This is an optimization exercise on Yosys and OpenROAD, whose aim is small area, a short achievable clock period and few clock cycles per item, not a production implementation.
At most, simulation tests tie the RTL to the original design; equivalence was not proved.
Some runs may be left out. An edit can pass the tests and still lose a function that they never use.
For runs 1 and 2, only the layout was checked, not whether the RTL still works.

[design/flow/run.sh]
#!/bin/bash
# synth_recipe.tcl (not shown) runs the flow's synth.tcl, then flattens the netlist and writes it again
# the make line also repeats each setting of config.mk as NAME=value (left out here)
make -C /OpenROAD-flow-scripts/flow DESIGN_CONFIG=/design/flow/config.mk WORK_HOME=/design/flow/orfs CLKGATE_MAP_FILE= SYNTH_SCRIPT=/design/flow/synth_recipe.tcl finish
[design/flow/config.mk]
export PLATFORM = sky130hd
export DESIGN_NAME = mult
export DESIGN_NICKNAME = mult
export VERILOG_FILES = /design/flow/design.v
export SDC_FILE = /design/flow/constraint.sdc
export NUM_CORES = 4
export LEC_CHECK = 0
export CAP_MARGIN = 20
export CORE_MARGIN = 2
export CORE_UTILIZATION = 40
export SLEW_MARGIN = 20
[design/flow/constraint.sdc]
create_clock -name core_clock -period 50.0 [get_ports {clk}]
set_input_delay 10.0000 -clock core_clock [delete_from_list [all_inputs] [get_ports {clk}]]
set_output_delay 10.0000 -clock core_clock [all_outputs]
set_load 0.01 [all_outputs]
[design/flow/design.v]
module mult(
	input clk, rst, start, in_is_signed,
	input [31:0] in_a, in_b,
	output mult_status,
	output [63:0] s);
	reg [32:0] n;	 
	reg busy;
	reg [18:0] w;	 
	reg [17:0] wlo;	 
	reg [45:0] acc;	 
	assign mult_status = busy;
	wire sha = &in_a[31:17] | ~|in_a[31:17];
	wire shb = &in_b[31:17] | ~|in_b[31:17];
	wire use_a = sha & ~shb;
	wire [31:0] m = use_a ? in_a : in_b;
	wire [31:0] nn = use_a ? in_b : in_a;
	wire msign = in_is_signed & m[31];
	wire corr = ~in_is_signed & m[31];
	always @(posedge clk) begin
		if (rst) begin
			busy <= 1'b0;
		end else if (!busy) begin
			if (start) begin
				n <= {in_is_signed & nn[31], nn};
				wlo <= m[17:0];
				if (sha | shb) begin
					w <= {m[17:0], 1'b0};
					acc <= corr ? {nn, 14'b0} : 46'b0;
				end else begin
					w <= {{4{msign}}, m[31:17]};
					acc <= 46'b0;
					busy <= 1'b1;
				end
			end
		end else begin
			acc <= s[45:0];
			w <= {wlo, 1'b0};
			busy <= 1'b0;
		end
	end
	wire [8:0] one, two, neg;
	wire [34:0] nx = {n[32], n, 1'b0};
	assign one[0] = w[1] ^ w[0];
	assign two[0] = (w[2] & ~w[1] & ~w[0]) | (~w[2] & w[1] & w[0]);
	assign neg[0] = w[2];
	assign one[1] = w[3] ^ w[2];
	assign two[1] = (w[4] & ~w[3] & ~w[2]) | (~w[4] & w[3] & w[2]);
	assign neg[1] = w[4];
	assign one[2] = w[5] ^ w[4];
	assign two[2] = (w[6] & ~w[5] & ~w[4]) | (~w[6] & w[5] & w[4]);
	assign neg[2] = w[6];
	assign one[3] = w[7] ^ w[6];
	assign two[3] = (w[8] & ~w[7] & ~w[6]) | (~w[8] & w[7] & w[6]);
	assign neg[3] = w[8];
	assign one[4] = w[9] ^ w[8];
	assign two[4] = (w[10] & ~w[9] & ~w[8]) | (~w[10] & w[9] & w[8]);
	assign neg[4] = w[10];
	assign one[5] = w[11] ^ w[10];
	assign two[5] = (w[12] & ~w[11] & ~w[10]) | (~w[12] & w[11] & w[10]);
	assign neg[5] = w[12];
	assign one[6] = w[13] ^ w[12];
	assign two[6] = (w[14] & ~w[13] & ~w[12]) | (~w[14] & w[13] & w[12]);
	assign neg[6] = w[14];
	assign one[7] = w[15] ^ w[14];
	assign two[7] = (w[16] & ~w[15] & ~w[14]) | (~w[16] & w[15] & w[14]);
	assign neg[7] = w[16];
	assign one[8] = w[17] ^ w[16];
	assign two[8] = (w[18] & ~w[17] & ~w[16]) | (~w[18] & w[17] & w[16]);
	assign neg[8] = w[18];
	wire [33:0] pp0 = (({34{one[0]}} & nx[34:1]) | ({34{two[0]}} & nx[33:0])) ^ {34{neg[0]}};
	wire [33:0] pp1 = (({34{one[1]}} & nx[34:1]) | ({34{two[1]}} & nx[33:0])) ^ {34{neg[1]}};
	wire [33:0] pp2 = (({34{one[2]}} & nx[34:1]) | ({34{two[2]}} & nx[33:0])) ^ {34{neg[2]}};
	wire [33:0] pp3 = (({34{one[3]}} & nx[34:1]) | ({34{two[3]}} & nx[33:0])) ^ {34{neg[3]}};
	wire [33:0] pp4 = (({34{one[4]}} & nx[34:1]) | ({34{two[4]}} & nx[33:0])) ^ {34{neg[4]}};
	wire [33:0] pp5 = (({34{one[5]}} & nx[34:1]) | ({34{two[5]}} & nx[33:0])) ^ {34{neg[5]}};
	wire [33:0] pp6 = (({34{one[6]}} & nx[34:1]) | ({34{two[6]}} & nx[33:0])) ^ {34{neg[6]}};
	wire [33:0] pp7 = (({34{one[7]}} & nx[34:1]) | ({34{two[7]}} & nx[33:0])) ^ {34{neg[7]}};
	wire [33:0] pp8 = (({34{one[8]}} & nx[34:1]) | ({34{two[8]}} & nx[33:0])) ^ {34{neg[8]}};
	wire fs1;
	wire fc2;
	wire fs3;
	wire fc4;
	wire fs5;
	wire fc6;
	wire fs7;
	wire fc8;
	wire fs9;
	wire fc10;
	wire fs11;
	wire fc12;
	wire fs13;
	wire fc14;
	wire fs15;
	wire fc16;
	wire fs17;
	wire fc18;
	wire fs19;
	wire fc20;
	wire fs21;
	wire fc22;
	wire fs23;
	wire fc24;
	wire fs25;
	wire fc26;
	wire fs27;
	wire fc28;
	wire fs29;
	wire fc30;
	wire fs31;
	wire fc32;
	wire fs33;
	wire fc34;
	wire fs35;
	wire fc36;
	wire fs37;
	wire fc38;
	wire fs39;
	wire fc40;
	wire fs41;
	wire fc42;
	wire fs43;
	wire fc44;
	wire fs45;
	wire fc46;
	wire fs47;
	wire fc48;
	wire fs49;
	wire fc50;
	wire fs51;
	wire fc52;
	wire fs53;
	wire fc54;
	wire fs55;
	wire fc56;
	wire fs57;
	wire fc58;
	wire fs59;
	wire fc60;
	wire fs61;
	wire fc62;
	wire fs63;
	wire fc64;
	wire fs65;
	wire fc66;
	wire fs67;
	wire fc68;
	wire fs69;
	wire fc70;
	wire fs71;
	wire fc72;
	wire fs73;
	wire fc74;
	wire fs75;
	wire fc76;
	wire fs77;
	wire fc78;
	wire fs79;
	wire fc80;
	wire fs81;
	wire fc82;
	wire fs83;
	wire fc84;
	wire fs85;
	wire fc86;
	wire fs87;
	wire fc88;
	wire fs89;
	wire fc90;
	wire fs91;
	wire fc92;
	wire fs93;
	wire fc94;
	wire fs95;
	wire fc96;
	wire fs97;
	wire fc98;
	wire fs99;
	wire fc100;
	wire fs101;
	wire fc102;
	wire fs103;
	wire fc104;
	wire fs105;
	wire fc106;
	wire fs107;
	wire fc108;
	wire fs109;
	wire fc110;
	wire fs111;
	wire fc112;
	wire fs113;
	wire fc114;
	wire fs115;
	wire fc116;
	wire fs117;
	wire fc118;
	wire fs119;
	wire fc120;
	wire fs121;
	wire fc122;
	wire fs123;
	wire fc124;
	wire fs125;
	wire fc126;
	wire fs127;
	wire fc128;
	wire fs129;
	wire fc130;
	wire fs131;
	wire fc132;
	wire fs133;
	wire fc134;
	wire fs135;
	wire fc136;
	wire fs137;
	wire fc138;
	wire fs139;
	wire fc140;
	wire fs141;
	wire fc142;
	wire fs143;
	wire fc144;
	wire fs145;
	wire fc146;
	wire fs147;
	wire fc148;
	wire fs149;
	wire fc150;
	wire fs151;
	wire fc152;
	wire fs153;
	wire fc154;
	wire fs155;
	wire fc156;
	wire fs157;
	wire fc158;
	wire fs159;
	wire fc160;
	wire fs161;
	wire fc162;
	wire fs163;
	wire fc164;
	wire fs165;
	wire fc166;
	wire fs167;
	wire fc168;
	wire fs169;
	wire fc170;
	wire fs171;
	wire fc172;
	wire fs173;
	wire fc174;
	wire fs175;
	wire fc176;
	wire fs177;
	wire fc178;
	wire fs179;
	wire fc180;
	wire fs181;
	wire fc182;
	wire fs183;
	wire fc184;
	wire fs185;
	wire fc186;
	wire fs187;
	wire fc188;
	wire fs189;
	wire fc190;
	wire fs191;
	wire fc192;
	wire fs193;
	wire fc194;
	wire fs195;
	wire fc196;
	wire fs197;
	wire fc198;
	wire fs199;
	wire fc200;
	wire fs201;
	wire fc202;
	wire fs203;
	wire fc204;
	wire fs205;
	wire fc206;
	wire fs207;
	wire fc208;
	wire fs209;
	wire fc210;
	wire fs211;
	wire fc212;
	wire fs213;
	wire fc214;
	wire fs215;
	wire fc216;
	wire fs217;
	wire fc218;
	wire fs219;
	wire fc220;
	wire fs221;
	wire fc222;
	wire fs223;
	wire fc224;
	wire fs225;
	wire fc226;
	wire fs227;
	wire fc228;
	wire fs229;
	wire fc230;
	wire fs231;
	wire fc232;
	wire fs233;
	wire fc234;
	wire fs235;
	wire fc236;
	wire fs237;
	wire fc238;
	wire fs239;
	wire fc240;
	wire fs241;
	wire fc242;
	wire fs243;
	wire fc244;
	wire fs245;
	wire fc246;
	wire fs247;
	wire fc248;
	wire fs249;
	wire fc250;
	wire fs251;
	wire fc252;
	wire fs253;
	wire fc254;
	wire fs255;
	wire fc256;
	wire fs257;
	wire fc258;
	wire fs259;
	wire fc260;
	wire fs261;
	wire fc262;
	wire fs263;
	wire fc264;
	wire fs265;
	wire fc266;
	wire fs267;
	wire fc268;
	wire fs269;
	wire fc270;
	wire fs271;
	wire fc272;
	wire fs273;
	wire fc274;
	wire fs275;
	wire fc276;
	wire fs277;
	wire fc278;
	wire fs279;
	wire fc280;
	wire fs281;
	wire fc282;
	wire fs283;
	wire fc284;
	wire fs285;
	wire fc286;
	wire fs287;
	wire fc288;
	wire fs289;
	wire fc290;
	wire fs291;
	wire fc292;
	wire fs293;
	wire fc294;
	wire fs295;
	wire fc296;
	wire fs297;
	wire fc298;
	wire fs299;
	wire fc300;
	wire fs301;
	wire fc302;
	wire fs303;
	wire fc304;
	wire fs305;
	wire fc306;
	wire fs307;
	wire fc308;
	wire fs309;
	wire fc310;
	wire fs311;
	wire fc312;
	wire fs313;
	wire fc314;
	wire fs315;
	wire fc316;
	wire fs317;
	wire fc318;
	wire fs319;
	wire fc320;
	wire fs321;
	wire fc322;
	wire fs323;
	wire fc324;
	wire fs325;
	wire fc326;
	wire fs327;
	wire fc328;
	wire fs329;
	wire fc330;
	wire fs331;
	wire fc332;
	wire fs333;
	wire fc334;
	wire fs335;
	wire fc336;
	wire fs337;
	wire fc338;
	wire fs339;
	wire fc340;
	wire fs341;
	wire fc342;
	wire fs343;
	wire fc344;
	wire fs345;
	wire fc346;
	wire fs347;
	wire fc348;
	wire fs349;
	wire fc350;
	wire fs351;
	wire fc352;
	wire fs353;
	wire fc354;
	wire fs355;
	wire fc356;
	wire fs357;
	wire fc358;
	wire fs359;
	wire fc360;
	wire fs361;
	wire fc362;
	wire fs363;
	wire fc364;
	wire fs365;
	wire fc366;
	wire fs367;
	wire fc368;
	wire fs369;
	wire fc370;
	wire fs371;
	wire fc372;
	wire fs373;
	wire fc374;
	wire fs375;
	wire fc376;
	wire fs377;
	wire fc378;
	wire fs379;
	wire fc380;
	wire fs381;
	wire fc382;
	wire fs383;
	wire fc384;
	wire fs385;
	wire fc386;
	wire fs387;
	wire fc388;
	wire fs389;
	wire fc390;
	wire fs391;
	wire fc392;
	wire fs393;
	wire fc394;
	wire fs395;
	wire fc396;
	wire fs397;
	wire fc398;
	wire fs399;
	wire fc400;
	wire fs401;
	wire fc402;
	wire fs403;
	wire fc404;
	wire fs405;
	wire fc406;
	wire fs407;
	wire fc408;
	wire fs409;
	wire fc410;
	wire fs411;
	wire fc412;
	wire fs413;
	wire fc414;
	wire fs415;
	wire fc416;
	wire fs417;
	wire fc418;
	wire fs419;
	wire fc420;
	wire fs421;
	wire fc422;
	wire fs423;
	wire fc424;
	wire fs425;
	wire fc426;
	wire fs427;
	wire fc428;
	wire fs429;
	wire fc430;
	wire fs431;
	wire fc432;
	wire fs433;
	wire fc434;
	wire fs435;
	wire fc436;
	wire fs437;
	wire fc438;
	wire fs439;
	wire fc440;
	wire fs441;
	wire fc442;
	wire fs443;
	wire fc444;
	wire fs445;
	wire fc446;
	wire fs447;
	wire fc448;
	wire fs449;
	wire fc450;
	wire fs451;
	wire fc452;
	wire fs453;
	wire fc454;
	wire fs455;
	wire fc456;
	wire fs457;
	wire fc458;
	wire fs459;
	wire fc460;
	wire fs461;
	wire fc462;
	wire fs463;
	wire fc464;
	wire fs465;
	wire fc466;
	wire fs467;
	wire fc468;
	wire fs469;
	wire fc470;
	wire fs471;
	wire fc472;
	wire fs473;
	wire fc474;
	wire fs475;
	wire fc476;
	wire fs477;
	wire fc478;
	wire fs479;
	wire fc480;
	wire fs481;
	wire fc482;
	wire fs483;
	wire fc484;
	wire fs485;
	wire fc486;
	wire fs487;
	wire fc488;
	wire fs489;
	wire fc490;
	wire fs491;
	wire fc492;
	wire fs493;
	wire fc494;
	wire fs495;
	wire fc496;
	wire fs497;
	wire fc498;
	wire fs499;
	wire fc500;
	wire fs501;
	wire fc502;
	wire fs503;
	wire fc504;
	wire fs505;
	wire fc506;
	wire fs507;
	wire fc508;
	wire fs509;
	wire fc510;
	wire fs511;
	wire fc512;
	wire fs513;
	wire fc514;
	wire fs515;
	wire fc516;
	wire fs517;
	wire fc518;
	wire fs519;
	wire fc520;
	wire fs521;
	wire fc522;
	wire fs523;
	wire fc524;
	wire fs525;
	wire fc526;
	wire fs527;
	wire fc528;
	wire fs529;
	wire fc530;
	wire fs531;
	wire fc532;
	wire fs533;
	wire fc534;
	wire fs535;
	wire fc536;
	wire fs537;
	wire fc538;
	wire fs539;
	wire fc540;
	wire fs541;
	wire fc542;
	wire fs543;
	wire fc544;
	wire fs545;
	wire fc546;
	wire fs547;
	wire fc548;
	wire fs549;
	wire fc550;
	wire fs551;
	wire fc552;
	wire fs553;
	wire fc554;
	wire fs555;
	wire fc556;
	wire fs557;
	wire fc558;
	wire fs559;
	wire fc560;
	wire fs561;
	wire fc562;
	wire fs563;
	wire fc564;
	wire fs565;
	wire fc566;
	wire fs567;
	wire fc568;
	wire fs569;
	wire fc570;
	wire fs571;
	wire fc572;
	wire fs573;
	wire fc574;
	wire fs575;
	wire fc576;
	wire fs577;
	wire fc578;
	wire fs579;
	wire fc580;
	wire fs581;
	wire fc582;
	wire fs583;
	wire fc584;
	wire fs585;
	wire fc586;
	wire fs587;
	wire fc588;
	wire fs589;
	wire fc590;
	assign fs1 = neg[1] ^ pp0[2] ^ pp1[0];
	assign fc2 = (neg[1] & pp0[2]) | (neg[1] & pp1[0]) | (pp0[2] & pp1[0]);
	assign fs3 = pp0[3] ^ pp1[1] ^ fc2;
	assign fc4 = (pp0[3] & pp1[1]) | (pp0[3] & fc2) | (pp1[1] & fc2);
	assign fs5 = neg[2] ^ pp0[4] ^ pp1[2];
	assign fc6 = (neg[2] & pp0[4]) | (neg[2] & pp1[2]) | (pp0[4] & pp1[2]);
	assign fs7 = pp2[0] ^ fs5 ^ fc4;
	assign fc8 = (pp2[0] & fs5) | (pp2[0] & fc4) | (fs5 & fc4);
	assign fs9 = pp0[5] ^ pp1[3] ^ pp2[1];
	assign fc10 = (pp0[5] & pp1[3]) | (pp0[5] & pp2[1]) | (pp1[3] & pp2[1]);
	assign fs11 = fc6 ^ fs9 ^ fc8;
	assign fc12 = (fc6 & fs9) | (fc6 & fc8) | (fs9 & fc8);
	assign fs13 = neg[3] ^ pp0[6] ^ pp1[4];
	assign fc14 = (neg[3] & pp0[6]) | (neg[3] & pp1[4]) | (pp0[6] & pp1[4]);
	assign fs15 = pp2[2] ^ pp3[0] ^ fc10;
	assign fc16 = (pp2[2] & pp3[0]) | (pp2[2] & fc10) | (pp3[0] & fc10);
	assign fs17 = fs13 ^ fs15 ^ fc12;
	assign fc18 = (fs13 & fs15) | (fs13 & fc12) | (fs15 & fc12);
	assign fs19 = pp0[7] ^ pp1[5] ^ pp2[3];
	assign fc20 = (pp0[7] & pp1[5]) | (pp0[7] & pp2[3]) | (pp1[5] & pp2[3]);
	assign fs21 = pp3[1] ^ fc14 ^ fs19;
	assign fc22 = (pp3[1] & fc14) | (pp3[1] & fs19) | (fc14 & fs19);
	assign fs23 = fc16 ^ fs21 ^ fc18;
	assign fc24 = (fc16 & fs21) | (fc16 & fc18) | (fs21 & fc18);
	assign fs25 = neg[4] ^ pp0[8] ^ pp1[6];
	assign fc26 = (neg[4] & pp0[8]) | (neg[4] & pp1[6]) | (pp0[8] & pp1[6]);
	assign fs27 = pp2[4] ^ pp3[2] ^ pp4[0];
	assign fc28 = (pp2[4] & pp3[2]) | (pp2[4] & pp4[0]) | (pp3[2] & pp4[0]);
	assign fs29 = fc20 ^ fs25 ^ fs27;
	assign fc30 = (fc20 & fs25) | (fc20 & fs27) | (fs25 & fs27);
	assign fs31 = fc22 ^ fs29 ^ fc24;
	assign fc32 = (fc22 & fs29) | (fc22 & fc24) | (fs29 & fc24);
	assign fs33 = pp0[9] ^ pp1[7] ^ pp2[5];
	assign fc34 = (pp0[9] & pp1[7]) | (pp0[9] & pp2[5]) | (pp1[7] & pp2[5]);
	assign fs35 = pp3[3] ^ pp4[1] ^ fc26;
	assign fc36 = (pp3[3] & pp4[1]) | (pp3[3] & fc26) | (pp4[1] & fc26);
	assign fs37 = fc28 ^ fs33 ^ fc30;
	assign fc38 = (fc28 & fs33) | (fc28 & fc30) | (fs33 & fc30);
	assign fs39 = fs35 ^ fs37 ^ fc32;
	assign fc40 = (fs35 & fs37) | (fs35 & fc32) | (fs37 & fc32);
	assign fs41 = neg[5] ^ pp0[10] ^ pp1[8];
	assign fc42 = (neg[5] & pp0[10]) | (neg[5] & pp1[8]) | (pp0[10] & pp1[8]);
	assign fs43 = pp2[6] ^ pp3[4] ^ pp4[2];
	assign fc44 = (pp2[6] & pp3[4]) | (pp2[6] & pp4[2]) | (pp3[4] & pp4[2]);
	assign fs45 = pp5[0] ^ fc34 ^ fs41;
	assign fc46 = (pp5[0] & fc34) | (pp5[0] & fs41) | (fc34 & fs41);
	assign fs47 = fs43 ^ fc36 ^ fs45;
	assign fc48 = (fs43 & fc36) | (fs43 & fs45) | (fc36 & fs45);
	assign fs49 = fc38 ^ fs47 ^ fc40;
	assign fc50 = (fc38 & fs47) | (fc38 & fc40) | (fs47 & fc40);
	assign fs51 = pp0[11] ^ pp1[9] ^ pp2[7];
	assign fc52 = (pp0[11] & pp1[9]) | (pp0[11] & pp2[7]) | (pp1[9] & pp2[7]);
	assign fs53 = pp3[5] ^ pp4[3] ^ pp5[1];
	assign fc54 = (pp3[5] & pp4[3]) | (pp3[5] & pp5[1]) | (pp4[3] & pp5[1]);
	assign fs55 = fc42 ^ fc44 ^ fs51;
	assign fc56 = (fc42 & fc44) | (fc42 & fs51) | (fc44 & fs51);
	assign fs57 = fs53 ^ fc46 ^ fs55;
	assign fc58 = (fs53 & fc46) | (fs53 & fs55) | (fc46 & fs55);
	assign fs59 = fc48 ^ fs57 ^ fc50;
	assign fc60 = (fc48 & fs57) | (fc48 & fc50) | (fs57 & fc50);
	assign fs61 = neg[6] ^ pp0[12] ^ pp1[10];
	assign fc62 = (neg[6] & pp0[12]) | (neg[6] & pp1[10]) | (pp0[12] & pp1[10]);
	assign fs63 = pp2[8] ^ pp3[6] ^ pp4[4];
	assign fc64 = (pp2[8] & pp3[6]) | (pp2[8] & pp4[4]) | (pp3[6] & pp4[4]);
	assign fs65 = pp5[2] ^ pp6[0] ^ fc52;
	assign fc66 = (pp5[2] & pp6[0]) | (pp5[2] & fc52) | (pp6[0] & fc52);
	assign fs67 = fc54 ^ fs61 ^ fs63;
	assign fc68 = (fc54 & fs61) | (fc54 & fs63) | (fs61 & fs63);
	assign fs69 = fc56 ^ fs65 ^ fs67;
	assign fc70 = (fc56 & fs65) | (fc56 & fs67) | (fs65 & fs67);
	assign fs71 = fc58 ^ fs69 ^ fc60;
	assign fc72 = (fc58 & fs69) | (fc58 & fc60) | (fs69 & fc60);
	assign fs73 = pp0[13] ^ pp1[11] ^ pp2[9];
	assign fc74 = (pp0[13] & pp1[11]) | (pp0[13] & pp2[9]) | (pp1[11] & pp2[9]);
	assign fs75 = pp3[7] ^ pp4[5] ^ pp5[3];
	assign fc76 = (pp3[7] & pp4[5]) | (pp3[7] & pp5[3]) | (pp4[5] & pp5[3]);
	assign fs77 = pp6[1] ^ fc62 ^ fc64;
	assign fc78 = (pp6[1] & fc62) | (pp6[1] & fc64) | (fc62 & fc64);
	assign fs79 = fs73 ^ fs75 ^ fc66;
	assign fc80 = (fs73 & fs75) | (fs73 & fc66) | (fs75 & fc66);
	assign fs81 = fc68 ^ fs77 ^ fs79;
	assign fc82 = (fc68 & fs77) | (fc68 & fs79) | (fs77 & fs79);
	assign fs83 = fc70 ^ fs81 ^ fc72;
	assign fc84 = (fc70 & fs81) | (fc70 & fc72) | (fs81 & fc72);
	assign fs85 = neg[7] ^ pp0[14] ^ pp1[12];
	assign fc86 = (neg[7] & pp0[14]) | (neg[7] & pp1[12]) | (pp0[14] & pp1[12]);
	assign fs87 = pp2[10] ^ pp3[8] ^ pp4[6];
	assign fc88 = (pp2[10] & pp3[8]) | (pp2[10] & pp4[6]) | (pp3[8] & pp4[6]);
	assign fs89 = pp5[4] ^ pp6[2] ^ pp7[0];
	assign fc90 = (pp5[4] & pp6[2]) | (pp5[4] & pp7[0]) | (pp6[2] & pp7[0]);
	assign fs91 = fc74 ^ fc76 ^ fs85;
	assign fc92 = (fc74 & fc76) | (fc74 & fs85) | (fc76 & fs85);
	assign fs93 = fs87 ^ fs89 ^ fc78;
	assign fc94 = (fs87 & fs89) | (fs87 & fc78) | (fs89 & fc78);
	assign fs95 = fs91 ^ fc80 ^ fs93;
	assign fc96 = (fs91 & fc80) | (fs91 & fs93) | (fc80 & fs93);
	assign fs97 = fc82 ^ fs95 ^ fc84;
	assign fc98 = (fc82 & fs95) | (fc82 & fc84) | (fs95 & fc84);
	assign fs99 = pp0[15] ^ pp1[13] ^ pp2[11];
	assign fc100 = (pp0[15] & pp1[13]) | (pp0[15] & pp2[11]) | (pp1[13] & pp2[11]);
	assign fs101 = pp3[9] ^ pp4[7] ^ pp5[5];
	assign fc102 = (pp3[9] & pp4[7]) | (pp3[9] & pp5[5]) | (pp4[7] & pp5[5]);
	assign fs103 = pp6[3] ^ pp7[1] ^ fc86;
	assign fc104 = (pp6[3] & pp7[1]) | (pp6[3] & fc86) | (pp7[1] & fc86);
	assign fs105 = fc88 ^ fc90 ^ fs99;
	assign fc106 = (fc88 & fc90) | (fc88 & fs99) | (fc90 & fs99);
	assign fs107 = fs101 ^ fc92 ^ fs103;
	assign fc108 = (fs101 & fc92) | (fs101 & fs103) | (fc92 & fs103);
	assign fs109 = fs105 ^ fc94 ^ fs107;
	assign fc110 = (fs105 & fc94) | (fs105 & fs107) | (fc94 & fs107);
	assign fs111 = fc96 ^ fs109 ^ fc98;
	assign fc112 = (fc96 & fs109) | (fc96 & fc98) | (fs109 & fc98);
	assign fs113 = neg[8] ^ pp0[16] ^ pp1[14];
	assign fc114 = (neg[8] & pp0[16]) | (neg[8] & pp1[14]) | (pp0[16] & pp1[14]);
	assign fs115 = pp2[12] ^ pp3[10] ^ pp4[8];
	assign fc116 = (pp2[12] & pp3[10]) | (pp2[12] & pp4[8]) | (pp3[10] & pp4[8]);
	assign fs117 = pp5[6] ^ pp6[4] ^ pp7[2];
	assign fc118 = (pp5[6] & pp6[4]) | (pp5[6] & pp7[2]) | (pp6[4] & pp7[2]);
	assign fs119 = pp8[0] ^ fc100 ^ fc102;
	assign fc120 = (pp8[0] & fc100) | (pp8[0] & fc102) | (fc100 & fc102);
	assign fs121 = fs113 ^ fs115 ^ fs117;
	assign fc122 = (fs113 & fs115) | (fs113 & fs117) | (fs115 & fs117);
	assign fs123 = fc104 ^ fc106 ^ fs119;
	assign fc124 = (fc104 & fc106) | (fc104 & fs119) | (fc106 & fs119);
	assign fs125 = fs121 ^ fc108 ^ fs123;
	assign fc126 = (fs121 & fc108) | (fs121 & fs123) | (fc108 & fs123);
	assign fs127 = fc110 ^ fs125 ^ fc112;
	assign fc128 = (fc110 & fs125) | (fc110 & fc112) | (fs125 & fc112);
	assign fs129 = pp0[17] ^ pp1[15] ^ pp2[13];
	assign fc130 = (pp0[17] & pp1[15]) | (pp0[17] & pp2[13]) | (pp1[15] & pp2[13]);
	assign fs131 = pp3[11] ^ pp4[9] ^ pp5[7];
	assign fc132 = (pp3[11] & pp4[9]) | (pp3[11] & pp5[7]) | (pp4[9] & pp5[7]);
	assign fs133 = pp6[5] ^ pp7[3] ^ pp8[1];
	assign fc134 = (pp6[5] & pp7[3]) | (pp6[5] & pp8[1]) | (pp7[3] & pp8[1]);
	assign fs135 = fc114 ^ fc116 ^ fc118;
	assign fc136 = (fc114 & fc116) | (fc114 & fc118) | (fc116 & fc118);
	assign fs137 = fs129 ^ fs131 ^ fs133;
	assign fc138 = (fs129 & fs131) | (fs129 & fs133) | (fs131 & fs133);
	assign fs139 = fc120 ^ fc122 ^ fs135;
	assign fc140 = (fc120 & fc122) | (fc120 & fs135) | (fc122 & fs135);
	assign fs141 = fs137 ^ fc124 ^ fs139;
	assign fc142 = (fs137 & fc124) | (fs137 & fs139) | (fc124 & fs139);
	assign fs143 = fc126 ^ fs141 ^ fc128;
	assign fc144 = (fc126 & fs141) | (fc126 & fc128) | (fs141 & fc128);
	assign fs145 = acc[0] ^ pp0[18] ^ pp1[16];
	assign fc146 = (acc[0] & pp0[18]) | (acc[0] & pp1[16]) | (pp0[18] & pp1[16]);
	assign fs147 = pp2[14] ^ pp3[12] ^ pp4[10];
	assign fc148 = (pp2[14] & pp3[12]) | (pp2[14] & pp4[10]) | (pp3[12] & pp4[10]);
	assign fs149 = pp5[8] ^ pp6[6] ^ pp7[4];
	assign fc150 = (pp5[8] & pp6[6]) | (pp5[8] & pp7[4]) | (pp6[6] & pp7[4]);
	assign fs151 = pp8[2] ^ fc130 ^ fc132;
	assign fc152 = (pp8[2] & fc130) | (pp8[2] & fc132) | (fc130 & fc132);
	assign fs153 = fc134 ^ fs145 ^ fs147;
	assign fc154 = (fc134 & fs145) | (fc134 & fs147) | (fs145 & fs147);
	assign fs155 = fs149 ^ fc136 ^ fc138;
	assign fc156 = (fs149 & fc136) | (fs149 & fc138) | (fc136 & fc138);
	assign fs157 = fs151 ^ fs153 ^ fc140;
	assign fc158 = (fs151 & fs153) | (fs151 & fc140) | (fs153 & fc140);
	assign fs159 = fs155 ^ fc142 ^ fs157;
	assign fc160 = (fs155 & fc142) | (fs155 & fs157) | (fc142 & fs157);
	assign fs161 = acc[1] ^ pp0[19] ^ pp1[17];
	assign fc162 = (acc[1] & pp0[19]) | (acc[1] & pp1[17]) | (pp0[19] & pp1[17]);
	assign fs163 = pp2[15] ^ pp3[13] ^ pp4[11];
	assign fc164 = (pp2[15] & pp3[13]) | (pp2[15] & pp4[11]) | (pp3[13] & pp4[11]);
	assign fs165 = pp5[9] ^ pp6[7] ^ pp7[5];
	assign fc166 = (pp5[9] & pp6[7]) | (pp5[9] & pp7[5]) | (pp6[7] & pp7[5]);
	assign fs167 = pp8[3] ^ fc146 ^ fc148;
	assign fc168 = (pp8[3] & fc146) | (pp8[3] & fc148) | (fc146 & fc148);
	assign fs169 = fc150 ^ fs161 ^ fs163;
	assign fc170 = (fc150 & fs161) | (fc150 & fs163) | (fs161 & fs163);
	assign fs171 = fs165 ^ fc152 ^ fc154;
	assign fc172 = (fs165 & fc152) | (fs165 & fc154) | (fc152 & fc154);
	assign fs173 = fs167 ^ fs169 ^ fc156;
	assign fc174 = (fs167 & fs169) | (fs167 & fc156) | (fs169 & fc156);
	assign fs175 = fs171 ^ fc158 ^ fs173;
	assign fc176 = (fs171 & fc158) | (fs171 & fs173) | (fc158 & fs173);
	assign fs177 = acc[2] ^ pp0[20] ^ pp1[18];
	assign fc178 = (acc[2] & pp0[20]) | (acc[2] & pp1[18]) | (pp0[20] & pp1[18]);
	assign fs179 = pp2[16] ^ pp3[14] ^ pp4[12];
	assign fc180 = (pp2[16] & pp3[14]) | (pp2[16] & pp4[12]) | (pp3[14] & pp4[12]);
	assign fs181 = pp5[10] ^ pp6[8] ^ pp7[6];
	assign fc182 = (pp5[10] & pp6[8]) | (pp5[10] & pp7[6]) | (pp6[8] & pp7[6]);
	assign fs183 = pp8[4] ^ fc162 ^ fc164;
	assign fc184 = (pp8[4] & fc162) | (pp8[4] & fc164) | (fc162 & fc164);
	assign fs185 = fc166 ^ fs177 ^ fs179;
	assign fc186 = (fc166 & fs177) | (fc166 & fs179) | (fs177 & fs179);
	assign fs187 = fs181 ^ fc168 ^ fc170;
	assign fc188 = (fs181 & fc168) | (fs181 & fc170) | (fc168 & fc170);
	assign fs189 = fs183 ^ fs185 ^ fc172;
	assign fc190 = (fs183 & fs185) | (fs183 & fc172) | (fs185 & fc172);
	assign fs191 = fs187 ^ fc174 ^ fs189;
	assign fc192 = (fs187 & fc174) | (fs187 & fs189) | (fc174 & fs189);
	assign fs193 = acc[3] ^ pp0[21] ^ pp1[19];
	assign fc194 = (acc[3] & pp0[21]) | (acc[3] & pp1[19]) | (pp0[21] & pp1[19]);
	assign fs195 = pp2[17] ^ pp3[15] ^ pp4[13];
	assign fc196 = (pp2[17] & pp3[15]) | (pp2[17] & pp4[13]) | (pp3[15] & pp4[13]);
	assign fs197 = pp5[11] ^ pp6[9] ^ pp7[7];
	assign fc198 = (pp5[11] & pp6[9]) | (pp5[11] & pp7[7]) | (pp6[9] & pp7[7]);
	assign fs199 = pp8[5] ^ fc178 ^ fc180;
	assign fc200 = (pp8[5] & fc178) | (pp8[5] & fc180) | (fc178 & fc180);
	assign fs201 = fc182 ^ fs193 ^ fs195;
	assign fc202 = (fc182 & fs193) | (fc182 & fs195) | (fs193 & fs195);
	assign fs203 = fs197 ^ fc184 ^ fc186;
	assign fc204 = (fs197 & fc184) | (fs197 & fc186) | (fc184 & fc186);
	assign fs205 = fs199 ^ fs201 ^ fc188;
	assign fc206 = (fs199 & fs201) | (fs199 & fc188) | (fs201 & fc188);
	assign fs207 = fs203 ^ fc190 ^ fs205;
	assign fc208 = (fs203 & fc190) | (fs203 & fs205) | (fc190 & fs205);
	assign fs209 = acc[4] ^ pp0[22] ^ pp1[20];
	assign fc210 = (acc[4] & pp0[22]) | (acc[4] & pp1[20]) | (pp0[22] & pp1[20]);
	assign fs211 = pp2[18] ^ pp3[16] ^ pp4[14];
	assign fc212 = (pp2[18] & pp3[16]) | (pp2[18] & pp4[14]) | (pp3[16] & pp4[14]);
	assign fs213 = pp5[12] ^ pp6[10] ^ pp7[8];
	assign fc214 = (pp5[12] & pp6[10]) | (pp5[12] & pp7[8]) | (pp6[10] & pp7[8]);
	assign fs215 = pp8[6] ^ fc194 ^ fc196;
	assign fc216 = (pp8[6] & fc194) | (pp8[6] & fc196) | (fc194 & fc196);
	assign fs217 = fc198 ^ fs209 ^ fs211;
	assign fc218 = (fc198 & fs209) | (fc198 & fs211) | (fs209 & fs211);
	assign fs219 = fs213 ^ fc200 ^ fc202;
	assign fc220 = (fs213 & fc200) | (fs213 & fc202) | (fc200 & fc202);
	assign fs221 = fs215 ^ fs217 ^ fc204;
	assign fc222 = (fs215 & fs217) | (fs215 & fc204) | (fs217 & fc204);
	assign fs223 = fs219 ^ fc206 ^ fs221;
	assign fc224 = (fs219 & fc206) | (fs219 & fs221) | (fc206 & fs221);
	assign fs225 = acc[5] ^ pp0[23] ^ pp1[21];
	assign fc226 = (acc[5] & pp0[23]) | (acc[5] & pp1[21]) | (pp0[23] & pp1[21]);
	assign fs227 = pp2[19] ^ pp3[17] ^ pp4[15];
	assign fc228 = (pp2[19] & pp3[17]) | (pp2[19] & pp4[15]) | (pp3[17] & pp4[15]);
	assign fs229 = pp5[13] ^ pp6[11] ^ pp7[9];
	assign fc230 = (pp5[13] & pp6[11]) | (pp5[13] & pp7[9]) | (pp6[11] & pp7[9]);
	assign fs231 = pp8[7] ^ fc210 ^ fc212;
	assign fc232 = (pp8[7] & fc210) | (pp8[7] & fc212) | (fc210 & fc212);
	assign fs233 = fc214 ^ fs225 ^ fs227;
	assign fc234 = (fc214 & fs225) | (fc214 & fs227) | (fs225 & fs227);
	assign fs235 = fs229 ^ fc216 ^ fc218;
	assign fc236 = (fs229 & fc216) | (fs229 & fc218) | (fc216 & fc218);
	assign fs237 = fs231 ^ fs233 ^ fc220;
	assign fc238 = (fs231 & fs233) | (fs231 & fc220) | (fs233 & fc220);
	assign fs239 = fs235 ^ fc222 ^ fs237;
	assign fc240 = (fs235 & fc222) | (fs235 & fs237) | (fc222 & fs237);
	assign fs241 = acc[6] ^ pp0[24] ^ pp1[22];
	assign fc242 = (acc[6] & pp0[24]) | (acc[6] & pp1[22]) | (pp0[24] & pp1[22]);
	assign fs243 = pp2[20] ^ pp3[18] ^ pp4[16];
	assign fc244 = (pp2[20] & pp3[18]) | (pp2[20] & pp4[16]) | (pp3[18] & pp4[16]);
	assign fs245 = pp5[14] ^ pp6[12] ^ pp7[10];
	assign fc246 = (pp5[14] & pp6[12]) | (pp5[14] & pp7[10]) | (pp6[12] & pp7[10]);
	assign fs247 = pp8[8] ^ fc226 ^ fc228;
	assign fc248 = (pp8[8] & fc226) | (pp8[8] & fc228) | (fc226 & fc228);
	assign fs249 = fc230 ^ fs241 ^ fs243;
	assign fc250 = (fc230 & fs241) | (fc230 & fs243) | (fs241 & fs243);
	assign fs251 = fs245 ^ fc232 ^ fc234;
	assign fc252 = (fs245 & fc232) | (fs245 & fc234) | (fc232 & fc234);
	assign fs253 = fs247 ^ fs249 ^ fc236;
	assign fc254 = (fs247 & fs249) | (fs247 & fc236) | (fs249 & fc236);
	assign fs255 = fs251 ^ fc238 ^ fs253;
	assign fc256 = (fs251 & fc238) | (fs251 & fs253) | (fc238 & fs253);
	assign fs257 = acc[7] ^ pp0[25] ^ pp1[23];
	assign fc258 = (acc[7] & pp0[25]) | (acc[7] & pp1[23]) | (pp0[25] & pp1[23]);
	assign fs259 = pp2[21] ^ pp3[19] ^ pp4[17];
	assign fc260 = (pp2[21] & pp3[19]) | (pp2[21] & pp4[17]) | (pp3[19] & pp4[17]);
	assign fs261 = pp5[15] ^ pp6[13] ^ pp7[11];
	assign fc262 = (pp5[15] & pp6[13]) | (pp5[15] & pp7[11]) | (pp6[13] & pp7[11]);
	assign fs263 = pp8[9] ^ fc242 ^ fc244;
	assign fc264 = (pp8[9] & fc242) | (pp8[9] & fc244) | (fc242 & fc244);
	assign fs265 = fc246 ^ fs257 ^ fs259;
	assign fc266 = (fc246 & fs257) | (fc246 & fs259) | (fs257 & fs259);
	assign fs267 = fs261 ^ fc248 ^ fc250;
	assign fc268 = (fs261 & fc248) | (fs261 & fc250) | (fc248 & fc250);
	assign fs269 = fs263 ^ fs265 ^ fc252;
	assign fc270 = (fs263 & fs265) | (fs263 & fc252) | (fs265 & fc252);
	assign fs271 = fs267 ^ fc254 ^ fs269;
	assign fc272 = (fs267 & fc254) | (fs267 & fs269) | (fc254 & fs269);
	assign fs273 = acc[8] ^ pp0[26] ^ pp1[24];
	assign fc274 = (acc[8] & pp0[26]) | (acc[8] & pp1[24]) | (pp0[26] & pp1[24]);
	assign fs275 = pp2[22] ^ pp3[20] ^ pp4[18];
	assign fc276 = (pp2[22] & pp3[20]) | (pp2[22] & pp4[18]) | (pp3[20] & pp4[18]);
	assign fs277 = pp5[16] ^ pp6[14] ^ pp7[12];
	assign fc278 = (pp5[16] & pp6[14]) | (pp5[16] & pp7[12]) | (pp6[14] & pp7[12]);
	assign fs279 = pp8[10] ^ fc258 ^ fc260;
	assign fc280 = (pp8[10] & fc258) | (pp8[10] & fc260) | (fc258 & fc260);
	assign fs281 = fc262 ^ fs273 ^ fs275;
	assign fc282 = (fc262 & fs273) | (fc262 & fs275) | (fs273 & fs275);
	assign fs283 = fs277 ^ fc264 ^ fc266;
	assign fc284 = (fs277 & fc264) | (fs277 & fc266) | (fc264 & fc266);
	assign fs285 = fs279 ^ fs281 ^ fc268;
	assign fc286 = (fs279 & fs281) | (fs279 & fc268) | (fs281 & fc268);
	assign fs287 = fs283 ^ fc270 ^ fs285;
	assign fc288 = (fs283 & fc270) | (fs283 & fs285) | (fc270 & fs285);
	assign fs289 = acc[9] ^ pp0[27] ^ pp1[25];
	assign fc290 = (acc[9] & pp0[27]) | (acc[9] & pp1[25]) | (pp0[27] & pp1[25]);
	assign fs291 = pp2[23] ^ pp3[21] ^ pp4[19];
	assign fc292 = (pp2[23] & pp3[21]) | (pp2[23] & pp4[19]) | (pp3[21] & pp4[19]);
	assign fs293 = pp5[17] ^ pp6[15] ^ pp7[13];
	assign fc294 = (pp5[17] & pp6[15]) | (pp5[17] & pp7[13]) | (pp6[15] & pp7[13]);
	assign fs295 = pp8[11] ^ fc274 ^ fc276;
	assign fc296 = (pp8[11] & fc274) | (pp8[11] & fc276) | (fc274 & fc276);
	assign fs297 = fc278 ^ fs289 ^ fs291;
	assign fc298 = (fc278 & fs289) | (fc278 & fs291) | (fs289 & fs291);
	assign fs299 = fs293 ^ fc280 ^ fc282;
	assign fc300 = (fs293 & fc280) | (fs293 & fc282) | (fc280 & fc282);
	assign fs301 = fs295 ^ fs297 ^ fc284;
	assign fc302 = (fs295 & fs297) | (fs295 & fc284) | (fs297 & fc284);
	assign fs303 = fs299 ^ fc286 ^ fs301;
	assign fc304 = (fs299 & fc286) | (fs299 & fs301) | (fc286 & fs301);
	assign fs305 = acc[10] ^ pp0[28] ^ pp1[26];
	assign fc306 = (acc[10] & pp0[28]) | (acc[10] & pp1[26]) | (pp0[28] & pp1[26]);
	assign fs307 = pp2[24] ^ pp3[22] ^ pp4[20];
	assign fc308 = (pp2[24] & pp3[22]) | (pp2[24] & pp4[20]) | (pp3[22] & pp4[20]);
	assign fs309 = pp5[18] ^ pp6[16] ^ pp7[14];
	assign fc310 = (pp5[18] & pp6[16]) | (pp5[18] & pp7[14]) | (pp6[16] & pp7[14]);
	assign fs311 = pp8[12] ^ fc290 ^ fc292;
	assign fc312 = (pp8[12] & fc290) | (pp8[12] & fc292) | (fc290 & fc292);
	assign fs313 = fc294 ^ fs305 ^ fs307;
	assign fc314 = (fc294 & fs305) | (fc294 & fs307) | (fs305 & fs307);
	assign fs315 = fs309 ^ fc296 ^ fc298;
	assign fc316 = (fs309 & fc296) | (fs309 & fc298) | (fc296 & fc298);
	assign fs317 = fs311 ^ fs313 ^ fc300;
	assign fc318 = (fs311 & fs313) | (fs311 & fc300) | (fs313 & fc300);
	assign fs319 = fs315 ^ fc302 ^ fs317;
	assign fc320 = (fs315 & fc302) | (fs315 & fs317) | (fc302 & fs317);
	assign fs321 = acc[11] ^ pp0[29] ^ pp1[27];
	assign fc322 = (acc[11] & pp0[29]) | (acc[11] & pp1[27]) | (pp0[29] & pp1[27]);
	assign fs323 = pp2[25] ^ pp3[23] ^ pp4[21];
	assign fc324 = (pp2[25] & pp3[23]) | (pp2[25] & pp4[21]) | (pp3[23] & pp4[21]);
	assign fs325 = pp5[19] ^ pp6[17] ^ pp7[15];
	assign fc326 = (pp5[19] & pp6[17]) | (pp5[19] & pp7[15]) | (pp6[17] & pp7[15]);
	assign fs327 = pp8[13] ^ fc306 ^ fc308;
	assign fc328 = (pp8[13] & fc306) | (pp8[13] & fc308) | (fc306 & fc308);
	assign fs329 = fc310 ^ fs321 ^ fs323;
	assign fc330 = (fc310 & fs321) | (fc310 & fs323) | (fs321 & fs323);
	assign fs331 = fs325 ^ fc312 ^ fc314;
	assign fc332 = (fs325 & fc312) | (fs325 & fc314) | (fc312 & fc314);
	assign fs333 = fs327 ^ fs329 ^ fc316;
	assign fc334 = (fs327 & fs329) | (fs327 & fc316) | (fs329 & fc316);
	assign fs335 = fs331 ^ fc318 ^ fs333;
	assign fc336 = (fs331 & fc318) | (fs331 & fs333) | (fc318 & fs333);
	assign fs337 = acc[12] ^ pp0[30] ^ pp1[28];
	assign fc338 = (acc[12] & pp0[30]) | (acc[12] & pp1[28]) | (pp0[30] & pp1[28]);
	assign fs339 = pp2[26] ^ pp3[24] ^ pp4[22];
	assign fc340 = (pp2[26] & pp3[24]) | (pp2[26] & pp4[22]) | (pp3[24] & pp4[22]);
	assign fs341 = pp5[20] ^ pp6[18] ^ pp7[16];
	assign fc342 = (pp5[20] & pp6[18]) | (pp5[20] & pp7[16]) | (pp6[18] & pp7[16]);
	assign fs343 = pp8[14] ^ fc322 ^ fc324;
	assign fc344 = (pp8[14] & fc322) | (pp8[14] & fc324) | (fc322 & fc324);
	assign fs345 = fc326 ^ fs337 ^ fs339;
	assign fc346 = (fc326 & fs337) | (fc326 & fs339) | (fs337 & fs339);
	assign fs347 = fs341 ^ fc328 ^ fc330;
	assign fc348 = (fs341 & fc328) | (fs341 & fc330) | (fc328 & fc330);
	assign fs349 = fs343 ^ fs345 ^ fc332;
	assign fc350 = (fs343 & fs345) | (fs343 & fc332) | (fs345 & fc332);
	assign fs351 = fs347 ^ fc334 ^ fs349;
	assign fc352 = (fs347 & fc334) | (fs347 & fs349) | (fc334 & fs349);
	assign fs353 = acc[13] ^ pp0[31] ^ pp1[29];
	assign fc354 = (acc[13] & pp0[31]) | (acc[13] & pp1[29]) | (pp0[31] & pp1[29]);
	assign fs355 = pp2[27] ^ pp3[25] ^ pp4[23];
	assign fc356 = (pp2[27] & pp3[25]) | (pp2[27] & pp4[23]) | (pp3[25] & pp4[23]);
	assign fs357 = pp5[21] ^ pp6[19] ^ pp7[17];
	assign fc358 = (pp5[21] & pp6[19]) | (pp5[21] & pp7[17]) | (pp6[19] & pp7[17]);
	assign fs359 = pp8[15] ^ fc338 ^ fc340;
	assign fc360 = (pp8[15] & fc338) | (pp8[15] & fc340) | (fc338 & fc340);
	assign fs361 = fc342 ^ fs353 ^ fs355;
	assign fc362 = (fc342 & fs353) | (fc342 & fs355) | (fs353 & fs355);
	assign fs363 = fs357 ^ fc344 ^ fc346;
	assign fc364 = (fs357 & fc344) | (fs357 & fc346) | (fc344 & fc346);
	assign fs365 = fs359 ^ fs361 ^ fc348;
	assign fc366 = (fs359 & fs361) | (fs359 & fc348) | (fs361 & fc348);
	assign fs367 = fs363 ^ fc350 ^ fs365;
	assign fc368 = (fs363 & fc350) | (fs363 & fs365) | (fc350 & fs365);
	assign fs369 = acc[14] ^ pp0[32] ^ pp1[30];
	assign fc370 = (acc[14] & pp0[32]) | (acc[14] & pp1[30]) | (pp0[32] & pp1[30]);
	assign fs371 = pp2[28] ^ pp3[26] ^ pp4[24];
	assign fc372 = (pp2[28] & pp3[26]) | (pp2[28] & pp4[24]) | (pp3[26] & pp4[24]);
	assign fs373 = pp5[22] ^ pp6[20] ^ pp7[18];
	assign fc374 = (pp5[22] & pp6[20]) | (pp5[22] & pp7[18]) | (pp6[20] & pp7[18]);
	assign fs375 = pp8[16] ^ fc354 ^ fc356;
	assign fc376 = (pp8[16] & fc354) | (pp8[16] & fc356) | (fc354 & fc356);
	assign fs377 = fc358 ^ fs369 ^ fs371;
	assign fc378 = (fc358 & fs369) | (fc358 & fs371) | (fs369 & fs371);
	assign fs379 = fs373 ^ fc360 ^ fc362;
	assign fc380 = (fs373 & fc360) | (fs373 & fc362) | (fc360 & fc362);
	assign fs381 = fs375 ^ fs377 ^ fc364;
	assign fc382 = (fs375 & fs377) | (fs375 & fc364) | (fs377 & fc364);
	assign fs383 = fs379 ^ fc366 ^ fs381;
	assign fc384 = (fs379 & fc366) | (fs379 & fs381) | (fc366 & fs381);
	assign fs385 = ~(acc[15] ^ ~pp0[33]);
	assign fc386 = acc[15] | ~pp0[33];
	assign fs387 = pp1[31] ^ pp2[29] ^ pp3[27];
	assign fc388 = (pp1[31] & pp2[29]) | (pp1[31] & pp3[27]) | (pp2[29] & pp3[27]);
	assign fs389 = pp4[25] ^ pp5[23] ^ pp6[21];
	assign fc390 = (pp4[25] & pp5[23]) | (pp4[25] & pp6[21]) | (pp5[23] & pp6[21]);
	assign fs391 = pp7[19] ^ pp8[17] ^ fc370;
	assign fc392 = (pp7[19] & pp8[17]) | (pp7[19] & fc370) | (pp8[17] & fc370);
	assign fs393 = fc372 ^ fc374 ^ fs385;
	assign fc394 = (fc372 & fc374) | (fc372 & fs385) | (fc374 & fs385);
	assign fs395 = fs387 ^ fs389 ^ fc376;
	assign fc396 = (fs387 & fs389) | (fs387 & fc376) | (fs389 & fc376);
	assign fs397 = fc378 ^ fs391 ^ fs393;
	assign fc398 = (fc378 & fs391) | (fc378 & fs393) | (fs391 & fs393);
	assign fs399 = fc380 ^ fs395 ^ fs397;
	assign fc400 = (fc380 & fs395) | (fc380 & fs397) | (fs395 & fs397);
	assign fs401 = fc382 ^ fs399 ^ fc384;
	assign fc402 = (fc382 & fs399) | (fc382 & fc384) | (fs399 & fc384);
	assign fs403 = ~(acc[16] ^ pp1[32]);
	assign fc404 = acc[16] | pp1[32];
	assign fs405 = pp2[30] ^ pp3[28] ^ pp4[26];
	assign fc406 = (pp2[30] & pp3[28]) | (pp2[30] & pp4[26]) | (pp3[28] & pp4[26]);
	assign fs407 = pp5[24] ^ pp6[22] ^ pp7[20];
	assign fc408 = (pp5[24] & pp6[22]) | (pp5[24] & pp7[20]) | (pp6[22] & pp7[20]);
	assign fs409 = pp8[18] ^ fc386 ^ fc388;
	assign fc410 = (pp8[18] & fc386) | (pp8[18] & fc388) | (fc386 & fc388);
	assign fs411 = fc390 ^ fs403 ^ fs405;
	assign fc412 = (fc390 & fs403) | (fc390 & fs405) | (fs403 & fs405);
	assign fs413 = fs407 ^ fc392 ^ fc394;
	assign fc414 = (fs407 & fc392) | (fs407 & fc394) | (fc392 & fc394);
	assign fs415 = fs409 ^ fs411 ^ fc396;
	assign fc416 = (fs409 & fs411) | (fs409 & fc396) | (fs411 & fc396);
	assign fs417 = fc398 ^ fs413 ^ fs415;
	assign fc418 = (fc398 & fs413) | (fc398 & fs415) | (fs413 & fs415);
	assign fs419 = fc400 ^ fs417 ^ fc402;
	assign fc420 = (fc400 & fs417) | (fc400 & fc402) | (fs417 & fc402);
	assign fs421 = acc[17] ^ ~pp1[33] ^ pp2[31];
	assign fc422 = (acc[17] & ~pp1[33]) | (acc[17] & pp2[31]) | (~pp1[33] & pp2[31]);
	assign fs423 = pp3[29] ^ pp4[27] ^ pp5[25];
	assign fc424 = (pp3[29] & pp4[27]) | (pp3[29] & pp5[25]) | (pp4[27] & pp5[25]);
	assign fs425 = pp6[23] ^ pp7[21] ^ pp8[19];
	assign fc426 = (pp6[23] & pp7[21]) | (pp6[23] & pp8[19]) | (pp7[21] & pp8[19]);
	assign fs427 = fc404 ^ fc406 ^ fc408;
	assign fc428 = (fc404 & fc406) | (fc404 & fc408) | (fc406 & fc408);
	assign fs429 = fs421 ^ fs423 ^ fs425;
	assign fc430 = (fs421 & fs423) | (fs421 & fs425) | (fs423 & fs425);
	assign fs431 = fc410 ^ fc412 ^ fs427;
	assign fc432 = (fc410 & fc412) | (fc410 & fs427) | (fc412 & fs427);
	assign fs433 = fs429 ^ fc414 ^ fs431;
	assign fc434 = (fs429 & fc414) | (fs429 & fs431) | (fc414 & fs431);
	assign fs435 = fc416 ^ fs433 ^ fc418;
	assign fc436 = (fc416 & fs433) | (fc416 & fc418) | (fs433 & fc418);
	assign fs437 = ~(acc[18] ^ pp2[32]);
	assign fc438 = acc[18] | pp2[32];
	assign fs439 = pp3[30] ^ pp4[28] ^ pp5[26];
	assign fc440 = (pp3[30] & pp4[28]) | (pp3[30] & pp5[26]) | (pp4[28] & pp5[26]);
	assign fs441 = pp6[24] ^ pp7[22] ^ pp8[20];
	assign fc442 = (pp6[24] & pp7[22]) | (pp6[24] & pp8[20]) | (pp7[22] & pp8[20]);
	assign fs443 = fc422 ^ fc424 ^ fc426;
	assign fc444 = (fc422 & fc424) | (fc422 & fc426) | (fc424 & fc426);
	assign fs445 = fs437 ^ fs439 ^ fs441;
	assign fc446 = (fs437 & fs439) | (fs437 & fs441) | (fs439 & fs441);
	assign fs447 = fc428 ^ fc430 ^ fs443;
	assign fc448 = (fc428 & fc430) | (fc428 & fs443) | (fc430 & fs443);
	assign fs449 = fs445 ^ fc432 ^ fs447;
	assign fc450 = (fs445 & fc432) | (fs445 & fs447) | (fc432 & fs447);
	assign fs451 = fc434 ^ fs449 ^ fc436;
	assign fc452 = (fc434 & fs449) | (fc434 & fc436) | (fs449 & fc436);
	assign fs453 = acc[19] ^ ~pp2[33] ^ pp3[31];
	assign fc454 = (acc[19] & ~pp2[33]) | (acc[19] & pp3[31]) | (~pp2[33] & pp3[31]);
	assign fs455 = pp4[29] ^ pp5[27] ^ pp6[25];
	assign fc456 = (pp4[29] & pp5[27]) | (pp4[29] & pp6[25]) | (pp5[27] & pp6[25]);
	assign fs457 = pp7[23] ^ pp8[21] ^ fc438;
	assign fc458 = (pp7[23] & pp8[21]) | (pp7[23] & fc438) | (pp8[21] & fc438);
	assign fs459 = fc440 ^ fc442 ^ fs453;
	assign fc460 = (fc440 & fc442) | (fc440 & fs453) | (fc442 & fs453);
	assign fs461 = fs455 ^ fc444 ^ fc446;
	assign fc462 = (fs455 & fc444) | (fs455 & fc446) | (fc444 & fc446);
	assign fs463 = fs457 ^ fs459 ^ fc448;
	assign fc464 = (fs457 & fs459) | (fs457 & fc448) | (fs459 & fc448);
	assign fs465 = fs461 ^ fc450 ^ fs463;
	assign fc466 = (fs461 & fc450) | (fs461 & fs463) | (fc450 & fs463);
	assign fs467 = ~(acc[20] ^ pp3[32]);
	assign fc468 = acc[20] | pp3[32];
	assign fs469 = pp4[30] ^ pp5[28] ^ pp6[26];
	assign fc470 = (pp4[30] & pp5[28]) | (pp4[30] & pp6[26]) | (pp5[28] & pp6[26]);
	assign fs471 = pp7[24] ^ pp8[22] ^ fc454;
	assign fc472 = (pp7[24] & pp8[22]) | (pp7[24] & fc454) | (pp8[22] & fc454);
	assign fs473 = fc456 ^ fs467 ^ fs469;
	assign fc474 = (fc456 & fs467) | (fc456 & fs469) | (fs467 & fs469);
	assign fs475 = fc458 ^ fc460 ^ fs471;
	assign fc476 = (fc458 & fc460) | (fc458 & fs471) | (fc460 & fs471);
	assign fs477 = fs473 ^ fc462 ^ fs475;
	assign fc478 = (fs473 & fc462) | (fs473 & fs475) | (fc462 & fs475);
	assign fs479 = fc464 ^ fs477 ^ fc466;
	assign fc480 = (fc464 & fs477) | (fc464 & fc466) | (fs477 & fc466);
	assign fs481 = acc[21] ^ ~pp3[33] ^ pp4[31];
	assign fc482 = (acc[21] & ~pp3[33]) | (acc[21] & pp4[31]) | (~pp3[33] & pp4[31]);
	assign fs483 = pp5[29] ^ pp6[27] ^ pp7[25];
	assign fc484 = (pp5[29] & pp6[27]) | (pp5[29] & pp7[25]) | (pp6[27] & pp7[25]);
	assign fs485 = pp8[23] ^ fc468 ^ fc470;
	assign fc486 = (pp8[23] & fc468) | (pp8[23] & fc470) | (fc468 & fc470);
	assign fs487 = fs481 ^ fs483 ^ fc472;
	assign fc488 = (fs481 & fs483) | (fs481 & fc472) | (fs483 & fc472);
	assign fs489 = fc474 ^ fs485 ^ fc476;
	assign fc490 = (fc474 & fs485) | (fc474 & fc476) | (fs485 & fc476);
	assign fs491 = fs487 ^ fc478 ^ fs489;
	assign fc492 = (fs487 & fc478) | (fs487 & fs489) | (fc478 & fs489);
	assign fs493 = ~(acc[22] ^ pp4[32]);
	assign fc494 = acc[22] | pp4[32];
	assign fs495 = pp5[30] ^ pp6[28] ^ pp7[26];
	assign fc496 = (pp5[30] & pp6[28]) | (pp5[30] & pp7[26]) | (pp6[28] & pp7[26]);
	assign fs497 = pp8[24] ^ fc482 ^ fc484;
	assign fc498 = (pp8[24] & fc482) | (pp8[24] & fc484) | (fc482 & fc484);
	assign fs499 = fs493 ^ fs495 ^ fc486;
	assign fc500 = (fs493 & fs495) | (fs493 & fc486) | (fs495 & fc486);
	assign fs501 = fs497 ^ fc488 ^ fs499;
	assign fc502 = (fs497 & fc488) | (fs497 & fs499) | (fc488 & fs499);
	assign fs503 = fc490 ^ fs501 ^ fc492;
	assign fc504 = (fc490 & fs501) | (fc490 & fc492) | (fs501 & fc492);
	assign fs505 = acc[23] ^ ~pp4[33] ^ pp5[31];
	assign fc506 = (acc[23] & ~pp4[33]) | (acc[23] & pp5[31]) | (~pp4[33] & pp5[31]);
	assign fs507 = pp6[29] ^ pp7[27] ^ pp8[25];
	assign fc508 = (pp6[29] & pp7[27]) | (pp6[29] & pp8[25]) | (pp7[27] & pp8[25]);
	assign fs509 = fc494 ^ fc496 ^ fs505;
	assign fc510 = (fc494 & fc496) | (fc494 & fs505) | (fc496 & fs505);
	assign fs511 = fs507 ^ fc498 ^ fs509;
	assign fc512 = (fs507 & fc498) | (fs507 & fs509) | (fc498 & fs509);
	assign fs513 = fc500 ^ fs511 ^ fc502;
	assign fc514 = (fc500 & fs511) | (fc500 & fc502) | (fs511 & fc502);
	assign fs515 = ~(acc[24] ^ pp5[32]);
	assign fc516 = acc[24] | pp5[32];
	assign fs517 = pp6[30] ^ pp7[28] ^ pp8[26];
	assign fc518 = (pp6[30] & pp7[28]) | (pp6[30] & pp8[26]) | (pp7[28] & pp8[26]);
	assign fs519 = fc506 ^ fc508 ^ fs515;
	assign fc520 = (fc506 & fc508) | (fc506 & fs515) | (fc508 & fs515);
	assign fs521 = fs517 ^ fc510 ^ fs519;
	assign fc522 = (fs517 & fc510) | (fs517 & fs519) | (fc510 & fs519);
	assign fs523 = fc512 ^ fs521 ^ fc514;
	assign fc524 = (fc512 & fs521) | (fc512 & fc514) | (fs521 & fc514);
	assign fs525 = acc[25] ^ ~pp5[33] ^ pp6[31];
	assign fc526 = (acc[25] & ~pp5[33]) | (acc[25] & pp6[31]) | (~pp5[33] & pp6[31]);
	assign fs527 = pp7[29] ^ pp8[27] ^ fc516;
	assign fc528 = (pp7[29] & pp8[27]) | (pp7[29] & fc516) | (pp8[27] & fc516);
	assign fs529 = fc518 ^ fs525 ^ fc520;
	assign fc530 = (fc518 & fs525) | (fc518 & fc520) | (fs525 & fc520);
	assign fs531 = fs527 ^ fc522 ^ fs529;
	assign fc532 = (fs527 & fc522) | (fs527 & fs529) | (fc522 & fs529);
	assign fs533 = ~(acc[26] ^ pp6[32]);
	assign fc534 = acc[26] | pp6[32];
	assign fs535 = pp7[30] ^ pp8[28] ^ fc526;
	assign fc536 = (pp7[30] & pp8[28]) | (pp7[30] & fc526) | (pp8[28] & fc526);
	assign fs537 = fs533 ^ fc528 ^ fs535;
	assign fc538 = (fs533 & fc528) | (fs533 & fs535) | (fc528 & fs535);
	assign fs539 = fc530 ^ fs537 ^ fc532;
	assign fc540 = (fc530 & fs537) | (fc530 & fc532) | (fs537 & fc532);
	assign fs541 = acc[27] ^ ~pp6[33] ^ pp7[31];
	assign fc542 = (acc[27] & ~pp6[33]) | (acc[27] & pp7[31]) | (~pp6[33] & pp7[31]);
	assign fs543 = pp8[29] ^ fc534 ^ fs541;
	assign fc544 = (pp8[29] & fc534) | (pp8[29] & fs541) | (fc534 & fs541);
	assign fs545 = fc536 ^ fs543 ^ fc538;
	assign fc546 = (fc536 & fs543) | (fc536 & fc538) | (fs543 & fc538);
	assign fs547 = ~(acc[28] ^ pp7[32]);
	assign fc548 = acc[28] | pp7[32];
	assign fs549 = pp8[30] ^ fc542 ^ fs547;
	assign fc550 = (pp8[30] & fc542) | (pp8[30] & fs547) | (fc542 & fs547);
	assign fs551 = fc544 ^ fs549 ^ fc546;
	assign fc552 = (fc544 & fs549) | (fc544 & fc546) | (fs549 & fc546);
	assign fs553 = acc[29] ^ ~pp7[33] ^ pp8[31];
	assign fc554 = (acc[29] & ~pp7[33]) | (acc[29] & pp8[31]) | (~pp7[33] & pp8[31]);
	assign fs555 = fc548 ^ fs553 ^ fc550;
	assign fc556 = (fc548 & fs553) | (fc548 & fc550) | (fs553 & fc550);
	assign fs557 = ~(acc[30] ^ pp8[32]);
	assign fc558 = acc[30] | pp8[32];
	assign fs559 = fc554 ^ fs557 ^ fc556;
	assign fc560 = (fc554 & fs557) | (fc554 & fc556) | (fs557 & fc556);
	assign fs561 = acc[31] ^ ~pp8[33] ^ fc558;
	assign fc562 = (acc[31] & ~pp8[33]) | (acc[31] & fc558) | (~pp8[33] & fc558);
	assign fs563 = ~(acc[32] ^ fc562);
	assign fc564 = acc[32] | fc562;
	assign fs565 = ~(acc[33] ^ fc564);
	assign fc566 = acc[33] | fc564;
	assign fs567 = ~(acc[34] ^ fc566);
	assign fc568 = acc[34] | fc566;
	assign fs569 = ~(acc[35] ^ fc568);
	assign fc570 = acc[35] | fc568;
	assign fs571 = ~(acc[36] ^ fc570);
	assign fc572 = acc[36] | fc570;
	assign fs573 = ~(acc[37] ^ fc572);
	assign fc574 = acc[37] | fc572;
	assign fs575 = ~(acc[38] ^ fc574);
	assign fc576 = acc[38] | fc574;
	assign fs577 = ~(acc[39] ^ fc576);
	assign fc578 = acc[39] | fc576;
	assign fs579 = ~(acc[40] ^ fc578);
	assign fc580 = acc[40] | fc578;
	assign fs581 = ~(acc[41] ^ fc580);
	assign fc582 = acc[41] | fc580;
	assign fs583 = ~(acc[42] ^ fc582);
	assign fc584 = acc[42] | fc582;
	assign fs585 = ~(acc[43] ^ fc584);
	assign fc586 = acc[43] | fc584;
	assign fs587 = ~(acc[44] ^ fc586);
	assign fc588 = acc[44] | fc586;
	assign fs589 = ~(acc[45] ^ fc588);
	assign fc590 = acc[45] | fc588;
	wire [63:0] rx = {fs589, fs587, fs585, fs583, fs581, fs579, fs577, fs575, fs573, fs571, fs569, fs567, fs565, fs563, fs561, fs559, fs555, fs551, fs545, fs539, fs531, fs523, fs513, fs503, fs491, fs479, fs465, fs451, fs435, fs419, fs401, fc368, fc352, fc336, fc320, fc304, fc288, fc272, fc256, fc240, fc224, fc208, fc192, fc176, fc160, fs159, fs143, fs127, fs111, fs97, fs83, fs71, fs59, fs49, fs39, fs31, fs23, fs17, fs11, fs7, fs3, fs1, pp0[1], neg[0]};
	wire [63:0] ry = {1'b0, 1'b0, 1'b0, 1'b0, 1'b0, 1'b0, 1'b0, 1'b0, 1'b0, 1'b0, 1'b0, 1'b0, 1'b0, 1'b0, fc560, 1'b0, fc552, 1'b0, fc540, 1'b0, fc524, 1'b0, fc504, 1'b0, fc480, 1'b0, fc452, 1'b0, fc420, 1'b0, 1'b0, fs383, fs367, fs351, fs335, fs319, fs303, fs287, fs271, fs255, fs239, fs223, fs207, fs191, fs175, fc144, 1'b0, 1'b0, 1'b0, 1'b0, 1'b0, 1'b0, 1'b0, 1'b0, 1'b0, 1'b0, 1'b0, 1'b0, 1'b0, 1'b0, 1'b0, 1'b0, 1'b0, pp0[0]};
	assign s = rx + ry;
endmodule
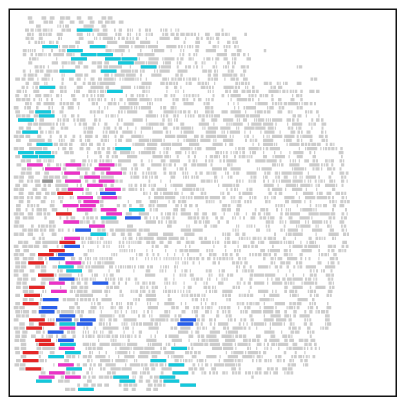
*Sequential cells grouped by signal name, run 1*
Scale: 1.5 px per um. Other sequential cells in the stronger gray, the rest of the logic in the fainter gray.
- cyan: acc (flops 46)
- blue: w (flops 19; where lower left)
- red: wlo (flops 18)
- magenta: n (flops 33)
- not colored: 1
sequential cell area: 3505 um2
sequential cell area share: 12.62%
fin util: 43.96%

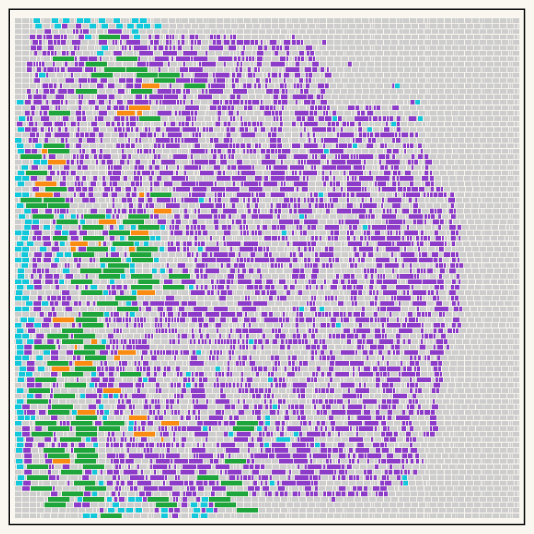
*Cells colored by class, run 1*
Scale: 2 px per um. Fill, decap, tap and diode cells in gray.
- cyan: other buffers and delay cells (cells 222)
- purple: all other logic (cells 2,830)
- orange: clock drivers and dummy loads (cells 31)
- green: flops (cells 117)
Core Footprint: 63,200 um2
FP Rows: 92
Post-Layout Inst Area: 27,780 um2

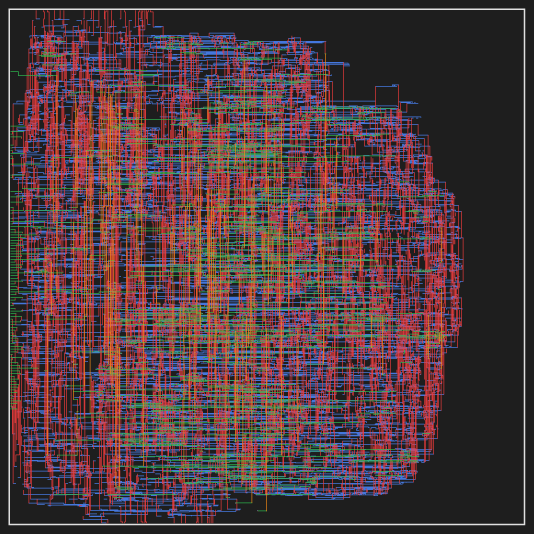
*Wiring by layer, run 1*
Scale: 2 px per um.
- green: met3 (wire length 10,700 um)
- red: met2 (wire length 45.1 mm)
- orange: met4 (wire length 5,670 um)
- blue: met1 (wire length 40.4 mm)
gr usage total: 30.58%
via count: 25,570

==> key figures, run 1 <==
Outcome
  • Run status: no timing/DRC/antenna violations

Timing
  • Least-Margin Pin Slew: 0.9914 ns
  • RSZ-0062 raised after global routing: false
  • Final hold vios: 0

Route
  • Antenna-violating nets left: 0
  • DR DRC count: 0
  • Initial DRC count: 3,095

Placement
  • Detailed placement HPWL: 73.19 mm
  • Placed cell area: 27,160 um2

Synthesis
  • Sequential share of the synthesized area: 13.69%
  • Main flop type after synthesis: edfxtp_1
  • Most instantiated library cell after synthesis: inv_1
  • Syn Nets: 3,740
  • Yosys warns: 1

Floorplan
  • Die Wd: 256.9 um
  • Die area: 66,010 um2
  • Initial Utilization: 40.49%

Setup path
  • Worst path required time: 40.00 ns
  • Max incr delay on CP: 0.70 ns
  • Startpoint class of the critical path: flop

Clocking
  • Post-cts sizing count: 0

Global routing
  • First-pass GRT wire length: 153.7 mm
[run 1: worst max-delay path, delay by kind of cell, from the launching register on]
kind	cells	cell delay [ns]
buf+inv	9	1.57
compound gates	6	1.57
flops	1	0.53
simple gates	5	1.48
xor+xnor	1	0.20
fa+ha+maj	16	5.46
[run 1: flip-flops by register name, summed over array words and instances (netlist names)]
register,count
wlo,18
n,33
acc,46
busy,1
w,19
[run 1: worst paths after layout]
check        cells past startpoint  slack, ns                 to               start
max                             37      28.71              s[62]  w[0]$_SDFFCE_PP0P_
max reg2reg                     36      39.47  acc[35]$_DFFE_PP_  w[0]$_SDFFCE_PP0P_
min                              2       0.52    w[10]$_DFFE_PP_    wlo[9]$_DFFE_PP_
min reg2reg                      2       0.52    w[10]$_DFFE_PP_    wlo[9]$_DFFE_PP_
[run 1: cells in the final DEF, fill, tap and decap left out, types with 6 or more instances in the layout]
master and n:
buf_4 89, xor2_1 42, nor3_1 14, xnor2_1 29, mux2_2 49, o21a_1 6
maj3_1 88, nor4_1 9, edfxtp_1 116, nor2_1 244, and2_1 34, a22oi_1 124
o311a_1 32, inv_1 341, o211ai_1 8, a211oi_1 34, ha_1 47, a32o_1 29
o21ai_0 180, clkdlybuf4s50_1 132, nand4_1 18, nand2_1 333, o31ai_1 36, a21o_1 7
a221oi_1 94, a21oi_1 315, a31oi_1 9, nand3_1 32, fa_1 271, o221ai_1 13
o21bai_1 8, and3_1 15, or2_2 6, mux2i_1 17, o22ai_1 186, clkbuf_16 17
nor2b_1 72
[run 1: kinds of logic after synthesis]
kind of cell	share of synthesized area, %
AOI/OAI and AO/OA	28.58
and+or+nand+nor	14.41
buffers and inverters	11.06
adders and majority gates	26.94
DFF	13.69
xor gates and xnor gates	2.494
muxes	2.821
[run 1: metrics by stage]
stage	worst slack [ns]	util (%)	cells	hold WS, ns
3_3_place_gp	29.28	42.98	4015	0.5073
2_1_floorplan	30.75	-	3354	0.5000
4_1_cts	28.74	43.96	4046	0.5220
3_5_place_dp	29.21	42.98	4015	0.5109
5_1_grt	28.05	43.96	4046	0.5552
6_report	28.71	43.96	4046	0.5214
[run 1: layer usage]
layer / wire length, um / share of wire [%] / up-vias / global-route usage (%)
li1: - / - / 11450 / -
met1: 40400 / 40 / 12430 / 40.79
met2: 45110 / 44 / 1439 / 47.02
met3: 10690 / 10 / 250 / 6.491
met4: 5668 / 5.6 / 0 / 15.13
met5: 0 / 0 / - / 0
[run 1: final cells by class]
class / instances / area [um2] / share of cell area (%)
tap: 846 / 1059 / 3.811
clock inverter: 12 / 181.4 / 0.6531
timing repair buffer: 222 / 2009 / 7.234
sequential: 117 / 3505 / 12.62
clock buffer: 19 / 432.9 / 1.558
multi-input combinational: 2488 / 19310 / 69.51
inverter: 342 / 1284 / 4.621
### Clock wiring as the flow saved it, run 1

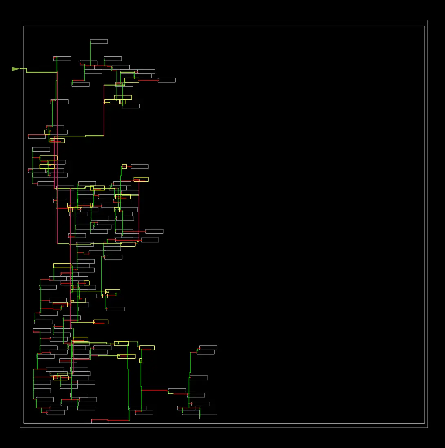

--- run 2 (changed files replaced; the others as in run 1) ---
==> design/flow/design.v <==
module mult(
	input clk, rst, start, in_is_signed,
	input [31:0] in_a, in_b,
	output mult_status,
	output [63:0] s);
	reg [32:0] n;	 
	reg busy;
	reg [8:0] one, two, neg;	 
	reg [17:0] wlo;	 
	reg [45:0] acc;	 
	assign mult_status = busy;
	wire sha = &in_a[31:17] | ~|in_a[31:17];
	wire shb = &in_b[31:17] | ~|in_b[31:17];
	wire use_a = sha & ~shb;
	wire [31:0] m = use_a ? in_a : in_b;
	wire [31:0] nn = use_a ? in_b : in_a;
	wire msign = in_is_signed & m[31];
	wire corr = ~in_is_signed & m[31];
	wire [18:0] wn = busy ? {wlo, 1'b0} : (sha | shb) ? {m[17:0], 1'b0} : {{4{msign}}, m[31:17]};
	wire [8:0] one_n, two_n, neg_n;
	assign one_n[0] = wn[1] ^ wn[0];
	assign two_n[0] = (wn[2] & ~wn[1] & ~wn[0]) | (~wn[2] & wn[1] & wn[0]);
	assign neg_n[0] = wn[2];
	assign one_n[1] = wn[3] ^ wn[2];
	assign two_n[1] = (wn[4] & ~wn[3] & ~wn[2]) | (~wn[4] & wn[3] & wn[2]);
	assign neg_n[1] = wn[4];
	assign one_n[2] = wn[5] ^ wn[4];
	assign two_n[2] = (wn[6] & ~wn[5] & ~wn[4]) | (~wn[6] & wn[5] & wn[4]);
	assign neg_n[2] = wn[6];
	assign one_n[3] = wn[7] ^ wn[6];
	assign two_n[3] = (wn[8] & ~wn[7] & ~wn[6]) | (~wn[8] & wn[7] & wn[6]);
	assign neg_n[3] = wn[8];
	assign one_n[4] = wn[9] ^ wn[8];
	assign two_n[4] = (wn[10] & ~wn[9] & ~wn[8]) | (~wn[10] & wn[9] & wn[8]);
	assign neg_n[4] = wn[10];
	assign one_n[5] = wn[11] ^ wn[10];
	assign two_n[5] = (wn[12] & ~wn[11] & ~wn[10]) | (~wn[12] & wn[11] & wn[10]);
	assign neg_n[5] = wn[12];
	assign one_n[6] = wn[13] ^ wn[12];
	assign two_n[6] = (wn[14] & ~wn[13] & ~wn[12]) | (~wn[14] & wn[13] & wn[12]);
	assign neg_n[6] = wn[14];
	assign one_n[7] = wn[15] ^ wn[14];
	assign two_n[7] = (wn[16] & ~wn[15] & ~wn[14]) | (~wn[16] & wn[15] & wn[14]);
	assign neg_n[7] = wn[16];
	assign one_n[8] = wn[17] ^ wn[16];
	assign two_n[8] = (wn[18] & ~wn[17] & ~wn[16]) | (~wn[18] & wn[17] & wn[16]);
	assign neg_n[8] = wn[18];
	always @(posedge clk) begin
		if (rst) begin
			busy <= 1'b0;
		end else if (!busy) begin
			if (start) begin
				n <= {in_is_signed & nn[31], nn};
				wlo <= m[17:0];
				one <= one_n; two <= two_n; neg <= neg_n;
				acc <= (corr & (sha | shb)) ? {nn, 14'b0} : 46'b0;
				busy <= ~(sha | shb);
			end
		end else begin
			acc <= s[45:0];
			one <= one_n; two <= two_n; neg <= neg_n;
			busy <= 1'b0;
		end
	end
	wire [34:0] nx = {n[32], n, 1'b0};
	wire [33:0] pp0 = (({34{one[0]}} & nx[34:1]) | ({34{two[0]}} & nx[33:0])) ^ {34{neg[0]}};
	wire [33:0] pp1 = (({34{one[1]}} & nx[34:1]) | ({34{two[1]}} & nx[33:0])) ^ {34{neg[1]}};
	wire [33:0] pp2 = (({34{one[2]}} & nx[34:1]) | ({34{two[2]}} & nx[33:0])) ^ {34{neg[2]}};
	wire [33:0] pp3 = (({34{one[3]}} & nx[34:1]) | ({34{two[3]}} & nx[33:0])) ^ {34{neg[3]}};
	wire [33:0] pp4 = (({34{one[4]}} & nx[34:1]) | ({34{two[4]}} & nx[33:0])) ^ {34{neg[4]}};
	wire [33:0] pp5 = (({34{one[5]}} & nx[34:1]) | ({34{two[5]}} & nx[33:0])) ^ {34{neg[5]}};
	wire [33:0] pp6 = (({34{one[6]}} & nx[34:1]) | ({34{two[6]}} & nx[33:0])) ^ {34{neg[6]}};
	wire [33:0] pp7 = (({34{one[7]}} & nx[34:1]) | ({34{two[7]}} & nx[33:0])) ^ {34{neg[7]}};
	wire [33:0] pp8 = (({34{one[8]}} & nx[34:1]) | ({34{two[8]}} & nx[33:0])) ^ {34{neg[8]}};
	wire hs1;
	wire hc2;
	wire hs3;
	wire hc4;
	wire fs5;
	wire fc6;
	wire fs7;
	wire fc8;
	wire fs9;
	wire fc10;
	wire fs11;
	wire fc12;
	wire fs13;
	wire fc14;
	wire fs15;
	wire fc16;
	wire fs17;
	wire fc18;
	wire fs19;
	wire fc20;
	wire fs21;
	wire fc22;
	wire fs23;
	wire fc24;
	wire fs25;
	wire fc26;
	wire fs27;
	wire fc28;
	wire fs29;
	wire fc30;
	wire fs31;
	wire fc32;
	wire fs33;
	wire fc34;
	wire fs35;
	wire fc36;
	wire hs37;
	wire hc38;
	wire fs39;
	wire fc40;
	wire hs41;
	wire hc42;
	wire fs43;
	wire fc44;
	wire hs45;
	wire hc46;
	wire hs47;
	wire hc48;
	wire hs49;
	wire hc50;
	wire fs51;
	wire fc52;
	wire hs53;
	wire hc54;
	wire fs55;
	wire fc56;
	wire hs57;
	wire hc58;
	wire fs59;
	wire fc60;
	wire fs61;
	wire fc62;
	wire hs63;
	wire hc64;
	wire fs65;
	wire fc66;
	wire fs67;
	wire fc68;
	wire hs69;
	wire hc70;
	wire fs71;
	wire fc72;
	wire fs73;
	wire fc74;
	wire fs75;
	wire fc76;
	wire fs77;
	wire fc78;
	wire fs79;
	wire fc80;
	wire fs81;
	wire fc82;
	wire fs83;
	wire fc84;
	wire fs85;
	wire fc86;
	wire fs87;
	wire fc88;
	wire fs89;
	wire fc90;
	wire fs91;
	wire fc92;
	wire fs93;
	wire fc94;
	wire fs95;
	wire fc96;
	wire fs97;
	wire fc98;
	wire fs99;
	wire fc100;
	wire fs101;
	wire fc102;
	wire fs103;
	wire fc104;
	wire fs105;
	wire fc106;
	wire fs107;
	wire fc108;
	wire fs109;
	wire fc110;
	wire fs111;
	wire fc112;
	wire fs113;
	wire fc114;
	wire fs115;
	wire fc116;
	wire fs117;
	wire fc118;
	wire fs119;
	wire fc120;
	wire fs121;
	wire fc122;
	wire fs123;
	wire fc124;
	wire fs125;
	wire fc126;
	wire fs127;
	wire fc128;
	wire fs129;
	wire fc130;
	wire fs131;
	wire fc132;
	wire fs133;
	wire fc134;
	wire fs135;
	wire fc136;
	wire fs137;
	wire fc138;
	wire fs139;
	wire fc140;
	wire fs141;
	wire fc142;
	wire fs143;
	wire fc144;
	wire fs145;
	wire fc146;
	wire fs147;
	wire fc148;
	wire fs149;
	wire fc150;
	wire fs151;
	wire fc152;
	wire fs153;
	wire fc154;
	wire fs155;
	wire fc156;
	wire fs157;
	wire fc158;
	wire fs159;
	wire fc160;
	wire fs161;
	wire fc162;
	wire fs163;
	wire fc164;
	wire fs165;
	wire fc166;
	wire fs167;
	wire fc168;
	wire fs169;
	wire fc170;
	wire fs171;
	wire fc172;
	wire fs173;
	wire fc174;
	wire fs175;
	wire fc176;
	wire fs177;
	wire fc178;
	wire fs179;
	wire fc180;
	wire fs181;
	wire fc182;
	wire fs183;
	wire fc184;
	wire fs185;
	wire fc186;
	wire fs187;
	wire fc188;
	wire fs189;
	wire fc190;
	wire fs191;
	wire fc192;
	wire fs193;
	wire fc194;
	wire fs195;
	wire fc196;
	wire fs197;
	wire fc198;
	wire fs199;
	wire fc200;
	wire fs201;
	wire fc202;
	wire fs203;
	wire fc204;
	wire fs205;
	wire fc206;
	wire hs207;
	wire hc208;
	wire fs209;
	wire fc210;
	wire fs211;
	wire fc212;
	wire fs213;
	wire fc214;
	wire hs215;
	wire hc216;
	wire fs217;
	wire fc218;
	wire hs219;
	wire hc220;
	wire hs221;
	wire hc222;
	wire hs223;
	wire hc224;
	wire fs225;
	wire fc226;
	wire hs227;
	wire hc228;
	wire fs229;
	wire fc230;
	wire hs231;
	wire hc232;
	wire fs233;
	wire fc234;
	wire fs235;
	wire fc236;
	wire fs237;
	wire fc238;
	wire fs239;
	wire fc240;
	wire fs241;
	wire fc242;
	wire fs243;
	wire fc244;
	wire fs245;
	wire fc246;
	wire fs247;
	wire fc248;
	wire fs249;
	wire fc250;
	wire fs251;
	wire fc252;
	wire fs253;
	wire fc254;
	wire fs255;
	wire fc256;
	wire fs257;
	wire fc258;
	wire fs259;
	wire fc260;
	wire fs261;
	wire fc262;
	wire fs263;
	wire fc264;
	wire fs265;
	wire fc266;
	wire fs267;
	wire fc268;
	wire fs269;
	wire fc270;
	wire fs271;
	wire fc272;
	wire fs273;
	wire fc274;
	wire fs275;
	wire fc276;
	wire fs277;
	wire fc278;
	wire fs279;
	wire fc280;
	wire fs281;
	wire fc282;
	wire fs283;
	wire fc284;
	wire fs285;
	wire fc286;
	wire fs287;
	wire fc288;
	wire fs289;
	wire fc290;
	wire fs291;
	wire fc292;
	wire fs293;
	wire fc294;
	wire fs295;
	wire fc296;
	wire fs297;
	wire fc298;
	wire fs299;
	wire fc300;
	wire fs301;
	wire fc302;
	wire fs303;
	wire fc304;
	wire fs305;
	wire fc306;
	wire fs307;
	wire fc308;
	wire fs309;
	wire fc310;
	wire fs311;
	wire fc312;
	wire fs313;
	wire fc314;
	wire fs315;
	wire fc316;
	wire fs317;
	wire fc318;
	wire fs319;
	wire fc320;
	wire fs321;
	wire fc322;
	wire fs323;
	wire fc324;
	wire fs325;
	wire fc326;
	wire fs327;
	wire fc328;
	wire fs329;
	wire fc330;
	wire fs331;
	wire fc332;
	wire fs333;
	wire fc334;
	wire fs335;
	wire fc336;
	wire fs337;
	wire fc338;
	wire fs339;
	wire fc340;
	wire fs341;
	wire fc342;
	wire fs343;
	wire fc344;
	wire fs345;
	wire fc346;
	wire fs347;
	wire fc348;
	wire fs349;
	wire fc350;
	wire fs351;
	wire fc352;
	wire fs353;
	wire fc354;
	wire fs355;
	wire fc356;
	wire fs357;
	wire fc358;
	wire fs359;
	wire fc360;
	wire fs361;
	wire fc362;
	wire fs363;
	wire fc364;
	wire fs365;
	wire fc366;
	wire fs367;
	wire fc368;
	wire fs369;
	wire fc370;
	wire hs371;
	wire hc372;
	wire fs373;
	wire fc374;
	wire hs375;
	wire hc376;
	wire hs377;
	wire hc378;
	wire hs379;
	wire hc380;
	wire fs381;
	wire fc382;
	wire fs383;
	wire fc384;
	wire fs385;
	wire fc386;
	wire fs387;
	wire fc388;
	wire fs389;
	wire fc390;
	wire fs391;
	wire fc392;
	wire fs393;
	wire fc394;
	wire fs395;
	wire fc396;
	wire fs397;
	wire fc398;
	wire fs399;
	wire fc400;
	wire fs401;
	wire fc402;
	wire fs403;
	wire fc404;
	wire fs405;
	wire fc406;
	wire fs407;
	wire fc408;
	wire fs409;
	wire fc410;
	wire fs411;
	wire fc412;
	wire fs413;
	wire fc414;
	wire fs415;
	wire fc416;
	wire fs417;
	wire fc418;
	wire fs419;
	wire fc420;
	wire fs421;
	wire fc422;
	wire fs423;
	wire fc424;
	wire fs425;
	wire fc426;
	wire fs427;
	wire fc428;
	wire fs429;
	wire fc430;
	wire fs431;
	wire fc432;
	wire fs433;
	wire fc434;
	wire fs435;
	wire fc436;
	wire fs437;
	wire fc438;
	wire fs439;
	wire fc440;
	wire fs441;
	wire fc442;
	wire fs443;
	wire fc444;
	wire fs445;
	wire fc446;
	wire fs447;
	wire fc448;
	wire fs449;
	wire fc450;
	wire fs451;
	wire fc452;
	wire fs453;
	wire fc454;
	wire fs455;
	wire fc456;
	wire fs457;
	wire fc458;
	wire fs459;
	wire fc460;
	wire fs461;
	wire fc462;
	wire fs463;
	wire fc464;
	wire hs465;
	wire hc466;
	wire hs467;
	wire hc468;
	wire hs469;
	wire hc470;
	wire fs471;
	wire fc472;
	wire fs473;
	wire fc474;
	wire fs475;
	wire fc476;
	wire fs477;
	wire fc478;
	wire fs479;
	wire fc480;
	wire fs481;
	wire fc482;
	wire fs483;
	wire fc484;
	wire fs485;
	wire fc486;
	wire fs487;
	wire fc488;
	wire fs489;
	wire fc490;
	wire fs491;
	wire fc492;
	wire fs493;
	wire fc494;
	wire fs495;
	wire fc496;
	wire fs497;
	wire fc498;
	wire fs499;
	wire fc500;
	wire fs501;
	wire fc502;
	wire fs503;
	wire fc504;
	wire fs505;
	wire fc506;
	wire fs507;
	wire fc508;
	wire fs509;
	wire fc510;
	wire fs511;
	wire fc512;
	wire fs513;
	wire fc514;
	wire fs515;
	wire fc516;
	wire fs517;
	wire fc518;
	wire fs519;
	wire fc520;
	wire fs521;
	wire fc522;
	wire fs523;
	wire fc524;
	wire fs525;
	wire fc526;
	wire fs527;
	wire fc528;
	wire fs529;
	wire fc530;
	wire fs531;
	wire fc532;
	wire fs533;
	wire fc534;
	wire fs535;
	wire fc536;
	wire fs537;
	wire fc538;
	wire fs539;
	wire fc540;
	wire fs541;
	wire fc542;
	wire fs543;
	wire fc544;
	wire fs545;
	wire fc546;
	wire fs547;
	wire fc548;
	wire fs549;
	wire fc550;
	wire fs551;
	wire fc552;
	wire fs553;
	wire fc554;
	wire fs555;
	wire fc556;
	wire fs557;
	wire fc558;
	wire fs559;
	wire fc560;
	wire fs561;
	wire fc562;
	wire hs563;
	wire hc564;
	wire hs565;
	wire hc566;
	wire hs567;
	wire hc568;
	wire hs569;
	wire hc570;
	wire hs571;
	wire hc572;
	wire hs573;
	wire hc574;
	wire hs575;
	wire hc576;
	wire hs577;
	wire hc578;
	wire hs579;
	wire hc580;
	wire hs581;
	wire hc582;
	wire hs583;
	wire hc584;
	wire hs585;
	wire hc586;
	wire hs587;
	wire hc588;
	wire hs589;
	wire hc590;
	assign hs1 = neg[8] ^ pp0[16];
	assign hc2 = neg[8] & pp0[16];
	assign hs3 = pp0[17] ^ pp1[15];
	assign hc4 = pp0[17] & pp1[15];
	assign fs5 = acc[0] ^ pp0[18] ^ pp1[16];
	assign fc6 = (acc[0] & pp0[18]) | (pp1[16] & (acc[0] ^ pp0[18]));
	assign fs7 = acc[1] ^ pp0[19] ^ pp1[17];
	assign fc8 = (acc[1] & pp0[19]) | (pp1[17] & (acc[1] ^ pp0[19]));
	assign fs9 = acc[2] ^ pp0[20] ^ pp1[18];
	assign fc10 = (acc[2] & pp0[20]) | (pp1[18] & (acc[2] ^ pp0[20]));
	assign fs11 = acc[3] ^ pp0[21] ^ pp1[19];
	assign fc12 = (acc[3] & pp0[21]) | (pp1[19] & (acc[3] ^ pp0[21]));
	assign fs13 = acc[4] ^ pp0[22] ^ pp1[20];
	assign fc14 = (acc[4] & pp0[22]) | (pp1[20] & (acc[4] ^ pp0[22]));
	assign fs15 = acc[5] ^ pp0[23] ^ pp1[21];
	assign fc16 = (acc[5] & pp0[23]) | (pp1[21] & (acc[5] ^ pp0[23]));
	assign fs17 = acc[6] ^ pp0[24] ^ pp1[22];
	assign fc18 = (acc[6] & pp0[24]) | (pp1[22] & (acc[6] ^ pp0[24]));
	assign fs19 = acc[7] ^ pp0[25] ^ pp1[23];
	assign fc20 = (acc[7] & pp0[25]) | (pp1[23] & (acc[7] ^ pp0[25]));
	assign fs21 = acc[8] ^ pp0[26] ^ pp1[24];
	assign fc22 = (acc[8] & pp0[26]) | (pp1[24] & (acc[8] ^ pp0[26]));
	assign fs23 = acc[9] ^ pp0[27] ^ pp1[25];
	assign fc24 = (acc[9] & pp0[27]) | (pp1[25] & (acc[9] ^ pp0[27]));
	assign fs25 = acc[10] ^ pp0[28] ^ pp1[26];
	assign fc26 = (acc[10] & pp0[28]) | (pp1[26] & (acc[10] ^ pp0[28]));
	assign fs27 = acc[11] ^ pp0[29] ^ pp1[27];
	assign fc28 = (acc[11] & pp0[29]) | (pp1[27] & (acc[11] ^ pp0[29]));
	assign fs29 = acc[12] ^ pp0[30] ^ pp1[28];
	assign fc30 = (acc[12] & pp0[30]) | (pp1[28] & (acc[12] ^ pp0[30]));
	assign fs31 = acc[13] ^ pp0[31] ^ pp1[29];
	assign fc32 = (acc[13] & pp0[31]) | (pp1[29] & (acc[13] ^ pp0[31]));
	assign fs33 = acc[14] ^ pp0[32] ^ pp1[30];
	assign fc34 = (acc[14] & pp0[32]) | (pp1[30] & (acc[14] ^ pp0[32]));
	assign fs35 = ~(acc[15] ^ ~pp0[33]);
	assign fc36 = acc[15] | ~pp0[33];
	assign hs37 = pp1[31] ^ pp2[29];
	assign hc38 = pp1[31] & pp2[29];
	assign fs39 = ~(acc[16] ^ pp1[32]);
	assign fc40 = acc[16] | pp1[32];
	assign hs41 = pp2[30] ^ pp3[28];
	assign hc42 = pp2[30] & pp3[28];
	assign fs43 = acc[17] ^ ~pp1[33] ^ pp2[31];
	assign fc44 = (acc[17] & ~pp1[33]) | (pp2[31] & (acc[17] ^ ~pp1[33]));
	assign hs45 = ~acc[18];
	assign hc46 = acc[18];
	assign hs47 = neg[5] ^ pp0[10];
	assign hc48 = neg[5] & pp0[10];
	assign hs49 = pp0[11] ^ pp1[9];
	assign hc50 = pp0[11] & pp1[9];
	assign fs51 = neg[6] ^ pp0[12] ^ pp1[10];
	assign fc52 = (neg[6] & pp0[12]) | (pp1[10] & (neg[6] ^ pp0[12]));
	assign hs53 = pp2[8] ^ pp3[6];
	assign hc54 = pp2[8] & pp3[6];
	assign fs55 = pp0[13] ^ pp1[11] ^ pp2[9];
	assign fc56 = (pp0[13] & pp1[11]) | (pp2[9] & (pp0[13] ^ pp1[11]));
	assign hs57 = pp3[7] ^ pp4[5];
	assign hc58 = pp3[7] & pp4[5];
	assign fs59 = neg[7] ^ pp0[14] ^ pp1[12];
	assign fc60 = (neg[7] & pp0[14]) | (pp1[12] & (neg[7] ^ pp0[14]));
	assign fs61 = pp2[10] ^ pp3[8] ^ pp4[6];
	assign fc62 = (pp2[10] & pp3[8]) | (pp4[6] & (pp2[10] ^ pp3[8]));
	assign hs63 = pp5[4] ^ pp6[2];
	assign hc64 = pp5[4] & pp6[2];
	assign fs65 = pp0[15] ^ pp1[13] ^ pp2[11];
	assign fc66 = (pp0[15] & pp1[13]) | (pp2[11] & (pp0[15] ^ pp1[13]));
	assign fs67 = pp3[9] ^ pp4[7] ^ pp5[5];
	assign fc68 = (pp3[9] & pp4[7]) | (pp5[5] & (pp3[9] ^ pp4[7]));
	assign hs69 = pp6[3] ^ pp7[1];
	assign hc70 = pp6[3] & pp7[1];
	assign fs71 = pp1[14] ^ pp2[12] ^ pp3[10];
	assign fc72 = (pp1[14] & pp2[12]) | (pp3[10] & (pp1[14] ^ pp2[12]));
	assign fs73 = pp4[8] ^ pp5[6] ^ pp6[4];
	assign fc74 = (pp4[8] & pp5[6]) | (pp6[4] & (pp4[8] ^ pp5[6]));
	assign fs75 = pp7[2] ^ pp8[0] ^ hs1;
	assign fc76 = (pp7[2] & pp8[0]) | (hs1 & (pp7[2] ^ pp8[0]));
	assign fs77 = pp2[13] ^ pp3[11] ^ pp4[9];
	assign fc78 = (pp2[13] & pp3[11]) | (pp4[9] & (pp2[13] ^ pp3[11]));
	assign fs79 = pp5[7] ^ pp6[5] ^ pp7[3];
	assign fc80 = (pp5[7] & pp6[5]) | (pp7[3] & (pp5[7] ^ pp6[5]));
	assign fs81 = pp8[1] ^ hc2 ^ hs3;
	assign fc82 = (pp8[1] & hc2) | (hs3 & (pp8[1] ^ hc2));
	assign fs83 = pp2[14] ^ pp3[12] ^ pp4[10];
	assign fc84 = (pp2[14] & pp3[12]) | (pp4[10] & (pp2[14] ^ pp3[12]));
	assign fs85 = pp5[8] ^ pp6[6] ^ pp7[4];
	assign fc86 = (pp5[8] & pp6[6]) | (pp7[4] & (pp5[8] ^ pp6[6]));
	assign fs87 = pp8[2] ^ hc4 ^ fs5;
	assign fc88 = (pp8[2] & hc4) | (fs5 & (pp8[2] ^ hc4));
	assign fs89 = pp2[15] ^ pp3[13] ^ pp4[11];
	assign fc90 = (pp2[15] & pp3[13]) | (pp4[11] & (pp2[15] ^ pp3[13]));
	assign fs91 = pp5[9] ^ pp6[7] ^ pp7[5];
	assign fc92 = (pp5[9] & pp6[7]) | (pp7[5] & (pp5[9] ^ pp6[7]));
	assign fs93 = pp8[3] ^ fc6 ^ fs7;
	assign fc94 = (pp8[3] & fc6) | (fs7 & (pp8[3] ^ fc6));
	assign fs95 = pp2[16] ^ pp3[14] ^ pp4[12];
	assign fc96 = (pp2[16] & pp3[14]) | (pp4[12] & (pp2[16] ^ pp3[14]));
	assign fs97 = pp5[10] ^ pp6[8] ^ pp7[6];
	assign fc98 = (pp5[10] & pp6[8]) | (pp7[6] & (pp5[10] ^ pp6[8]));
	assign fs99 = pp8[4] ^ fc8 ^ fs9;
	assign fc100 = (pp8[4] & fc8) | (fs9 & (pp8[4] ^ fc8));
	assign fs101 = pp2[17] ^ pp3[15] ^ pp4[13];
	assign fc102 = (pp2[17] & pp3[15]) | (pp4[13] & (pp2[17] ^ pp3[15]));
	assign fs103 = pp5[11] ^ pp6[9] ^ pp7[7];
	assign fc104 = (pp5[11] & pp6[9]) | (pp7[7] & (pp5[11] ^ pp6[9]));
	assign fs105 = pp8[5] ^ fc10 ^ fs11;
	assign fc106 = (pp8[5] & fc10) | (fs11 & (pp8[5] ^ fc10));
	assign fs107 = pp2[18] ^ pp3[16] ^ pp4[14];
	assign fc108 = (pp2[18] & pp3[16]) | (pp4[14] & (pp2[18] ^ pp3[16]));
	assign fs109 = pp5[12] ^ pp6[10] ^ pp7[8];
	assign fc110 = (pp5[12] & pp6[10]) | (pp7[8] & (pp5[12] ^ pp6[10]));
	assign fs111 = pp8[6] ^ fc12 ^ fs13;
	assign fc112 = (pp8[6] & fc12) | (fs13 & (pp8[6] ^ fc12));
	assign fs113 = pp2[19] ^ pp3[17] ^ pp4[15];
	assign fc114 = (pp2[19] & pp3[17]) | (pp4[15] & (pp2[19] ^ pp3[17]));
	assign fs115 = pp5[13] ^ pp6[11] ^ pp7[9];
	assign fc116 = (pp5[13] & pp6[11]) | (pp7[9] & (pp5[13] ^ pp6[11]));
	assign fs117 = pp8[7] ^ fc14 ^ fs15;
	assign fc118 = (pp8[7] & fc14) | (fs15 & (pp8[7] ^ fc14));
	assign fs119 = pp2[20] ^ pp3[18] ^ pp4[16];
	assign fc120 = (pp2[20] & pp3[18]) | (pp4[16] & (pp2[20] ^ pp3[18]));
	assign fs121 = pp5[14] ^ pp6[12] ^ pp7[10];
	assign fc122 = (pp5[14] & pp6[12]) | (pp7[10] & (pp5[14] ^ pp6[12]));
	assign fs123 = pp8[8] ^ fc16 ^ fs17;
	assign fc124 = (pp8[8] & fc16) | (fs17 & (pp8[8] ^ fc16));
	assign fs125 = pp2[21] ^ pp3[19] ^ pp4[17];
	assign fc126 = (pp2[21] & pp3[19]) | (pp4[17] & (pp2[21] ^ pp3[19]));
	assign fs127 = pp5[15] ^ pp6[13] ^ pp7[11];
	assign fc128 = (pp5[15] & pp6[13]) | (pp7[11] & (pp5[15] ^ pp6[13]));
	assign fs129 = pp8[9] ^ fc18 ^ fs19;
	assign fc130 = (pp8[9] & fc18) | (fs19 & (pp8[9] ^ fc18));
	assign fs131 = pp2[22] ^ pp3[20] ^ pp4[18];
	assign fc132 = (pp2[22] & pp3[20]) | (pp4[18] & (pp2[22] ^ pp3[20]));
	assign fs133 = pp5[16] ^ pp6[14] ^ pp7[12];
	assign fc134 = (pp5[16] & pp6[14]) | (pp7[12] & (pp5[16] ^ pp6[14]));
	assign fs135 = pp8[10] ^ fc20 ^ fs21;
	assign fc136 = (pp8[10] & fc20) | (fs21 & (pp8[10] ^ fc20));
	assign fs137 = pp2[23] ^ pp3[21] ^ pp4[19];
	assign fc138 = (pp2[23] & pp3[21]) | (pp4[19] & (pp2[23] ^ pp3[21]));
	assign fs139 = pp5[17] ^ pp6[15] ^ pp7[13];
	assign fc140 = (pp5[17] & pp6[15]) | (pp7[13] & (pp5[17] ^ pp6[15]));
	assign fs141 = pp8[11] ^ fc22 ^ fs23;
	assign fc142 = (pp8[11] & fc22) | (fs23 & (pp8[11] ^ fc22));
	assign fs143 = pp2[24] ^ pp3[22] ^ pp4[20];
	assign fc144 = (pp2[24] & pp3[22]) | (pp4[20] & (pp2[24] ^ pp3[22]));
	assign fs145 = pp5[18] ^ pp6[16] ^ pp7[14];
	assign fc146 = (pp5[18] & pp6[16]) | (pp7[14] & (pp5[18] ^ pp6[16]));
	assign fs147 = pp8[12] ^ fc24 ^ fs25;
	assign fc148 = (pp8[12] & fc24) | (fs25 & (pp8[12] ^ fc24));
	assign fs149 = pp2[25] ^ pp3[23] ^ pp4[21];
	assign fc150 = (pp2[25] & pp3[23]) | (pp4[21] & (pp2[25] ^ pp3[23]));
	assign fs151 = pp5[19] ^ pp6[17] ^ pp7[15];
	assign fc152 = (pp5[19] & pp6[17]) | (pp7[15] & (pp5[19] ^ pp6[17]));
	assign fs153 = pp8[13] ^ fc26 ^ fs27;
	assign fc154 = (pp8[13] & fc26) | (fs27 & (pp8[13] ^ fc26));
	assign fs155 = pp2[26] ^ pp3[24] ^ pp4[22];
	assign fc156 = (pp2[26] & pp3[24]) | (pp4[22] & (pp2[26] ^ pp3[24]));
	assign fs157 = pp5[20] ^ pp6[18] ^ pp7[16];
	assign fc158 = (pp5[20] & pp6[18]) | (pp7[16] & (pp5[20] ^ pp6[18]));
	assign fs159 = pp8[14] ^ fc28 ^ fs29;
	assign fc160 = (pp8[14] & fc28) | (fs29 & (pp8[14] ^ fc28));
	assign fs161 = pp2[27] ^ pp3[25] ^ pp4[23];
	assign fc162 = (pp2[27] & pp3[25]) | (pp4[23] & (pp2[27] ^ pp3[25]));
	assign fs163 = pp5[21] ^ pp6[19] ^ pp7[17];
	assign fc164 = (pp5[21] & pp6[19]) | (pp7[17] & (pp5[21] ^ pp6[19]));
	assign fs165 = pp8[15] ^ fc30 ^ fs31;
	assign fc166 = (pp8[15] & fc30) | (fs31 & (pp8[15] ^ fc30));
	assign fs167 = pp2[28] ^ pp3[26] ^ pp4[24];
	assign fc168 = (pp2[28] & pp3[26]) | (pp4[24] & (pp2[28] ^ pp3[26]));
	assign fs169 = pp5[22] ^ pp6[20] ^ pp7[18];
	assign fc170 = (pp5[22] & pp6[20]) | (pp7[18] & (pp5[22] ^ pp6[20]));
	assign fs171 = pp8[16] ^ fc32 ^ fs33;
	assign fc172 = (pp8[16] & fc32) | (fs33 & (pp8[16] ^ fc32));
	assign fs173 = pp3[27] ^ pp4[25] ^ pp5[23];
	assign fc174 = (pp3[27] & pp4[25]) | (pp5[23] & (pp3[27] ^ pp4[25]));
	assign fs175 = pp6[21] ^ pp7[19] ^ pp8[17];
	assign fc176 = (pp6[21] & pp7[19]) | (pp8[17] & (pp6[21] ^ pp7[19]));
	assign fs177 = fc34 ^ fs35 ^ hs37;
	assign fc178 = (fc34 & fs35) | (hs37 & (fc34 ^ fs35));
	assign fs179 = pp4[26] ^ pp5[24] ^ pp6[22];
	assign fc180 = (pp4[26] & pp5[24]) | (pp6[22] & (pp4[26] ^ pp5[24]));
	assign fs181 = pp7[20] ^ pp8[18] ^ fc36;
	assign fc182 = (pp7[20] & pp8[18]) | (fc36 & (pp7[20] ^ pp8[18]));
	assign fs183 = hc38 ^ fs39 ^ hs41;
	assign fc184 = (hc38 & fs39) | (hs41 & (hc38 ^ fs39));
	assign fs185 = pp3[29] ^ pp4[27] ^ pp5[25];
	assign fc186 = (pp3[29] & pp4[27]) | (pp5[25] & (pp3[29] ^ pp4[27]));
	assign fs187 = pp6[23] ^ pp7[21] ^ pp8[19];
	assign fc188 = (pp6[23] & pp7[21]) | (pp8[19] & (pp6[23] ^ pp7[21]));
	assign fs189 = fc40 ^ hc42 ^ fs43;
	assign fc190 = (fc40 & hc42) | (fs43 & (fc40 ^ hc42));
	assign fs191 = hs45 ^ pp2[32] ^ pp3[30];
	assign fc192 = (hs45 & pp2[32]) | (pp3[30] & (hs45 ^ pp2[32]));
	assign fs193 = pp4[28] ^ pp5[26] ^ pp6[24];
	assign fc194 = (pp4[28] & pp5[26]) | (pp6[24] & (pp4[28] ^ pp5[26]));
	assign fs195 = pp7[22] ^ pp8[20] ^ fc44;
	assign fc196 = (pp7[22] & pp8[20]) | (fc44 & (pp7[22] ^ pp8[20]));
	assign fs197 = acc[19] ^ hc46 ^ ~pp2[33];
	assign fc198 = (acc[19] & hc46) | (~pp2[33] & (acc[19] ^ hc46));
	assign fs199 = pp3[31] ^ pp4[29] ^ pp5[27];
	assign fc200 = (pp3[31] & pp4[29]) | (pp5[27] & (pp3[31] ^ pp4[29]));
	assign fs201 = pp6[25] ^ pp7[23] ^ pp8[21];
	assign fc202 = (pp6[25] & pp7[23]) | (pp8[21] & (pp6[25] ^ pp7[23]));
	assign fs203 = ~(acc[20] ^ pp3[32]);
	assign fc204 = acc[20] | pp3[32];
	assign fs205 = pp4[30] ^ pp5[28] ^ pp6[26];
	assign fc206 = (pp4[30] & pp5[28]) | (pp6[26] & (pp4[30] ^ pp5[28]));
	assign hs207 = pp7[24] ^ pp8[22];
	assign hc208 = pp7[24] & pp8[22];
	assign fs209 = acc[21] ^ ~pp3[33] ^ pp4[31];
	assign fc210 = (acc[21] & ~pp3[33]) | (pp4[31] & (acc[21] ^ ~pp3[33]));
	assign fs211 = pp5[29] ^ pp6[27] ^ pp7[25];
	assign fc212 = (pp5[29] & pp6[27]) | (pp7[25] & (pp5[29] ^ pp6[27]));
	assign fs213 = ~(acc[22] ^ pp4[32]);
	assign fc214 = acc[22] | pp4[32];
	assign hs215 = pp5[30] ^ pp6[28];
	assign hc216 = pp5[30] & pp6[28];
	assign fs217 = acc[23] ^ ~pp4[33] ^ pp5[31];
	assign fc218 = (acc[23] & ~pp4[33]) | (pp5[31] & (acc[23] ^ ~pp4[33]));
	assign hs219 = ~acc[24];
	assign hc220 = acc[24];
	assign hs221 = neg[3] ^ pp0[6];
	assign hc222 = neg[3] & pp0[6];
	assign hs223 = pp0[7] ^ pp1[5];
	assign hc224 = pp0[7] & pp1[5];
	assign fs225 = neg[4] ^ pp0[8] ^ pp1[6];
	assign fc226 = (neg[4] & pp0[8]) | (pp1[6] & (neg[4] ^ pp0[8]));
	assign hs227 = pp2[4] ^ pp3[2];
	assign hc228 = pp2[4] & pp3[2];
	assign fs229 = pp0[9] ^ pp1[7] ^ pp2[5];
	assign fc230 = (pp0[9] & pp1[7]) | (pp2[5] & (pp0[9] ^ pp1[7]));
	assign hs231 = pp3[3] ^ pp4[1];
	assign hc232 = pp3[3] & pp4[1];
	assign fs233 = pp1[8] ^ pp2[6] ^ pp3[4];
	assign fc234 = (pp1[8] & pp2[6]) | (pp3[4] & (pp1[8] ^ pp2[6]));
	assign fs235 = pp4[2] ^ pp5[0] ^ hs47;
	assign fc236 = (pp4[2] & pp5[0]) | (hs47 & (pp4[2] ^ pp5[0]));
	assign fs237 = pp2[7] ^ pp3[5] ^ pp4[3];
	assign fc238 = (pp2[7] & pp3[5]) | (pp4[3] & (pp2[7] ^ pp3[5]));
	assign fs239 = pp5[1] ^ hc48 ^ hs49;
	assign fc240 = (pp5[1] & hc48) | (hs49 & (pp5[1] ^ hc48));
	assign fs241 = pp4[4] ^ pp5[2] ^ pp6[0];
	assign fc242 = (pp4[4] & pp5[2]) | (pp6[0] & (pp4[4] ^ pp5[2]));
	assign fs243 = hc50 ^ fs51 ^ hs53;
	assign fc244 = (hc50 & fs51) | (hs53 & (hc50 ^ fs51));
	assign fs245 = pp5[3] ^ pp6[1] ^ fc52;
	assign fc246 = (pp5[3] & pp6[1]) | (fc52 & (pp5[3] ^ pp6[1]));
	assign fs247 = hc54 ^ fs55 ^ hs57;
	assign fc248 = (hc54 & fs55) | (hs57 & (hc54 ^ fs55));
	assign fs249 = pp7[0] ^ fc56 ^ hc58;
	assign fc250 = (pp7[0] & fc56) | (hc58 & (pp7[0] ^ fc56));
	assign fs251 = fs59 ^ fs61 ^ hs63;
	assign fc252 = (fs59 & fs61) | (hs63 & (fs59 ^ fs61));
	assign fs253 = fc60 ^ fc62 ^ hc64;
	assign fc254 = (fc60 & fc62) | (hc64 & (fc60 ^ fc62));
	assign fs255 = fs65 ^ fs67 ^ hs69;
	assign fc256 = (fs65 & fs67) | (hs69 & (fs65 ^ fs67));
	assign fs257 = fc66 ^ fc68 ^ hc70;
	assign fc258 = (fc66 & fc68) | (hc70 & (fc66 ^ fc68));
	assign fs259 = fs71 ^ fs73 ^ fs75;
	assign fc260 = (fs71 & fs73) | (fs75 & (fs71 ^ fs73));
	assign fs261 = fc72 ^ fc74 ^ fs77;
	assign fc262 = (fc72 & fc74) | (fs77 & (fc72 ^ fc74));
	assign fs263 = fs79 ^ fc76 ^ fs81;
	assign fc264 = (fs79 & fc76) | (fs81 & (fs79 ^ fc76));
	assign fs265 = fc78 ^ fc80 ^ fs83;
	assign fc266 = (fc78 & fc80) | (fs83 & (fc78 ^ fc80));
	assign fs267 = fs85 ^ fc82 ^ fs87;
	assign fc268 = (fs85 & fc82) | (fs87 & (fs85 ^ fc82));
	assign fs269 = fc84 ^ fc86 ^ fs89;
	assign fc270 = (fc84 & fc86) | (fs89 & (fc84 ^ fc86));
	assign fs271 = fs91 ^ fc88 ^ fs93;
	assign fc272 = (fs91 & fc88) | (fs93 & (fs91 ^ fc88));
	assign fs273 = fc90 ^ fc92 ^ fs95;
	assign fc274 = (fc90 & fc92) | (fs95 & (fc90 ^ fc92));
	assign fs275 = fs97 ^ fc94 ^ fs99;
	assign fc276 = (fs97 & fc94) | (fs99 & (fs97 ^ fc94));
	assign fs277 = fc96 ^ fc98 ^ fs101;
	assign fc278 = (fc96 & fc98) | (fs101 & (fc96 ^ fc98));
	assign fs279 = fs103 ^ fc100 ^ fs105;
	assign fc280 = (fs103 & fc100) | (fs105 & (fs103 ^ fc100));
	assign fs281 = fc102 ^ fc104 ^ fs107;
	assign fc282 = (fc102 & fc104) | (fs107 & (fc102 ^ fc104));
	assign fs283 = fs109 ^ fc106 ^ fs111;
	assign fc284 = (fs109 & fc106) | (fs111 & (fs109 ^ fc106));
	assign fs285 = fc108 ^ fc110 ^ fs113;
	assign fc286 = (fc108 & fc110) | (fs113 & (fc108 ^ fc110));
	assign fs287 = fs115 ^ fc112 ^ fs117;
	assign fc288 = (fs115 & fc112) | (fs117 & (fs115 ^ fc112));
	assign fs289 = fc114 ^ fc116 ^ fs119;
	assign fc290 = (fc114 & fc116) | (fs119 & (fc114 ^ fc116));
	assign fs291 = fs121 ^ fc118 ^ fs123;
	assign fc292 = (fs121 & fc118) | (fs123 & (fs121 ^ fc118));
	assign fs293 = fc120 ^ fc122 ^ fs125;
	assign fc294 = (fc120 & fc122) | (fs125 & (fc120 ^ fc122));
	assign fs295 = fs127 ^ fc124 ^ fs129;
	assign fc296 = (fs127 & fc124) | (fs129 & (fs127 ^ fc124));
	assign fs297 = fc126 ^ fc128 ^ fs131;
	assign fc298 = (fc126 & fc128) | (fs131 & (fc126 ^ fc128));
	assign fs299 = fs133 ^ fc130 ^ fs135;
	assign fc300 = (fs133 & fc130) | (fs135 & (fs133 ^ fc130));
	assign fs301 = fc132 ^ fc134 ^ fs137;
	assign fc302 = (fc132 & fc134) | (fs137 & (fc132 ^ fc134));
	assign fs303 = fs139 ^ fc136 ^ fs141;
	assign fc304 = (fs139 & fc136) | (fs141 & (fs139 ^ fc136));
	assign fs305 = fc138 ^ fc140 ^ fs143;
	assign fc306 = (fc138 & fc140) | (fs143 & (fc138 ^ fc140));
	assign fs307 = fs145 ^ fc142 ^ fs147;
	assign fc308 = (fs145 & fc142) | (fs147 & (fs145 ^ fc142));
	assign fs309 = fc144 ^ fc146 ^ fs149;
	assign fc310 = (fc144 & fc146) | (fs149 & (fc144 ^ fc146));
	assign fs311 = fs151 ^ fc148 ^ fs153;
	assign fc312 = (fs151 & fc148) | (fs153 & (fs151 ^ fc148));
	assign fs313 = fc150 ^ fc152 ^ fs155;
	assign fc314 = (fc150 & fc152) | (fs155 & (fc150 ^ fc152));
	assign fs315 = fs157 ^ fc154 ^ fs159;
	assign fc316 = (fs157 & fc154) | (fs159 & (fs157 ^ fc154));
	assign fs317 = fc156 ^ fc158 ^ fs161;
	assign fc318 = (fc156 & fc158) | (fs161 & (fc156 ^ fc158));
	assign fs319 = fs163 ^ fc160 ^ fs165;
	assign fc320 = (fs163 & fc160) | (fs165 & (fs163 ^ fc160));
	assign fs321 = fc162 ^ fc164 ^ fs167;
	assign fc322 = (fc162 & fc164) | (fs167 & (fc162 ^ fc164));
	assign fs323 = fs169 ^ fc166 ^ fs171;
	assign fc324 = (fs169 & fc166) | (fs171 & (fs169 ^ fc166));
	assign fs325 = fc168 ^ fc170 ^ fs173;
	assign fc326 = (fc168 & fc170) | (fs173 & (fc168 ^ fc170));
	assign fs327 = fs175 ^ fc172 ^ fs177;
	assign fc328 = (fs175 & fc172) | (fs177 & (fs175 ^ fc172));
	assign fs329 = fc174 ^ fc176 ^ fs179;
	assign fc330 = (fc174 & fc176) | (fs179 & (fc174 ^ fc176));
	assign fs331 = fc178 ^ fs181 ^ fs183;
	assign fc332 = (fc178 & fs181) | (fs183 & (fc178 ^ fs181));
	assign fs333 = fc180 ^ fs185 ^ fs187;
	assign fc334 = (fc180 & fs185) | (fs187 & (fc180 ^ fs185));
	assign fs335 = fc182 ^ fc184 ^ fs189;
	assign fc336 = (fc182 & fc184) | (fs189 & (fc182 ^ fc184));
	assign fs337 = fc186 ^ fc188 ^ fs191;
	assign fc338 = (fc186 & fc188) | (fs191 & (fc186 ^ fc188));
	assign fs339 = fs193 ^ fc190 ^ fs195;
	assign fc340 = (fs193 & fc190) | (fs195 & (fs193 ^ fc190));
	assign fs341 = fc192 ^ fc194 ^ fs197;
	assign fc342 = (fc192 & fc194) | (fs197 & (fc192 ^ fc194));
	assign fs343 = fs199 ^ fs201 ^ fc196;
	assign fc344 = (fs199 & fs201) | (fc196 & (fs199 ^ fs201));
	assign fs345 = fc198 ^ fc200 ^ fc202;
	assign fc346 = (fc198 & fc200) | (fc202 & (fc198 ^ fc200));
	assign fs347 = fs203 ^ fs205 ^ hs207;
	assign fc348 = (fs203 & fs205) | (hs207 & (fs203 ^ fs205));
	assign fs349 = pp8[23] ^ fc204 ^ fc206;
	assign fc350 = (pp8[23] & fc204) | (fc206 & (pp8[23] ^ fc204));
	assign fs351 = hc208 ^ fs209 ^ fs211;
	assign fc352 = (hc208 & fs209) | (fs211 & (hc208 ^ fs209));
	assign fs353 = pp7[26] ^ pp8[24] ^ fc210;
	assign fc354 = (pp7[26] & pp8[24]) | (fc210 & (pp7[26] ^ pp8[24]));
	assign fs355 = fc212 ^ fs213 ^ hs215;
	assign fc356 = (fc212 & fs213) | (hs215 & (fc212 ^ fs213));
	assign fs357 = pp6[29] ^ pp7[27] ^ pp8[25];
	assign fc358 = (pp6[29] & pp7[27]) | (pp8[25] & (pp6[29] ^ pp7[27]));
	assign fs359 = fc214 ^ hc216 ^ fs217;
	assign fc360 = (fc214 & hc216) | (fs217 & (fc214 ^ hc216));
	assign fs361 = hs219 ^ pp5[32] ^ pp6[30];
	assign fc362 = (hs219 & pp5[32]) | (pp6[30] & (hs219 ^ pp5[32]));
	assign fs363 = pp7[28] ^ pp8[26] ^ fc218;
	assign fc364 = (pp7[28] & pp8[26]) | (fc218 & (pp7[28] ^ pp8[26]));
	assign fs365 = acc[25] ^ hc220 ^ ~pp5[33];
	assign fc366 = (acc[25] & hc220) | (~pp5[33] & (acc[25] ^ hc220));
	assign fs367 = pp6[31] ^ pp7[29] ^ pp8[27];
	assign fc368 = (pp6[31] & pp7[29]) | (pp8[27] & (pp6[31] ^ pp7[29]));
	assign fs369 = ~(acc[26] ^ pp6[32]);
	assign fc370 = acc[26] | pp6[32];
	assign hs371 = pp7[30] ^ pp8[28];
	assign hc372 = pp7[30] & pp8[28];
	assign fs373 = acc[27] ^ ~pp6[33] ^ pp7[31];
	assign fc374 = (acc[27] & ~pp6[33]) | (pp7[31] & (acc[27] ^ ~pp6[33]));
	assign hs375 = ~acc[28];
	assign hc376 = acc[28];
	assign hs377 = neg[2] ^ pp0[4];
	assign hc378 = neg[2] & pp0[4];
	assign hs379 = pp0[5] ^ pp1[3];
	assign hc380 = pp0[5] & pp1[3];
	assign fs381 = pp1[4] ^ pp2[2] ^ pp3[0];
	assign fc382 = (pp1[4] & pp2[2]) | (pp3[0] & (pp1[4] ^ pp2[2]));
	assign fs383 = pp2[3] ^ pp3[1] ^ hc222;
	assign fc384 = (pp2[3] & pp3[1]) | (hc222 & (pp2[3] ^ pp3[1]));
	assign fs385 = pp4[0] ^ hc224 ^ fs225;
	assign fc386 = (pp4[0] & hc224) | (fs225 & (pp4[0] ^ hc224));
	assign fs387 = fc226 ^ hc228 ^ fs229;
	assign fc388 = (fc226 & hc228) | (fs229 & (fc226 ^ hc228));
	assign fs389 = fc230 ^ hc232 ^ fs233;
	assign fc390 = (fc230 & hc232) | (fs233 & (fc230 ^ hc232));
	assign fs391 = fc234 ^ fs237 ^ fc236;
	assign fc392 = (fc234 & fs237) | (fc236 & (fc234 ^ fs237));
	assign fs393 = fc238 ^ fs241 ^ fc240;
	assign fc394 = (fc238 & fs241) | (fc240 & (fc238 ^ fs241));
	assign fs395 = fc242 ^ fc244 ^ fs245;
	assign fc396 = (fc242 & fc244) | (fs245 & (fc242 ^ fc244));
	assign fs397 = fc246 ^ fc248 ^ fs249;
	assign fc398 = (fc246 & fc248) | (fs249 & (fc246 ^ fc248));
	assign fs399 = fc250 ^ fc252 ^ fs253;
	assign fc400 = (fc250 & fc252) | (fs253 & (fc250 ^ fc252));
	assign fs401 = fc254 ^ fc256 ^ fs257;
	assign fc402 = (fc254 & fc256) | (fs257 & (fc254 ^ fc256));
	assign fs403 = fc258 ^ fs261 ^ fc260;
	assign fc404 = (fc258 & fs261) | (fc260 & (fc258 ^ fs261));
	assign fs405 = fc262 ^ fs265 ^ fc264;
	assign fc406 = (fc262 & fs265) | (fc264 & (fc262 ^ fs265));
	assign fs407 = fc266 ^ fs269 ^ fc268;
	assign fc408 = (fc266 & fs269) | (fc268 & (fc266 ^ fs269));
	assign fs409 = fc270 ^ fs273 ^ fc272;
	assign fc410 = (fc270 & fs273) | (fc272 & (fc270 ^ fs273));
	assign fs411 = fc274 ^ fs277 ^ fc276;
	assign fc412 = (fc274 & fs277) | (fc276 & (fc274 ^ fs277));
	assign fs413 = fc278 ^ fs281 ^ fc280;
	assign fc414 = (fc278 & fs281) | (fc280 & (fc278 ^ fs281));
	assign fs415 = fc282 ^ fs285 ^ fc284;
	assign fc416 = (fc282 & fs285) | (fc284 & (fc282 ^ fs285));
	assign fs417 = fc286 ^ fs289 ^ fc288;
	assign fc418 = (fc286 & fs289) | (fc288 & (fc286 ^ fs289));
	assign fs419 = fc290 ^ fs293 ^ fc292;
	assign fc420 = (fc290 & fs293) | (fc292 & (fc290 ^ fs293));
	assign fs421 = fc294 ^ fs297 ^ fc296;
	assign fc422 = (fc294 & fs297) | (fc296 & (fc294 ^ fs297));
	assign fs423 = fc298 ^ fs301 ^ fc300;
	assign fc424 = (fc298 & fs301) | (fc300 & (fc298 ^ fs301));
	assign fs425 = fc302 ^ fs305 ^ fc304;
	assign fc426 = (fc302 & fs305) | (fc304 & (fc302 ^ fs305));
	assign fs427 = fc306 ^ fs309 ^ fc308;
	assign fc428 = (fc306 & fs309) | (fc308 & (fc306 ^ fs309));
	assign fs429 = fc310 ^ fs313 ^ fc312;
	assign fc430 = (fc310 & fs313) | (fc312 & (fc310 ^ fs313));
	assign fs431 = fc314 ^ fs317 ^ fc316;
	assign fc432 = (fc314 & fs317) | (fc316 & (fc314 ^ fs317));
	assign fs433 = fc318 ^ fs321 ^ fc320;
	assign fc434 = (fc318 & fs321) | (fc320 & (fc318 ^ fs321));
	assign fs435 = fc322 ^ fs325 ^ fc324;
	assign fc436 = (fc322 & fs325) | (fc324 & (fc322 ^ fs325));
	assign fs437 = fc326 ^ fs329 ^ fc328;
	assign fc438 = (fc326 & fs329) | (fc328 & (fc326 ^ fs329));
	assign fs439 = fc330 ^ fs333 ^ fc332;
	assign fc440 = (fc330 & fs333) | (fc332 & (fc330 ^ fs333));
	assign fs441 = fc334 ^ fs337 ^ fc336;
	assign fc442 = (fc334 & fs337) | (fc336 & (fc334 ^ fs337));
	assign fs443 = fc338 ^ fs341 ^ fc340;
	assign fc444 = (fc338 & fs341) | (fc340 & (fc338 ^ fs341));
	assign fs445 = fc342 ^ fs345 ^ fs347;
	assign fc446 = (fc342 & fs345) | (fs347 & (fc342 ^ fs345));
	assign fs447 = fc346 ^ fc348 ^ fs349;
	assign fc448 = (fc346 & fc348) | (fs349 & (fc346 ^ fc348));
	assign fs449 = fc350 ^ fc352 ^ fs353;
	assign fc450 = (fc350 & fc352) | (fs353 & (fc350 ^ fc352));
	assign fs451 = fs357 ^ fc354 ^ fc356;
	assign fc452 = (fs357 & fc354) | (fc356 & (fs357 ^ fc354));
	assign fs453 = fc358 ^ fs361 ^ fc360;
	assign fc454 = (fc358 & fs361) | (fc360 & (fc358 ^ fs361));
	assign fs455 = fc362 ^ fs365 ^ fs367;
	assign fc456 = (fc362 & fs365) | (fs367 & (fc362 ^ fs365));
	assign fs457 = fc366 ^ fc368 ^ fs369;
	assign fc458 = (fc366 & fc368) | (fs369 & (fc366 ^ fc368));
	assign fs459 = pp8[29] ^ fc370 ^ hc372;
	assign fc460 = (pp8[29] & fc370) | (hc372 & (pp8[29] ^ fc370));
	assign fs461 = hs375 ^ pp7[32] ^ pp8[30];
	assign fc462 = (hs375 & pp7[32]) | (pp8[30] & (hs375 ^ pp7[32]));
	assign fs463 = acc[29] ^ hc376 ^ ~pp7[33];
	assign fc464 = (acc[29] & hc376) | (~pp7[33] & (acc[29] ^ hc376));
	assign hs465 = ~acc[30];
	assign hc466 = acc[30];
	assign hs467 = neg[1] ^ pp0[2];
	assign hc468 = neg[1] & pp0[2];
	assign hs469 = pp0[3] ^ pp1[1];
	assign hc470 = pp0[3] & pp1[1];
	assign fs471 = pp1[2] ^ pp2[0] ^ hs377;
	assign fc472 = (pp1[2] & pp2[0]) | (hs377 & (pp1[2] ^ pp2[0]));
	assign fs473 = pp2[1] ^ hc378 ^ hs379;
	assign fc474 = (pp2[1] & hc378) | (hs379 & (pp2[1] ^ hc378));
	assign fs475 = hc380 ^ fs381 ^ hs221;
	assign fc476 = (hc380 & fs381) | (hs221 & (hc380 ^ fs381));
	assign fs477 = fc382 ^ hs223 ^ fs383;
	assign fc478 = (fc382 & hs223) | (fs383 & (fc382 ^ hs223));
	assign fs479 = hs227 ^ fc384 ^ fs385;
	assign fc480 = (hs227 & fc384) | (fs385 & (hs227 ^ fc384));
	assign fs481 = hs231 ^ fc386 ^ fs387;
	assign fc482 = (hs231 & fc386) | (fs387 & (hs231 ^ fc386));
	assign fs483 = fc388 ^ fs389 ^ fs235;
	assign fc484 = (fc388 & fs389) | (fs235 & (fc388 ^ fs389));
	assign fs485 = fc390 ^ fs239 ^ fs391;
	assign fc486 = (fc390 & fs239) | (fs391 & (fc390 ^ fs239));
	assign fs487 = fs243 ^ fc392 ^ fs393;
	assign fc488 = (fs243 & fc392) | (fs393 & (fs243 ^ fc392));
	assign fs489 = fs247 ^ fc394 ^ fs395;
	assign fc490 = (fs247 & fc394) | (fs395 & (fs247 ^ fc394));
	assign fs491 = fs251 ^ fc396 ^ fs397;
	assign fc492 = (fs251 & fc396) | (fs397 & (fs251 ^ fc396));
	assign fs493 = fs255 ^ fc398 ^ fs399;
	assign fc494 = (fs255 & fc398) | (fs399 & (fs255 ^ fc398));
	assign fs495 = fc400 ^ fs401 ^ fs259;
	assign fc496 = (fc400 & fs401) | (fs259 & (fc400 ^ fs401));
	assign fs497 = fc402 ^ fs263 ^ fs403;
	assign fc498 = (fc402 & fs263) | (fs403 & (fc402 ^ fs263));
	assign fs499 = fs267 ^ fc404 ^ fs405;
	assign fc500 = (fs267 & fc404) | (fs405 & (fs267 ^ fc404));
	assign fs501 = fs271 ^ fc406 ^ fs407;
	assign fc502 = (fs271 & fc406) | (fs407 & (fs271 ^ fc406));
	assign fs503 = fs275 ^ fc408 ^ fs409;
	assign fc504 = (fs275 & fc408) | (fs409 & (fs275 ^ fc408));
	assign fs505 = fs279 ^ fc410 ^ fs411;
	assign fc506 = (fs279 & fc410) | (fs411 & (fs279 ^ fc410));
	assign fs507 = fs283 ^ fc412 ^ fs413;
	assign fc508 = (fs283 & fc412) | (fs413 & (fs283 ^ fc412));
	assign fs509 = fs287 ^ fc414 ^ fs415;
	assign fc510 = (fs287 & fc414) | (fs415 & (fs287 ^ fc414));
	assign fs511 = fs291 ^ fc416 ^ fs417;
	assign fc512 = (fs291 & fc416) | (fs417 & (fs291 ^ fc416));
	assign fs513 = fs295 ^ fc418 ^ fs419;
	assign fc514 = (fs295 & fc418) | (fs419 & (fs295 ^ fc418));
	assign fs515 = fs299 ^ fc420 ^ fs421;
	assign fc516 = (fs299 & fc420) | (fs421 & (fs299 ^ fc420));
	assign fs517 = fs303 ^ fc422 ^ fs423;
	assign fc518 = (fs303 & fc422) | (fs423 & (fs303 ^ fc422));
	assign fs519 = fs307 ^ fc424 ^ fs425;
	assign fc520 = (fs307 & fc424) | (fs425 & (fs307 ^ fc424));
	assign fs521 = fs311 ^ fc426 ^ fs427;
	assign fc522 = (fs311 & fc426) | (fs427 & (fs311 ^ fc426));
	assign fs523 = fs315 ^ fc428 ^ fs429;
	assign fc524 = (fs315 & fc428) | (fs429 & (fs315 ^ fc428));
	assign fs525 = fs319 ^ fc430 ^ fs431;
	assign fc526 = (fs319 & fc430) | (fs431 & (fs319 ^ fc430));
	assign fs527 = fs323 ^ fc432 ^ fs433;
	assign fc528 = (fs323 & fc432) | (fs433 & (fs323 ^ fc432));
	assign fs529 = fs327 ^ fc434 ^ fs435;
	assign fc530 = (fs327 & fc434) | (fs435 & (fs327 ^ fc434));
	assign fs531 = fs331 ^ fc436 ^ fs437;
	assign fc532 = (fs331 & fc436) | (fs437 & (fs331 ^ fc436));
	assign fs533 = fs335 ^ fc438 ^ fs439;
	assign fc534 = (fs335 & fc438) | (fs439 & (fs335 ^ fc438));
	assign fs535 = fs339 ^ fc440 ^ fs441;
	assign fc536 = (fs339 & fc440) | (fs441 & (fs339 ^ fc440));
	assign fs537 = fs343 ^ fc442 ^ fs443;
	assign fc538 = (fs343 & fc442) | (fs443 & (fs343 ^ fc442));
	assign fs539 = fc344 ^ fs445 ^ fc444;
	assign fc540 = (fc344 & fs445) | (fc444 & (fc344 ^ fs445));
	assign fs541 = fs351 ^ fc446 ^ fs447;
	assign fc542 = (fs351 & fc446) | (fs447 & (fs351 ^ fc446));
	assign fs543 = fs355 ^ fc448 ^ fs449;
	assign fc544 = (fs355 & fc448) | (fs449 & (fs355 ^ fc448));
	assign fs545 = fs359 ^ fc450 ^ fs451;
	assign fc546 = (fs359 & fc450) | (fs451 & (fs359 ^ fc450));
	assign fs547 = fs363 ^ fc452 ^ fs453;
	assign fc548 = (fs363 & fc452) | (fs453 & (fs363 ^ fc452));
	assign fs549 = fc364 ^ fs455 ^ fc454;
	assign fc550 = (fc364 & fs455) | (fc454 & (fc364 ^ fs455));
	assign fs551 = hs371 ^ fc456 ^ fs457;
	assign fc552 = (hs371 & fc456) | (fs457 & (hs371 ^ fc456));
	assign fs553 = fs373 ^ fc458 ^ fs459;
	assign fc554 = (fs373 & fc458) | (fs459 & (fs373 ^ fc458));
	assign fs555 = fc374 ^ fs461 ^ fc460;
	assign fc556 = (fc374 & fs461) | (fc460 & (fc374 ^ fs461));
	assign fs557 = pp8[31] ^ fc462 ^ fs463;
	assign fc558 = (pp8[31] & fc462) | (fs463 & (pp8[31] ^ fc462));
	assign fs559 = hs465 ^ pp8[32] ^ fc464;
	assign fc560 = (hs465 & pp8[32]) | (fc464 & (hs465 ^ pp8[32]));
	assign fs561 = acc[31] ^ hc466 ^ ~pp8[33];
	assign fc562 = (acc[31] & hc466) | (~pp8[33] & (acc[31] ^ hc466));
	assign hs563 = ~acc[32];
	assign hc564 = acc[32];
	assign hs565 = ~acc[33];
	assign hc566 = acc[33];
	assign hs567 = ~acc[34];
	assign hc568 = acc[34];
	assign hs569 = ~acc[35];
	assign hc570 = acc[35];
	assign hs571 = ~acc[36];
	assign hc572 = acc[36];
	assign hs573 = ~acc[37];
	assign hc574 = acc[37];
	assign hs575 = ~acc[38];
	assign hc576 = acc[38];
	assign hs577 = ~acc[39];
	assign hc578 = acc[39];
	assign hs579 = ~acc[40];
	assign hc580 = acc[40];
	assign hs581 = ~acc[41];
	assign hc582 = acc[41];
	assign hs583 = ~acc[42];
	assign hc584 = acc[42];
	assign hs585 = ~acc[43];
	assign hc586 = acc[43];
	assign hs587 = ~acc[44];
	assign hc588 = acc[44];
	assign hs589 = ~acc[45];
	assign hc590 = acc[45];
	wire [63:0] rx = {hc588, hc586, hc584, hc582, hc580, hc578, hc576, hc574, hc572, hc570, hc568, hc566, hc564, fc562, fc560, fc558, fc556, fc554, fc552, fc550, fc548, fc546, fc544, fc542, fc540, fc538, fc536, fc534, fc532, fc530, fc528, fc526, fc524, fc522, fc520, fc518, fc516, fc514, fc512, fc510, fc508, fc506, fc504, fc502, fc500, fc498, fc496, fc494, fc492, fc490, fc488, fc486, fc484, fc482, fc480, fc478, fc476, fc474, fc472, hc470, hc468, hs467, pp0[1], neg[0]};
	wire [63:0] ry = {hs589, hs587, hs585, hs583, hs581, hs579, hs577, hs575, hs573, hs571, hs569, hs567, hs565, hs563, fs561, fs559, fs557, fs555, fs553, fs551, fs549, fs547, fs545, fs543, fs541, fs539, fs537, fs535, fs533, fs531, fs529, fs527, fs525, fs523, fs521, fs519, fs517, fs515, fs513, fs511, fs509, fs507, fs505, fs503, fs501, fs499, fs497, fs495, fs493, fs491, fs489, fs487, fs485, fs483, fs481, fs479, fs477, fs475, fs473, fs471, hs469, pp1[0], 1'b0, pp0[0]};
	wire [63:0] g0 = rx & ry, p0 = rx ^ ry;
	wire gu1_1 = g0[1] | (p0[1] & g0[0]);
	wire pu1_1 = p0[1] & p0[0];
	wire gu1_3 = g0[3] | (p0[3] & g0[2]);
	wire pu1_3 = p0[3] & p0[2];
	wire gu1_5 = g0[5] | (p0[5] & g0[4]);
	wire pu1_5 = p0[5] & p0[4];
	wire gu1_7 = g0[7] | (p0[7] & g0[6]);
	wire pu1_7 = p0[7] & p0[6];
	wire gu1_9 = g0[9] | (p0[9] & g0[8]);
	wire pu1_9 = p0[9] & p0[8];
	wire gu1_11 = g0[11] | (p0[11] & g0[10]);
	wire pu1_11 = p0[11] & p0[10];
	wire gu1_13 = g0[13] | (p0[13] & g0[12]);
	wire pu1_13 = p0[13] & p0[12];
	wire gu1_15 = g0[15] | (p0[15] & g0[14]);
	wire pu1_15 = p0[15] & p0[14];
	wire gu1_17 = g0[17] | (p0[17] & g0[16]);
	wire pu1_17 = p0[17] & p0[16];
	wire gu1_19 = g0[19] | (p0[19] & g0[18]);
	wire pu1_19 = p0[19] & p0[18];
	wire gu1_21 = g0[21] | (p0[21] & g0[20]);
	wire pu1_21 = p0[21] & p0[20];
	wire gu1_23 = g0[23] | (p0[23] & g0[22]);
	wire pu1_23 = p0[23] & p0[22];
	wire gu1_25 = g0[25] | (p0[25] & g0[24]);
	wire pu1_25 = p0[25] & p0[24];
	wire gu1_27 = g0[27] | (p0[27] & g0[26]);
	wire pu1_27 = p0[27] & p0[26];
	wire gu1_29 = g0[29] | (p0[29] & g0[28]);
	wire pu1_29 = p0[29] & p0[28];
	wire gu1_31 = g0[31] | (p0[31] & g0[30]);
	wire pu1_31 = p0[31] & p0[30];
	wire gu1_33 = g0[33] | (p0[33] & g0[32]);
	wire pu1_33 = p0[33] & p0[32];
	wire gu1_35 = g0[35] | (p0[35] & g0[34]);
	wire pu1_35 = p0[35] & p0[34];
	wire gu1_37 = g0[37] | (p0[37] & g0[36]);
	wire pu1_37 = p0[37] & p0[36];
	wire gu1_39 = g0[39] | (p0[39] & g0[38]);
	wire pu1_39 = p0[39] & p0[38];
	wire gu1_41 = g0[41] | (p0[41] & g0[40]);
	wire pu1_41 = p0[41] & p0[40];
	wire gu1_43 = g0[43] | (p0[43] & g0[42]);
	wire pu1_43 = p0[43] & p0[42];
	wire gu1_45 = g0[45] | (p0[45] & g0[44]);
	wire pu1_45 = p0[45] & p0[44];
	wire gu1_47 = g0[47] | (p0[47] & g0[46]);
	wire pu1_47 = p0[47] & p0[46];
	wire gu1_49 = g0[49] | (p0[49] & g0[48]);
	wire pu1_49 = p0[49] & p0[48];
	wire gu1_51 = g0[51] | (p0[51] & g0[50]);
	wire pu1_51 = p0[51] & p0[50];
	wire gu1_53 = g0[53] | (p0[53] & g0[52]);
	wire pu1_53 = p0[53] & p0[52];
	wire gu1_55 = g0[55] | (p0[55] & g0[54]);
	wire pu1_55 = p0[55] & p0[54];
	wire gu1_57 = g0[57] | (p0[57] & g0[56]);
	wire pu1_57 = p0[57] & p0[56];
	wire gu1_59 = g0[59] | (p0[59] & g0[58]);
	wire pu1_59 = p0[59] & p0[58];
	wire gu1_61 = g0[61] | (p0[61] & g0[60]);
	wire pu1_61 = p0[61] & p0[60];
	wire gu1_63 = g0[63] | (p0[63] & g0[62]);
	wire pu1_63 = p0[63] & p0[62];
	wire gu2_3 = gu1_3 | (pu1_3 & gu1_1);
	wire pu2_3 = pu1_3 & pu1_1;
	wire gu2_7 = gu1_7 | (pu1_7 & gu1_5);
	wire pu2_7 = pu1_7 & pu1_5;
	wire gu2_11 = gu1_11 | (pu1_11 & gu1_9);
	wire pu2_11 = pu1_11 & pu1_9;
	wire gu2_15 = gu1_15 | (pu1_15 & gu1_13);
	wire pu2_15 = pu1_15 & pu1_13;
	wire gu2_19 = gu1_19 | (pu1_19 & gu1_17);
	wire pu2_19 = pu1_19 & pu1_17;
	wire gu2_23 = gu1_23 | (pu1_23 & gu1_21);
	wire pu2_23 = pu1_23 & pu1_21;
	wire gu2_27 = gu1_27 | (pu1_27 & gu1_25);
	wire pu2_27 = pu1_27 & pu1_25;
	wire gu2_31 = gu1_31 | (pu1_31 & gu1_29);
	wire pu2_31 = pu1_31 & pu1_29;
	wire gu2_35 = gu1_35 | (pu1_35 & gu1_33);
	wire pu2_35 = pu1_35 & pu1_33;
	wire gu2_39 = gu1_39 | (pu1_39 & gu1_37);
	wire pu2_39 = pu1_39 & pu1_37;
	wire gu2_43 = gu1_43 | (pu1_43 & gu1_41);
	wire pu2_43 = pu1_43 & pu1_41;
	wire gu2_47 = gu1_47 | (pu1_47 & gu1_45);
	wire pu2_47 = pu1_47 & pu1_45;
	wire gu2_51 = gu1_51 | (pu1_51 & gu1_49);
	wire pu2_51 = pu1_51 & pu1_49;
	wire gu2_55 = gu1_55 | (pu1_55 & gu1_53);
	wire pu2_55 = pu1_55 & pu1_53;
	wire gu2_59 = gu1_59 | (pu1_59 & gu1_57);
	wire pu2_59 = pu1_59 & pu1_57;
	wire gu2_63 = gu1_63 | (pu1_63 & gu1_61);
	wire pu2_63 = pu1_63 & pu1_61;
	wire gu3_7 = gu2_7 | (pu2_7 & gu2_3);
	wire pu3_7 = pu2_7 & pu2_3;
	wire gu3_15 = gu2_15 | (pu2_15 & gu2_11);
	wire pu3_15 = pu2_15 & pu2_11;
	wire gu3_23 = gu2_23 | (pu2_23 & gu2_19);
	wire pu3_23 = pu2_23 & pu2_19;
	wire gu3_31 = gu2_31 | (pu2_31 & gu2_27);
	wire pu3_31 = pu2_31 & pu2_27;
	wire gu3_39 = gu2_39 | (pu2_39 & gu2_35);
	wire pu3_39 = pu2_39 & pu2_35;
	wire gu3_47 = gu2_47 | (pu2_47 & gu2_43);
	wire pu3_47 = pu2_47 & pu2_43;
	wire gu3_55 = gu2_55 | (pu2_55 & gu2_51);
	wire pu3_55 = pu2_55 & pu2_51;
	wire gu3_63 = gu2_63 | (pu2_63 & gu2_59);
	wire pu3_63 = pu2_63 & pu2_59;
	wire gu4_15 = gu3_15 | (pu3_15 & gu3_7);
	wire pu4_15 = pu3_15 & pu3_7;
	wire gu4_31 = gu3_31 | (pu3_31 & gu3_23);
	wire pu4_31 = pu3_31 & pu3_23;
	wire gu4_47 = gu3_47 | (pu3_47 & gu3_39);
	wire pu4_47 = pu3_47 & pu3_39;
	wire gu4_63 = gu3_63 | (pu3_63 & gu3_55);
	wire pu4_63 = pu3_63 & pu3_55;
	wire gu5_31 = gu4_31 | (pu4_31 & gu4_15);
	wire pu5_31 = pu4_31 & pu4_15;
	wire gu5_63 = gu4_63 | (pu4_63 & gu4_47);
	wire pu5_63 = pu4_63 & pu4_47;
	wire gu6_63 = gu5_63 | (pu5_63 & gu5_31);
	wire pu6_63 = pu5_63 & pu5_31;
	wire gd8_47 = gu4_47 | (pu4_47 & gu5_31);
	wire gd9_23 = gu3_23 | (pu3_23 & gu4_15);
	wire gd9_39 = gu3_39 | (pu3_39 & gu5_31);
	wire gd9_55 = gu3_55 | (pu3_55 & gd8_47);
	wire gd10_11 = gu2_11 | (pu2_11 & gu3_7);
	wire gd10_19 = gu2_19 | (pu2_19 & gu4_15);
	wire gd10_27 = gu2_27 | (pu2_27 & gd9_23);
	wire gd10_35 = gu2_35 | (pu2_35 & gu5_31);
	wire gd10_43 = gu2_43 | (pu2_43 & gd9_39);
	wire gd10_51 = gu2_51 | (pu2_51 & gd8_47);
	wire gd10_59 = gu2_59 | (pu2_59 & gd9_55);
	wire gd11_5 = gu1_5 | (pu1_5 & gu2_3);
	wire gd11_9 = gu1_9 | (pu1_9 & gu3_7);
	wire gd11_13 = gu1_13 | (pu1_13 & gd10_11);
	wire gd11_17 = gu1_17 | (pu1_17 & gu4_15);
	wire gd11_21 = gu1_21 | (pu1_21 & gd10_19);
	wire gd11_25 = gu1_25 | (pu1_25 & gd9_23);
	wire gd11_29 = gu1_29 | (pu1_29 & gd10_27);
	wire gd11_33 = gu1_33 | (pu1_33 & gu5_31);
	wire gd11_37 = gu1_37 | (pu1_37 & gd10_35);
	wire gd11_41 = gu1_41 | (pu1_41 & gd9_39);
	wire gd11_45 = gu1_45 | (pu1_45 & gd10_43);
	wire gd11_49 = gu1_49 | (pu1_49 & gd8_47);
	wire gd11_53 = gu1_53 | (pu1_53 & gd10_51);
	wire gd11_57 = gu1_57 | (pu1_57 & gd9_55);
	wire gd11_61 = gu1_61 | (pu1_61 & gd10_59);
	wire gd12_2 = g0[2] | (p0[2] & gu1_1);
	wire gd12_4 = g0[4] | (p0[4] & gu2_3);
	wire gd12_6 = g0[6] | (p0[6] & gd11_5);
	wire gd12_8 = g0[8] | (p0[8] & gu3_7);
	wire gd12_10 = g0[10] | (p0[10] & gd11_9);
	wire gd12_12 = g0[12] | (p0[12] & gd10_11);
	wire gd12_14 = g0[14] | (p0[14] & gd11_13);
	wire gd12_16 = g0[16] | (p0[16] & gu4_15);
	wire gd12_18 = g0[18] | (p0[18] & gd11_17);
	wire gd12_20 = g0[20] | (p0[20] & gd10_19);
	wire gd12_22 = g0[22] | (p0[22] & gd11_21);
	wire gd12_24 = g0[24] | (p0[24] & gd9_23);
	wire gd12_26 = g0[26] | (p0[26] & gd11_25);
	wire gd12_28 = g0[28] | (p0[28] & gd10_27);
	wire gd12_30 = g0[30] | (p0[30] & gd11_29);
	wire gd12_32 = g0[32] | (p0[32] & gu5_31);
	wire gd12_34 = g0[34] | (p0[34] & gd11_33);
	wire gd12_36 = g0[36] | (p0[36] & gd10_35);
	wire gd12_38 = g0[38] | (p0[38] & gd11_37);
	wire gd12_40 = g0[40] | (p0[40] & gd9_39);
	wire gd12_42 = g0[42] | (p0[42] & gd11_41);
	wire gd12_44 = g0[44] | (p0[44] & gd10_43);
	wire gd12_46 = g0[46] | (p0[46] & gd11_45);
	wire gd12_48 = g0[48] | (p0[48] & gd8_47);
	wire gd12_50 = g0[50] | (p0[50] & gd11_49);
	wire gd12_52 = g0[52] | (p0[52] & gd10_51);
	wire gd12_54 = g0[54] | (p0[54] & gd11_53);
	wire gd12_56 = g0[56] | (p0[56] & gd9_55);
	wire gd12_58 = g0[58] | (p0[58] & gd11_57);
	wire gd12_60 = g0[60] | (p0[60] & gd10_59);
	wire gd12_62 = g0[62] | (p0[62] & gd11_61);
	assign s[0] = p0[0];
	assign s[1] = p0[1] ^ g0[0];
	assign s[2] = p0[2] ^ gu1_1;
	assign s[3] = p0[3] ^ gd12_2;
	assign s[4] = p0[4] ^ gu2_3;
	assign s[5] = p0[5] ^ gd12_4;
	assign s[6] = p0[6] ^ gd11_5;
	assign s[7] = p0[7] ^ gd12_6;
	assign s[8] = p0[8] ^ gu3_7;
	assign s[9] = p0[9] ^ gd12_8;
	assign s[10] = p0[10] ^ gd11_9;
	assign s[11] = p0[11] ^ gd12_10;
	assign s[12] = p0[12] ^ gd10_11;
	assign s[13] = p0[13] ^ gd12_12;
	assign s[14] = p0[14] ^ gd11_13;
	assign s[15] = p0[15] ^ gd12_14;
	assign s[16] = p0[16] ^ gu4_15;
	assign s[17] = p0[17] ^ gd12_16;
	assign s[18] = p0[18] ^ gd11_17;
	assign s[19] = p0[19] ^ gd12_18;
	assign s[20] = p0[20] ^ gd10_19;
	assign s[21] = p0[21] ^ gd12_20;
	assign s[22] = p0[22] ^ gd11_21;
	assign s[23] = p0[23] ^ gd12_22;
	assign s[24] = p0[24] ^ gd9_23;
	assign s[25] = p0[25] ^ gd12_24;
	assign s[26] = p0[26] ^ gd11_25;
	assign s[27] = p0[27] ^ gd12_26;
	assign s[28] = p0[28] ^ gd10_27;
	assign s[29] = p0[29] ^ gd12_28;
	assign s[30] = p0[30] ^ gd11_29;
	assign s[31] = p0[31] ^ gd12_30;
	assign s[32] = p0[32] ^ gu5_31;
	assign s[33] = p0[33] ^ gd12_32;
	assign s[34] = p0[34] ^ gd11_33;
	assign s[35] = p0[35] ^ gd12_34;
	assign s[36] = p0[36] ^ gd10_35;
	assign s[37] = p0[37] ^ gd12_36;
	assign s[38] = p0[38] ^ gd11_37;
	assign s[39] = p0[39] ^ gd12_38;
	assign s[40] = p0[40] ^ gd9_39;
	assign s[41] = p0[41] ^ gd12_40;
	assign s[42] = p0[42] ^ gd11_41;
	assign s[43] = p0[43] ^ gd12_42;
	assign s[44] = p0[44] ^ gd10_43;
	assign s[45] = p0[45] ^ gd12_44;
	assign s[46] = p0[46] ^ gd11_45;
	assign s[47] = p0[47] ^ gd12_46;
	assign s[48] = p0[48] ^ gd8_47;
	assign s[49] = p0[49] ^ gd12_48;
	assign s[50] = p0[50] ^ gd11_49;
	assign s[51] = p0[51] ^ gd12_50;
	assign s[52] = p0[52] ^ gd10_51;
	assign s[53] = p0[53] ^ gd12_52;
	assign s[54] = p0[54] ^ gd11_53;
	assign s[55] = p0[55] ^ gd12_54;
	assign s[56] = p0[56] ^ gd9_55;
	assign s[57] = p0[57] ^ gd12_56;
	assign s[58] = p0[58] ^ gd11_57;
	assign s[59] = p0[59] ^ gd12_58;
	assign s[60] = p0[60] ^ gd10_59;
	assign s[61] = p0[61] ^ gd12_60;
	assign s[62] = p0[62] ^ gd11_61;
	assign s[63] = p0[63] ^ gd12_62;
endmodule
==> design/flow/config.mk <==
export PLATFORM = sky130hd
export DESIGN_NAME = mult
export DESIGN_NICKNAME = mult
export VERILOG_FILES = /design/flow/design.v
export SDC_FILE = /design/flow/constraint.sdc
export NUM_CORES = 4
export LEC_CHECK = 0
export ABC_AREA = 1
export CAP_MARGIN = 20
export CORE_MARGIN = 2
export CORE_UTILIZATION = 40
export SLEW_MARGIN = 20
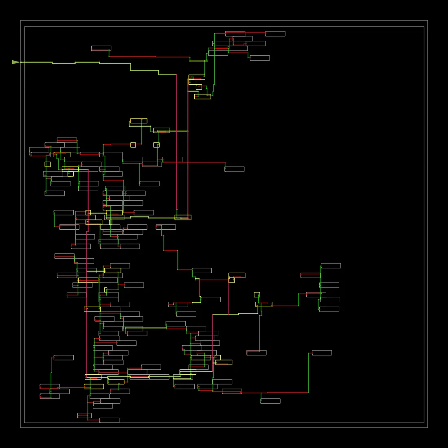
*Clock wiring as the flow saved it, run 2*
clock skew: 0.01613 ns
Seq cells: 125
Sink Count: 125

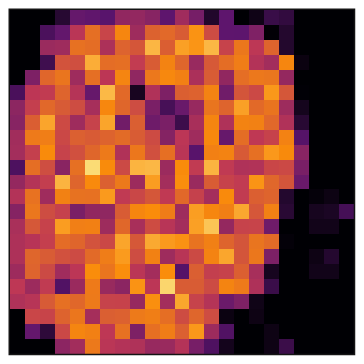
*Placement density heat map, run 2*
Scale: 1.5 px per um. The die is cut into 23 by 23 equal tiles; black is low, pale yellow is high, 0 to 100% covered.
- fullest tile: 92%
- nearly empty tiles: 20%
- emptiest ninth of the die: lower right
- tiles over 75% full: 7.6%
- mean over tiles: 42%
fin util: 45.48%
Initial Utilization: 40.45%
Core Footprint: 50,170 um2

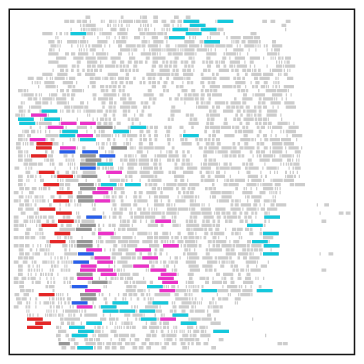
*Sequential cells grouped by signal name, run 2*
Scale: 1.5 px per um. Other sequential cells in the stronger gray, the rest of the logic in the fainter gray.
sequential cell area: 3745 um2
sequential cell area share: 16.41%

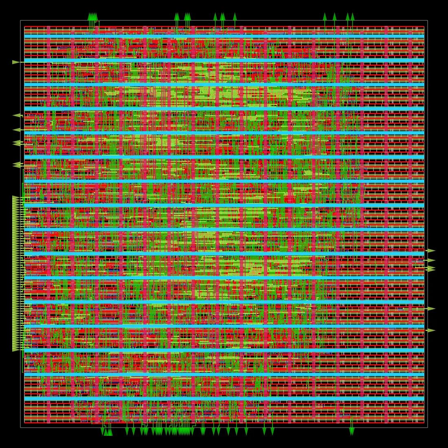
*Final layout, run 2*
die height: 229.2 um
Non-Filler Instances: 3,010

==> run 2 against run 1 <==
Compared with the run above: setup slack better by 3.2 ns; hold slack better by 0.092 ns; cell count is 26% lower; critical path depth is 15 lower; synthesized area is 21% lower; clock-buffer cell count is 1 lower; synthesized cell count is 32% lower.
==> key figures, run 2 <==
Setup path
  • Crit path from: one[1]$_DFFE_PP_
  • Reg2reg end: acc[31]$_DFFE_PP_
  • Reg2Reg Setup Slack: 42.66 ns
  • Max incr delay on CP: 0.77 ns
  • Number of cells on the worst reg-to-reg path: 23
  • Reg2reg start: one[1]$_DFFE_PP_
  • Startpoint class of the critical path: flop
  • CP most frequent cell: fa_1

Floorplan
  • Die Wd: 229.2 um
  • Die area: 52,550 um2

Finish
  • Biggest regs: acc: 46 flops, n: 33 flops, wlo: 18 flops
  • Number of flip-flops in the largest register: 46
  • Most frequent cells in the layout: inv_1 (417), xor2_1 (323), o22ai_1 (309)
  • Top reg by flops: acc
  • Leading cell type in the layout, fill and taps excluded: inv_1

Route
  • DR DRC count: 0
  • Via count: 16,980
  • Initial DRC count: 1,649
  • Antenna-violating nets left: 0

Worst hold path
  • Hold Startpoint: wlo[17]$_DFFE_PP_
  • Worst Hold End: neg[8]$_DFFE_PP_
  • Worst hold path depth: 2

Timing
  • Max frequency: 55.29 MHz
  • Least-Margin Pin Slew: 1.076 ns
  • Final period util: 36.17%
  • Final hold vios: 0

Placement
  • Detailed placement HPWL: 50.10 mm

Synthesis
  • Main flop type after synthesis: edfxtp_1
  • Sequential share of the synthesized area: 18.45%
  • Post-synth ARST share: 0%
  • Yosys warns: 1
  • Syn Nets: 2,712
  • Most instantiated library cell after synthesis: inv_1

Outcome
  • Run status: no timing/DRC/antenna violations

Clocking
  • Worst-path clk slew: 0.07 ns
  • Post-cts sizing count: 0

Global routing
  • First-pass GRT wire length: 105.0 mm
  • Gr usage total: 26.24%
[run 2: changes by cell type after synthesis, sizes merged, moves of 88 or more]
cell | before | now
a21oi | 315 | 43
a221oi | 94 | 0
a22oi | 124 | 0
clkbuf | 340 | 105
maj3 | 88 | 0
nand2 | 334 | 234
nor2 | 254 | 85
o21ai | 183 | 63
o22ai | 186 | 309
xor2 | 43 | 323
[run 2: worst max-delay path by stage]
| stage | cells past startpoint | endpoint |
|---|---|---|
| global route | 22 | s[31] |
| detailed placement | 22 | s[31] |
| floorplan | 25 | s[47] |
| finish | 22 | s[31] |
| global placement | 24 | s[31] |
| CTS | 22 | s[31] |
[run 2: routing by layer]
layer / up-vias / share of wire [%] / global-route usage [%]
met5: - / 0 / 0
met4: 0 / 3.2 / 9.213
met3: 148 / 9.7 / 6.038
met2: 927 / 46 / 41.26
met1: 8466 / 41 / 35.53
li1: 7438 / - / -
[run 2: cell type report]
| cell class | count | area (um2) |
|---|---|---|
| multi-input combinational | 1546 | 14250 |
| timing repair buffer | 174 | 1637 |
| fill | 4838 | 27350 |
| clock buffer | 18 | 429.2 |
| tap | 672 | 840.8 |
| clock inverter | 14 | 181.4 |
| inverter | 461 | 1735 |
| sequential | 125 | 3745 |
[run 2: critical path: cells and delay by family, from the launching register on]
| family | cells | cell delay [ns] |
|---|---|---|
| DFF | 1 | 0.41 |
| and+or+nand+nor | 3 | 0.29 |
| xor gates and xnor gates | 2 | 0.73 |
| buffers and inverters | 5 | 1.66 |
| AOI/OAI and AO/OA | 5 | 1.11 |
| adders and majority gates | 7 | 3.42 |
[run 2: cell families (layout without fill, tap and decap cells)]
kind of cell | Yosys count | count (layout) | share of synthesized area, %
compound gates | 445 | 445 | 13.63
fa+ha+maj | 370 | 370 | 33.24
xor+xnor | 340 | 340 | 14.67
flops | 125 | 125 | 18.45
simple gates | 385 | 385 | 8.262
mux | 6 | 6 | 0.3329
buf+inv | 603 | 667 | 11.41
[run 2: per-stage QoR]
stage | hold slack (ns) | instances | instance area, um2 | setup WS [ns]
5_1_grt | 0.6663 | 3010 | 22820 | 31.45
2_1_floorplan | 0.5567 | 2274 | 20290 | 34.01
3_3_place_gp | 0.6093 | 2978 | 22210 | 32.51
3_5_place_dp | 0.5922 | 2978 | 22210 | 32.37
6_report | 0.6135 | 3010 | 22820 | 31.92
4_1_cts | 0.6061 | 3010 | 22820 | 31.86
### Wiring by layer, run 2

Scale: 2 px per um.
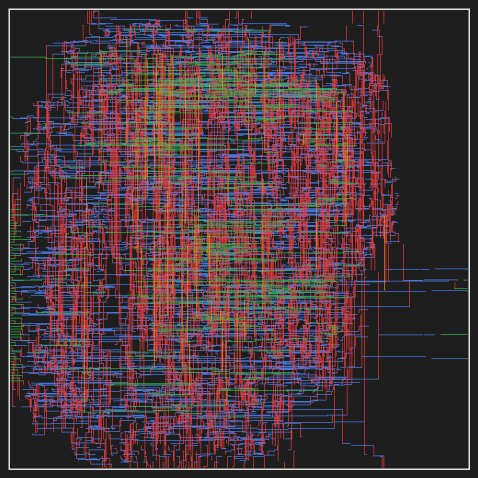

## Run 3: large edit since run 2, in outline
design/flow/design.v: 1505 -> 1243 lines; modules unchanged: 0
  mult: edited, 1505 -> 1235 lines
  mult_fa: new, 4 lines
  mult_ha: new, 4 lines
==> module mult_ha as of run 3 <==
module mult_ha(input a, b, output s, co);
	assign s = a ^ b;
	assign co = a & b;
endmodule
==> module mult_fa as of run 3 <==
module mult_fa(input a, b, c, output s, co);
	assign s = a ^ b ^ c;
	assign co = (a & b) | (c & (a ^ b));
endmodule
--- a/design/flow/config.mk
+++ b/design/flow/config.mk
@@ -11,2 +11,3 @@
 export CORE_UTILIZATION = 40
 export SLEW_MARGIN = 20
+export SYNTH_HIERARCHICAL = 1
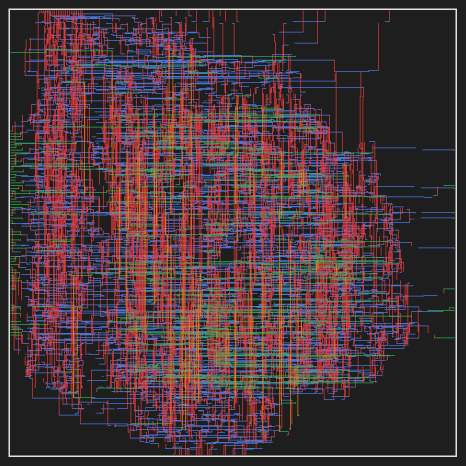
*Wiring by layer, run 3*
Scale: 2 px per um.
- green: met3 (wire length 5,990 um)
- blue: met1 (wire length 26.0 mm)
- orange: met4 (wire length 2,570 um)
- red: met2 (wire length 29.4 mm)
Routed WL: 63.97 mm
routed len/inst: 23.49 um
gr usage total: 26.19%
via count: 15,840

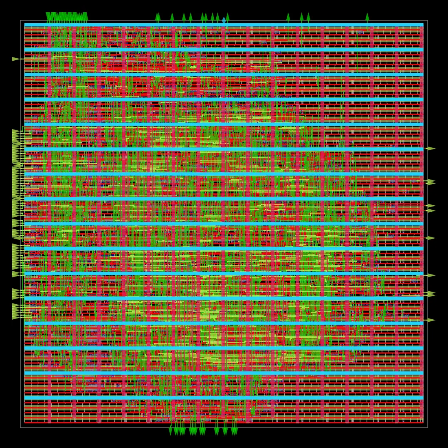
*Final layout, run 3*
die area: 49,620 um2
Post-Layout Inst Area: 21,460 um2
I/O pin count: 133
FP Rows: 80
Non-Filler Instances: 2,723

==> run 3 against run 2 <==
Compared with the run above: routed wire length shrank 6.6%; utilization decreased by 0.24 points; setup slack improved by 0.61 ns; cell count is 9.5% lower; clock-buffer cell count grew 1; global-route usage decreased by 0.054 points; via count shrank 6.7%; design area is 5.9% lower; critical path depth is 3 higher.
==> key figures, run 3 <==
Outcome
  • Run status: no timing/DRC/antenna violations

Setup path
  • Reg2reg end: acc[45]$_DFFE_PP_
  • Reg2reg start: one[1]$_DFFE_PP_
  • Max incr delay on CP: 0.81 ns
  • CP bufs+invs: 3
  • Startpoint class of the critical path: flop
  • Reg2Reg Setup Slack: 43.18 ns
  • Crit-path leading delay family: adder cells
  • Critical path depth: 25
  • Worst path required time: 40.00 ns

Placement
  • Placed cells: 2,691
  • Detailed placement HPWL: 47.09 mm

Synthesis
  • Main flop type after synthesis: edfxtp_1
  • Post-synth ARST share: 0%
  • Syn Nets: 2,502
  • Adder-Cell Fraction of Synth Area: 35.24%
  • Sequential share of the synthesized area: 18.62%
  • XOR/XNOR Fraction of Synth Area: 15.56%
  • Largest family of logic cells by synthesized area: adder cells
  • Most instantiated library cell after synthesis: xor2_1
  • Post-Synth Simple-Gate Area: 9.001%
  • Mux contribution to synthesized area: 0%
  • Yosys warns: 7

Timing
  • RSZ-0062 raised after global routing: false
  • Clock skew: 0.01380 ns
  • Final hold vios: 0
  • Least-Margin Pin Slew: 1.096 ns

Clocking
  • Sink Count: 125
  • Worst-path clk slew: 0.06 ns
  • Post-cts sizing count: 0

Finish
  • Number of flip-flops in the largest register: 46
  • Biggest regs: acc: 46 flops, n: 33 flops, wlo: 18 flops
  • Leading cell type in the layout, fill and taps excluded: xor2_1
  • Area growth syn-to-layout: 12.13%
  • Top reg by flops: acc

Floorplan
  • Die Wd: 222.8 um
  • Die height: 222.8 um

Worst hold path
  • Worst hold path depth: 2
  • Worst Hold End: neg[8]$_DFFE_PP_

Global routing
  • GRT met2 Usage: 41.67%
  • GRT busiest layer: met2
  • Met3 Use GR: 5.911%
  • Grt met1 use: 34.57%

Route
  • DR DRC count: 0
  • Initial DRC count: 1,462
  • Antenna-violating nets left: 0
Testbench counts for the RTL of run 3, summed over its fixed seeds: cycles 4,019, items 3,200.
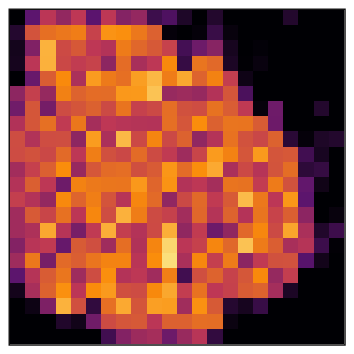
*Placement density heat map, run 3*
Scale: 1.5 px per um. The die is cut into 22 by 22 equal tiles; black is low, pale yellow is high, 0 to 100% covered.
- fullest tile: 93%
- nearly empty tiles: 20%
- emptiest ninth of the die: upper right
Initial Utilization: 40.35%
fin util: 45.24%
Core Footprint: 47,450 um2

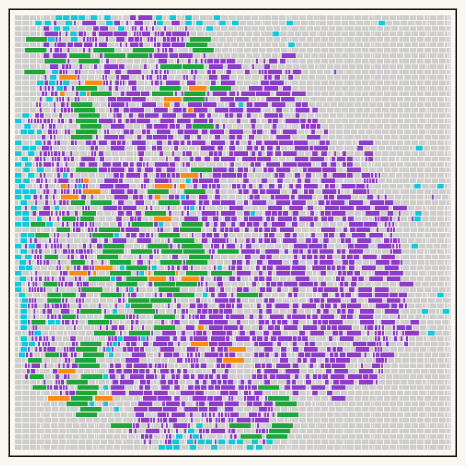
*Cells colored by class, run 3*
Scale: 2 px per um. Fill, decap, tap and diode cells in gray.
sequential cell area share: 16.61%

## run 3: final cells by class
cell class | instances | area, um2
Clock inverter | 13 | 140.1
Sequential cell | 125 | 3565
Tap cell | 615 | 769.5
Timing Repair Buffer | 164 | 1562
Multi-Input combinational cell | 1582 | 14220
Clock buffer | 19 | 432.9
Inverter | 205 | 769.5
Fill cell | 4620 | 25980
## run 3: worst max-delay path by stage
stage	from	end
finish	one[1]$_DFFE_PP_	s[55]
global route	one[0]$_DFFE_PP_	s[47]
CTS	one[1]$_DFFE_PP_	s[55]
detailed placement	one[1]$_DFFE_PP_	s[47]
global placement	one[1]$_DFFE_PP_	s[47]
floorplan	neg[0]$_DFFE_PP_	s[47]
## run 3: Yosys stat by module, one instance, submodules excluded
module | times used | flip-flops and latches
mult | 1 | 125
mult_ha | 21 | 0
mult_fa | 251 | 0
## run 3: worst min-delay path, cell delays in order, from the launching register on
cell,delay [ns]
dfxtp_1,0.30
nand2_1,0.04
nand2_1,0.10
## run 3: layer usage
| layer | vias up | part of all wire [%] |
|---|---|---|
| met5 | - | 0 |
| met4 | 0 | 4.0 |
| met3 | 133 | 9.4 |
| met2 | 846 | 46 |
| met1 | 7849 | 41 |
| li1 | 7016 | - |
## run 3: kinds of logic after synthesis
family / after synthesis
compound gates: 451
xor+xnor: 340
fa+ha+maj: 370
buf+inv: 357
flops: 125
simple gates: 421
## run 3: through the flow
stage | instance area (um2) | hold WS [ns] | utilization [%] | worst slack, ns
after floorplan | 19140 | 0.5215 | - | 34.60
after global routing | 21460 | 0.6225 | 45.24 | 32.15
final | 21460 | 0.5665 | 45.24 | 32.52
after detailed placement | 20890 | 0.5565 | 44.03 | 32.98
after global placement | 20890 | 0.5475 | 44.03 | 33.04
after CTS | 21460 | 0.5698 | 45.24 | 32.47
### Sequential cells grouped by signal name, run 3

Scale: 1.5 px per um. Other sequential cells in the stronger gray, the rest of the logic in the fainter gray.
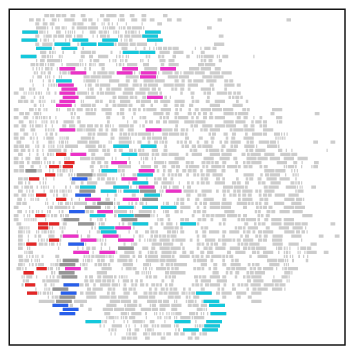

==> run 3 -> run 4 <==
==> design/flow/flow/run.sh (new file) <==
#!/bin/bash
set -euo pipefail
export BUFFER_PORTS_ARGS="-buffer_cell sky130_fd_sc_hd__buf_2"
bash standard.sh > standard.log 2>&1
==> design/flow/standard.sh (new file) <==
#!/bin/bash
# synth_recipe.tcl (not shown) runs the flow's synth.tcl, then flattens the netlist and writes it again
# the make line also repeats each setting of config.mk as NAME=value (left out here)
make -C /OpenROAD-flow-scripts/flow DESIGN_CONFIG=/design/flow/config.mk WORK_HOME=/design/flow/orfs CLKGATE_MAP_FILE= SYNTH_SCRIPT=/design/flow/synth_recipe.tcl "${@:-finish}"
removed: design/flow/run.sh
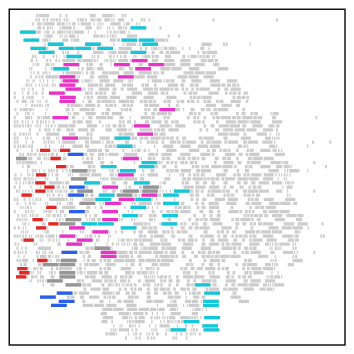
*Sequential cells grouped by signal name, run 4*
Scale: 1.5 px per um. Other sequential cells in the stronger gray, the rest of the logic in the fainter gray.
- cyan: acc (flops 46)
- magenta: n (flops 33)
- red: wlo (flops 18)
- blue: neg (flops 9)
sequential cell area share: 17.13%
fin util: 43.85%

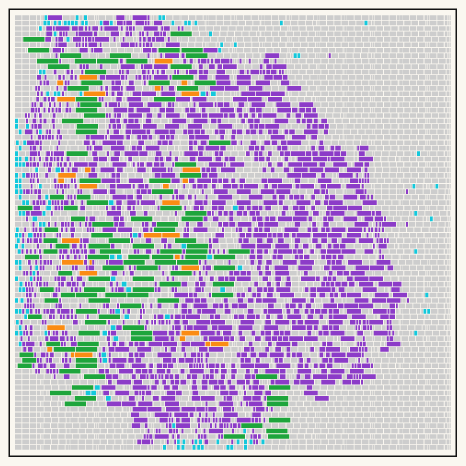
*Cells colored by class, run 4*
Scale: 2 px per um. Fill, decap, tap and diode cells in gray.
Post-Layout Inst Area: 20,810 um2

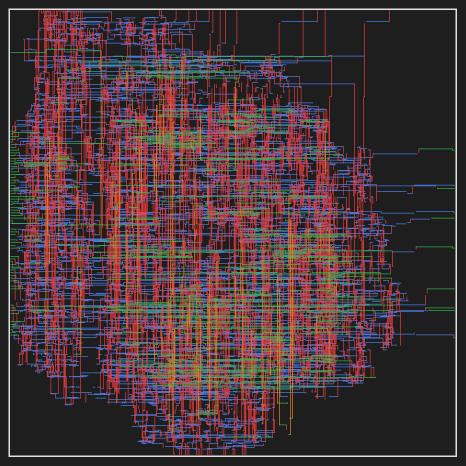
*Wiring by layer, run 4*
Scale: 2 px per um.
gr usage total: 25.80%
Routed WL: 63.67 mm
via count: 16,040
routed len/inst: 23.40 um

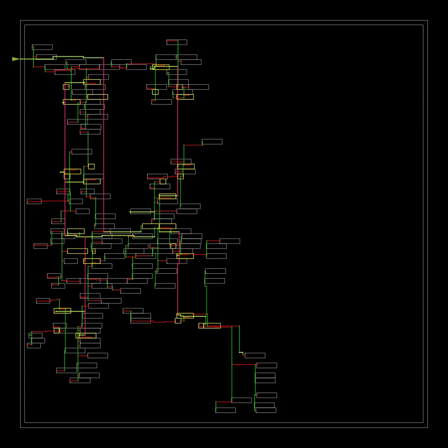
*Clock wiring as the flow saved it, run 4*
Layout clock buffers: 18
worst-skew pair later-pin latency: 0.44 ns
Num CTS Buffers: 17
clock skew: 0.009113 ns

==> run 4 against run 3 <==
Compared with the run above: still clean on timing, DRC and antenna; synthesized area unchanged; via count up 1.2%; global-route usage shrank 0.38 points; design area shrank 3.1%; cell count about the same; synthesized cell count unchanged; clock skew fell by 0.0047 ns.
==> key figures, run 4 <==
Timing
  • Final period util: 34.22%
  • Hold WS: 0.4526 ns
  • Max frequency: 58.45 MHz
  • Final hold vios: 0
  • RSZ-0062 raised after global routing: false
  • Least-Margin Pin Slew: 1.142 ns
  • Crit path setup slack, layout: 32.89 ns

Finish
  • Biggest regs: acc: 46 flops, n: 33 flops, wlo: 18 flops
  • Number of flip-flops in the largest register: 46
  • Non-Filler Instances: 2,721
  • Area growth syn-to-layout: 8.693%
  • Top reg by flops: acc

Clocking
  • Sink Count: 125
  • Worst-path clk slew: 0.06 ns

Setup path
  • CP bufs+invs: 2
  • Crit path from: one[1]$_DFFE_PP_
  • Worst path required time: 40.00 ns
  • Reg2reg start: one[1]$_DFFE_PP_
  • Startpoint class of the critical path: flop
  • Crit-path leading delay family: adder cells
  • Max incr delay on CP: 0.85 ns

Placement
  • Pre-CTS WS: 33.39 ns
  • Placed cells: 2,689
  • Placed cell area: 20,210 um2

Synthesis
  • Sequential share of the synthesized area: 18.62%
  • Yosys warns: 7
  • Syn Nets: 2,502
  • Most instantiated library cell after synthesis: xor2_1
  • Post-synth ARST share: 0%

Route
  • DR DRC count: 0
  • Initial DRC count: 1,571

Global routing
  • First-pass GRT wire length: 97.09 mm

Floorplan
  • Die area: 49,620 um2
  • Core Footprint: 47,450 um2
  • FP Rows: 80
  • Initial Utilization: 40.35%
  • Die Wd: 222.8 um
  • I/O pin count: 133

Outcome
  • Run status: no timing/DRC/antenna violations
run 4: cell counts after synthesis:
Identical to the previous run, type by type.
run 4: area by class of cell:
class	count	area [um2]	area share (%)
Clock buffer	18	429.2	2.063
Timing Repair Buffer	162	885.9	4.258
Multi-Input combinational cell	1582	14230	68.39
Tap cell	615	769.5	3.698
Inverter	205	769.5	3.698
Clock inverter	14	157.7	0.7577
Sequential cell	125	3565	17.13
run 4: worst reg2reg max path: cells and delay by family, from the launching register on:
| kind | cells | cell delay, ns |
|---|---|---|
| buffers and inverters | 1 | 0.85 |
| and+or+nand+nor | 12 | 1.27 |
| xor gates and xnor gates | 2 | 0.40 |
| AOI/OAI and AO/OA | 3 | 0.53 |
| DFF | 1 | 0.42 |
| adders and majority gates | 7 | 3.14 |
run 4: path summary, 6_finish.rpt:
| kind | end | cells after the start | slack [ns] |
|---|---|---|---|
| max reg2reg | acc[45]$_DFFE_PP_ | 25 | 43.10 |
| max | s[47] | 26 | 32.89 |
| min | busy$_SDFF_PP0_ | 1 | 0.45 |
| min reg2reg | busy$_SDFF_PP0_ | 1 | 0.45 |
run 4: modules after synthesis, one instance, submodules excluded:
module | cells inside | copies in the design
mult | 1792 | 1
mult_fa | 1 | 251
mult_ha | 1 | 21
run 4: cell families (layout without fill, tap and decap cells):
group | count (synthesis) | count (layout) | synth area share [%]
AO/OA/AOI/OAI | 451 | 451 | 14.38
AND/OR/NAND/NOR | 421 | 421 | 9.001
adder cells (fa/ha/maj) | 370 | 370 | 35.24
buffers and inverters | 357 | 399 | 7.203
XOR/XNOR | 340 | 340 | 15.56
flip-flops | 125 | 125 | 18.62
run 4: per-layer routing:
metal  track usage [%]  vias up  part of all wire [%]
met4             12.02        0                   4.5
li1                  -     7007                     -
met1             33.89     7914                    39
met3             5.805      151                    10
met5                 0        -                     0
met2             40.58      965                    46
### Placement density heat map, run 4

Scale: 1.5 px per um. The die is cut into 22 by 22 equal tiles; black is low, pale yellow is high, 0 to 100% covered.
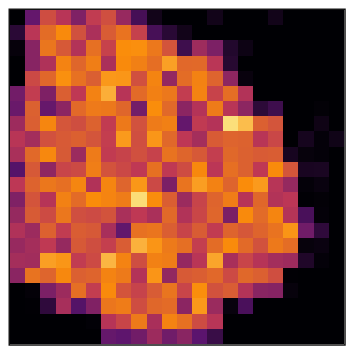

==> run 4 -> run 5 <==
--- a/design/flow/config.mk
+++ b/design/flow/config.mk
@@ -6,8 +6,8 @@
 export NUM_CORES = 4
 export LEC_CHECK = 0
 export ABC_AREA = 1
-export CAP_MARGIN = 20
+export CAP_MARGIN = 60
 export CORE_MARGIN = 2
 export CORE_UTILIZATION = 40
-export SLEW_MARGIN = 20
+export SLEW_MARGIN = 80
 export SYNTH_HIERARCHICAL = 1
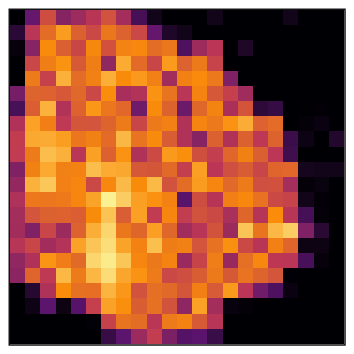
*Placement density heat map, run 5*
Scale: 1.5 px per um. The die is cut into 22 by 22 equal tiles; black is low, pale yellow is high, 0 to 100% covered.
- emptiest ninth of the die: upper right
- nearly empty tiles: 24%
- mean over tiles: 44%
- fullest tile: 97%
- densest ninth of the die: middle left
fin util: 47.39%

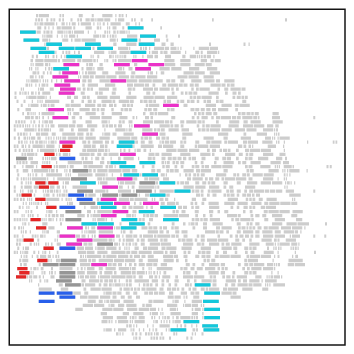
*Sequential cells grouped by signal name, run 5*
Scale: 1.5 px per um. Other sequential cells in the stronger gray, the rest of the logic in the fainter gray.
- magenta: n (flops 33)
- blue: neg (flops 9)
- red: wlo (flops 18)
- cyan: acc (flops 46)
- not colored: 19
sequential cell area: 3565 um2
sequential cell area share: 15.85%

==> run 5 against run 4 <==
Compared with the run above: still clean on timing, DRC and antenna; clock-buffer cell count did not move; global-route usage grew 0.44 points; clock skew increased by 0.0054 ns; synthesized cell count unchanged; non-clock buffer count grew 50; routed wire length increased by 1.8%; utilization rose by 3.5 points; largest cell class unchanged.
==> key figures, run 5 <==
Outcome
  • Run status: no timing/DRC/antenna violations

Floorplan
  • Initial Utilization: 40.35%
  • Core Footprint: 47,450 um2
  • FP Rows: 80
  • Die Wd: 222.8 um
  • Die height: 222.8 um
  • I/O pin count: 133

Finish
  • Biggest regs: acc: 46 flops, n: 33 flops, wlo: 18 flops
  • Top reg by flops: acc
  • Fillers: 4,430
  • Most frequent cells in the layout: nand2_1 (305), xor2_1 (305), o22ai_1 (289)
  • Area of the multi-input gates: 14,660 um2
  • Number of flip-flops in the largest register: 46
  • Area growth syn-to-layout: 17.47%

Synthesis
  • Post-Synth Simple-Gate Area: 9.001%
  • Main flop type after synthesis: edfxtp_1
  • Sequential share of the synthesized area: 18.62%
  • XOR/XNOR Fraction of Synth Area: 15.56%
  • Post-synth ARST share: 0%
  • Syn Nets: 2,502
  • Most instantiated library cell after synthesis: xor2_1
  • Mux contribution to synthesized area: 0%
  • Synth Area in Compound Gates: 14.38%

Route
  • Via count: 16,390
  • DR DRC count: 0
  • Initial DRC count: 1,826
  • Antenna-violating nets left: 0
  • Routed WL: 64.80 mm

Timing
  • Hold WS: 0.5379 ns
  • Least-Margin Pin Slew: 0.3245 ns
  • Max frequency: 60.96 MHz
  • RSZ-0062 raised after global routing: false
  • Final hold vios: 0

Clocking
  • Num CTS Buffers: 17
  • Post-cts sizing count: 0

Setup path
  • Max incr delay on CP: 0.51 ns
  • CP bufs+invs: 5
  • Startpoint class of the critical path: flop
  • Worst path required time: 40.00 ns

Global routing
  • Gr usage total: 26.24%

Placement
  • Placed cell area: 21,700 um2
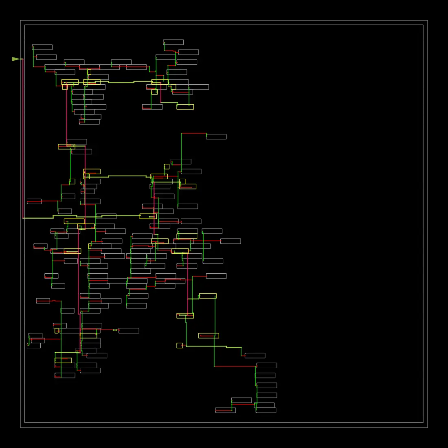
*Clock wiring as the flow saved it, run 5*
clock skew: 0.01454 ns
worst-skew pair later-pin latency: 0.45 ns

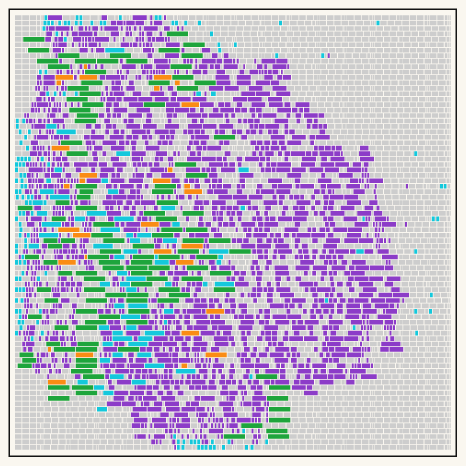
*Cells colored by class, run 5*
Scale: 2 px per um. Fill, decap, tap and diode cells in gray.
Post-Layout Inst Area: 22,490 um2

run 5: cell families (layout without fill, tap and decap cells):
| kind of cell | count (synthesis) | after routing |
|---|---|---|
| flops | 125 | 125 |
| simple gates | 421 | 421 |
| buf+inv | 357 | 448 |
| xor+xnor | 340 | 340 |
| compound gates | 451 | 451 |
| fa+ha+maj | 370 | 370 |
run 5: through the flow:
step                util (%)  cells  setup slack, ns
finish                 47.39   2770            33.60
floorplan                  -   2064            34.60
global route           47.39   2770            33.24
global placement       42.61   2689            33.44
detailed placement     45.74   2734            34.02
CTS                    47.00   2765            33.54
run 5: routing by layer:
metal / global-route usage, % / wire (um) / vias to the layer above / share of wire (%)
met3: 5.792 / 6682 / 184 / 10
met4: 12.56 / 3231 / 0 / 5.0
met2: 41.18 / 29470 / 1004 / 45
li1: - / - / 7107 / -
met5: 0 / 0 / - / 0
met1: 34.50 / 25420 / 8094 / 39
run 5: area by class of cell:
class | count | share of cell area, %
sequential | 125 | 15.85
timing repair buffer | 212 | 8.686
tap | 615 | 3.422
clock inverter | 13 | 0.7401
clock buffer | 18 | 1.909
multi-input combinational | 1582 | 65.19
inverter | 205 | 4.196
run 5: Yosys stat by module (local to each module, per instance):
module	cell area, um2	flops+latches
mult	13850	125
mult_fa	20.02	0
mult_ha	12.51	0
run 5: path summary, 6_finish.rpt:
| check | start | to | slack, ns | depth (start not counted) |
|---|---|---|---|---|
| worst max-delay path | neg[0]$_DFFE_PP_ | s[47] | 33.60 | 27 |
| worst min-delay path | busy$_SDFF_PP0_ | busy$_SDFF_PP0_ | 0.54 | 1 |
| worst max register to register | neg[0]$_DFFE_PP_ | acc[45]$_DFFE_PP_ | 43.86 | 26 |
| worst min register to register | busy$_SDFF_PP0_ | busy$_SDFF_PP0_ | 0.54 | 1 |
### Wiring by layer, run 5

Scale: 2 px per um.
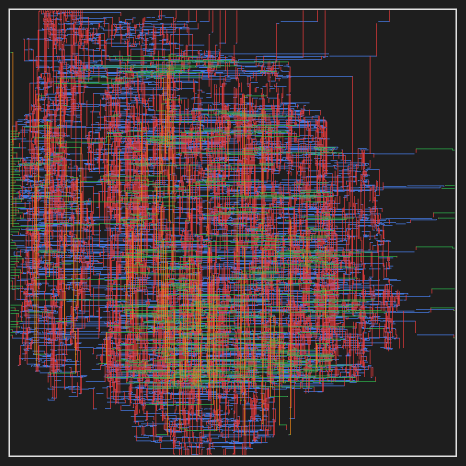

==> run 5 -> run 6 <==
--- a/design/flow/config.mk
+++ b/design/flow/config.mk
@@ -6,8 +6,9 @@
 export NUM_CORES = 4
 export LEC_CHECK = 0
 export ABC_AREA = 1
-export CAP_MARGIN = 60
+export CAP_MARGIN = 20
 export CORE_MARGIN = 2
-export CORE_UTILIZATION = 40
-export SLEW_MARGIN = 80
+export CORE_UTILIZATION = 60
+export PLACE_DENSITY = 0.75
+export SLEW_MARGIN = 20
 export SYNTH_HIERARCHICAL = 1
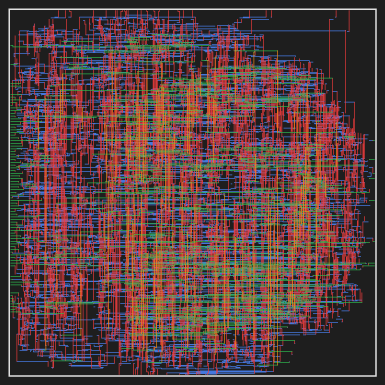
*Wiring by layer, run 6*
Scale: 2 px per um.
- orange: met4 (wire length 3,770 um)
- red: met2 (wire length 28.0 mm)
- green: met3 (wire length 7,900 um)
- blue: met1 (wire length 22.1 mm)
routed len/inst: 24.59 um
Routed WL: 61.76 mm

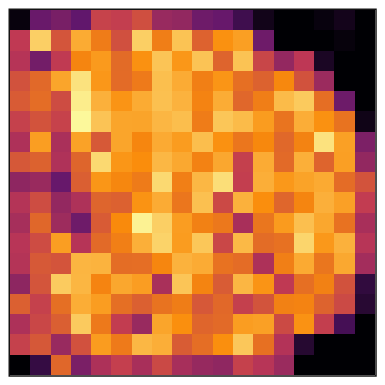
*Placement density heat map, run 6*
Scale: 2 px per um. The die is cut into 18 by 18 equal tiles; black is low, pale yellow is high, 0 to 100% covered.
Core Footprint: 31,470 um2
fin util: 65.38%

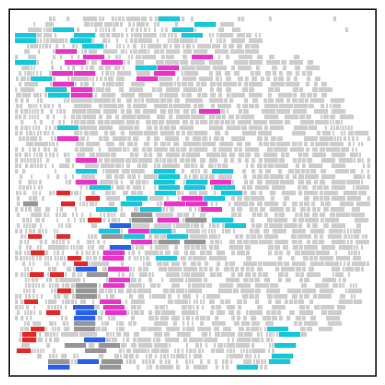
*Sequential cells grouped by signal name, run 6*
Scale: 2 px per um. Other sequential cells in the stronger gray, the rest of the logic in the fainter gray.
- blue: neg (flops 9; where lower left)
- red: wlo (flops 18)
- cyan: acc (flops 46)
- magenta: n (flops 33)
- not colored: 19
sequential cell area share: 17.32%

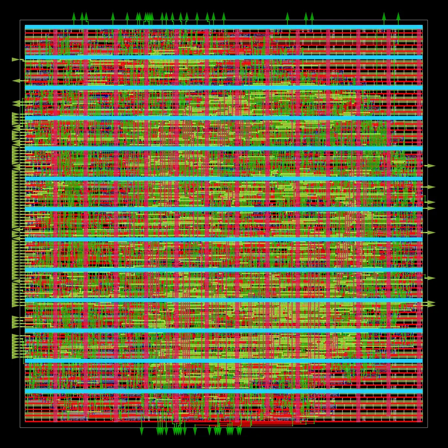
*Final layout, run 6*
Non-Filler Instances: 2,512
die area: 33,350 um2
Post-Layout Inst Area: 20,580 um2

==> run 6 against run 5 <==
Compared with the run above: critical path depth shrank 3; via count up 0.89%; largest cell class unchanged.
==> key figures, run 6 <==
Outcome
  • Run status: no timing/DRC/antenna violations

Finish
  • Biggest regs: acc: 46 flops, n: 33 flops, wlo: 18 flops
  • Most frequent cells in the layout: xor2_1 (316), nand2_1 (307), o22ai_1 (296)

Synthesis
  • Most instantiated library cell after synthesis: xor2_1
  • Sequential share of the synthesized area: 18.62%
  • Post-synth ARST share: 0%
  • Syn Nets: 2,502
  • Yosys warns: 7

Placement
  • Placed cell area: 19,990 um2
  • Pre-CTS WS: 33.54 ns

Setup path
  • Max incr delay on CP: 0.75 ns
  • Worst path required time: 40.00 ns
  • CP bufs+invs: 2

Clocking
  • Worst-path clk slew: 0.06 ns
  • Worst-skew pair later-pin latency: 0.43 ns
  • Sink Count: 125
  • Post-cts sizing count: 0

Timing
  • Hold WS: 0.5698 ns
  • Max frequency: 58.61 MHz
  • Final period util: 34.13%
  • Final hold vios: 0
  • Least-Margin Pin Slew: 1.041 ns
  • RSZ-0062 raised after global routing: false

Global routing
  • First-pass GRT wire length: 94.85 mm

Floorplan
  • Die height: 182.6 um
  • Die Wd: 182.6 um
  • I/O pin count: 133

Route
  • Via count: 16,540
  • Initial DRC count: 1,941
  • Antenna-violating nets left: 0
[run 6: cell counts after synthesis]
No cell type changed its count.
[run 6: per-module statistics from Yosys (local to each module, per instance)]
| module | copies in the design | flip-flops and latches | area (um2) |
|---|---|---|---|
| mult_fa | 251 | 0 | 20.02 |
| mult_ha | 21 | 0 | 12.51 |
| mult | 1 | 125 | 13850 |
[run 6: final timing paths]
kind / from / endpoint / slack, ns / depth (start not counted)
worst min-delay path: wlo[17]$_DFF_P_ / neg[8]$_DFFE_PP_ / 0.57 / 2
worst max-delay path: one[0]$_DFFE_PP_ / s[47] / 32.94 / 24
worst max register to register: one[0]$_DFFE_PP_ / acc[31]$_DFFE_PP_ / 43.16 / 23
worst min register to register: wlo[17]$_DFF_P_ / neg[8]$_DFFE_PP_ / 0.57 / 2
[run 6: cell families (layout without fill, tap and decap cells)]
kind of cell	after synthesis	count (layout)	share of synthesized area (%)
AO/OA/AOI/OAI	451	451	14.38
flip-flops	125	125	18.62
buffers and inverters	357	403	7.203
AND/OR/NAND/NOR	421	421	9.001
XOR/XNOR	340	340	15.56
adder cells (fa/ha/maj)	370	370	35.24
[run 6: area by class of cell]
class / count / area share [%]
clock buffer: 18 / 2.086
timing repair buffer: 166 / 4.512
multi-input combinational: 1582 / 69.13
sequential: 125 / 17.32
inverter: 205 / 3.740
tap: 402 / 2.444
clock inverter: 14 / 0.7661
[run 6: metrics by stage]
| step | utilization [%] |
|---|---|
| 6_report | 65.38 |
| 5_1_grt | 65.38 |
| 4_1_cts | 65.38 |
| 3_5_place_dp | 63.51 |
| 3_3_place_gp | 63.45 |
| 2_1_floorplan | - |
[run 6: worst register-to-register path: cells and delay by family (launching register included)]
| kind | cells | cell delay [ns] |
|---|---|---|
| fa+ha+maj | 7 | 3.06 |
| xor+xnor | 2 | 0.63 |
| simple gates | 6 | 0.59 |
| buf+inv | 3 | 0.97 |
| compound gates | 5 | 1.04 |
| flops | 1 | 0.40 |
[run 6: layer usage]
| layer | up-vias | part of all wire (%) | GRT usage (%) |
|---|---|---|---|
| met5 | - | 0 | 0 |
| met4 | 0 | 6.1 | 20.06 |
| met3 | 280 | 13 | 10.60 |
| met2 | 1331 | 45 | 58.89 |
| met1 | 7909 | 36 | 48.34 |
| li1 | 7015 | - | - |
### Cells colored by class, run 6

Scale: 2 px per um. Fill, decap, tap and diode cells in gray.
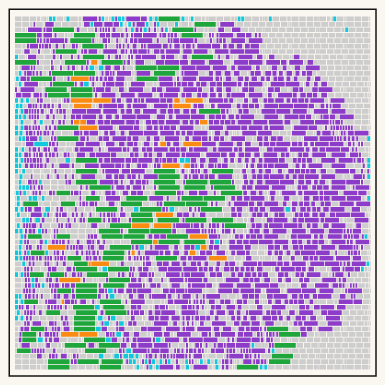

==> run 6 -> run 7 <==
--- a/design/flow/design.v
+++ b/design/flow/design.v
@@ -3,9 +3,11 @@
 	input [31:0] in_a, in_b,
 	output mult_status,
 	output [63:0] s);
-	reg [32:0] n;	 
+	reg [32:0] n_b;	 
+	wire [32:0] n = ~n_b;
 	reg busy;
-	reg [8:0] one, two, neg;	 
+	reg [8:0] one_b, two_b, neg;	 
+	wire [8:0] one = ~one_b, two = ~two_b;
 	reg [17:0] wlo;	 
 	reg [45:0] acc;	 
 	assign mult_status = busy;
@@ -51,14 +53,14 @@
 			busy <= 1'b0;
 		end else if (!busy) begin
 			if (start) begin
-				n <= {in_is_signed & nn[31], nn};
-				one <= one_n; two <= two_n; neg <= neg_n;
+				n_b <= ~{in_is_signed & nn[31], nn};
+				one_b <= ~one_n; two_b <= ~two_n; neg <= neg_n;
 				acc <= (corr & (sha | shb)) ? {nn, 14'b0} : 46'b0;
 				busy <= ~(sha | shb);
 			end
 		end else begin
 			acc <= s[45:0];
-			one <= one_n; two <= two_n; neg <= neg_n;
+			one_b <= ~one_n; two_b <= ~two_n; neg <= neg_n;
 			busy <= 1'b0;
 		end
 	end
--- a/design/flow/config.mk
+++ b/design/flow/config.mk
@@ -8,7 +8,6 @@
 export ABC_AREA = 1
 export CAP_MARGIN = 20
 export CORE_MARGIN = 2
-export CORE_UTILIZATION = 60
-export PLACE_DENSITY = 0.75
-export SLEW_MARGIN = 20
+export CORE_UTILIZATION = 40
+export SLEW_MARGIN = 55
 export SYNTH_HIERARCHICAL = 1
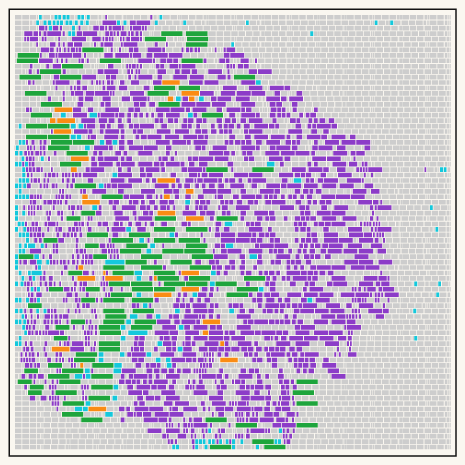
*Cells colored by class, run 7*
Scale: 2 px per um. Fill, decap, tap and diode cells in gray.
Core Footprint: 47,450 um2
sequential cell area share: 16.97%

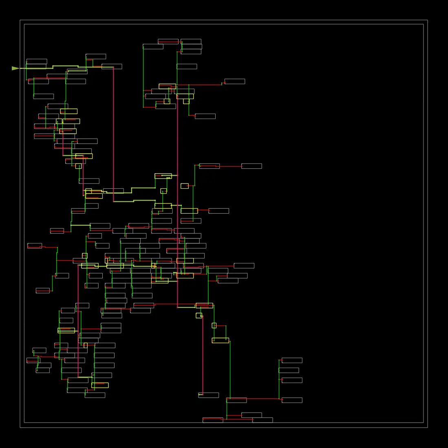
*Clock wiring as the flow saved it, run 7*
Layout clock buffers: 20
clock skew: 0.01534 ns

==> run 7 against run 6 <==
Compared with the run above: still clean; critical path depth grew 2; global-route usage shrank 12 points; design area grew 2.1%; sequential cell count is the same; cell count grew 7.7%; utilization shrank 21 points; register-to-register slack gained 0.42 ns; clock skew grew 0.0055 ns; synthesized area shrank 0.15%; maximum frequency grew 2.0%; critical path type unchanged.
==> key figures, run 7 <==
Outcome
  • Run status: no timing/DRC/antenna violations

Floorplan
  • Initial Utilization: 40.28%
  • Die Wd: 222.6 um
  • FP Rows: 80

Synthesis
  • Main flop type after synthesis: edfxtp_1
  • Yosys warns: 7
  • Post-synth ARST share: 0%

Clocking
  • Worst-skew pair later-pin latency: 0.45 ns
  • Sink Count: 125
  • Worst-path clk slew: 0.06 ns
  • Num CTS Buffers: 17
  • Post-cts sizing count: 0

Timing
  • Hold WS: 0.5813 ns
  • RSZ-0062 raised after global routing: false
  • Final period util: 33.47%
  • Max frequency: 59.76 MHz
  • Least-Margin Pin Slew: 0.6600 ns
  • Final hold vios: 0

Setup path
  • CP most frequent cell: nand2_1
  • Number of cells on the worst reg-to-reg path: 24
  • Crit path from: one_b[0]$_DFFE_PP_
  • Reg2reg end: acc[39]$_DFFE_PP_
  • Reg2reg start: one_b[0]$_DFFE_PP_

Finish
  • Leading cell type in the layout, fill and taps excluded: xor2_1
  • Most frequent cells in the layout: xor2_1 (303), o22ai_1 (296), fa_1 (282)
  • Area growth syn-to-layout: 9.904%
  • Biggest regs: acc: 46 flops, n_b: 33 flops, wlo: 18 flops

Route
  • Antenna-violating nets left: 0
Testbench counts for the RTL of run 7, summed over its fixed seeds: cycles 4,019, items 3,200.
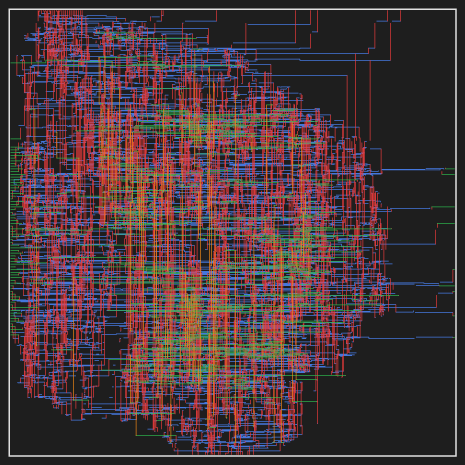
*Wiring by layer, run 7*
Scale: 2 px per um.
- orange: met4 (wire length 3,530 um)
- green: met3 (wire length 6,590 um)
- blue: met1 (wire length 25.8 mm)
- red: met2 (wire length 28.4 mm)
routed len/inst: 23.79 um
gr usage total: 26.31%
via count: 16,000
Routed WL: 64.36 mm

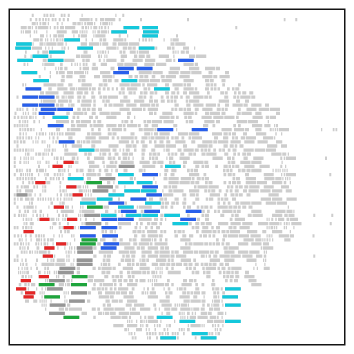
*Sequential cells grouped by signal name, run 7*
Scale: 1.5 px per um. Other sequential cells in the stronger gray, the rest of the logic in the fainter gray.
- red: wlo (flops 18)
- green: neg (flops 9; where lower left)
- blue: n_b (flops 33)
- cyan: acc (flops 46)
fin util: 44.27%

==> run 7: critical path, delay by kind of cell, from the launching register on <==
kind | cells | cell delay [ns]
buffers and inverters | 2 | 0.56
xor gates and xnor gates | 2 | 0.41
and+or+nand+nor | 13 | 1.35
DFF | 1 | 0.53
AOI/OAI and AO/OA | 2 | 0.28
adders and majority gates | 7 | 3.16
==> run 7: worst min path at each step <==
stage / from / end / slack (ns) / depth (start not counted)
floorplan: wlo[3]$_DFF_P_ / neg[1]$_DFFE_PP_ / 0.54 / 2
global placement: wlo[1]$_DFF_P_ / neg[0]$_DFFE_PP_ / 0.56 / 2
detailed placement: wlo[1]$_DFF_P_ / neg[0]$_DFFE_PP_ / 0.56 / 2
CTS: wlo[1]$_DFF_P_ / neg[0]$_DFFE_PP_ / 0.58 / 2
global route: wlo[1]$_DFF_P_ / neg[0]$_DFFE_PP_ / 0.61 / 2
finish: wlo[1]$_DFF_P_ / neg[0]$_DFFE_PP_ / 0.58 / 2
==> run 7: layout make-up <==
type | count | area [um2] | area share, %
sequential | 125 | 3565 | 16.97
clock buffer | 20 | 479.2 | 2.281
clock inverter | 12 | 96.34 | 0.4586
tap | 615 | 769.5 | 3.663
multi-input combinational | 1550 | 14130 | 67.27
inverter | 181 | 679.4 | 3.234
timing repair buffer | 202 | 1286 | 6.123
==> run 7: per-stage QoR <==
step           util [%]  instances  instance area (um2)  setup slack [ns]
3_5_place_dp      42.77       2664                20290             33.74
5_1_grt           44.27       2705                21010             32.85
3_3_place_gp      42.33       2645                20080             33.84
2_1_floorplan         -       2056                19110             34.58
4_1_cts           43.98       2696                20870             33.26
6_report          44.27       2705                21010             33.27
==> run 7: kinds of logic after synthesis <==
family          count (synthesis)  share of synthesized area [%]
flops                         125                          18.64
simple gates                  394                          8.720
compound gates                455                          14.46
xor+xnor                      331                          15.17
fa+ha+maj                     370                          35.30
buf+inv                       381                          7.711
==> run 7: layer usage <==
layer  track usage, %  part of all wire (%)  wire [um]
met3            6.440                    10       6590
met1            34.48                    40      25850
met5                0                     0          0
met2            40.18                    44      28400
met4            14.14                   5.5       3531
==> run 7: modules after synthesis, one instance, submodules excluded <==
module   flops+latches  copies in the design
mult               125                     1
mult_fa              0                   251
mult_ha              0                    21
### Placement density heat map, run 7

Scale: 1.5 px per um. The die is cut into 22 by 22 equal tiles; black is low, pale yellow is high, 0 to 100% covered.
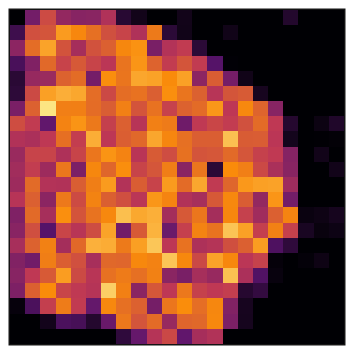

==> run 7 -> run 8 <==
--- a/design/flow/config.mk
+++ b/design/flow/config.mk
@@ -9,5 +9,6 @@
 export CAP_MARGIN = 20
 export CORE_MARGIN = 2
 export CORE_UTILIZATION = 40
-export SLEW_MARGIN = 55
+export GPL_TIMING_DRIVEN = 0
+export SLEW_MARGIN = 20
 export SYNTH_HIERARCHICAL = 1
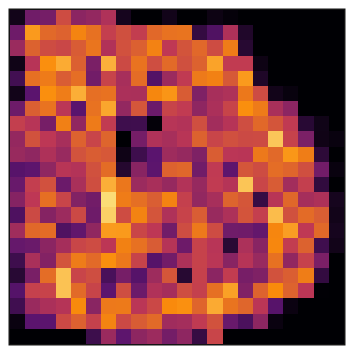
*Placement density heat map, run 8*
Scale: 1.5 px per um. The die is cut into 22 by 22 equal tiles; black is low, pale yellow is high, 0 to 100% covered.
fin util: 44.78%
Initial Utilization: 40.28%

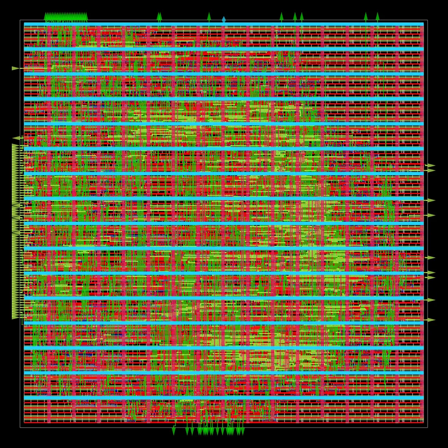
*Final layout, run 8*
Post-Layout Inst Area: 21,240 um2
Non-Filler Instances: 2,844

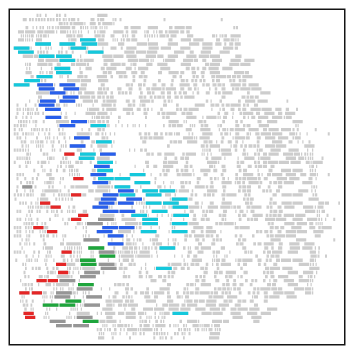
*Sequential cells grouped by signal name, run 8*
Scale: 1.5 px per um. Other sequential cells in the stronger gray, the rest of the logic in the fainter gray.
sequential cell area share: 16.77%

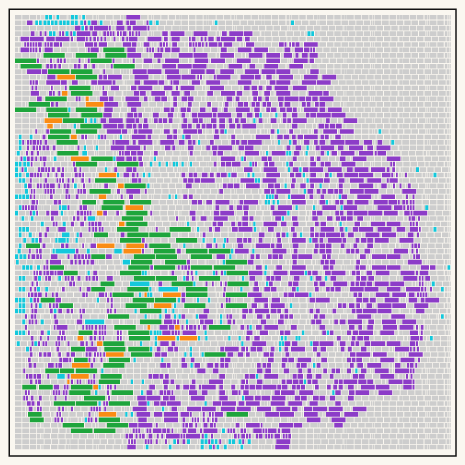
*Cells colored by class, run 8*
Scale: 2 px per um. Fill, decap, tap and diode cells in gray.
- green: flops (cells 125)
- cyan: other buffers and delay cells (cells 339)
- orange: clock drivers and dummy loads (cells 32)
- purple: all other logic (cells 1,731)

==> run 8 against run 7 <==
Compared with the run above: global-route usage up 2.8 points; design area grew 1.1%; cell count increased by 5.1%; first-iteration DRC count down 9.0%; via count grew 3.3%; non-clock buffer count grew 137; register-to-register slack got worse by 0.75 ns; critical path type unchanged; critical endpoint is now s[39].
==> key figures, run 8 <==
Route
  • Routed len/inst: 25.16 um
  • Antenna-violating nets left: 0
  • Via count: 16,520
  • Initial DRC count: 1,786
  • Routed WL: 71.56 mm

Setup path
  • Reg2reg end: acc[39]$_DFFE_PP_
  • Reg2reg start: n_b[17]$_DFFE_PP_
  • Critical path depth: 24
  • Startpoint class of the critical path: flop
  • Reg2Reg Setup Slack: 42.83 ns
  • Worst path required time: 40.00 ns
  • CP bufs+invs: 5
  • Max incr delay on CP: 0.56 ns

Synthesis
  • Main flop type after synthesis: edfxtp_1
  • Most instantiated library cell after synthesis: xor2_1
  • XOR/XNOR Fraction of Synth Area: 15.17%
  • Synth Area in Compound Gates: 14.46%
  • Syn Nets: 2,494
  • Yosys warns: 7
  • Post-synth ARST share: 0%
  • Post-Synth Simple-Gate Area: 8.720%
  • Mux contribution to synthesized area: 0%

Worst hold path
  • Hold Startpoint: wlo[9]$_DFF_P_
  • Worst hold path depth: 2

Finish
  • Area growth syn-to-layout: 11.15%
  • Top reg by flops: acc
  • Area of the multi-input gates: 14,090 um2
  • Most frequent cells in the layout: xor2_1 (303), o22ai_1 (296), fa_1 (282)
  • Number of flip-flops in the largest register: 46
  • Fillers: 4,748

Timing
  • Clock skew: 0.01797 ns
  • Final hold vios: 0
  • Max frequency: 57.36 MHz
  • Least-Margin Pin Slew: 0.9258 ns
  • Final period util: 34.87%

Global routing
  • Gr usage total: 29.12%
  • First-pass GRT wire length: 107.2 mm

Floorplan
  • Core Footprint: 47,450 um2
  • Die Wd: 222.6 um
  • Die area: 49,550 um2
  • Die height: 222.6 um
  • FP Rows: 80

Clocking
  • Sink Count: 125
  • Post-cts sizing count: 0
  • Worst-skew pair later-pin latency: 0.43 ns
  • Num CTS Buffers: 17

Outcome
  • Run status: no timing/DRC/antenna violations

Placement
  • Detailed placement HPWL: 58.77 mm
  • Pre-CTS WS: 33.08 ns
[run 8: logic make-up after synthesis]
kind of cell,count (synthesis)
flip-flops,125
AND/OR/NAND/NOR,394
buffers and inverters,381
adder cells (fa/ha/maj),370
XOR/XNOR,331
AO/OA/AOI/OAI,455
[run 8: worst max-delay path by stage]
stage,start,to,slack (ns)
floorplan,neg[0]$_DFFE_PP_,s[55],34.58
global placement,n_b[25]$_DFFE_PP_,s[39],33.11
detailed placement,n_b[15]$_DFFE_PP_,s[63],33.08
CTS,n_b[15]$_DFFE_PP_,s[63],32.62
global route,n_b[24]$_DFFE_PP_,s[63],32.23
finish,n_b[17]$_DFFE_PP_,s[39],32.57
[run 8: cell type report]
type,instances,share of cell area (%)
Multi-Input combinational cell,1550,66.34
Sequential cell,125,16.77
Timing Repair Buffer,139,3.769
Buffer,200,3.740
Tap cell,615,3.622
Inverter,181,3.198
Clock buffer,18,2.020
Clock inverter,14,0.5183
Antenna cell,2,0.02356
[run 8: tightest hold or removal path, delay by kind of cell (launching register included)]
kind | cells | cell delay [ns]
flops | 1 | 0.32
buf+inv | 1 | 0.08
compound gates | 1 | 0.06
[run 8: Yosys stat by module (local to each module, per instance)]
module | flip-flops and latches | cells inside | cell area (um2)
mult | 125 | 1784 | 13830
mult_ha | 0 | 1 | 12.51
mult_fa | 0 | 1 | 20.02
[run 8: routing by layer]
layer / vias up / GRT usage (%) / part of all wire (%)
li1: 7208 / - / -
met1: 8186 / 39.58 / 42
met2: 965 / 45.75 / 45
met3: 161 / 5.316 / 9.2
met4: 0 / 12.32 / 4.4
met5: - / 0 / 0
### Wiring by layer, run 8

Scale: 2 px per um.
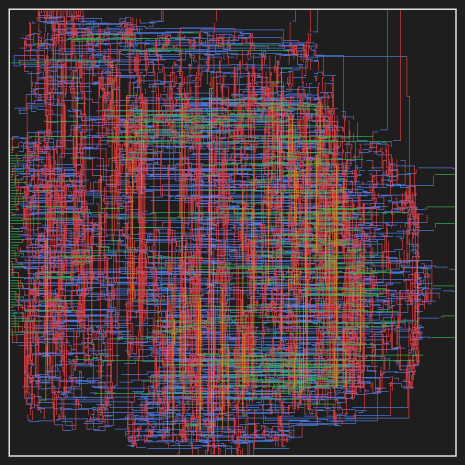

==> run 8 -> run 9 <==
--- a/design/flow/config.mk
+++ b/design/flow/config.mk
@@ -9,6 +9,5 @@
 export CAP_MARGIN = 20
 export CORE_MARGIN = 2
 export CORE_UTILIZATION = 40
-export GPL_TIMING_DRIVEN = 0
 export SLEW_MARGIN = 20
 export SYNTH_HIERARCHICAL = 1
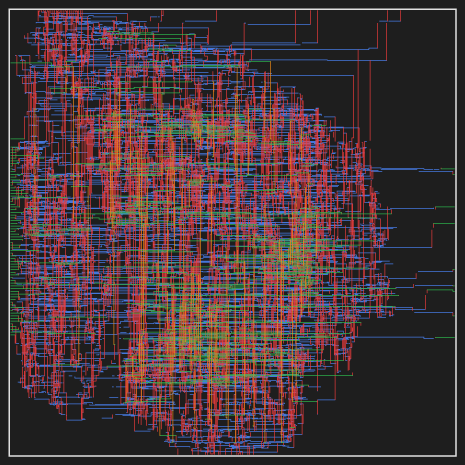
*Wiring by layer, run 9*
Scale: 2 px per um.
- blue: met1 (wire length 25.4 mm)
- green: met3 (wire length 6,590 um)
- red: met2 (wire length 28.0 mm)
- orange: met4 (wire length 3,590 um)
routed len/inst: 23.77 um
Routed WL: 63.64 mm

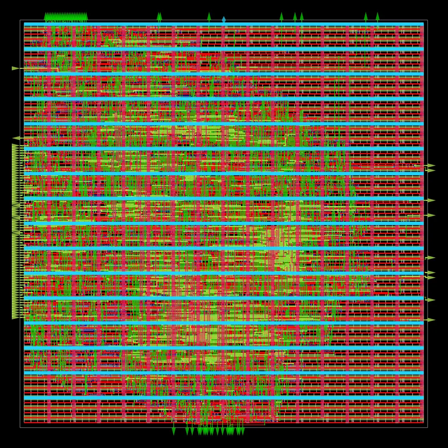
*Final layout, run 9*
die height: 222.6 um
fin util: 43.56%
die area: 49,550 um2
Die Wd: 222.6 um
Post-Layout Inst Area: 20,670 um2

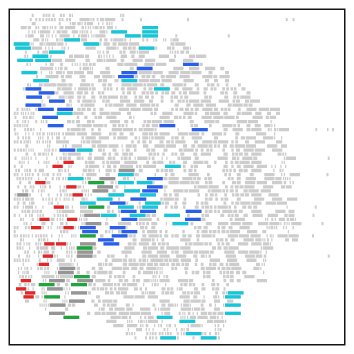
*Sequential cells grouped by signal name, run 9*
Scale: 1.5 px per um. Other sequential cells in the stronger gray, the rest of the logic in the fainter gray.
- blue: n_b (flops 33)
- cyan: acc (flops 46)
- green: neg (flops 9; where lower left)
- red: wlo (flops 18)
- not colored: 19
sequential cell area share: 17.25%

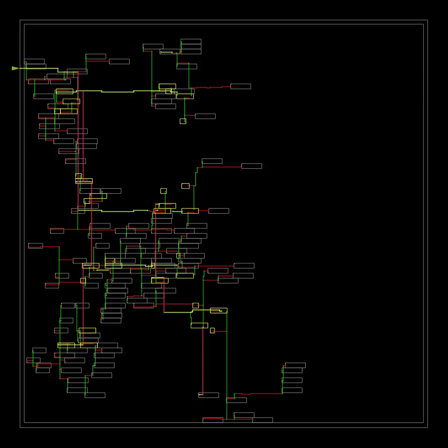
*Clock wiring as the flow saved it, run 9*
worst-skew pair later-pin latency: 0.44 ns
clock skew: 0.01561 ns

==> run 9 against run 8 <==
Compared with the run above: still clean on timing, DRC and antenna; design area fell by 2.7%; cell count fell by 5.9%; via count fell by 4.5%; critical endpoint is now s[47].
==> key figures, run 9 <==
Floorplan
  • FP Rows: 80
  • Core Footprint: 47,450 um2
  • I/O pin count: 133

Finish
  • Fillers: 4,662
  • Area growth syn-to-layout: 8.130%
  • Non-Filler Instances: 2,677
  • Diode count: 0
  • Biggest regs: acc: 46 flops, n_b: 33 flops, wlo: 18 flops
  • Most frequent cells in the layout: xor2_1 (303), o22ai_1 (296), fa_1 (282)
  • Number of flip-flops in the largest register: 46
  • Leading cell type in the layout, fill and taps excluded: xor2_1

Synthesis
  • Yosys warns: 7
  • Sequential share of the synthesized area: 18.64%
  • Main flop type after synthesis: edfxtp_1
  • Most instantiated library cell after synthesis: xor2_1
  • Syn Nets: 2,494

Timing
  • Final hold vios: 0
  • Final period util: 33.50%
  • Crit path setup slack, layout: 33.25 ns

Outcome
  • Run status: no timing/DRC/antenna violations

Setup path
  • Reg2Reg Setup Slack: 43.55 ns
  • Reg2reg end: acc[39]$_DFFE_PP_
  • Reg2reg start: n_b[22]$_DFFE_PP_

Placement
  • Placed cells: 2,645

Route
  • DR DRC count: 0

Clocking
  • Post-cts sizing count: 0
-- run 9: stage by stage --
| stage | instance area (um2) |
|---|---|
| floorplan | 19110 |
| global placement | 20080 |
| detailed placement | 20080 |
| CTS | 20670 |
| global route | 20670 |
| finish | 20670 |
-- run 9: critical path, cell delays in order, from the launching register on --
cell and delay, ns:
edfxtp_1 0.92, o22ai_1 0.19, xor2_1 0.19, fa_1 0.53, fa_1 0.44, fa_1 0.48
fa_1 0.55, fa_1 0.42, ha_1 0.34, nand2_1 0.08, nand2_1 0.06, nand2_1 0.07
nand2_1 0.05, nand2_1 0.05, nand2_1 0.06, a21oi_1 0.12, nand2_1 0.28, nand2_1 0.14
nand3_1 0.14, nand2_1 0.10, nand3_1 0.11, nand3_1 0.10, nand2_1 0.07, fa_1 0.37
xor2_1 0.23, buf_2 0.17
-- run 9: worst max path at each step --
stage | slack (ns) | from | endpoint | cells after the start
2_1_floorplan | 34.58 | neg[0]$_DFFE_PP_ | s[55] | 23
3_3_place_gp | 33.84 | n_b[22]$_DFFE_PP_ | s[31] | 20
3_5_place_dp | 33.74 | one_b[0]$_DFFE_PP_ | s[47] | 26
4_1_cts | 33.25 | one_b[0]$_DFFE_PP_ | s[47] | 26
5_1_grt | 32.85 | n_b[22]$_DFFE_PP_ | s[47] | 25
6_report | 33.25 | n_b[22]$_DFFE_PP_ | s[47] | 25
-- run 9: cell families (layout without fill, tap and decap cells) --
group                    Yosys count  after routing  share of synthesized area (%)
AO/OA/AOI/OAI                    455            455                          14.46
XOR/XNOR                         331            331                          15.17
adder cells (fa/ha/maj)          370            370                          35.30
buffers and inverters            381            387                          7.711
flip-flops                       125            125                          18.64
AND/OR/NAND/NOR                  394            394                          8.720
-- run 9: layer usage --
metal  global-route usage, %  share of wire (%)  vias up
li1                        -                  -     6886
met1                   33.76                 40     7724
met2                   39.96                 44      942
met3                   7.022                 10      225
met4                   13.03                5.6        0
met5                       0                  0        -
-- run 9: area by class of cell --
class                      instances  area, um2  share of cell area, %
clock buffer                      20      489.2                  2.367
clock inverter                    12      96.34                 0.4662
inverter                         181      679.4                  3.287
multi-input combinational       1550      14090                  68.19
sequential                       125       3565                  17.25
tap                              615      769.5                  3.723
timing repair buffer             174      975.9                  4.722
-- run 9: per-module statistics from Yosys, one instance, submodules excluded --
module / cells inside / times used / flip-flops and latches
mult: 1784 / 1 / 125
mult_fa: 1 / 251 / 0
mult_ha: 1 / 21 / 0
### Placement density heat map, run 9

Scale: 1.5 px per um. The die is cut into 22 by 22 equal tiles; black is low, pale yellow is high, 0 to 100% covered.
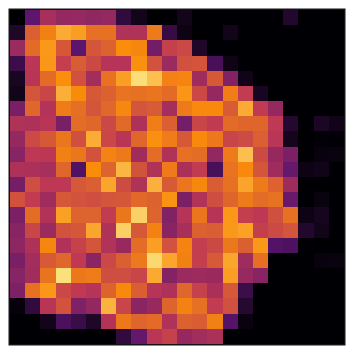

--- run 10: outline of the changes from run 9 ---
design/flow/design.v: 1245 -> 1147 lines; modules unchanged: 2
  mult: edited, 1237 -> 1139 lines
--- a/design/flow/config.mk
+++ b/design/flow/config.mk
@@ -10,4 +10,5 @@
 export CORE_MARGIN = 2
 export CORE_UTILIZATION = 40
+export CTS_BUF_LIST = sky130_fd_sc_hd__clkbuf_8
 export SLEW_MARGIN = 20
 export SYNTH_HIERARCHICAL = 1
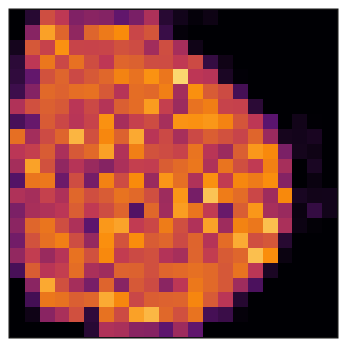
*Placement density heat map, run 10*
Scale: 1.5 px per um. The die is cut into 22 by 22 equal tiles; black is low, pale yellow is high, 0 to 100% covered.
fin util: 43.23%
Initial Utilization: 40.45%
Core Footprint: 45,280 um2

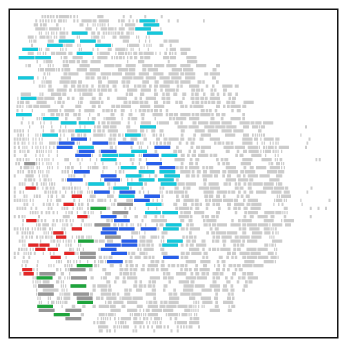
*Sequential cells grouped by signal name, run 10*
Scale: 1.5 px per um. Other sequential cells in the stronger gray, the rest of the logic in the fainter gray.
- blue: n_b (flops 33)
- red: wlo (flops 16)
- cyan: acc (flops 48)
- green: neg (flops 8; where lower left)
- not colored: 17
sequential cell area share: 17.85%
sequential cell area: 3495 um2

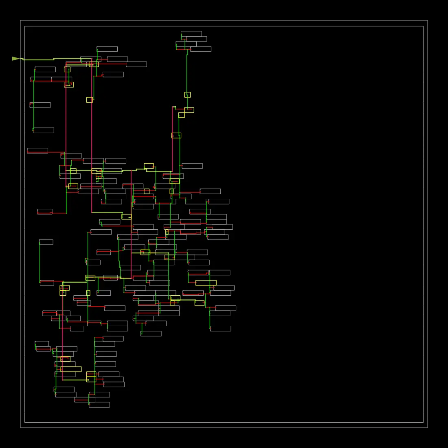
*Clock wiring as the flow saved it, run 10*
clock skew: 0.01611 ns
worst-skew pair later-pin latency: 0.48 ns

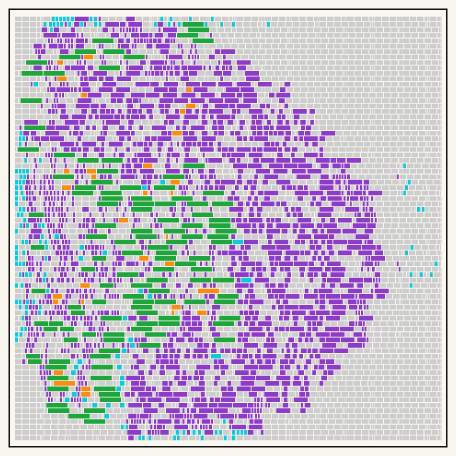
*Cells colored by class, run 10*
Scale: 2 px per um. Fill, decap, tap and diode cells in gray.
FP Rows: 78
Post-Layout Inst Area: 19,580 um2

==> run 10 against run 9 <==
Compared with the run above: highest routed layer unchanged; largest cell class unchanged; synthesized area decreased by 4.2%; design area decreased by 5.3%; sequential cell count decreased by 3; clock-buffer cell count decreased by 2.
==> key figures, run 10 <==
Setup path
  • CP most frequent cell: nand2_1
  • Reg2Reg Setup Slack: 43.75 ns
  • Reg2reg end: acc[46]$_DFFE_PP_
  • CP Capture Point: s[46]
  • Crit-path slowest cell: edfxtp_1
  • Worst path required time: 40.00 ns
  • Startpoint class of the critical path: flop
  • CP cell instances: buf_8 > o22ai_1 > xor2_1 > fa_1 > fa_1 > fa_1 > fa_1 > ha_1 > nand2_1 > nor2_1 > inv_1 > nor2_1 > nand2_1 > nand2_1 > nand2_1 > nand2_1 > inv_1 > o21bai_1 > nand2_1 > nand3_1 > nand2_1 > nand2_1 > fa_1 > buf_2

Global routing
  • Gr usage total: 25.48%
  • First-pass GRT wire length: 91.84 mm

Finish
  • Leading cell type in the layout, fill and taps excluded: nand2_1
  • Fillers: 4,472
  • Number of flip-flops in the largest register: 48
  • Most frequent cells in the layout: nand2_1 (371), xor2_1 (275), o22ai_1 (258)

Synthesis
  • Sequential share of the synthesized area: 19.07%
  • Post-synth ARST share: 0%
  • Most instantiated library cell after synthesis: nand2_1
  • Syn Nets: 2,467
  • Yosys warns: 7

Timing
  • Final period util: 33.03%
  • Least-Margin Pin Slew: 0.9234 ns
  • Max frequency: 60.55 MHz

Clocking
  • Post-cts sizing count: 0
  • Worst-path clk slew: 0.09 ns

Route
  • DR DRC count: 0
  • Via count: 15,560
  • Initial DRC count: 1,565
  • Routed WL: 59.58 mm

Floorplan
  • Die height: 218 um
  • I/O pin count: 133
  • Die area: 47,520 um2

Outcome
  • Run status: no timing/DRC/antenna violations

Placement
  • Detailed placement HPWL: 43.21 mm
Testbench counts for the RTL of run 10, summed over its fixed seeds: cycles 4,019, items 3,200.
-- run 10: kinds of logic after synthesis --
| logic type | after synthesis | share of synthesized area [%] |
|---|---|---|
| buf+inv | 367 | 7.902 |
| flops | 122 | 19.07 |
| compound gates | 377 | 12.59 |
| xor+xnor | 304 | 14.53 |
| simple gates | 561 | 12.76 |
| fa+ha+maj | 334 | 33.14 |
-- run 10: per-stage QoR --
step	instances	utilization (%)	hold slack, ns
4_1_cts	2657	43.13	0.5744
3_3_place_gp	2625	42.26	0.5426
5_1_grt	2660	43.23	0.6020
6_report	2660	43.23	0.5726
3_5_place_dp	2625	42.26	0.5520
2_1_floorplan	2065	-	0.5268
-- run 10: worst min path at each step --
stage | from | endpoint | slack [ns] | cells past startpoint
after detailed placement | wlo[1]$_DFF_P_ | neg[0]$_DFFE_PP_ | 0.55 | 2
after floorplan | wlo[3]$_DFF_P_ | neg[1]$_DFFE_PP_ | 0.53 | 2
after CTS | wlo[1]$_DFF_P_ | neg[0]$_DFFE_PP_ | 0.57 | 2
after global routing | wlo[11]$_DFF_P_ | neg[5]$_DFFE_PP_ | 0.60 | 2
after global placement | wlo[1]$_DFF_P_ | neg[0]$_DFFE_PP_ | 0.54 | 2
final | wlo[1]$_DFF_P_ | neg[0]$_DFFE_PP_ | 0.57 | 2
-- run 10: per-module statistics from Yosys (local to each module, per instance) --
module / area [um2] / flops+latches / copies in the design / cells inside
mult: 13680 / 122 / 1 / 1827
mult_fa: 20.02 / 0 / 221 / 1
mult_ha: 12.51 / 0 / 17 / 1
-- run 10: worst max-delay path: cells and delay by family, from the launching register on --
kind | cells | cell delay [ns]
buffers and inverters | 4 | 0.61
XOR/XNOR | 1 | 0.20
flip-flops | 1 | 0.76
AND/OR/NAND/NOR | 11 | 1.32
AO/OA/AOI/OAI | 2 | 0.43
adder cells (fa/ha/maj) | 6 | 2.68
-- run 10: layout make-up --
type                    instances  area [um2]  share of cell area, %
clock inverters                14       146.4                 0.7478
inverters                     167       626.9                  3.202
repair buffers                163       915.9                  4.679
flip-flops and latches        122        3495                  17.85
well taps                     600       750.7                  3.835
clock buffers                  18       247.7                  1.265
multi-input cells            1576       13390                  68.42
-- run 10: layer usage --
metal | vias to the layer above | routed length (um) | GRT usage (%)
met5 | - | 0 | 0
met4 | 0 | 2861 | 12.86
met3 | 156 | 6104 | 6.081
met2 | 876 | 26300 | 38.49
met1 | 7702 | 24320 | 34.10
li1 | 6827 | - | -
### Wiring by layer, run 10

Scale: 2 px per um.
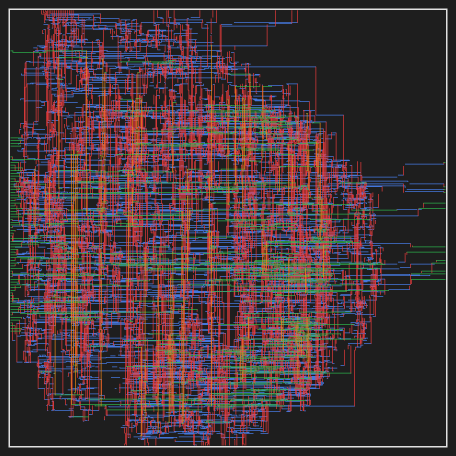

==> run 10 -> run 11 <==
--- a/design/flow/config.mk
+++ b/design/flow/config.mk
@@ -9,6 +9,5 @@
 export CAP_MARGIN = 20
 export CORE_MARGIN = 2
 export CORE_UTILIZATION = 40
-export CTS_BUF_LIST = sky130_fd_sc_hd__clkbuf_8
 export SLEW_MARGIN = 20
 export SYNTH_HIERARCHICAL = 1
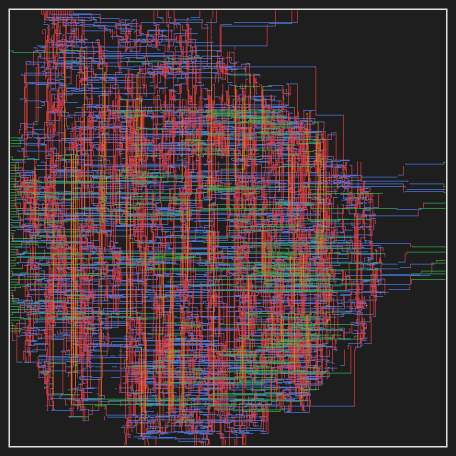
*Wiring by layer, run 11*
Scale: 2 px per um.
- green: met3 (wire length 5,980 um)
- blue: met1 (wire length 24.3 mm)
- red: met2 (wire length 26.3 mm)
- orange: met4 (wire length 3,090 um)
via count: 15,550
Routed WL: 59.60 mm

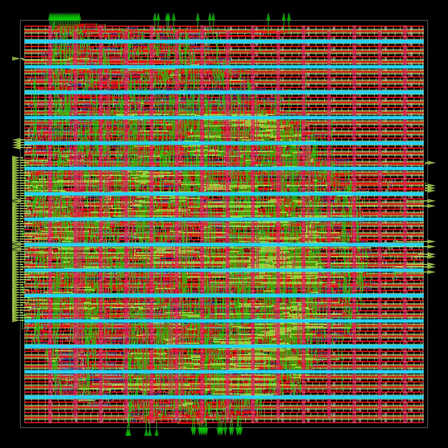
*Final layout, run 11*
Non-Filler Instances: 2,660
die area: 47,520 um2
fin util: 43.65%

==> run 11 against run 10 <==
Compared with the run above: synthesized cell count unchanged; routed wire length about the same; setup slack better by 0.037 ns; hold slack worse by 0.0046 ns; design area up 0.98%; global-route usage about the same; cell count unchanged; clock-buffer cell count up 1; non-clock buffer count unchanged; critical endpoint is now s[31].
==> key figures, run 11 <==
Clocking
  • Worst-path clk slew: 0.06 ns
  • Post-cts sizing count: 0
  • Num CTS Buffers: 17

Setup path
  • Startpoint class of the critical path: flop
  • CP bufs+invs: 5
  • Crit-path slowest cell: edfxtp_1
  • Crit-path leading delay family: adder cells
  • CP cell instances: buf_8 > o22ai_1 > xor2_1 > fa_1 > fa_1 > fa_1 > fa_1 > ha_1 > nand2_1 > inv_1 > nand2_1 > nand2_1 > a21oi_1 > nand2_1 > a31oi_1 > inv_1 > nand2_1 > nand3_1 > inv_1 > o21ai_0 > fa_1 > xor2_1 > buf_2

Finish
  • Leading cell type in the layout, fill and taps excluded: nand2_1
  • Fillers: 4,460
  • Post-Layout Inst Area: 19,770 um2
  • Biggest regs: acc: 48 flops, n_b: 33 flops, wlo: 16 flops
  • Top reg by flops: acc
  • Area growth syn-to-layout: 7.909%
  • Most frequent cells in the layout: nand2_1 (371), xor2_1 (275), o22ai_1 (258)

Timing
  • Least-Margin Pin Slew: 0.9105 ns
  • Max frequency: 60.68 MHz
  • Crit path setup slack, layout: 33.52 ns
  • Final period util: 32.96%
  • RSZ-0062 raised after global routing: false
  • Hold WS: 0.5680 ns
  • Clock skew: 0.01096 ns

Global routing
  • Gr usage total: 25.52%
  • First-pass GRT wire length: 92.02 mm

Floorplan
  • I/O pin count: 133
  • Die height: 218 um
  • Initial Utilization: 40.45%
  • Core Footprint: 45,280 um2

Synthesis
  • Post-synth ARST share: 0%
  • Yosys warns: 7
  • Most instantiated library cell after synthesis: nand2_1
  • Sequential share of the synthesized area: 19.07%
  • Main flop type after synthesis: edfxtp_1

Route
  • DR DRC count: 0
  • Initial DRC count: 1,539
  • Routed len/inst: 22.41 um
  • Antenna-violating nets left: 0

Outcome
  • Run status: no timing/DRC/antenna violations

Placement
  • Pre-CTS WS: 33.66 ns
  • Placed cell area: 19,140 um2
  • Detailed placement HPWL: 43.21 mm
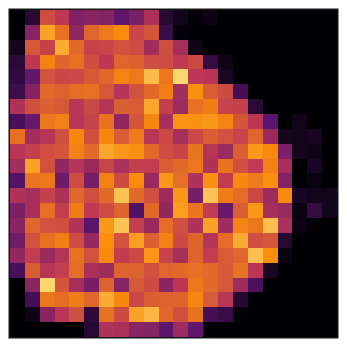
*Placement density heat map, run 11*
Scale: 1.5 px per um. The die is cut into 22 by 22 equal tiles; black is low, pale yellow is high, 0 to 100% covered.

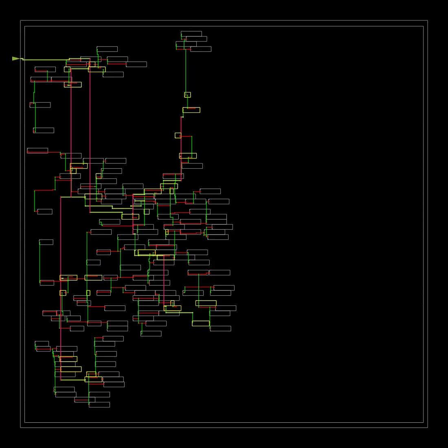
*Clock wiring as the flow saved it, run 11*
Layout clock buffers: 19
worst-skew pair later-pin latency: 0.44 ns
Sink Count: 122

[run 11: cell counts after synthesis]
Identical to the previous run, type by type.
[run 11: final cells by class]
type	count	area [um2]	area share, %
inverter	167	626.9	3.171
timing repair buffer	163	915.9	4.633
clock buffer	19	442.9	2.241
sequential	122	3495	17.68
multi-input combinational	1576	13390	67.76
clock inverter	13	142.6	0.7216
tap	600	750.7	3.798
[run 11: worst paths after layout]
path	start	endpoint	slack [ns]	depth (start not counted)
max	one_b[0]$_DFFE_PP_	s[31]	33.52	23
min	wlo[1]$_DFF_P_	neg[0]$_DFFE_PP_	0.57	2
max reg2reg	one_b[0]$_DFFE_PP_	acc[46]$_DFFE_PP_	43.77	25
min reg2reg	wlo[1]$_DFF_P_	neg[0]$_DFFE_PP_	0.57	2
[run 11: Yosys stat by module, one instance, submodules excluded]
module / cell area, um2 / cells inside
mult: 13680 / 1827
mult_fa: 20.02 / 1
mult_ha: 12.51 / 1
[run 11: kinds of logic (layout without fill, tap and decap cells)]
| group | Yosys count | after routing | share of synthesized area, % |
|---|---|---|---|
| buffers and inverters | 367 | 362 | 7.902 |
| xor gates and xnor gates | 304 | 304 | 14.53 |
| AOI/OAI and AO/OA | 377 | 377 | 12.59 |
| adders and majority gates | 334 | 334 | 33.14 |
| and+or+nand+nor | 561 | 561 | 12.76 |
| DFF | 122 | 122 | 19.07 |
[run 11: layer usage]
metal	vias to the layer above	wire (um)	track usage [%]
met2	883	26250	38.53
met4	0	3088	13.22
met1	7662	24280	34.11
met5	-	0	0
met3	177	5979	5.997
li1	6830	-	-
[run 11: metrics by stage]
stage               utilization (%)  std cells
global route                  43.65       2660
finish                        43.65       2660
floorplan                         -       2065
global placement              42.26       2625
CTS                           43.55       2657
detailed placement            42.26       2625
[run 11: worst min-delay path, cell delays in order (launching register included)]
cell     delay, ns
dfxtp_1       0.31
nand2_1       0.06
nand2_2       0.09
### Sequential cells grouped by signal name, run 11

Scale: 1.5 px per um. Other sequential cells in the stronger gray, the rest of the logic in the fainter gray.
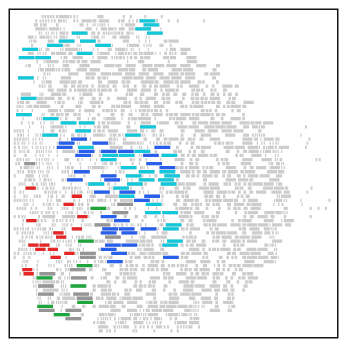

==> run 11 -> run 12 <==
--- a/design/flow/design.v
+++ b/design/flow/design.v
@@ -888,7 +888,72 @@
 	assign hc524 = acc[47];
 	wire [63:0] rx = {hc522, hc520, hc518, hc516, hc514, hc512, hc510, hc508, hc506, hc504, hc502, hc500, hc498, hc496, hc494, fc492, fc490, fc488, fc486, fc484, fc482, fc480, fc478, fc476, fc474, fc472, fc470, fc468, fc466, fc464, fc462, fc460, fc458, fc456, fc454, fc452, fc450, fc448, fc446, fc444, fc442, fc440, fc438, fc436, fc434, fc432, fc430, fc428, fc426, fc424, fc422, fc420, fc418, fc416, fc414, fc412, fc410, fc408, fc406, hc404, hc402, hs401, pp0[1], neg[0]};
 	wire [63:0] ry = {hs523, hs521, hs519, hs517, hs515, hs513, hs511, hs509, hs507, hs505, hs503, hs501, hs499, hs497, hs495, hs493, fs491, fs489, fs487, fs485, fs483, fs481, fs479, fs477, fs475, fs473, fs471, fs469, fs467, fs465, fs463, fs461, fs459, fs457, fs455, fs453, fs451, fs449, fs447, fs445, fs443, fs441, fs439, fs437, fs435, fs433, fs431, fs429, fs427, fs425, fs423, fs421, fs419, fs417, fs415, fs413, fs411, fs409, fs407, fs405, hs403, pp1[0], 1'b0, pp0[0]};
-	wire [63:0] g0 = rx & ry, p0 = rx ^ ry;
+	wire [63:0] g0, p0;
+	mult_ha u_pg0 (.a(rx[0]), .b(ry[0]), .s(p0[0]), .co(g0[0]));
+	assign p0[1] = rx[1];
+	assign g0[1] = 1'b0;
+	mult_ha u_pg2 (.a(rx[2]), .b(ry[2]), .s(p0[2]), .co(g0[2]));
+	mult_ha u_pg3 (.a(rx[3]), .b(ry[3]), .s(p0[3]), .co(g0[3]));
+	mult_ha u_pg4 (.a(rx[4]), .b(ry[4]), .s(p0[4]), .co(g0[4]));
+	mult_ha u_pg5 (.a(rx[5]), .b(ry[5]), .s(p0[5]), .co(g0[5]));
+	mult_ha u_pg6 (.a(rx[6]), .b(ry[6]), .s(p0[6]), .co(g0[6]));
+	mult_ha u_pg7 (.a(rx[7]), .b(ry[7]), .s(p0[7]), .co(g0[7]));
+	mult_ha u_pg8 (.a(rx[8]), .b(ry[8]), .s(p0[8]), .co(g0[8]));
+	mult_ha u_pg9 (.a(rx[9]), .b(ry[9]), .s(p0[9]), .co(g0[9]));
+	mult_ha u_pg10 (.a(rx[10]), .b(ry[10]), .s(p0[10]), .co(g0[10]));
+	mult_ha u_pg11 (.a(rx[11]), .b(ry[11]), .s(p0[11]), .co(g0[11]));
+	mult_ha u_pg12 (.a(rx[12]), .b(ry[12]), .s(p0[12]), .co(g0[12]));
+	mult_ha u_pg13 (.a(rx[13]), .b(ry[13]), .s(p0[13]), .co(g0[13]));
+	mult_ha u_pg14 (.a(rx[14]), .b(ry[14]), .s(p0[14]), .co(g0[14]));
+	mult_ha u_pg15 (.a(rx[15]), .b(ry[15]), .s(p0[15]), .co(g0[15]));
+	mult_ha u_pg16 (.a(rx[16]), .b(ry[16]), .s(p0[16]), .co(g0[16]));
+	mult_ha u_pg17 (.a(rx[17]), .b(ry[17]), .s(p0[17]), .co(g0[17]));
+	mult_ha u_pg18 (.a(rx[18]), .b(ry[18]), .s(p0[18]), .co(g0[18]));
+	mult_ha u_pg19 (.a(rx[19]), .b(ry[19]), .s(p0[19]), .co(g0[19]));
+	mult_ha u_pg20 (.a(rx[20]), .b(ry[20]), .s(p0[20]), .co(g0[20]));
+	mult_ha u_pg21 (.a(rx[21]), .b(ry[21]), .s(p0[21]), .co(g0[21]));
+	mult_ha u_pg22 (.a(rx[22]), .b(ry[22]), .s(p0[22]), .co(g0[22]));
+	mult_ha u_pg23 (.a(rx[23]), .b(ry[23]), .s(p0[23]), .co(g0[23]));
+	mult_ha u_pg24 (.a(rx[24]), .b(ry[24]), .s(p0[24]), .co(g0[24]));
+	mult_ha u_pg25 (.a(rx[25]), .b(ry[25]), .s(p0[25]), .co(g0[25]));
+	mult_ha u_pg26 (.a(rx[26]), .b(ry[26]), .s(p0[26]), .co(g0[26]));
+	mult_ha u_pg27 (.a(rx[27]), .b(ry[27]), .s(p0[27]), .co(g0[27]));
+	mult_ha u_pg28 (.a(rx[28]), .b(ry[28]), .s(p0[28]), .co(g0[28]));
+	mult_ha u_pg29 (.a(rx[29]), .b(ry[29]), .s(p0[29]), .co(g0[29]));
+	mult_ha u_pg30 (.a(rx[30]), .b(ry[30]), .s(p0[30]), .co(g0[30]));
+	mult_ha u_pg31 (.a(rx[31]), .b(ry[31]), .s(p0[31]), .co(g0[31]));
+	mult_ha u_pg32 (.a(rx[32]), .b(ry[32]), .s(p0[32]), .co(g0[32]));
+	mult_ha u_pg33 (.a(rx[33]), .b(ry[33]), .s(p0[33]), .co(g0[33]));
+	mult_ha u_pg34 (.a(rx[34]), .b(ry[34]), .s(p0[34]), .co(g0[34]));
+	mult_ha u_pg35 (.a(rx[35]), .b(ry[35]), .s(p0[35]), .co(g0[35]));
+	mult_ha u_pg36 (.a(rx[36]), .b(ry[36]), .s(p0[36]), .co(g0[36]));
+	mult_ha u_pg37 (.a(rx[37]), .b(ry[37]), .s(p0[37]), .co(g0[37]));
+	mult_ha u_pg38 (.a(rx[38]), .b(ry[38]), .s(p0[38]), .co(g0[38]));
+	mult_ha u_pg39 (.a(rx[39]), .b(ry[39]), .s(p0[39]), .co(g0[39]));
+	mult_ha u_pg40 (.a(rx[40]), .b(ry[40]), .s(p0[40]), .co(g0[40]));
+	mult_ha u_pg41 (.a(rx[41]), .b(ry[41]), .s(p0[41]), .co(g0[41]));
+	mult_ha u_pg42 (.a(rx[42]), .b(ry[42]), .s(p0[42]), .co(g0[42]));
+	mult_ha u_pg43 (.a(rx[43]), .b(ry[43]), .s(p0[43]), .co(g0[43]));
+	mult_ha u_pg44 (.a(rx[44]), .b(ry[44]), .s(p0[44]), .co(g0[44]));
+	mult_ha u_pg45 (.a(rx[45]), .b(ry[45]), .s(p0[45]), .co(g0[45]));
+	mult_ha u_pg46 (.a(rx[46]), .b(ry[46]), .s(p0[46]), .co(g0[46]));
+	mult_ha u_pg47 (.a(rx[47]), .b(ry[47]), .s(p0[47]), .co(g0[47]));
+	mult_ha u_pg48 (.a(rx[48]), .b(ry[48]), .s(p0[48]), .co(g0[48]));
+	mult_ha u_pg49 (.a(rx[49]), .b(ry[49]), .s(p0[49]), .co(g0[49]));
+	mult_ha u_pg50 (.a(rx[50]), .b(ry[50]), .s(p0[50]), .co(g0[50]));
+	mult_ha u_pg51 (.a(rx[51]), .b(ry[51]), .s(p0[51]), .co(g0[51]));
+	mult_ha u_pg52 (.a(rx[52]), .b(ry[52]), .s(p0[52]), .co(g0[52]));
+	mult_ha u_pg53 (.a(rx[53]), .b(ry[53]), .s(p0[53]), .co(g0[53]));
+	mult_ha u_pg54 (.a(rx[54]), .b(ry[54]), .s(p0[54]), .co(g0[54]));
+	mult_ha u_pg55 (.a(rx[55]), .b(ry[55]), .s(p0[55]), .co(g0[55]));
+	mult_ha u_pg56 (.a(rx[56]), .b(ry[56]), .s(p0[56]), .co(g0[56]));
+	mult_ha u_pg57 (.a(rx[57]), .b(ry[57]), .s(p0[57]), .co(g0[57]));
+	mult_ha u_pg58 (.a(rx[58]), .b(ry[58]), .s(p0[58]), .co(g0[58]));
+	mult_ha u_pg59 (.a(rx[59]), .b(ry[59]), .s(p0[59]), .co(g0[59]));
+	mult_ha u_pg60 (.a(rx[60]), .b(ry[60]), .s(p0[60]), .co(g0[60]));
+	mult_ha u_pg61 (.a(rx[61]), .b(ry[61]), .s(p0[61]), .co(g0[61]));
+	mult_ha u_pg62 (.a(rx[62]), .b(ry[62]), .s(p0[62]), .co(g0[62]));
+	mult_ha u_pg63 (.a(rx[63]), .b(ry[63]), .s(p0[63]), .co(g0[63]));
 	wire gu1_1 = g0[1] | (p0[1] & g0[0]);
 	wire pu1_1 = p0[1] & p0[0];
 	wire gu1_3 = g0[3] | (p0[3] & g0[2]);
==> design/flow/flow/run.sh (replaced) <==
#!/bin/bash
set -euo pipefail
export BUFFER_PORTS_ARGS="-buffer_cell sky130_fd_sc_hd__buf_1"
bash standard.sh > standard.log 2>&1
--- a/design/flow/config.mk
+++ b/design/flow/config.mk
@@ -9,5 +9,6 @@
 export CAP_MARGIN = 20
 export CORE_MARGIN = 2
 export CORE_UTILIZATION = 40
+export CTS_BUF_LIST = sky130_fd_sc_hd__clkbuf_8
 export SLEW_MARGIN = 20
 export SYNTH_HIERARCHICAL = 1
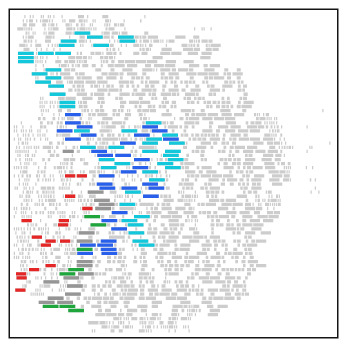
*Sequential cells grouped by signal name, run 12*
Scale: 1.5 px per um. Other sequential cells in the stronger gray, the rest of the logic in the fainter gray.
sequential cell area share: 17.99%
fin util: 42.90%

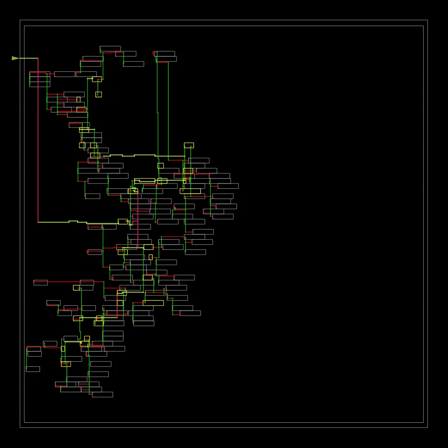
*Clock wiring as the flow saved it, run 12*
clock skew: 0.02131 ns
Seq cells: 122
Layout clock buffers: 17

==> run 12 against run 11 <==
Compared with the run above: synthesized cell count up 1.6%; critical endpoint is now s[63]; largest cell class unchanged; global-route usage down 0.14 points; highest routed layer unchanged; routed wire length about the same; setup slack worse by 0.0045 ns; register-to-register slack worse by 0.06 ns; first-iteration DRC count up 17%.
==> key figures, run 12 <==
Outcome
  • Run status: no timing/DRC/antenna violations

Floorplan
  • I/O pin count: 133
  • Die height: 218.0 um
  • Core Footprint: 45,280 um2
  • Die area: 47,530 um2
  • Die Wd: 218.0 um

Synthesis
  • Sequential share of the synthesized area: 19.07%
  • Main flop type after synthesis: edfxtp_1

Setup path
  • Worst path required time: 40.00 ns

Finish
  • Biggest regs: acc: 48 flops, n_b: 33 flops, wlo: 16 flops
  • Most frequent cells in the layout: nand2_1 (367), xor2_1 (262), o22ai_1 (256)
  • Leading cell type in the layout, fill and taps excluded: nand2_1
  • Area of the multi-input gates: 13,520 um2
  • Area growth syn-to-layout: 6.037%
  • Fillers: 4,534
  • Top reg by flops: acc
  • Number of flip-flops in the largest register: 48

Clocking
  • Worst-path clk slew: 0.08 ns
  • Sink Count: 122

Route
  • Antenna-violating nets left: 0
  • Initial DRC count: 1,799
  • DR DRC count: 0
  • Routed len/inst: 22.16 um

Worst hold path
  • Worst hold path depth: 2
  • Worst Hold End: neg[1]$_DFFE_PP_
  • Hold Startpoint: wlo[3]$_DFF_P_

Global routing
  • Gr usage total: 25.38%

Placement
  • Placed cells: 2,658

Timing
  • Hold WS: 0.5805 ns
Testbench counts for the RTL of run 12, summed over its fixed seeds: cycles 4,019, items 3,200.
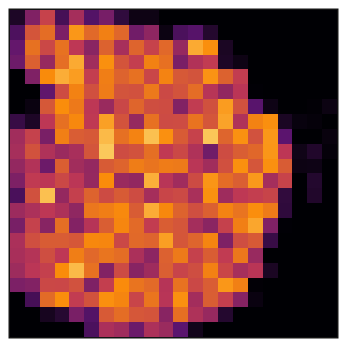
*Placement density heat map, run 12*
Scale: 1.5 px per um. The die is cut into 22 by 22 equal tiles; black is low, pale yellow is high, 0 to 100% covered.
- tiles over 75% full: 8.1%
- fullest tile: 88%
- mean over tiles: 39%
- emptiest ninth of the die: upper right
- nearly empty tiles: 24%
Initial Utilization: 40.46%

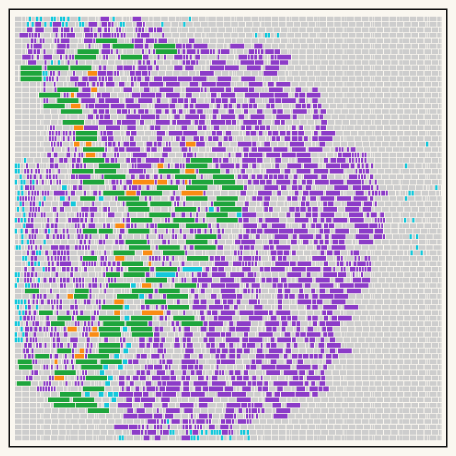
*Cells colored by class, run 12*
Scale: 2 px per um. Fill, decap, tap and diode cells in gray.
Post-Layout Inst Area: 19,430 um2

==> run 12: critical path, cell delays in order (launching register included) <==
cell and delay, ns:
edfxtp_1 0.93, buf_4 0.40, o22ai_1 0.14, xor2_1 0.28
fa_1 0.48, fa_1 0.41, fa_1 0.54, fa_1 0.42
ha_1 0.33, a21oi_1 0.21, nand2_1 0.13, nand2_1 0.08
nand2_1 0.09, a21oi_1 0.17, nand2_2 0.18, nand2_1 0.10
nand2_1 0.11, nand2_1 0.08, nand2_1 0.10, nand2_1 0.08
nand2_1 0.07, nand2_1 0.06, nand2_1 0.05, ha_1 0.17
nor2_1 0.12, xnor2_1 0.13, buf_1 0.16
==> run 12: worst max-delay path by stage <==
stage               cells after the start     to
finish                                 26  s[63]
global route                           26  s[63]
CTS                                    26  s[63]
detailed placement                     26  s[63]
global placement                       27  s[63]
floorplan                              27  s[63]
==> run 12: per-stage QoR <==
| step | worst slack, ns | utilization [%] | cell area [um2] |
|---|---|---|---|
| after floorplan | 35.02 | - | 18320 |
| after global placement | 33.89 | 41.87 | 18960 |
| after detailed placement | 34.10 | 41.99 | 19020 |
| after CTS | 33.60 | 42.90 | 19430 |
| after global routing | 33.20 | 42.90 | 19430 |
| final | 33.52 | 42.90 | 19430 |
==> run 12: logic make-up after synthesis <==
| family | share of synthesized area, % |
|---|---|
| buf+inv | 7.205 |
| fa+ha+maj | 32.00 |
| simple gates | 15.17 |
| flops | 19.07 |
| compound gates | 12.45 |
| xor+xnor | 14.10 |
==> run 12: cell type report <==
type | count | area share (%)
clock buffer | 17 | 1.204
clock inverter | 15 | 0.9082
inverter | 133 | 2.583
multi-input combinational | 1643 | 69.61
sequential | 122 | 17.99
tap | 600 | 3.864
timing repair buffer | 160 | 3.839
==> run 12: routing by layer <==
layer | wire length, um | track usage, % | vias to the layer above | share of wire (%)
met5 | 0 | 0 | - | 0
met4 | 2059 | 9.841 | 0 | 3.5
met3 | 5953 | 5.384 | 147 | 10
met2 | 26850 | 39.26 | 933 | 45
met1 | 24760 | 34.75 | 7676 | 42
li1 | - | - | 7015 | -
==> run 12: modules after synthesis, one instance, submodules excluded <==
module | cells | copies in the design
mult_ha | 1 | 80
mult_fa | 1 | 221
mult | 1798 | 1
### Final layout, run 12

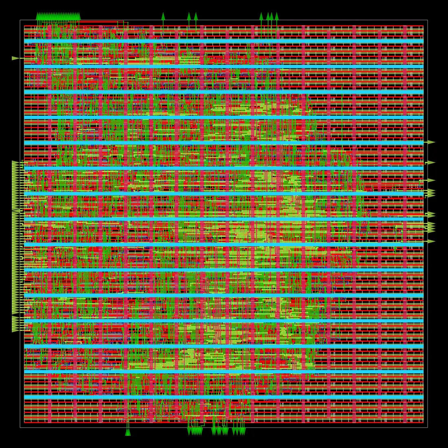

==> run 12 -> run 13 <==
==> design/flow/flow/run.sh (replaced) <==
#!/bin/bash
set -euo pipefail
export BUFFER_PORTS_ARGS="-buffer_cell sky130_fd_sc_hd__buf_2"
bash standard.sh > standard.log 2>&1
--- a/design/flow/config.mk
+++ b/design/flow/config.mk
@@ -10,5 +10,5 @@
 export CORE_MARGIN = 2
 export CORE_UTILIZATION = 40
 export CTS_BUF_LIST = sky130_fd_sc_hd__clkbuf_8
-export SLEW_MARGIN = 20
+export SLEW_MARGIN = 50
 export SYNTH_HIERARCHICAL = 1
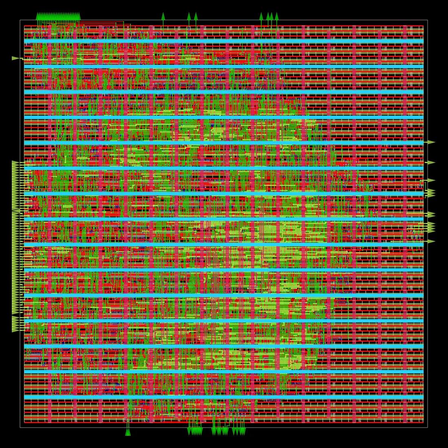
*Final layout, run 13*
fin util: 43.74%
Die Wd: 218.0 um

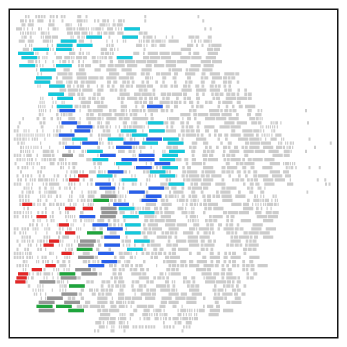
*Sequential cells grouped by signal name, run 13*
Scale: 1.5 px per um. Other sequential cells in the stronger gray, the rest of the logic in the fainter gray.
- red: wlo (flops 16)
- green: neg (flops 8; where lower left)
- cyan: acc (flops 48)
- blue: n_b (flops 33)
- not colored: 17
sequential cell area share: 17.64%

==> run 13 against run 12 <==
Compared with the run above: cell count rose by 1.0%; critical path depth rose by 2; hold slack got worse by 0.0082 ns; critical path type unchanged; largest cell class unchanged; highest routed layer unchanged.
==> key figures, run 13 <==
Outcome
  • Run status: no timing/DRC/antenna violations

Route
  • Routed len/inst: 22.10 um
  • Routed WL: 60.08 mm
  • Antenna-violating nets left: 0
  • Initial DRC count: 1,775
  • Via count: 15,860

Setup path
  • CP bufs+invs: 2
  • Crit-path leading delay family: adder cells
  • Worst path required time: 40.00 ns
  • CP most frequent cell: nand2_1
  • Startpoint class of the critical path: flop
  • Max incr delay on CP: 0.65 ns

Clocking
  • Worst-path clk slew: 0.08 ns
  • Worst-skew pair later-pin latency: 0.44 ns
  • Post-cts sizing count: 0

Floorplan
  • Initial Utilization: 40.46%
  • FP Rows: 78
  • Core Footprint: 45,280 um2
  • I/O pin count: 133
  • Die area: 47,530 um2

Synthesis
  • Yosys warns: 7
  • Main flop type after synthesis: edfxtp_1
  • Most instantiated library cell after synthesis: nand2_1
  • Post-synth ARST share: 0%

Finish
  • Area of the multi-input gates: 13,530 um2
  • Number of flip-flops in the largest register: 48
  • Leading cell type in the layout, fill and taps excluded: nand2_1
  • Biggest regs: acc: 48 flops, n_b: 33 flops, wlo: 16 flops
  • Most frequent cells in the layout: nand2_1 (367), xor2_1 (262), o22ai_1 (256)
  • Sequential cell area: 3495 um2

Timing
  • Final period util: 32.18%
  • RSZ-0062 raised after global routing: false
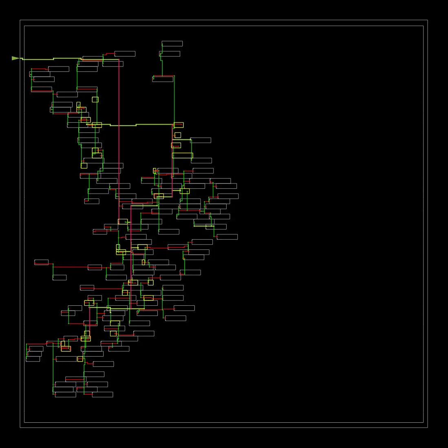
*Clock wiring as the flow saved it, run 13*
clock skew: 0.01739 ns

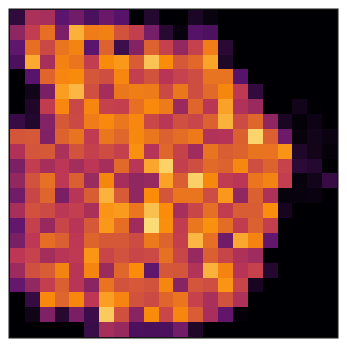
*Placement density heat map, run 13*
Scale: 1.5 px per um. The die is cut into 22 by 22 equal tiles; black is low, pale yellow is high, 0 to 100% covered.
- densest ninth of the die: center
- fullest tile: 92%
- mean over tiles: 40%
- tiles over 75% full: 6.8%
- nearly empty tiles: 23%

==> run 13: cell counts after synthesis <==
Identical to the previous run, type by type.
==> run 13: metrics by stage <==
step / hold WS, ns / setup slack (ns) / instances / area (um2)
5_1_grt: 0.6041 / 33.47 / 2717 / 19810
3_5_place_dp: 0.5563 / 34.36 / 2672 / 19310
3_3_place_gp: 0.5568 / 33.93 / 2657 / 19130
6_report: 0.5723 / 33.91 / 2718 / 19810
2_1_floorplan: 0.5324 / 35.02 / 2099 / 18320
4_1_cts: 0.5763 / 33.86 / 2704 / 19670
==> run 13: worst min-delay path, stage by stage (launching register included) <==
cell and delay [ns]:
dfxtp_1 0.31, nand2_1 0.05, nand2_2 0.10
==> run 13: kinds of logic after synthesis <==
group,Yosys count,share of synthesized area (%)
buffers and inverters,334,7.205
AO/OA/AOI/OAI,374,12.45
AND/OR/NAND/NOR,638,15.17
adder cells (fa/ha/maj),336,32.00
flip-flops,122,19.07
XOR/XNOR,295,14.10
==> run 13: per-module statistics from Yosys (local to each module, per instance) <==
module | flops+latches | area (um2)
mult_fa | 0 | 20.02
mult_ha | 0 | 12.51
mult | 122 | 12890
==> run 13: final timing paths <==
kind / start / to / slack (ns) / depth (start not counted)
setup / recovery: two_b[0]$_DFFE_PP_ / s[63] / 33.91 / 28
hold / removal: wlo[9]$_DFF_P_ / neg[4]$_DFFE_PP_ / 0.57 / 2
setup reg to reg: two_b[0]$_DFFE_PP_ / acc[31]$_DFFE_PP_ / 44.03 / 25
hold reg to reg: wlo[9]$_DFF_P_ / neg[4]$_DFFE_PP_ / 0.57 / 2
==> run 13: cell type report <==
| class | count | area share, % |
|---|---|---|
| well taps | 600 | 3.790 |
| clock inverters | 15 | 0.6380 |
| flip-flops and latches | 122 | 17.64 |
| inverters | 133 | 2.533 |
| repair buffers | 187 | 5.887 |
| diodes | 1 | 0.01263 |
| clock buffers | 17 | 1.181 |
| multi-input cells | 1643 | 68.32 |
==> run 13: per-layer routing <==
metal	wire [um]	vias up	global-route usage [%]	share of wire (%)
met3	5811	133	5.091	9.7
met5	0	-	0	0
met2	27330	920	40.32	45
met4	1975	0	9.796	3.3
met1	24960	7735	34.85	42
li1	-	7067	-	-
### Wiring by layer, run 13

Scale: 2 px per um.
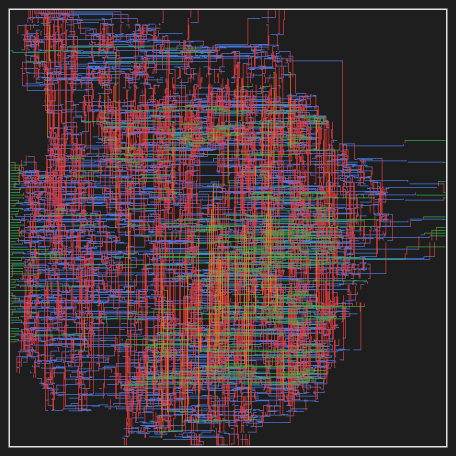

==> run 13 -> run 14 <==
--- a/design/flow/config.mk
+++ b/design/flow/config.mk
@@ -10,5 +10,5 @@
 export CORE_MARGIN = 2
 export CORE_UTILIZATION = 40
 export CTS_BUF_LIST = sky130_fd_sc_hd__clkbuf_8
-export SLEW_MARGIN = 50
+export SLEW_MARGIN = 65
 export SYNTH_HIERARCHICAL = 1
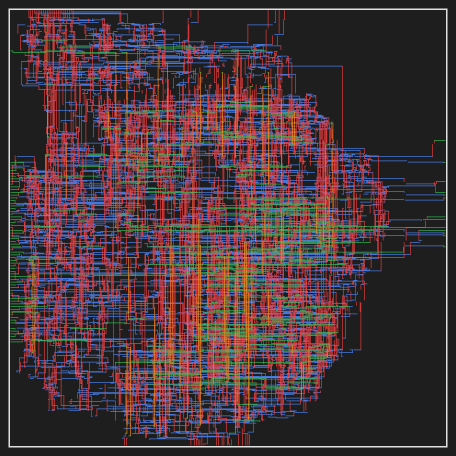
*Wiring by layer, run 14*
Scale: 2 px per um.
- green: met3 (wire length 6,300 um)
- red: met2 (wire length 27.0 mm)
- blue: met1 (wire length 24.8 mm)
- orange: met4 (wire length 2,920 um)
routed len/inst: 22.04 um
Routed WL: 61.00 mm

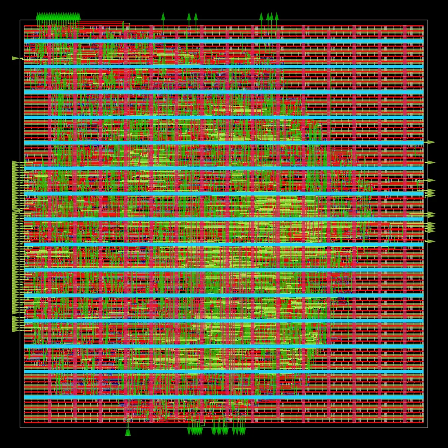
*Final layout, run 14*
Non-Filler Instances: 2,767
die area: 47,530 um2
fin util: 44.83%
Post-Layout Inst Area: 20,300 um2

==> run 14 against run 13 <==
Compared with the run above: die area did not move; non-clock buffer count rose by 50; global-route usage rose by 0.27 points; sequential share of layout area fell by 0.43 points; synthesized cell count did not move; utilization rose by 1.1 points; clock-buffer cell count rose by 2; cell count rose by 1.8%; setup slack got worse by 0.15 ns.
==> key figures, run 14 <==
Outcome
  • Run status: no timing/DRC/antenna violations

Timing
  • Final hold vios: 0
  • RSZ-0062 raised after global routing: false
  • Clock skew: 0.01411 ns
  • Hold WS: 0.5727 ns

Setup path
  • CP most frequent cell: nand2_1
  • Startpoint class of the critical path: flop
  • Worst path required time: 40.00 ns
  • Crit-path leading delay family: adder cells
  • Reg2Reg Setup Slack: 43.91 ns

Clocking
  • Sink Count: 122
  • Post-cts sizing count: 0
  • Worst-path clk slew: 0.08 ns
  • Worst-skew pair later-pin latency: 0.45 ns

Synthesis
  • Main flop type after synthesis: edfxtp_1
  • Most instantiated library cell after synthesis: nand2_1

Floorplan
  • I/O pin count: 133
  • Core Footprint: 45,280 um2

Finish
  • Number of flip-flops in the largest register: 48
  • Fillers: 4,457

Worst hold path
  • Worst Hold End: neg[1]$_DFFE_PP_
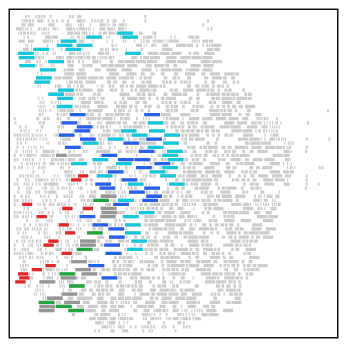
*Sequential cells grouped by signal name, run 14*
Scale: 1.5 px per um. Other sequential cells in the stronger gray, the rest of the logic in the fainter gray.
- blue: n_b (flops 33)
- red: wlo (flops 16)
- cyan: acc (flops 48)
- green: neg (flops 8; where lower left)
- not colored: 17
sequential cell area share: 17.21%

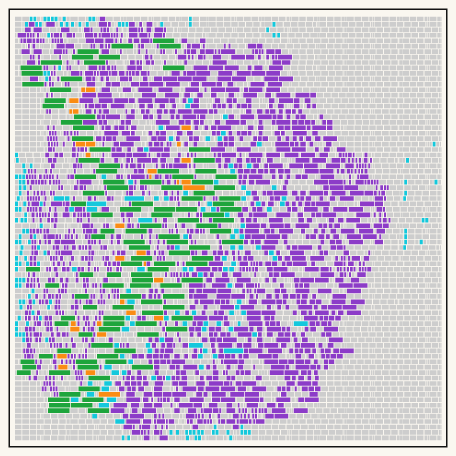
*Cells colored by class, run 14*
Scale: 2 px per um. Fill, decap, tap and diode cells in gray.
- cyan: other buffers and delay cells (cells 237)
- green: flops (cells 122)
- purple: all other logic (cells 1,776)
- orange: clock drivers and dummy loads (cells 32)

-- run 14: cell type report --
class	count	area [um2]	share of cell area [%]
multi-input cells	1643	13550	66.75
repair buffers	237	1613	7.945
well taps	600	750.7	3.698
flip-flops and latches	122	3495	17.21
clock buffers	19	261.5	1.288
clock inverters	13	127.6	0.6287
inverters	133	503.0	2.478
-- run 14: cell families after synthesis --
group	Yosys count	synth area share, %
xor+xnor	295	14.10
compound gates	374	12.45
fa+ha+maj	336	32.00
flops	122	19.07
simple gates	638	15.17
buf+inv	334	7.205
-- run 14: worst max-delay path by stage --
stage,startpoint,endpoint,slack (ns)
2_1_floorplan,neg[0]$_DFFE_PP_,s[63],35.02
3_3_place_gp,one_b[0]$_DFFE_PP_,s[63],33.93
3_5_place_dp,two_b[0]$_DFFE_PP_,s[47],34.29
4_1_cts,two_b[0]$_DFFE_PP_,s[47],33.77
5_1_grt,two_b[0]$_DFFE_PP_,s[47],33.39
6_report,two_b[0]$_DFFE_PP_,s[47],33.76
-- run 14: metrics by stage --
stage / cells / utilization [%]
after floorplan: 2099 / -
after global placement: 2657 / 42.25
after detailed placement: 2732 / 43.76
after global routing: 2767 / 44.83
after CTS: 2764 / 44.62
final: 2767 / 44.83
-- run 14: per-module statistics from Yosys (local to each module, per instance) --
module   flops+latches  cells
mult               122   1798
mult_fa              0      1
mult_ha              0      1
-- run 14: layer usage --
layer / up-vias / track usage, % / part of all wire [%]
li1: 7165 / - / -
met1: 7936 / 34.79 / 41
met2: 993 / 39.80 / 44
met3: 183 / 5.439 / 10
met4: 0 / 12.49 / 4.8
met5: - / 0 / 0
-- run 14: worst register-to-register path: stages, from the launching register on --
cell	delay [ns]
edfxtp_1	0.54
buf_4	0.25
buf_2	0.17
o22ai_1	0.17
xor2_1	0.21
fa_1	0.46
fa_1	0.42
fa_1	0.53
fa_1	0.43
ha_1	0.37
nand2_1	0.08
nor2_1	0.14
inv_1	0.06
nor2_1	0.10
nand2_1	0.06
nand2_1	0.31
a31o_2	0.29
nand2_1	0.06
nand3_1	0.09
nand3_1	0.08
nand2_1	0.07
ha_1	0.13
nor2_1	0.04
or2_2	0.28
a21oi_1	0.32
nor2_1	0.18
nand2_1	0.10

==> screenshots <==
Cells colored by class.
Scale: 2 px per um. Fill, decap, tap and diode cells in gray.
image #1
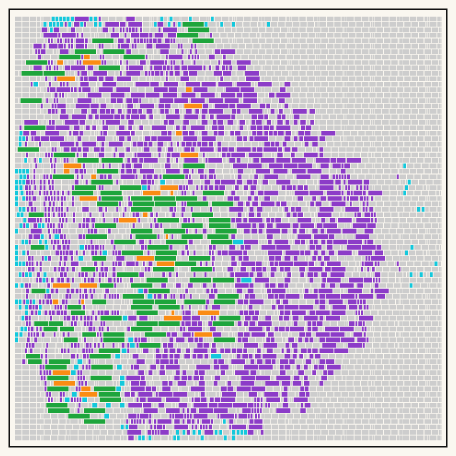
image #2
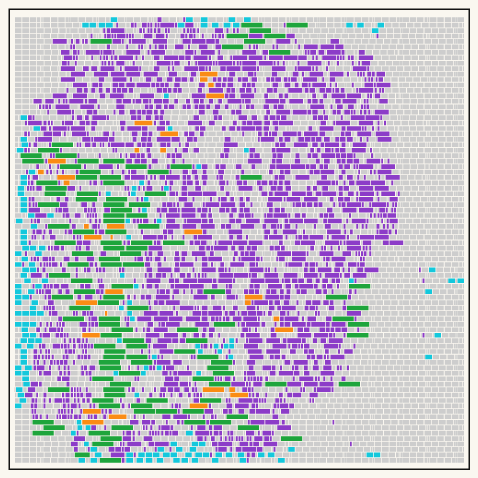
run 2 -> image #2
run 11 -> image #1

Key to image #2:
- orange: clock drivers and dummy loads (cells 32)
- green: flops (cells 125)
- cyan: other buffers and delay cells (cells 174)
- purple: all other logic (cells 2,007)


==> notes/layouts.md <==
Pictures saved along the way, in no particular order.

Final layout.
panel A
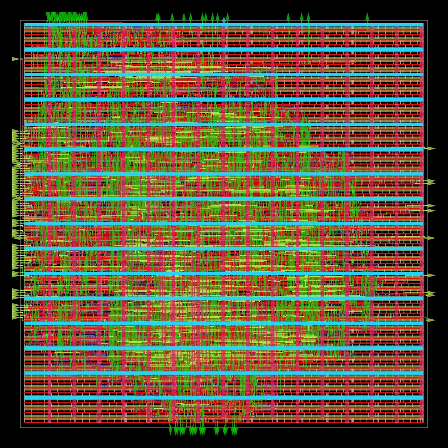
panel B
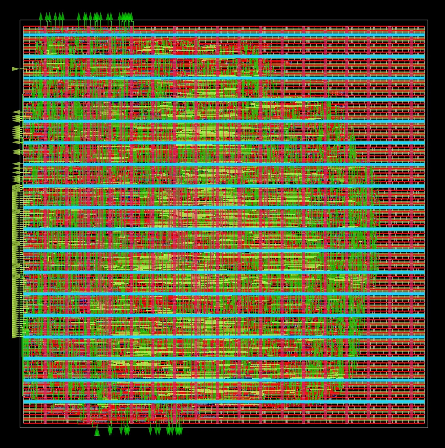
| picture | from |
|---|---|
| panel A | run 5 |
| panel B | run 1 |
Of these, most cells: panel B

-- afterwards: timing with drivers on the ports --
How much do the figures lean on ideal ports? The routed layouts below were timed once more, with nothing changed but the port constraints. Step 1 (the two cells are an assumption about what drives the block):
set clk [get_ports {clk}]
set_driving_cell -lib_cell sky130_fd_sc_hd__clkbuf_16 $clk
set_driving_cell -lib_cell sky130_fd_sc_hd__buf_2 [delete_from_list [all_inputs] $clk]
Step 2 adds t to the input delays and takes it off the output delays; t is the mean of the earliest and latest rising clock arrival at the registers after step 1. Input paths then give back, and output paths get back, about the clock's delay inside the block. Three values: no drivers, after step 1, after step 2; two values: the first two.
run	t (ns)	setup WS [ns]	worst setup path at the end	cell pins on the clock port's net
run 1	0.504	28.715 / 28.658 / 29.163	register to output	1
run 2	0.511	31.915 / 31.859 / 32.370	register to output	1
run 3	0.498	32.523 / 32.471 / 32.969	register to output	1
run 4	0.492	32.892 / 32.839 / 33.331	register to output	1
run 5	0.491	33.596 / 33.549 / 34.040	register to output	1
run 6	0.476	32.937 / 32.884 / 33.360	register to output	1
run 7	0.497	33.267 / 33.216 / 33.713	register to output	1
run 8	0.476	32.566 / 32.515 / 32.991	register to output	1
run 9	0.487	33.249 / 33.198 / 33.686	register to output	1
run 10	0.518	33.483 / 33.440 / 33.958	register to output	1
run 11	0.484	33.520 / 33.472 / 33.957	register to output	1
run 12	0.482	33.516 / 33.473 / 33.955	register to output	1
run 13	0.480	33.911 / 33.866 / 34.346	register to output	1
run 14	0.483	33.763 / 33.718 / 34.201	register to output	1
After both steps setup and hold are still met in every run listed.
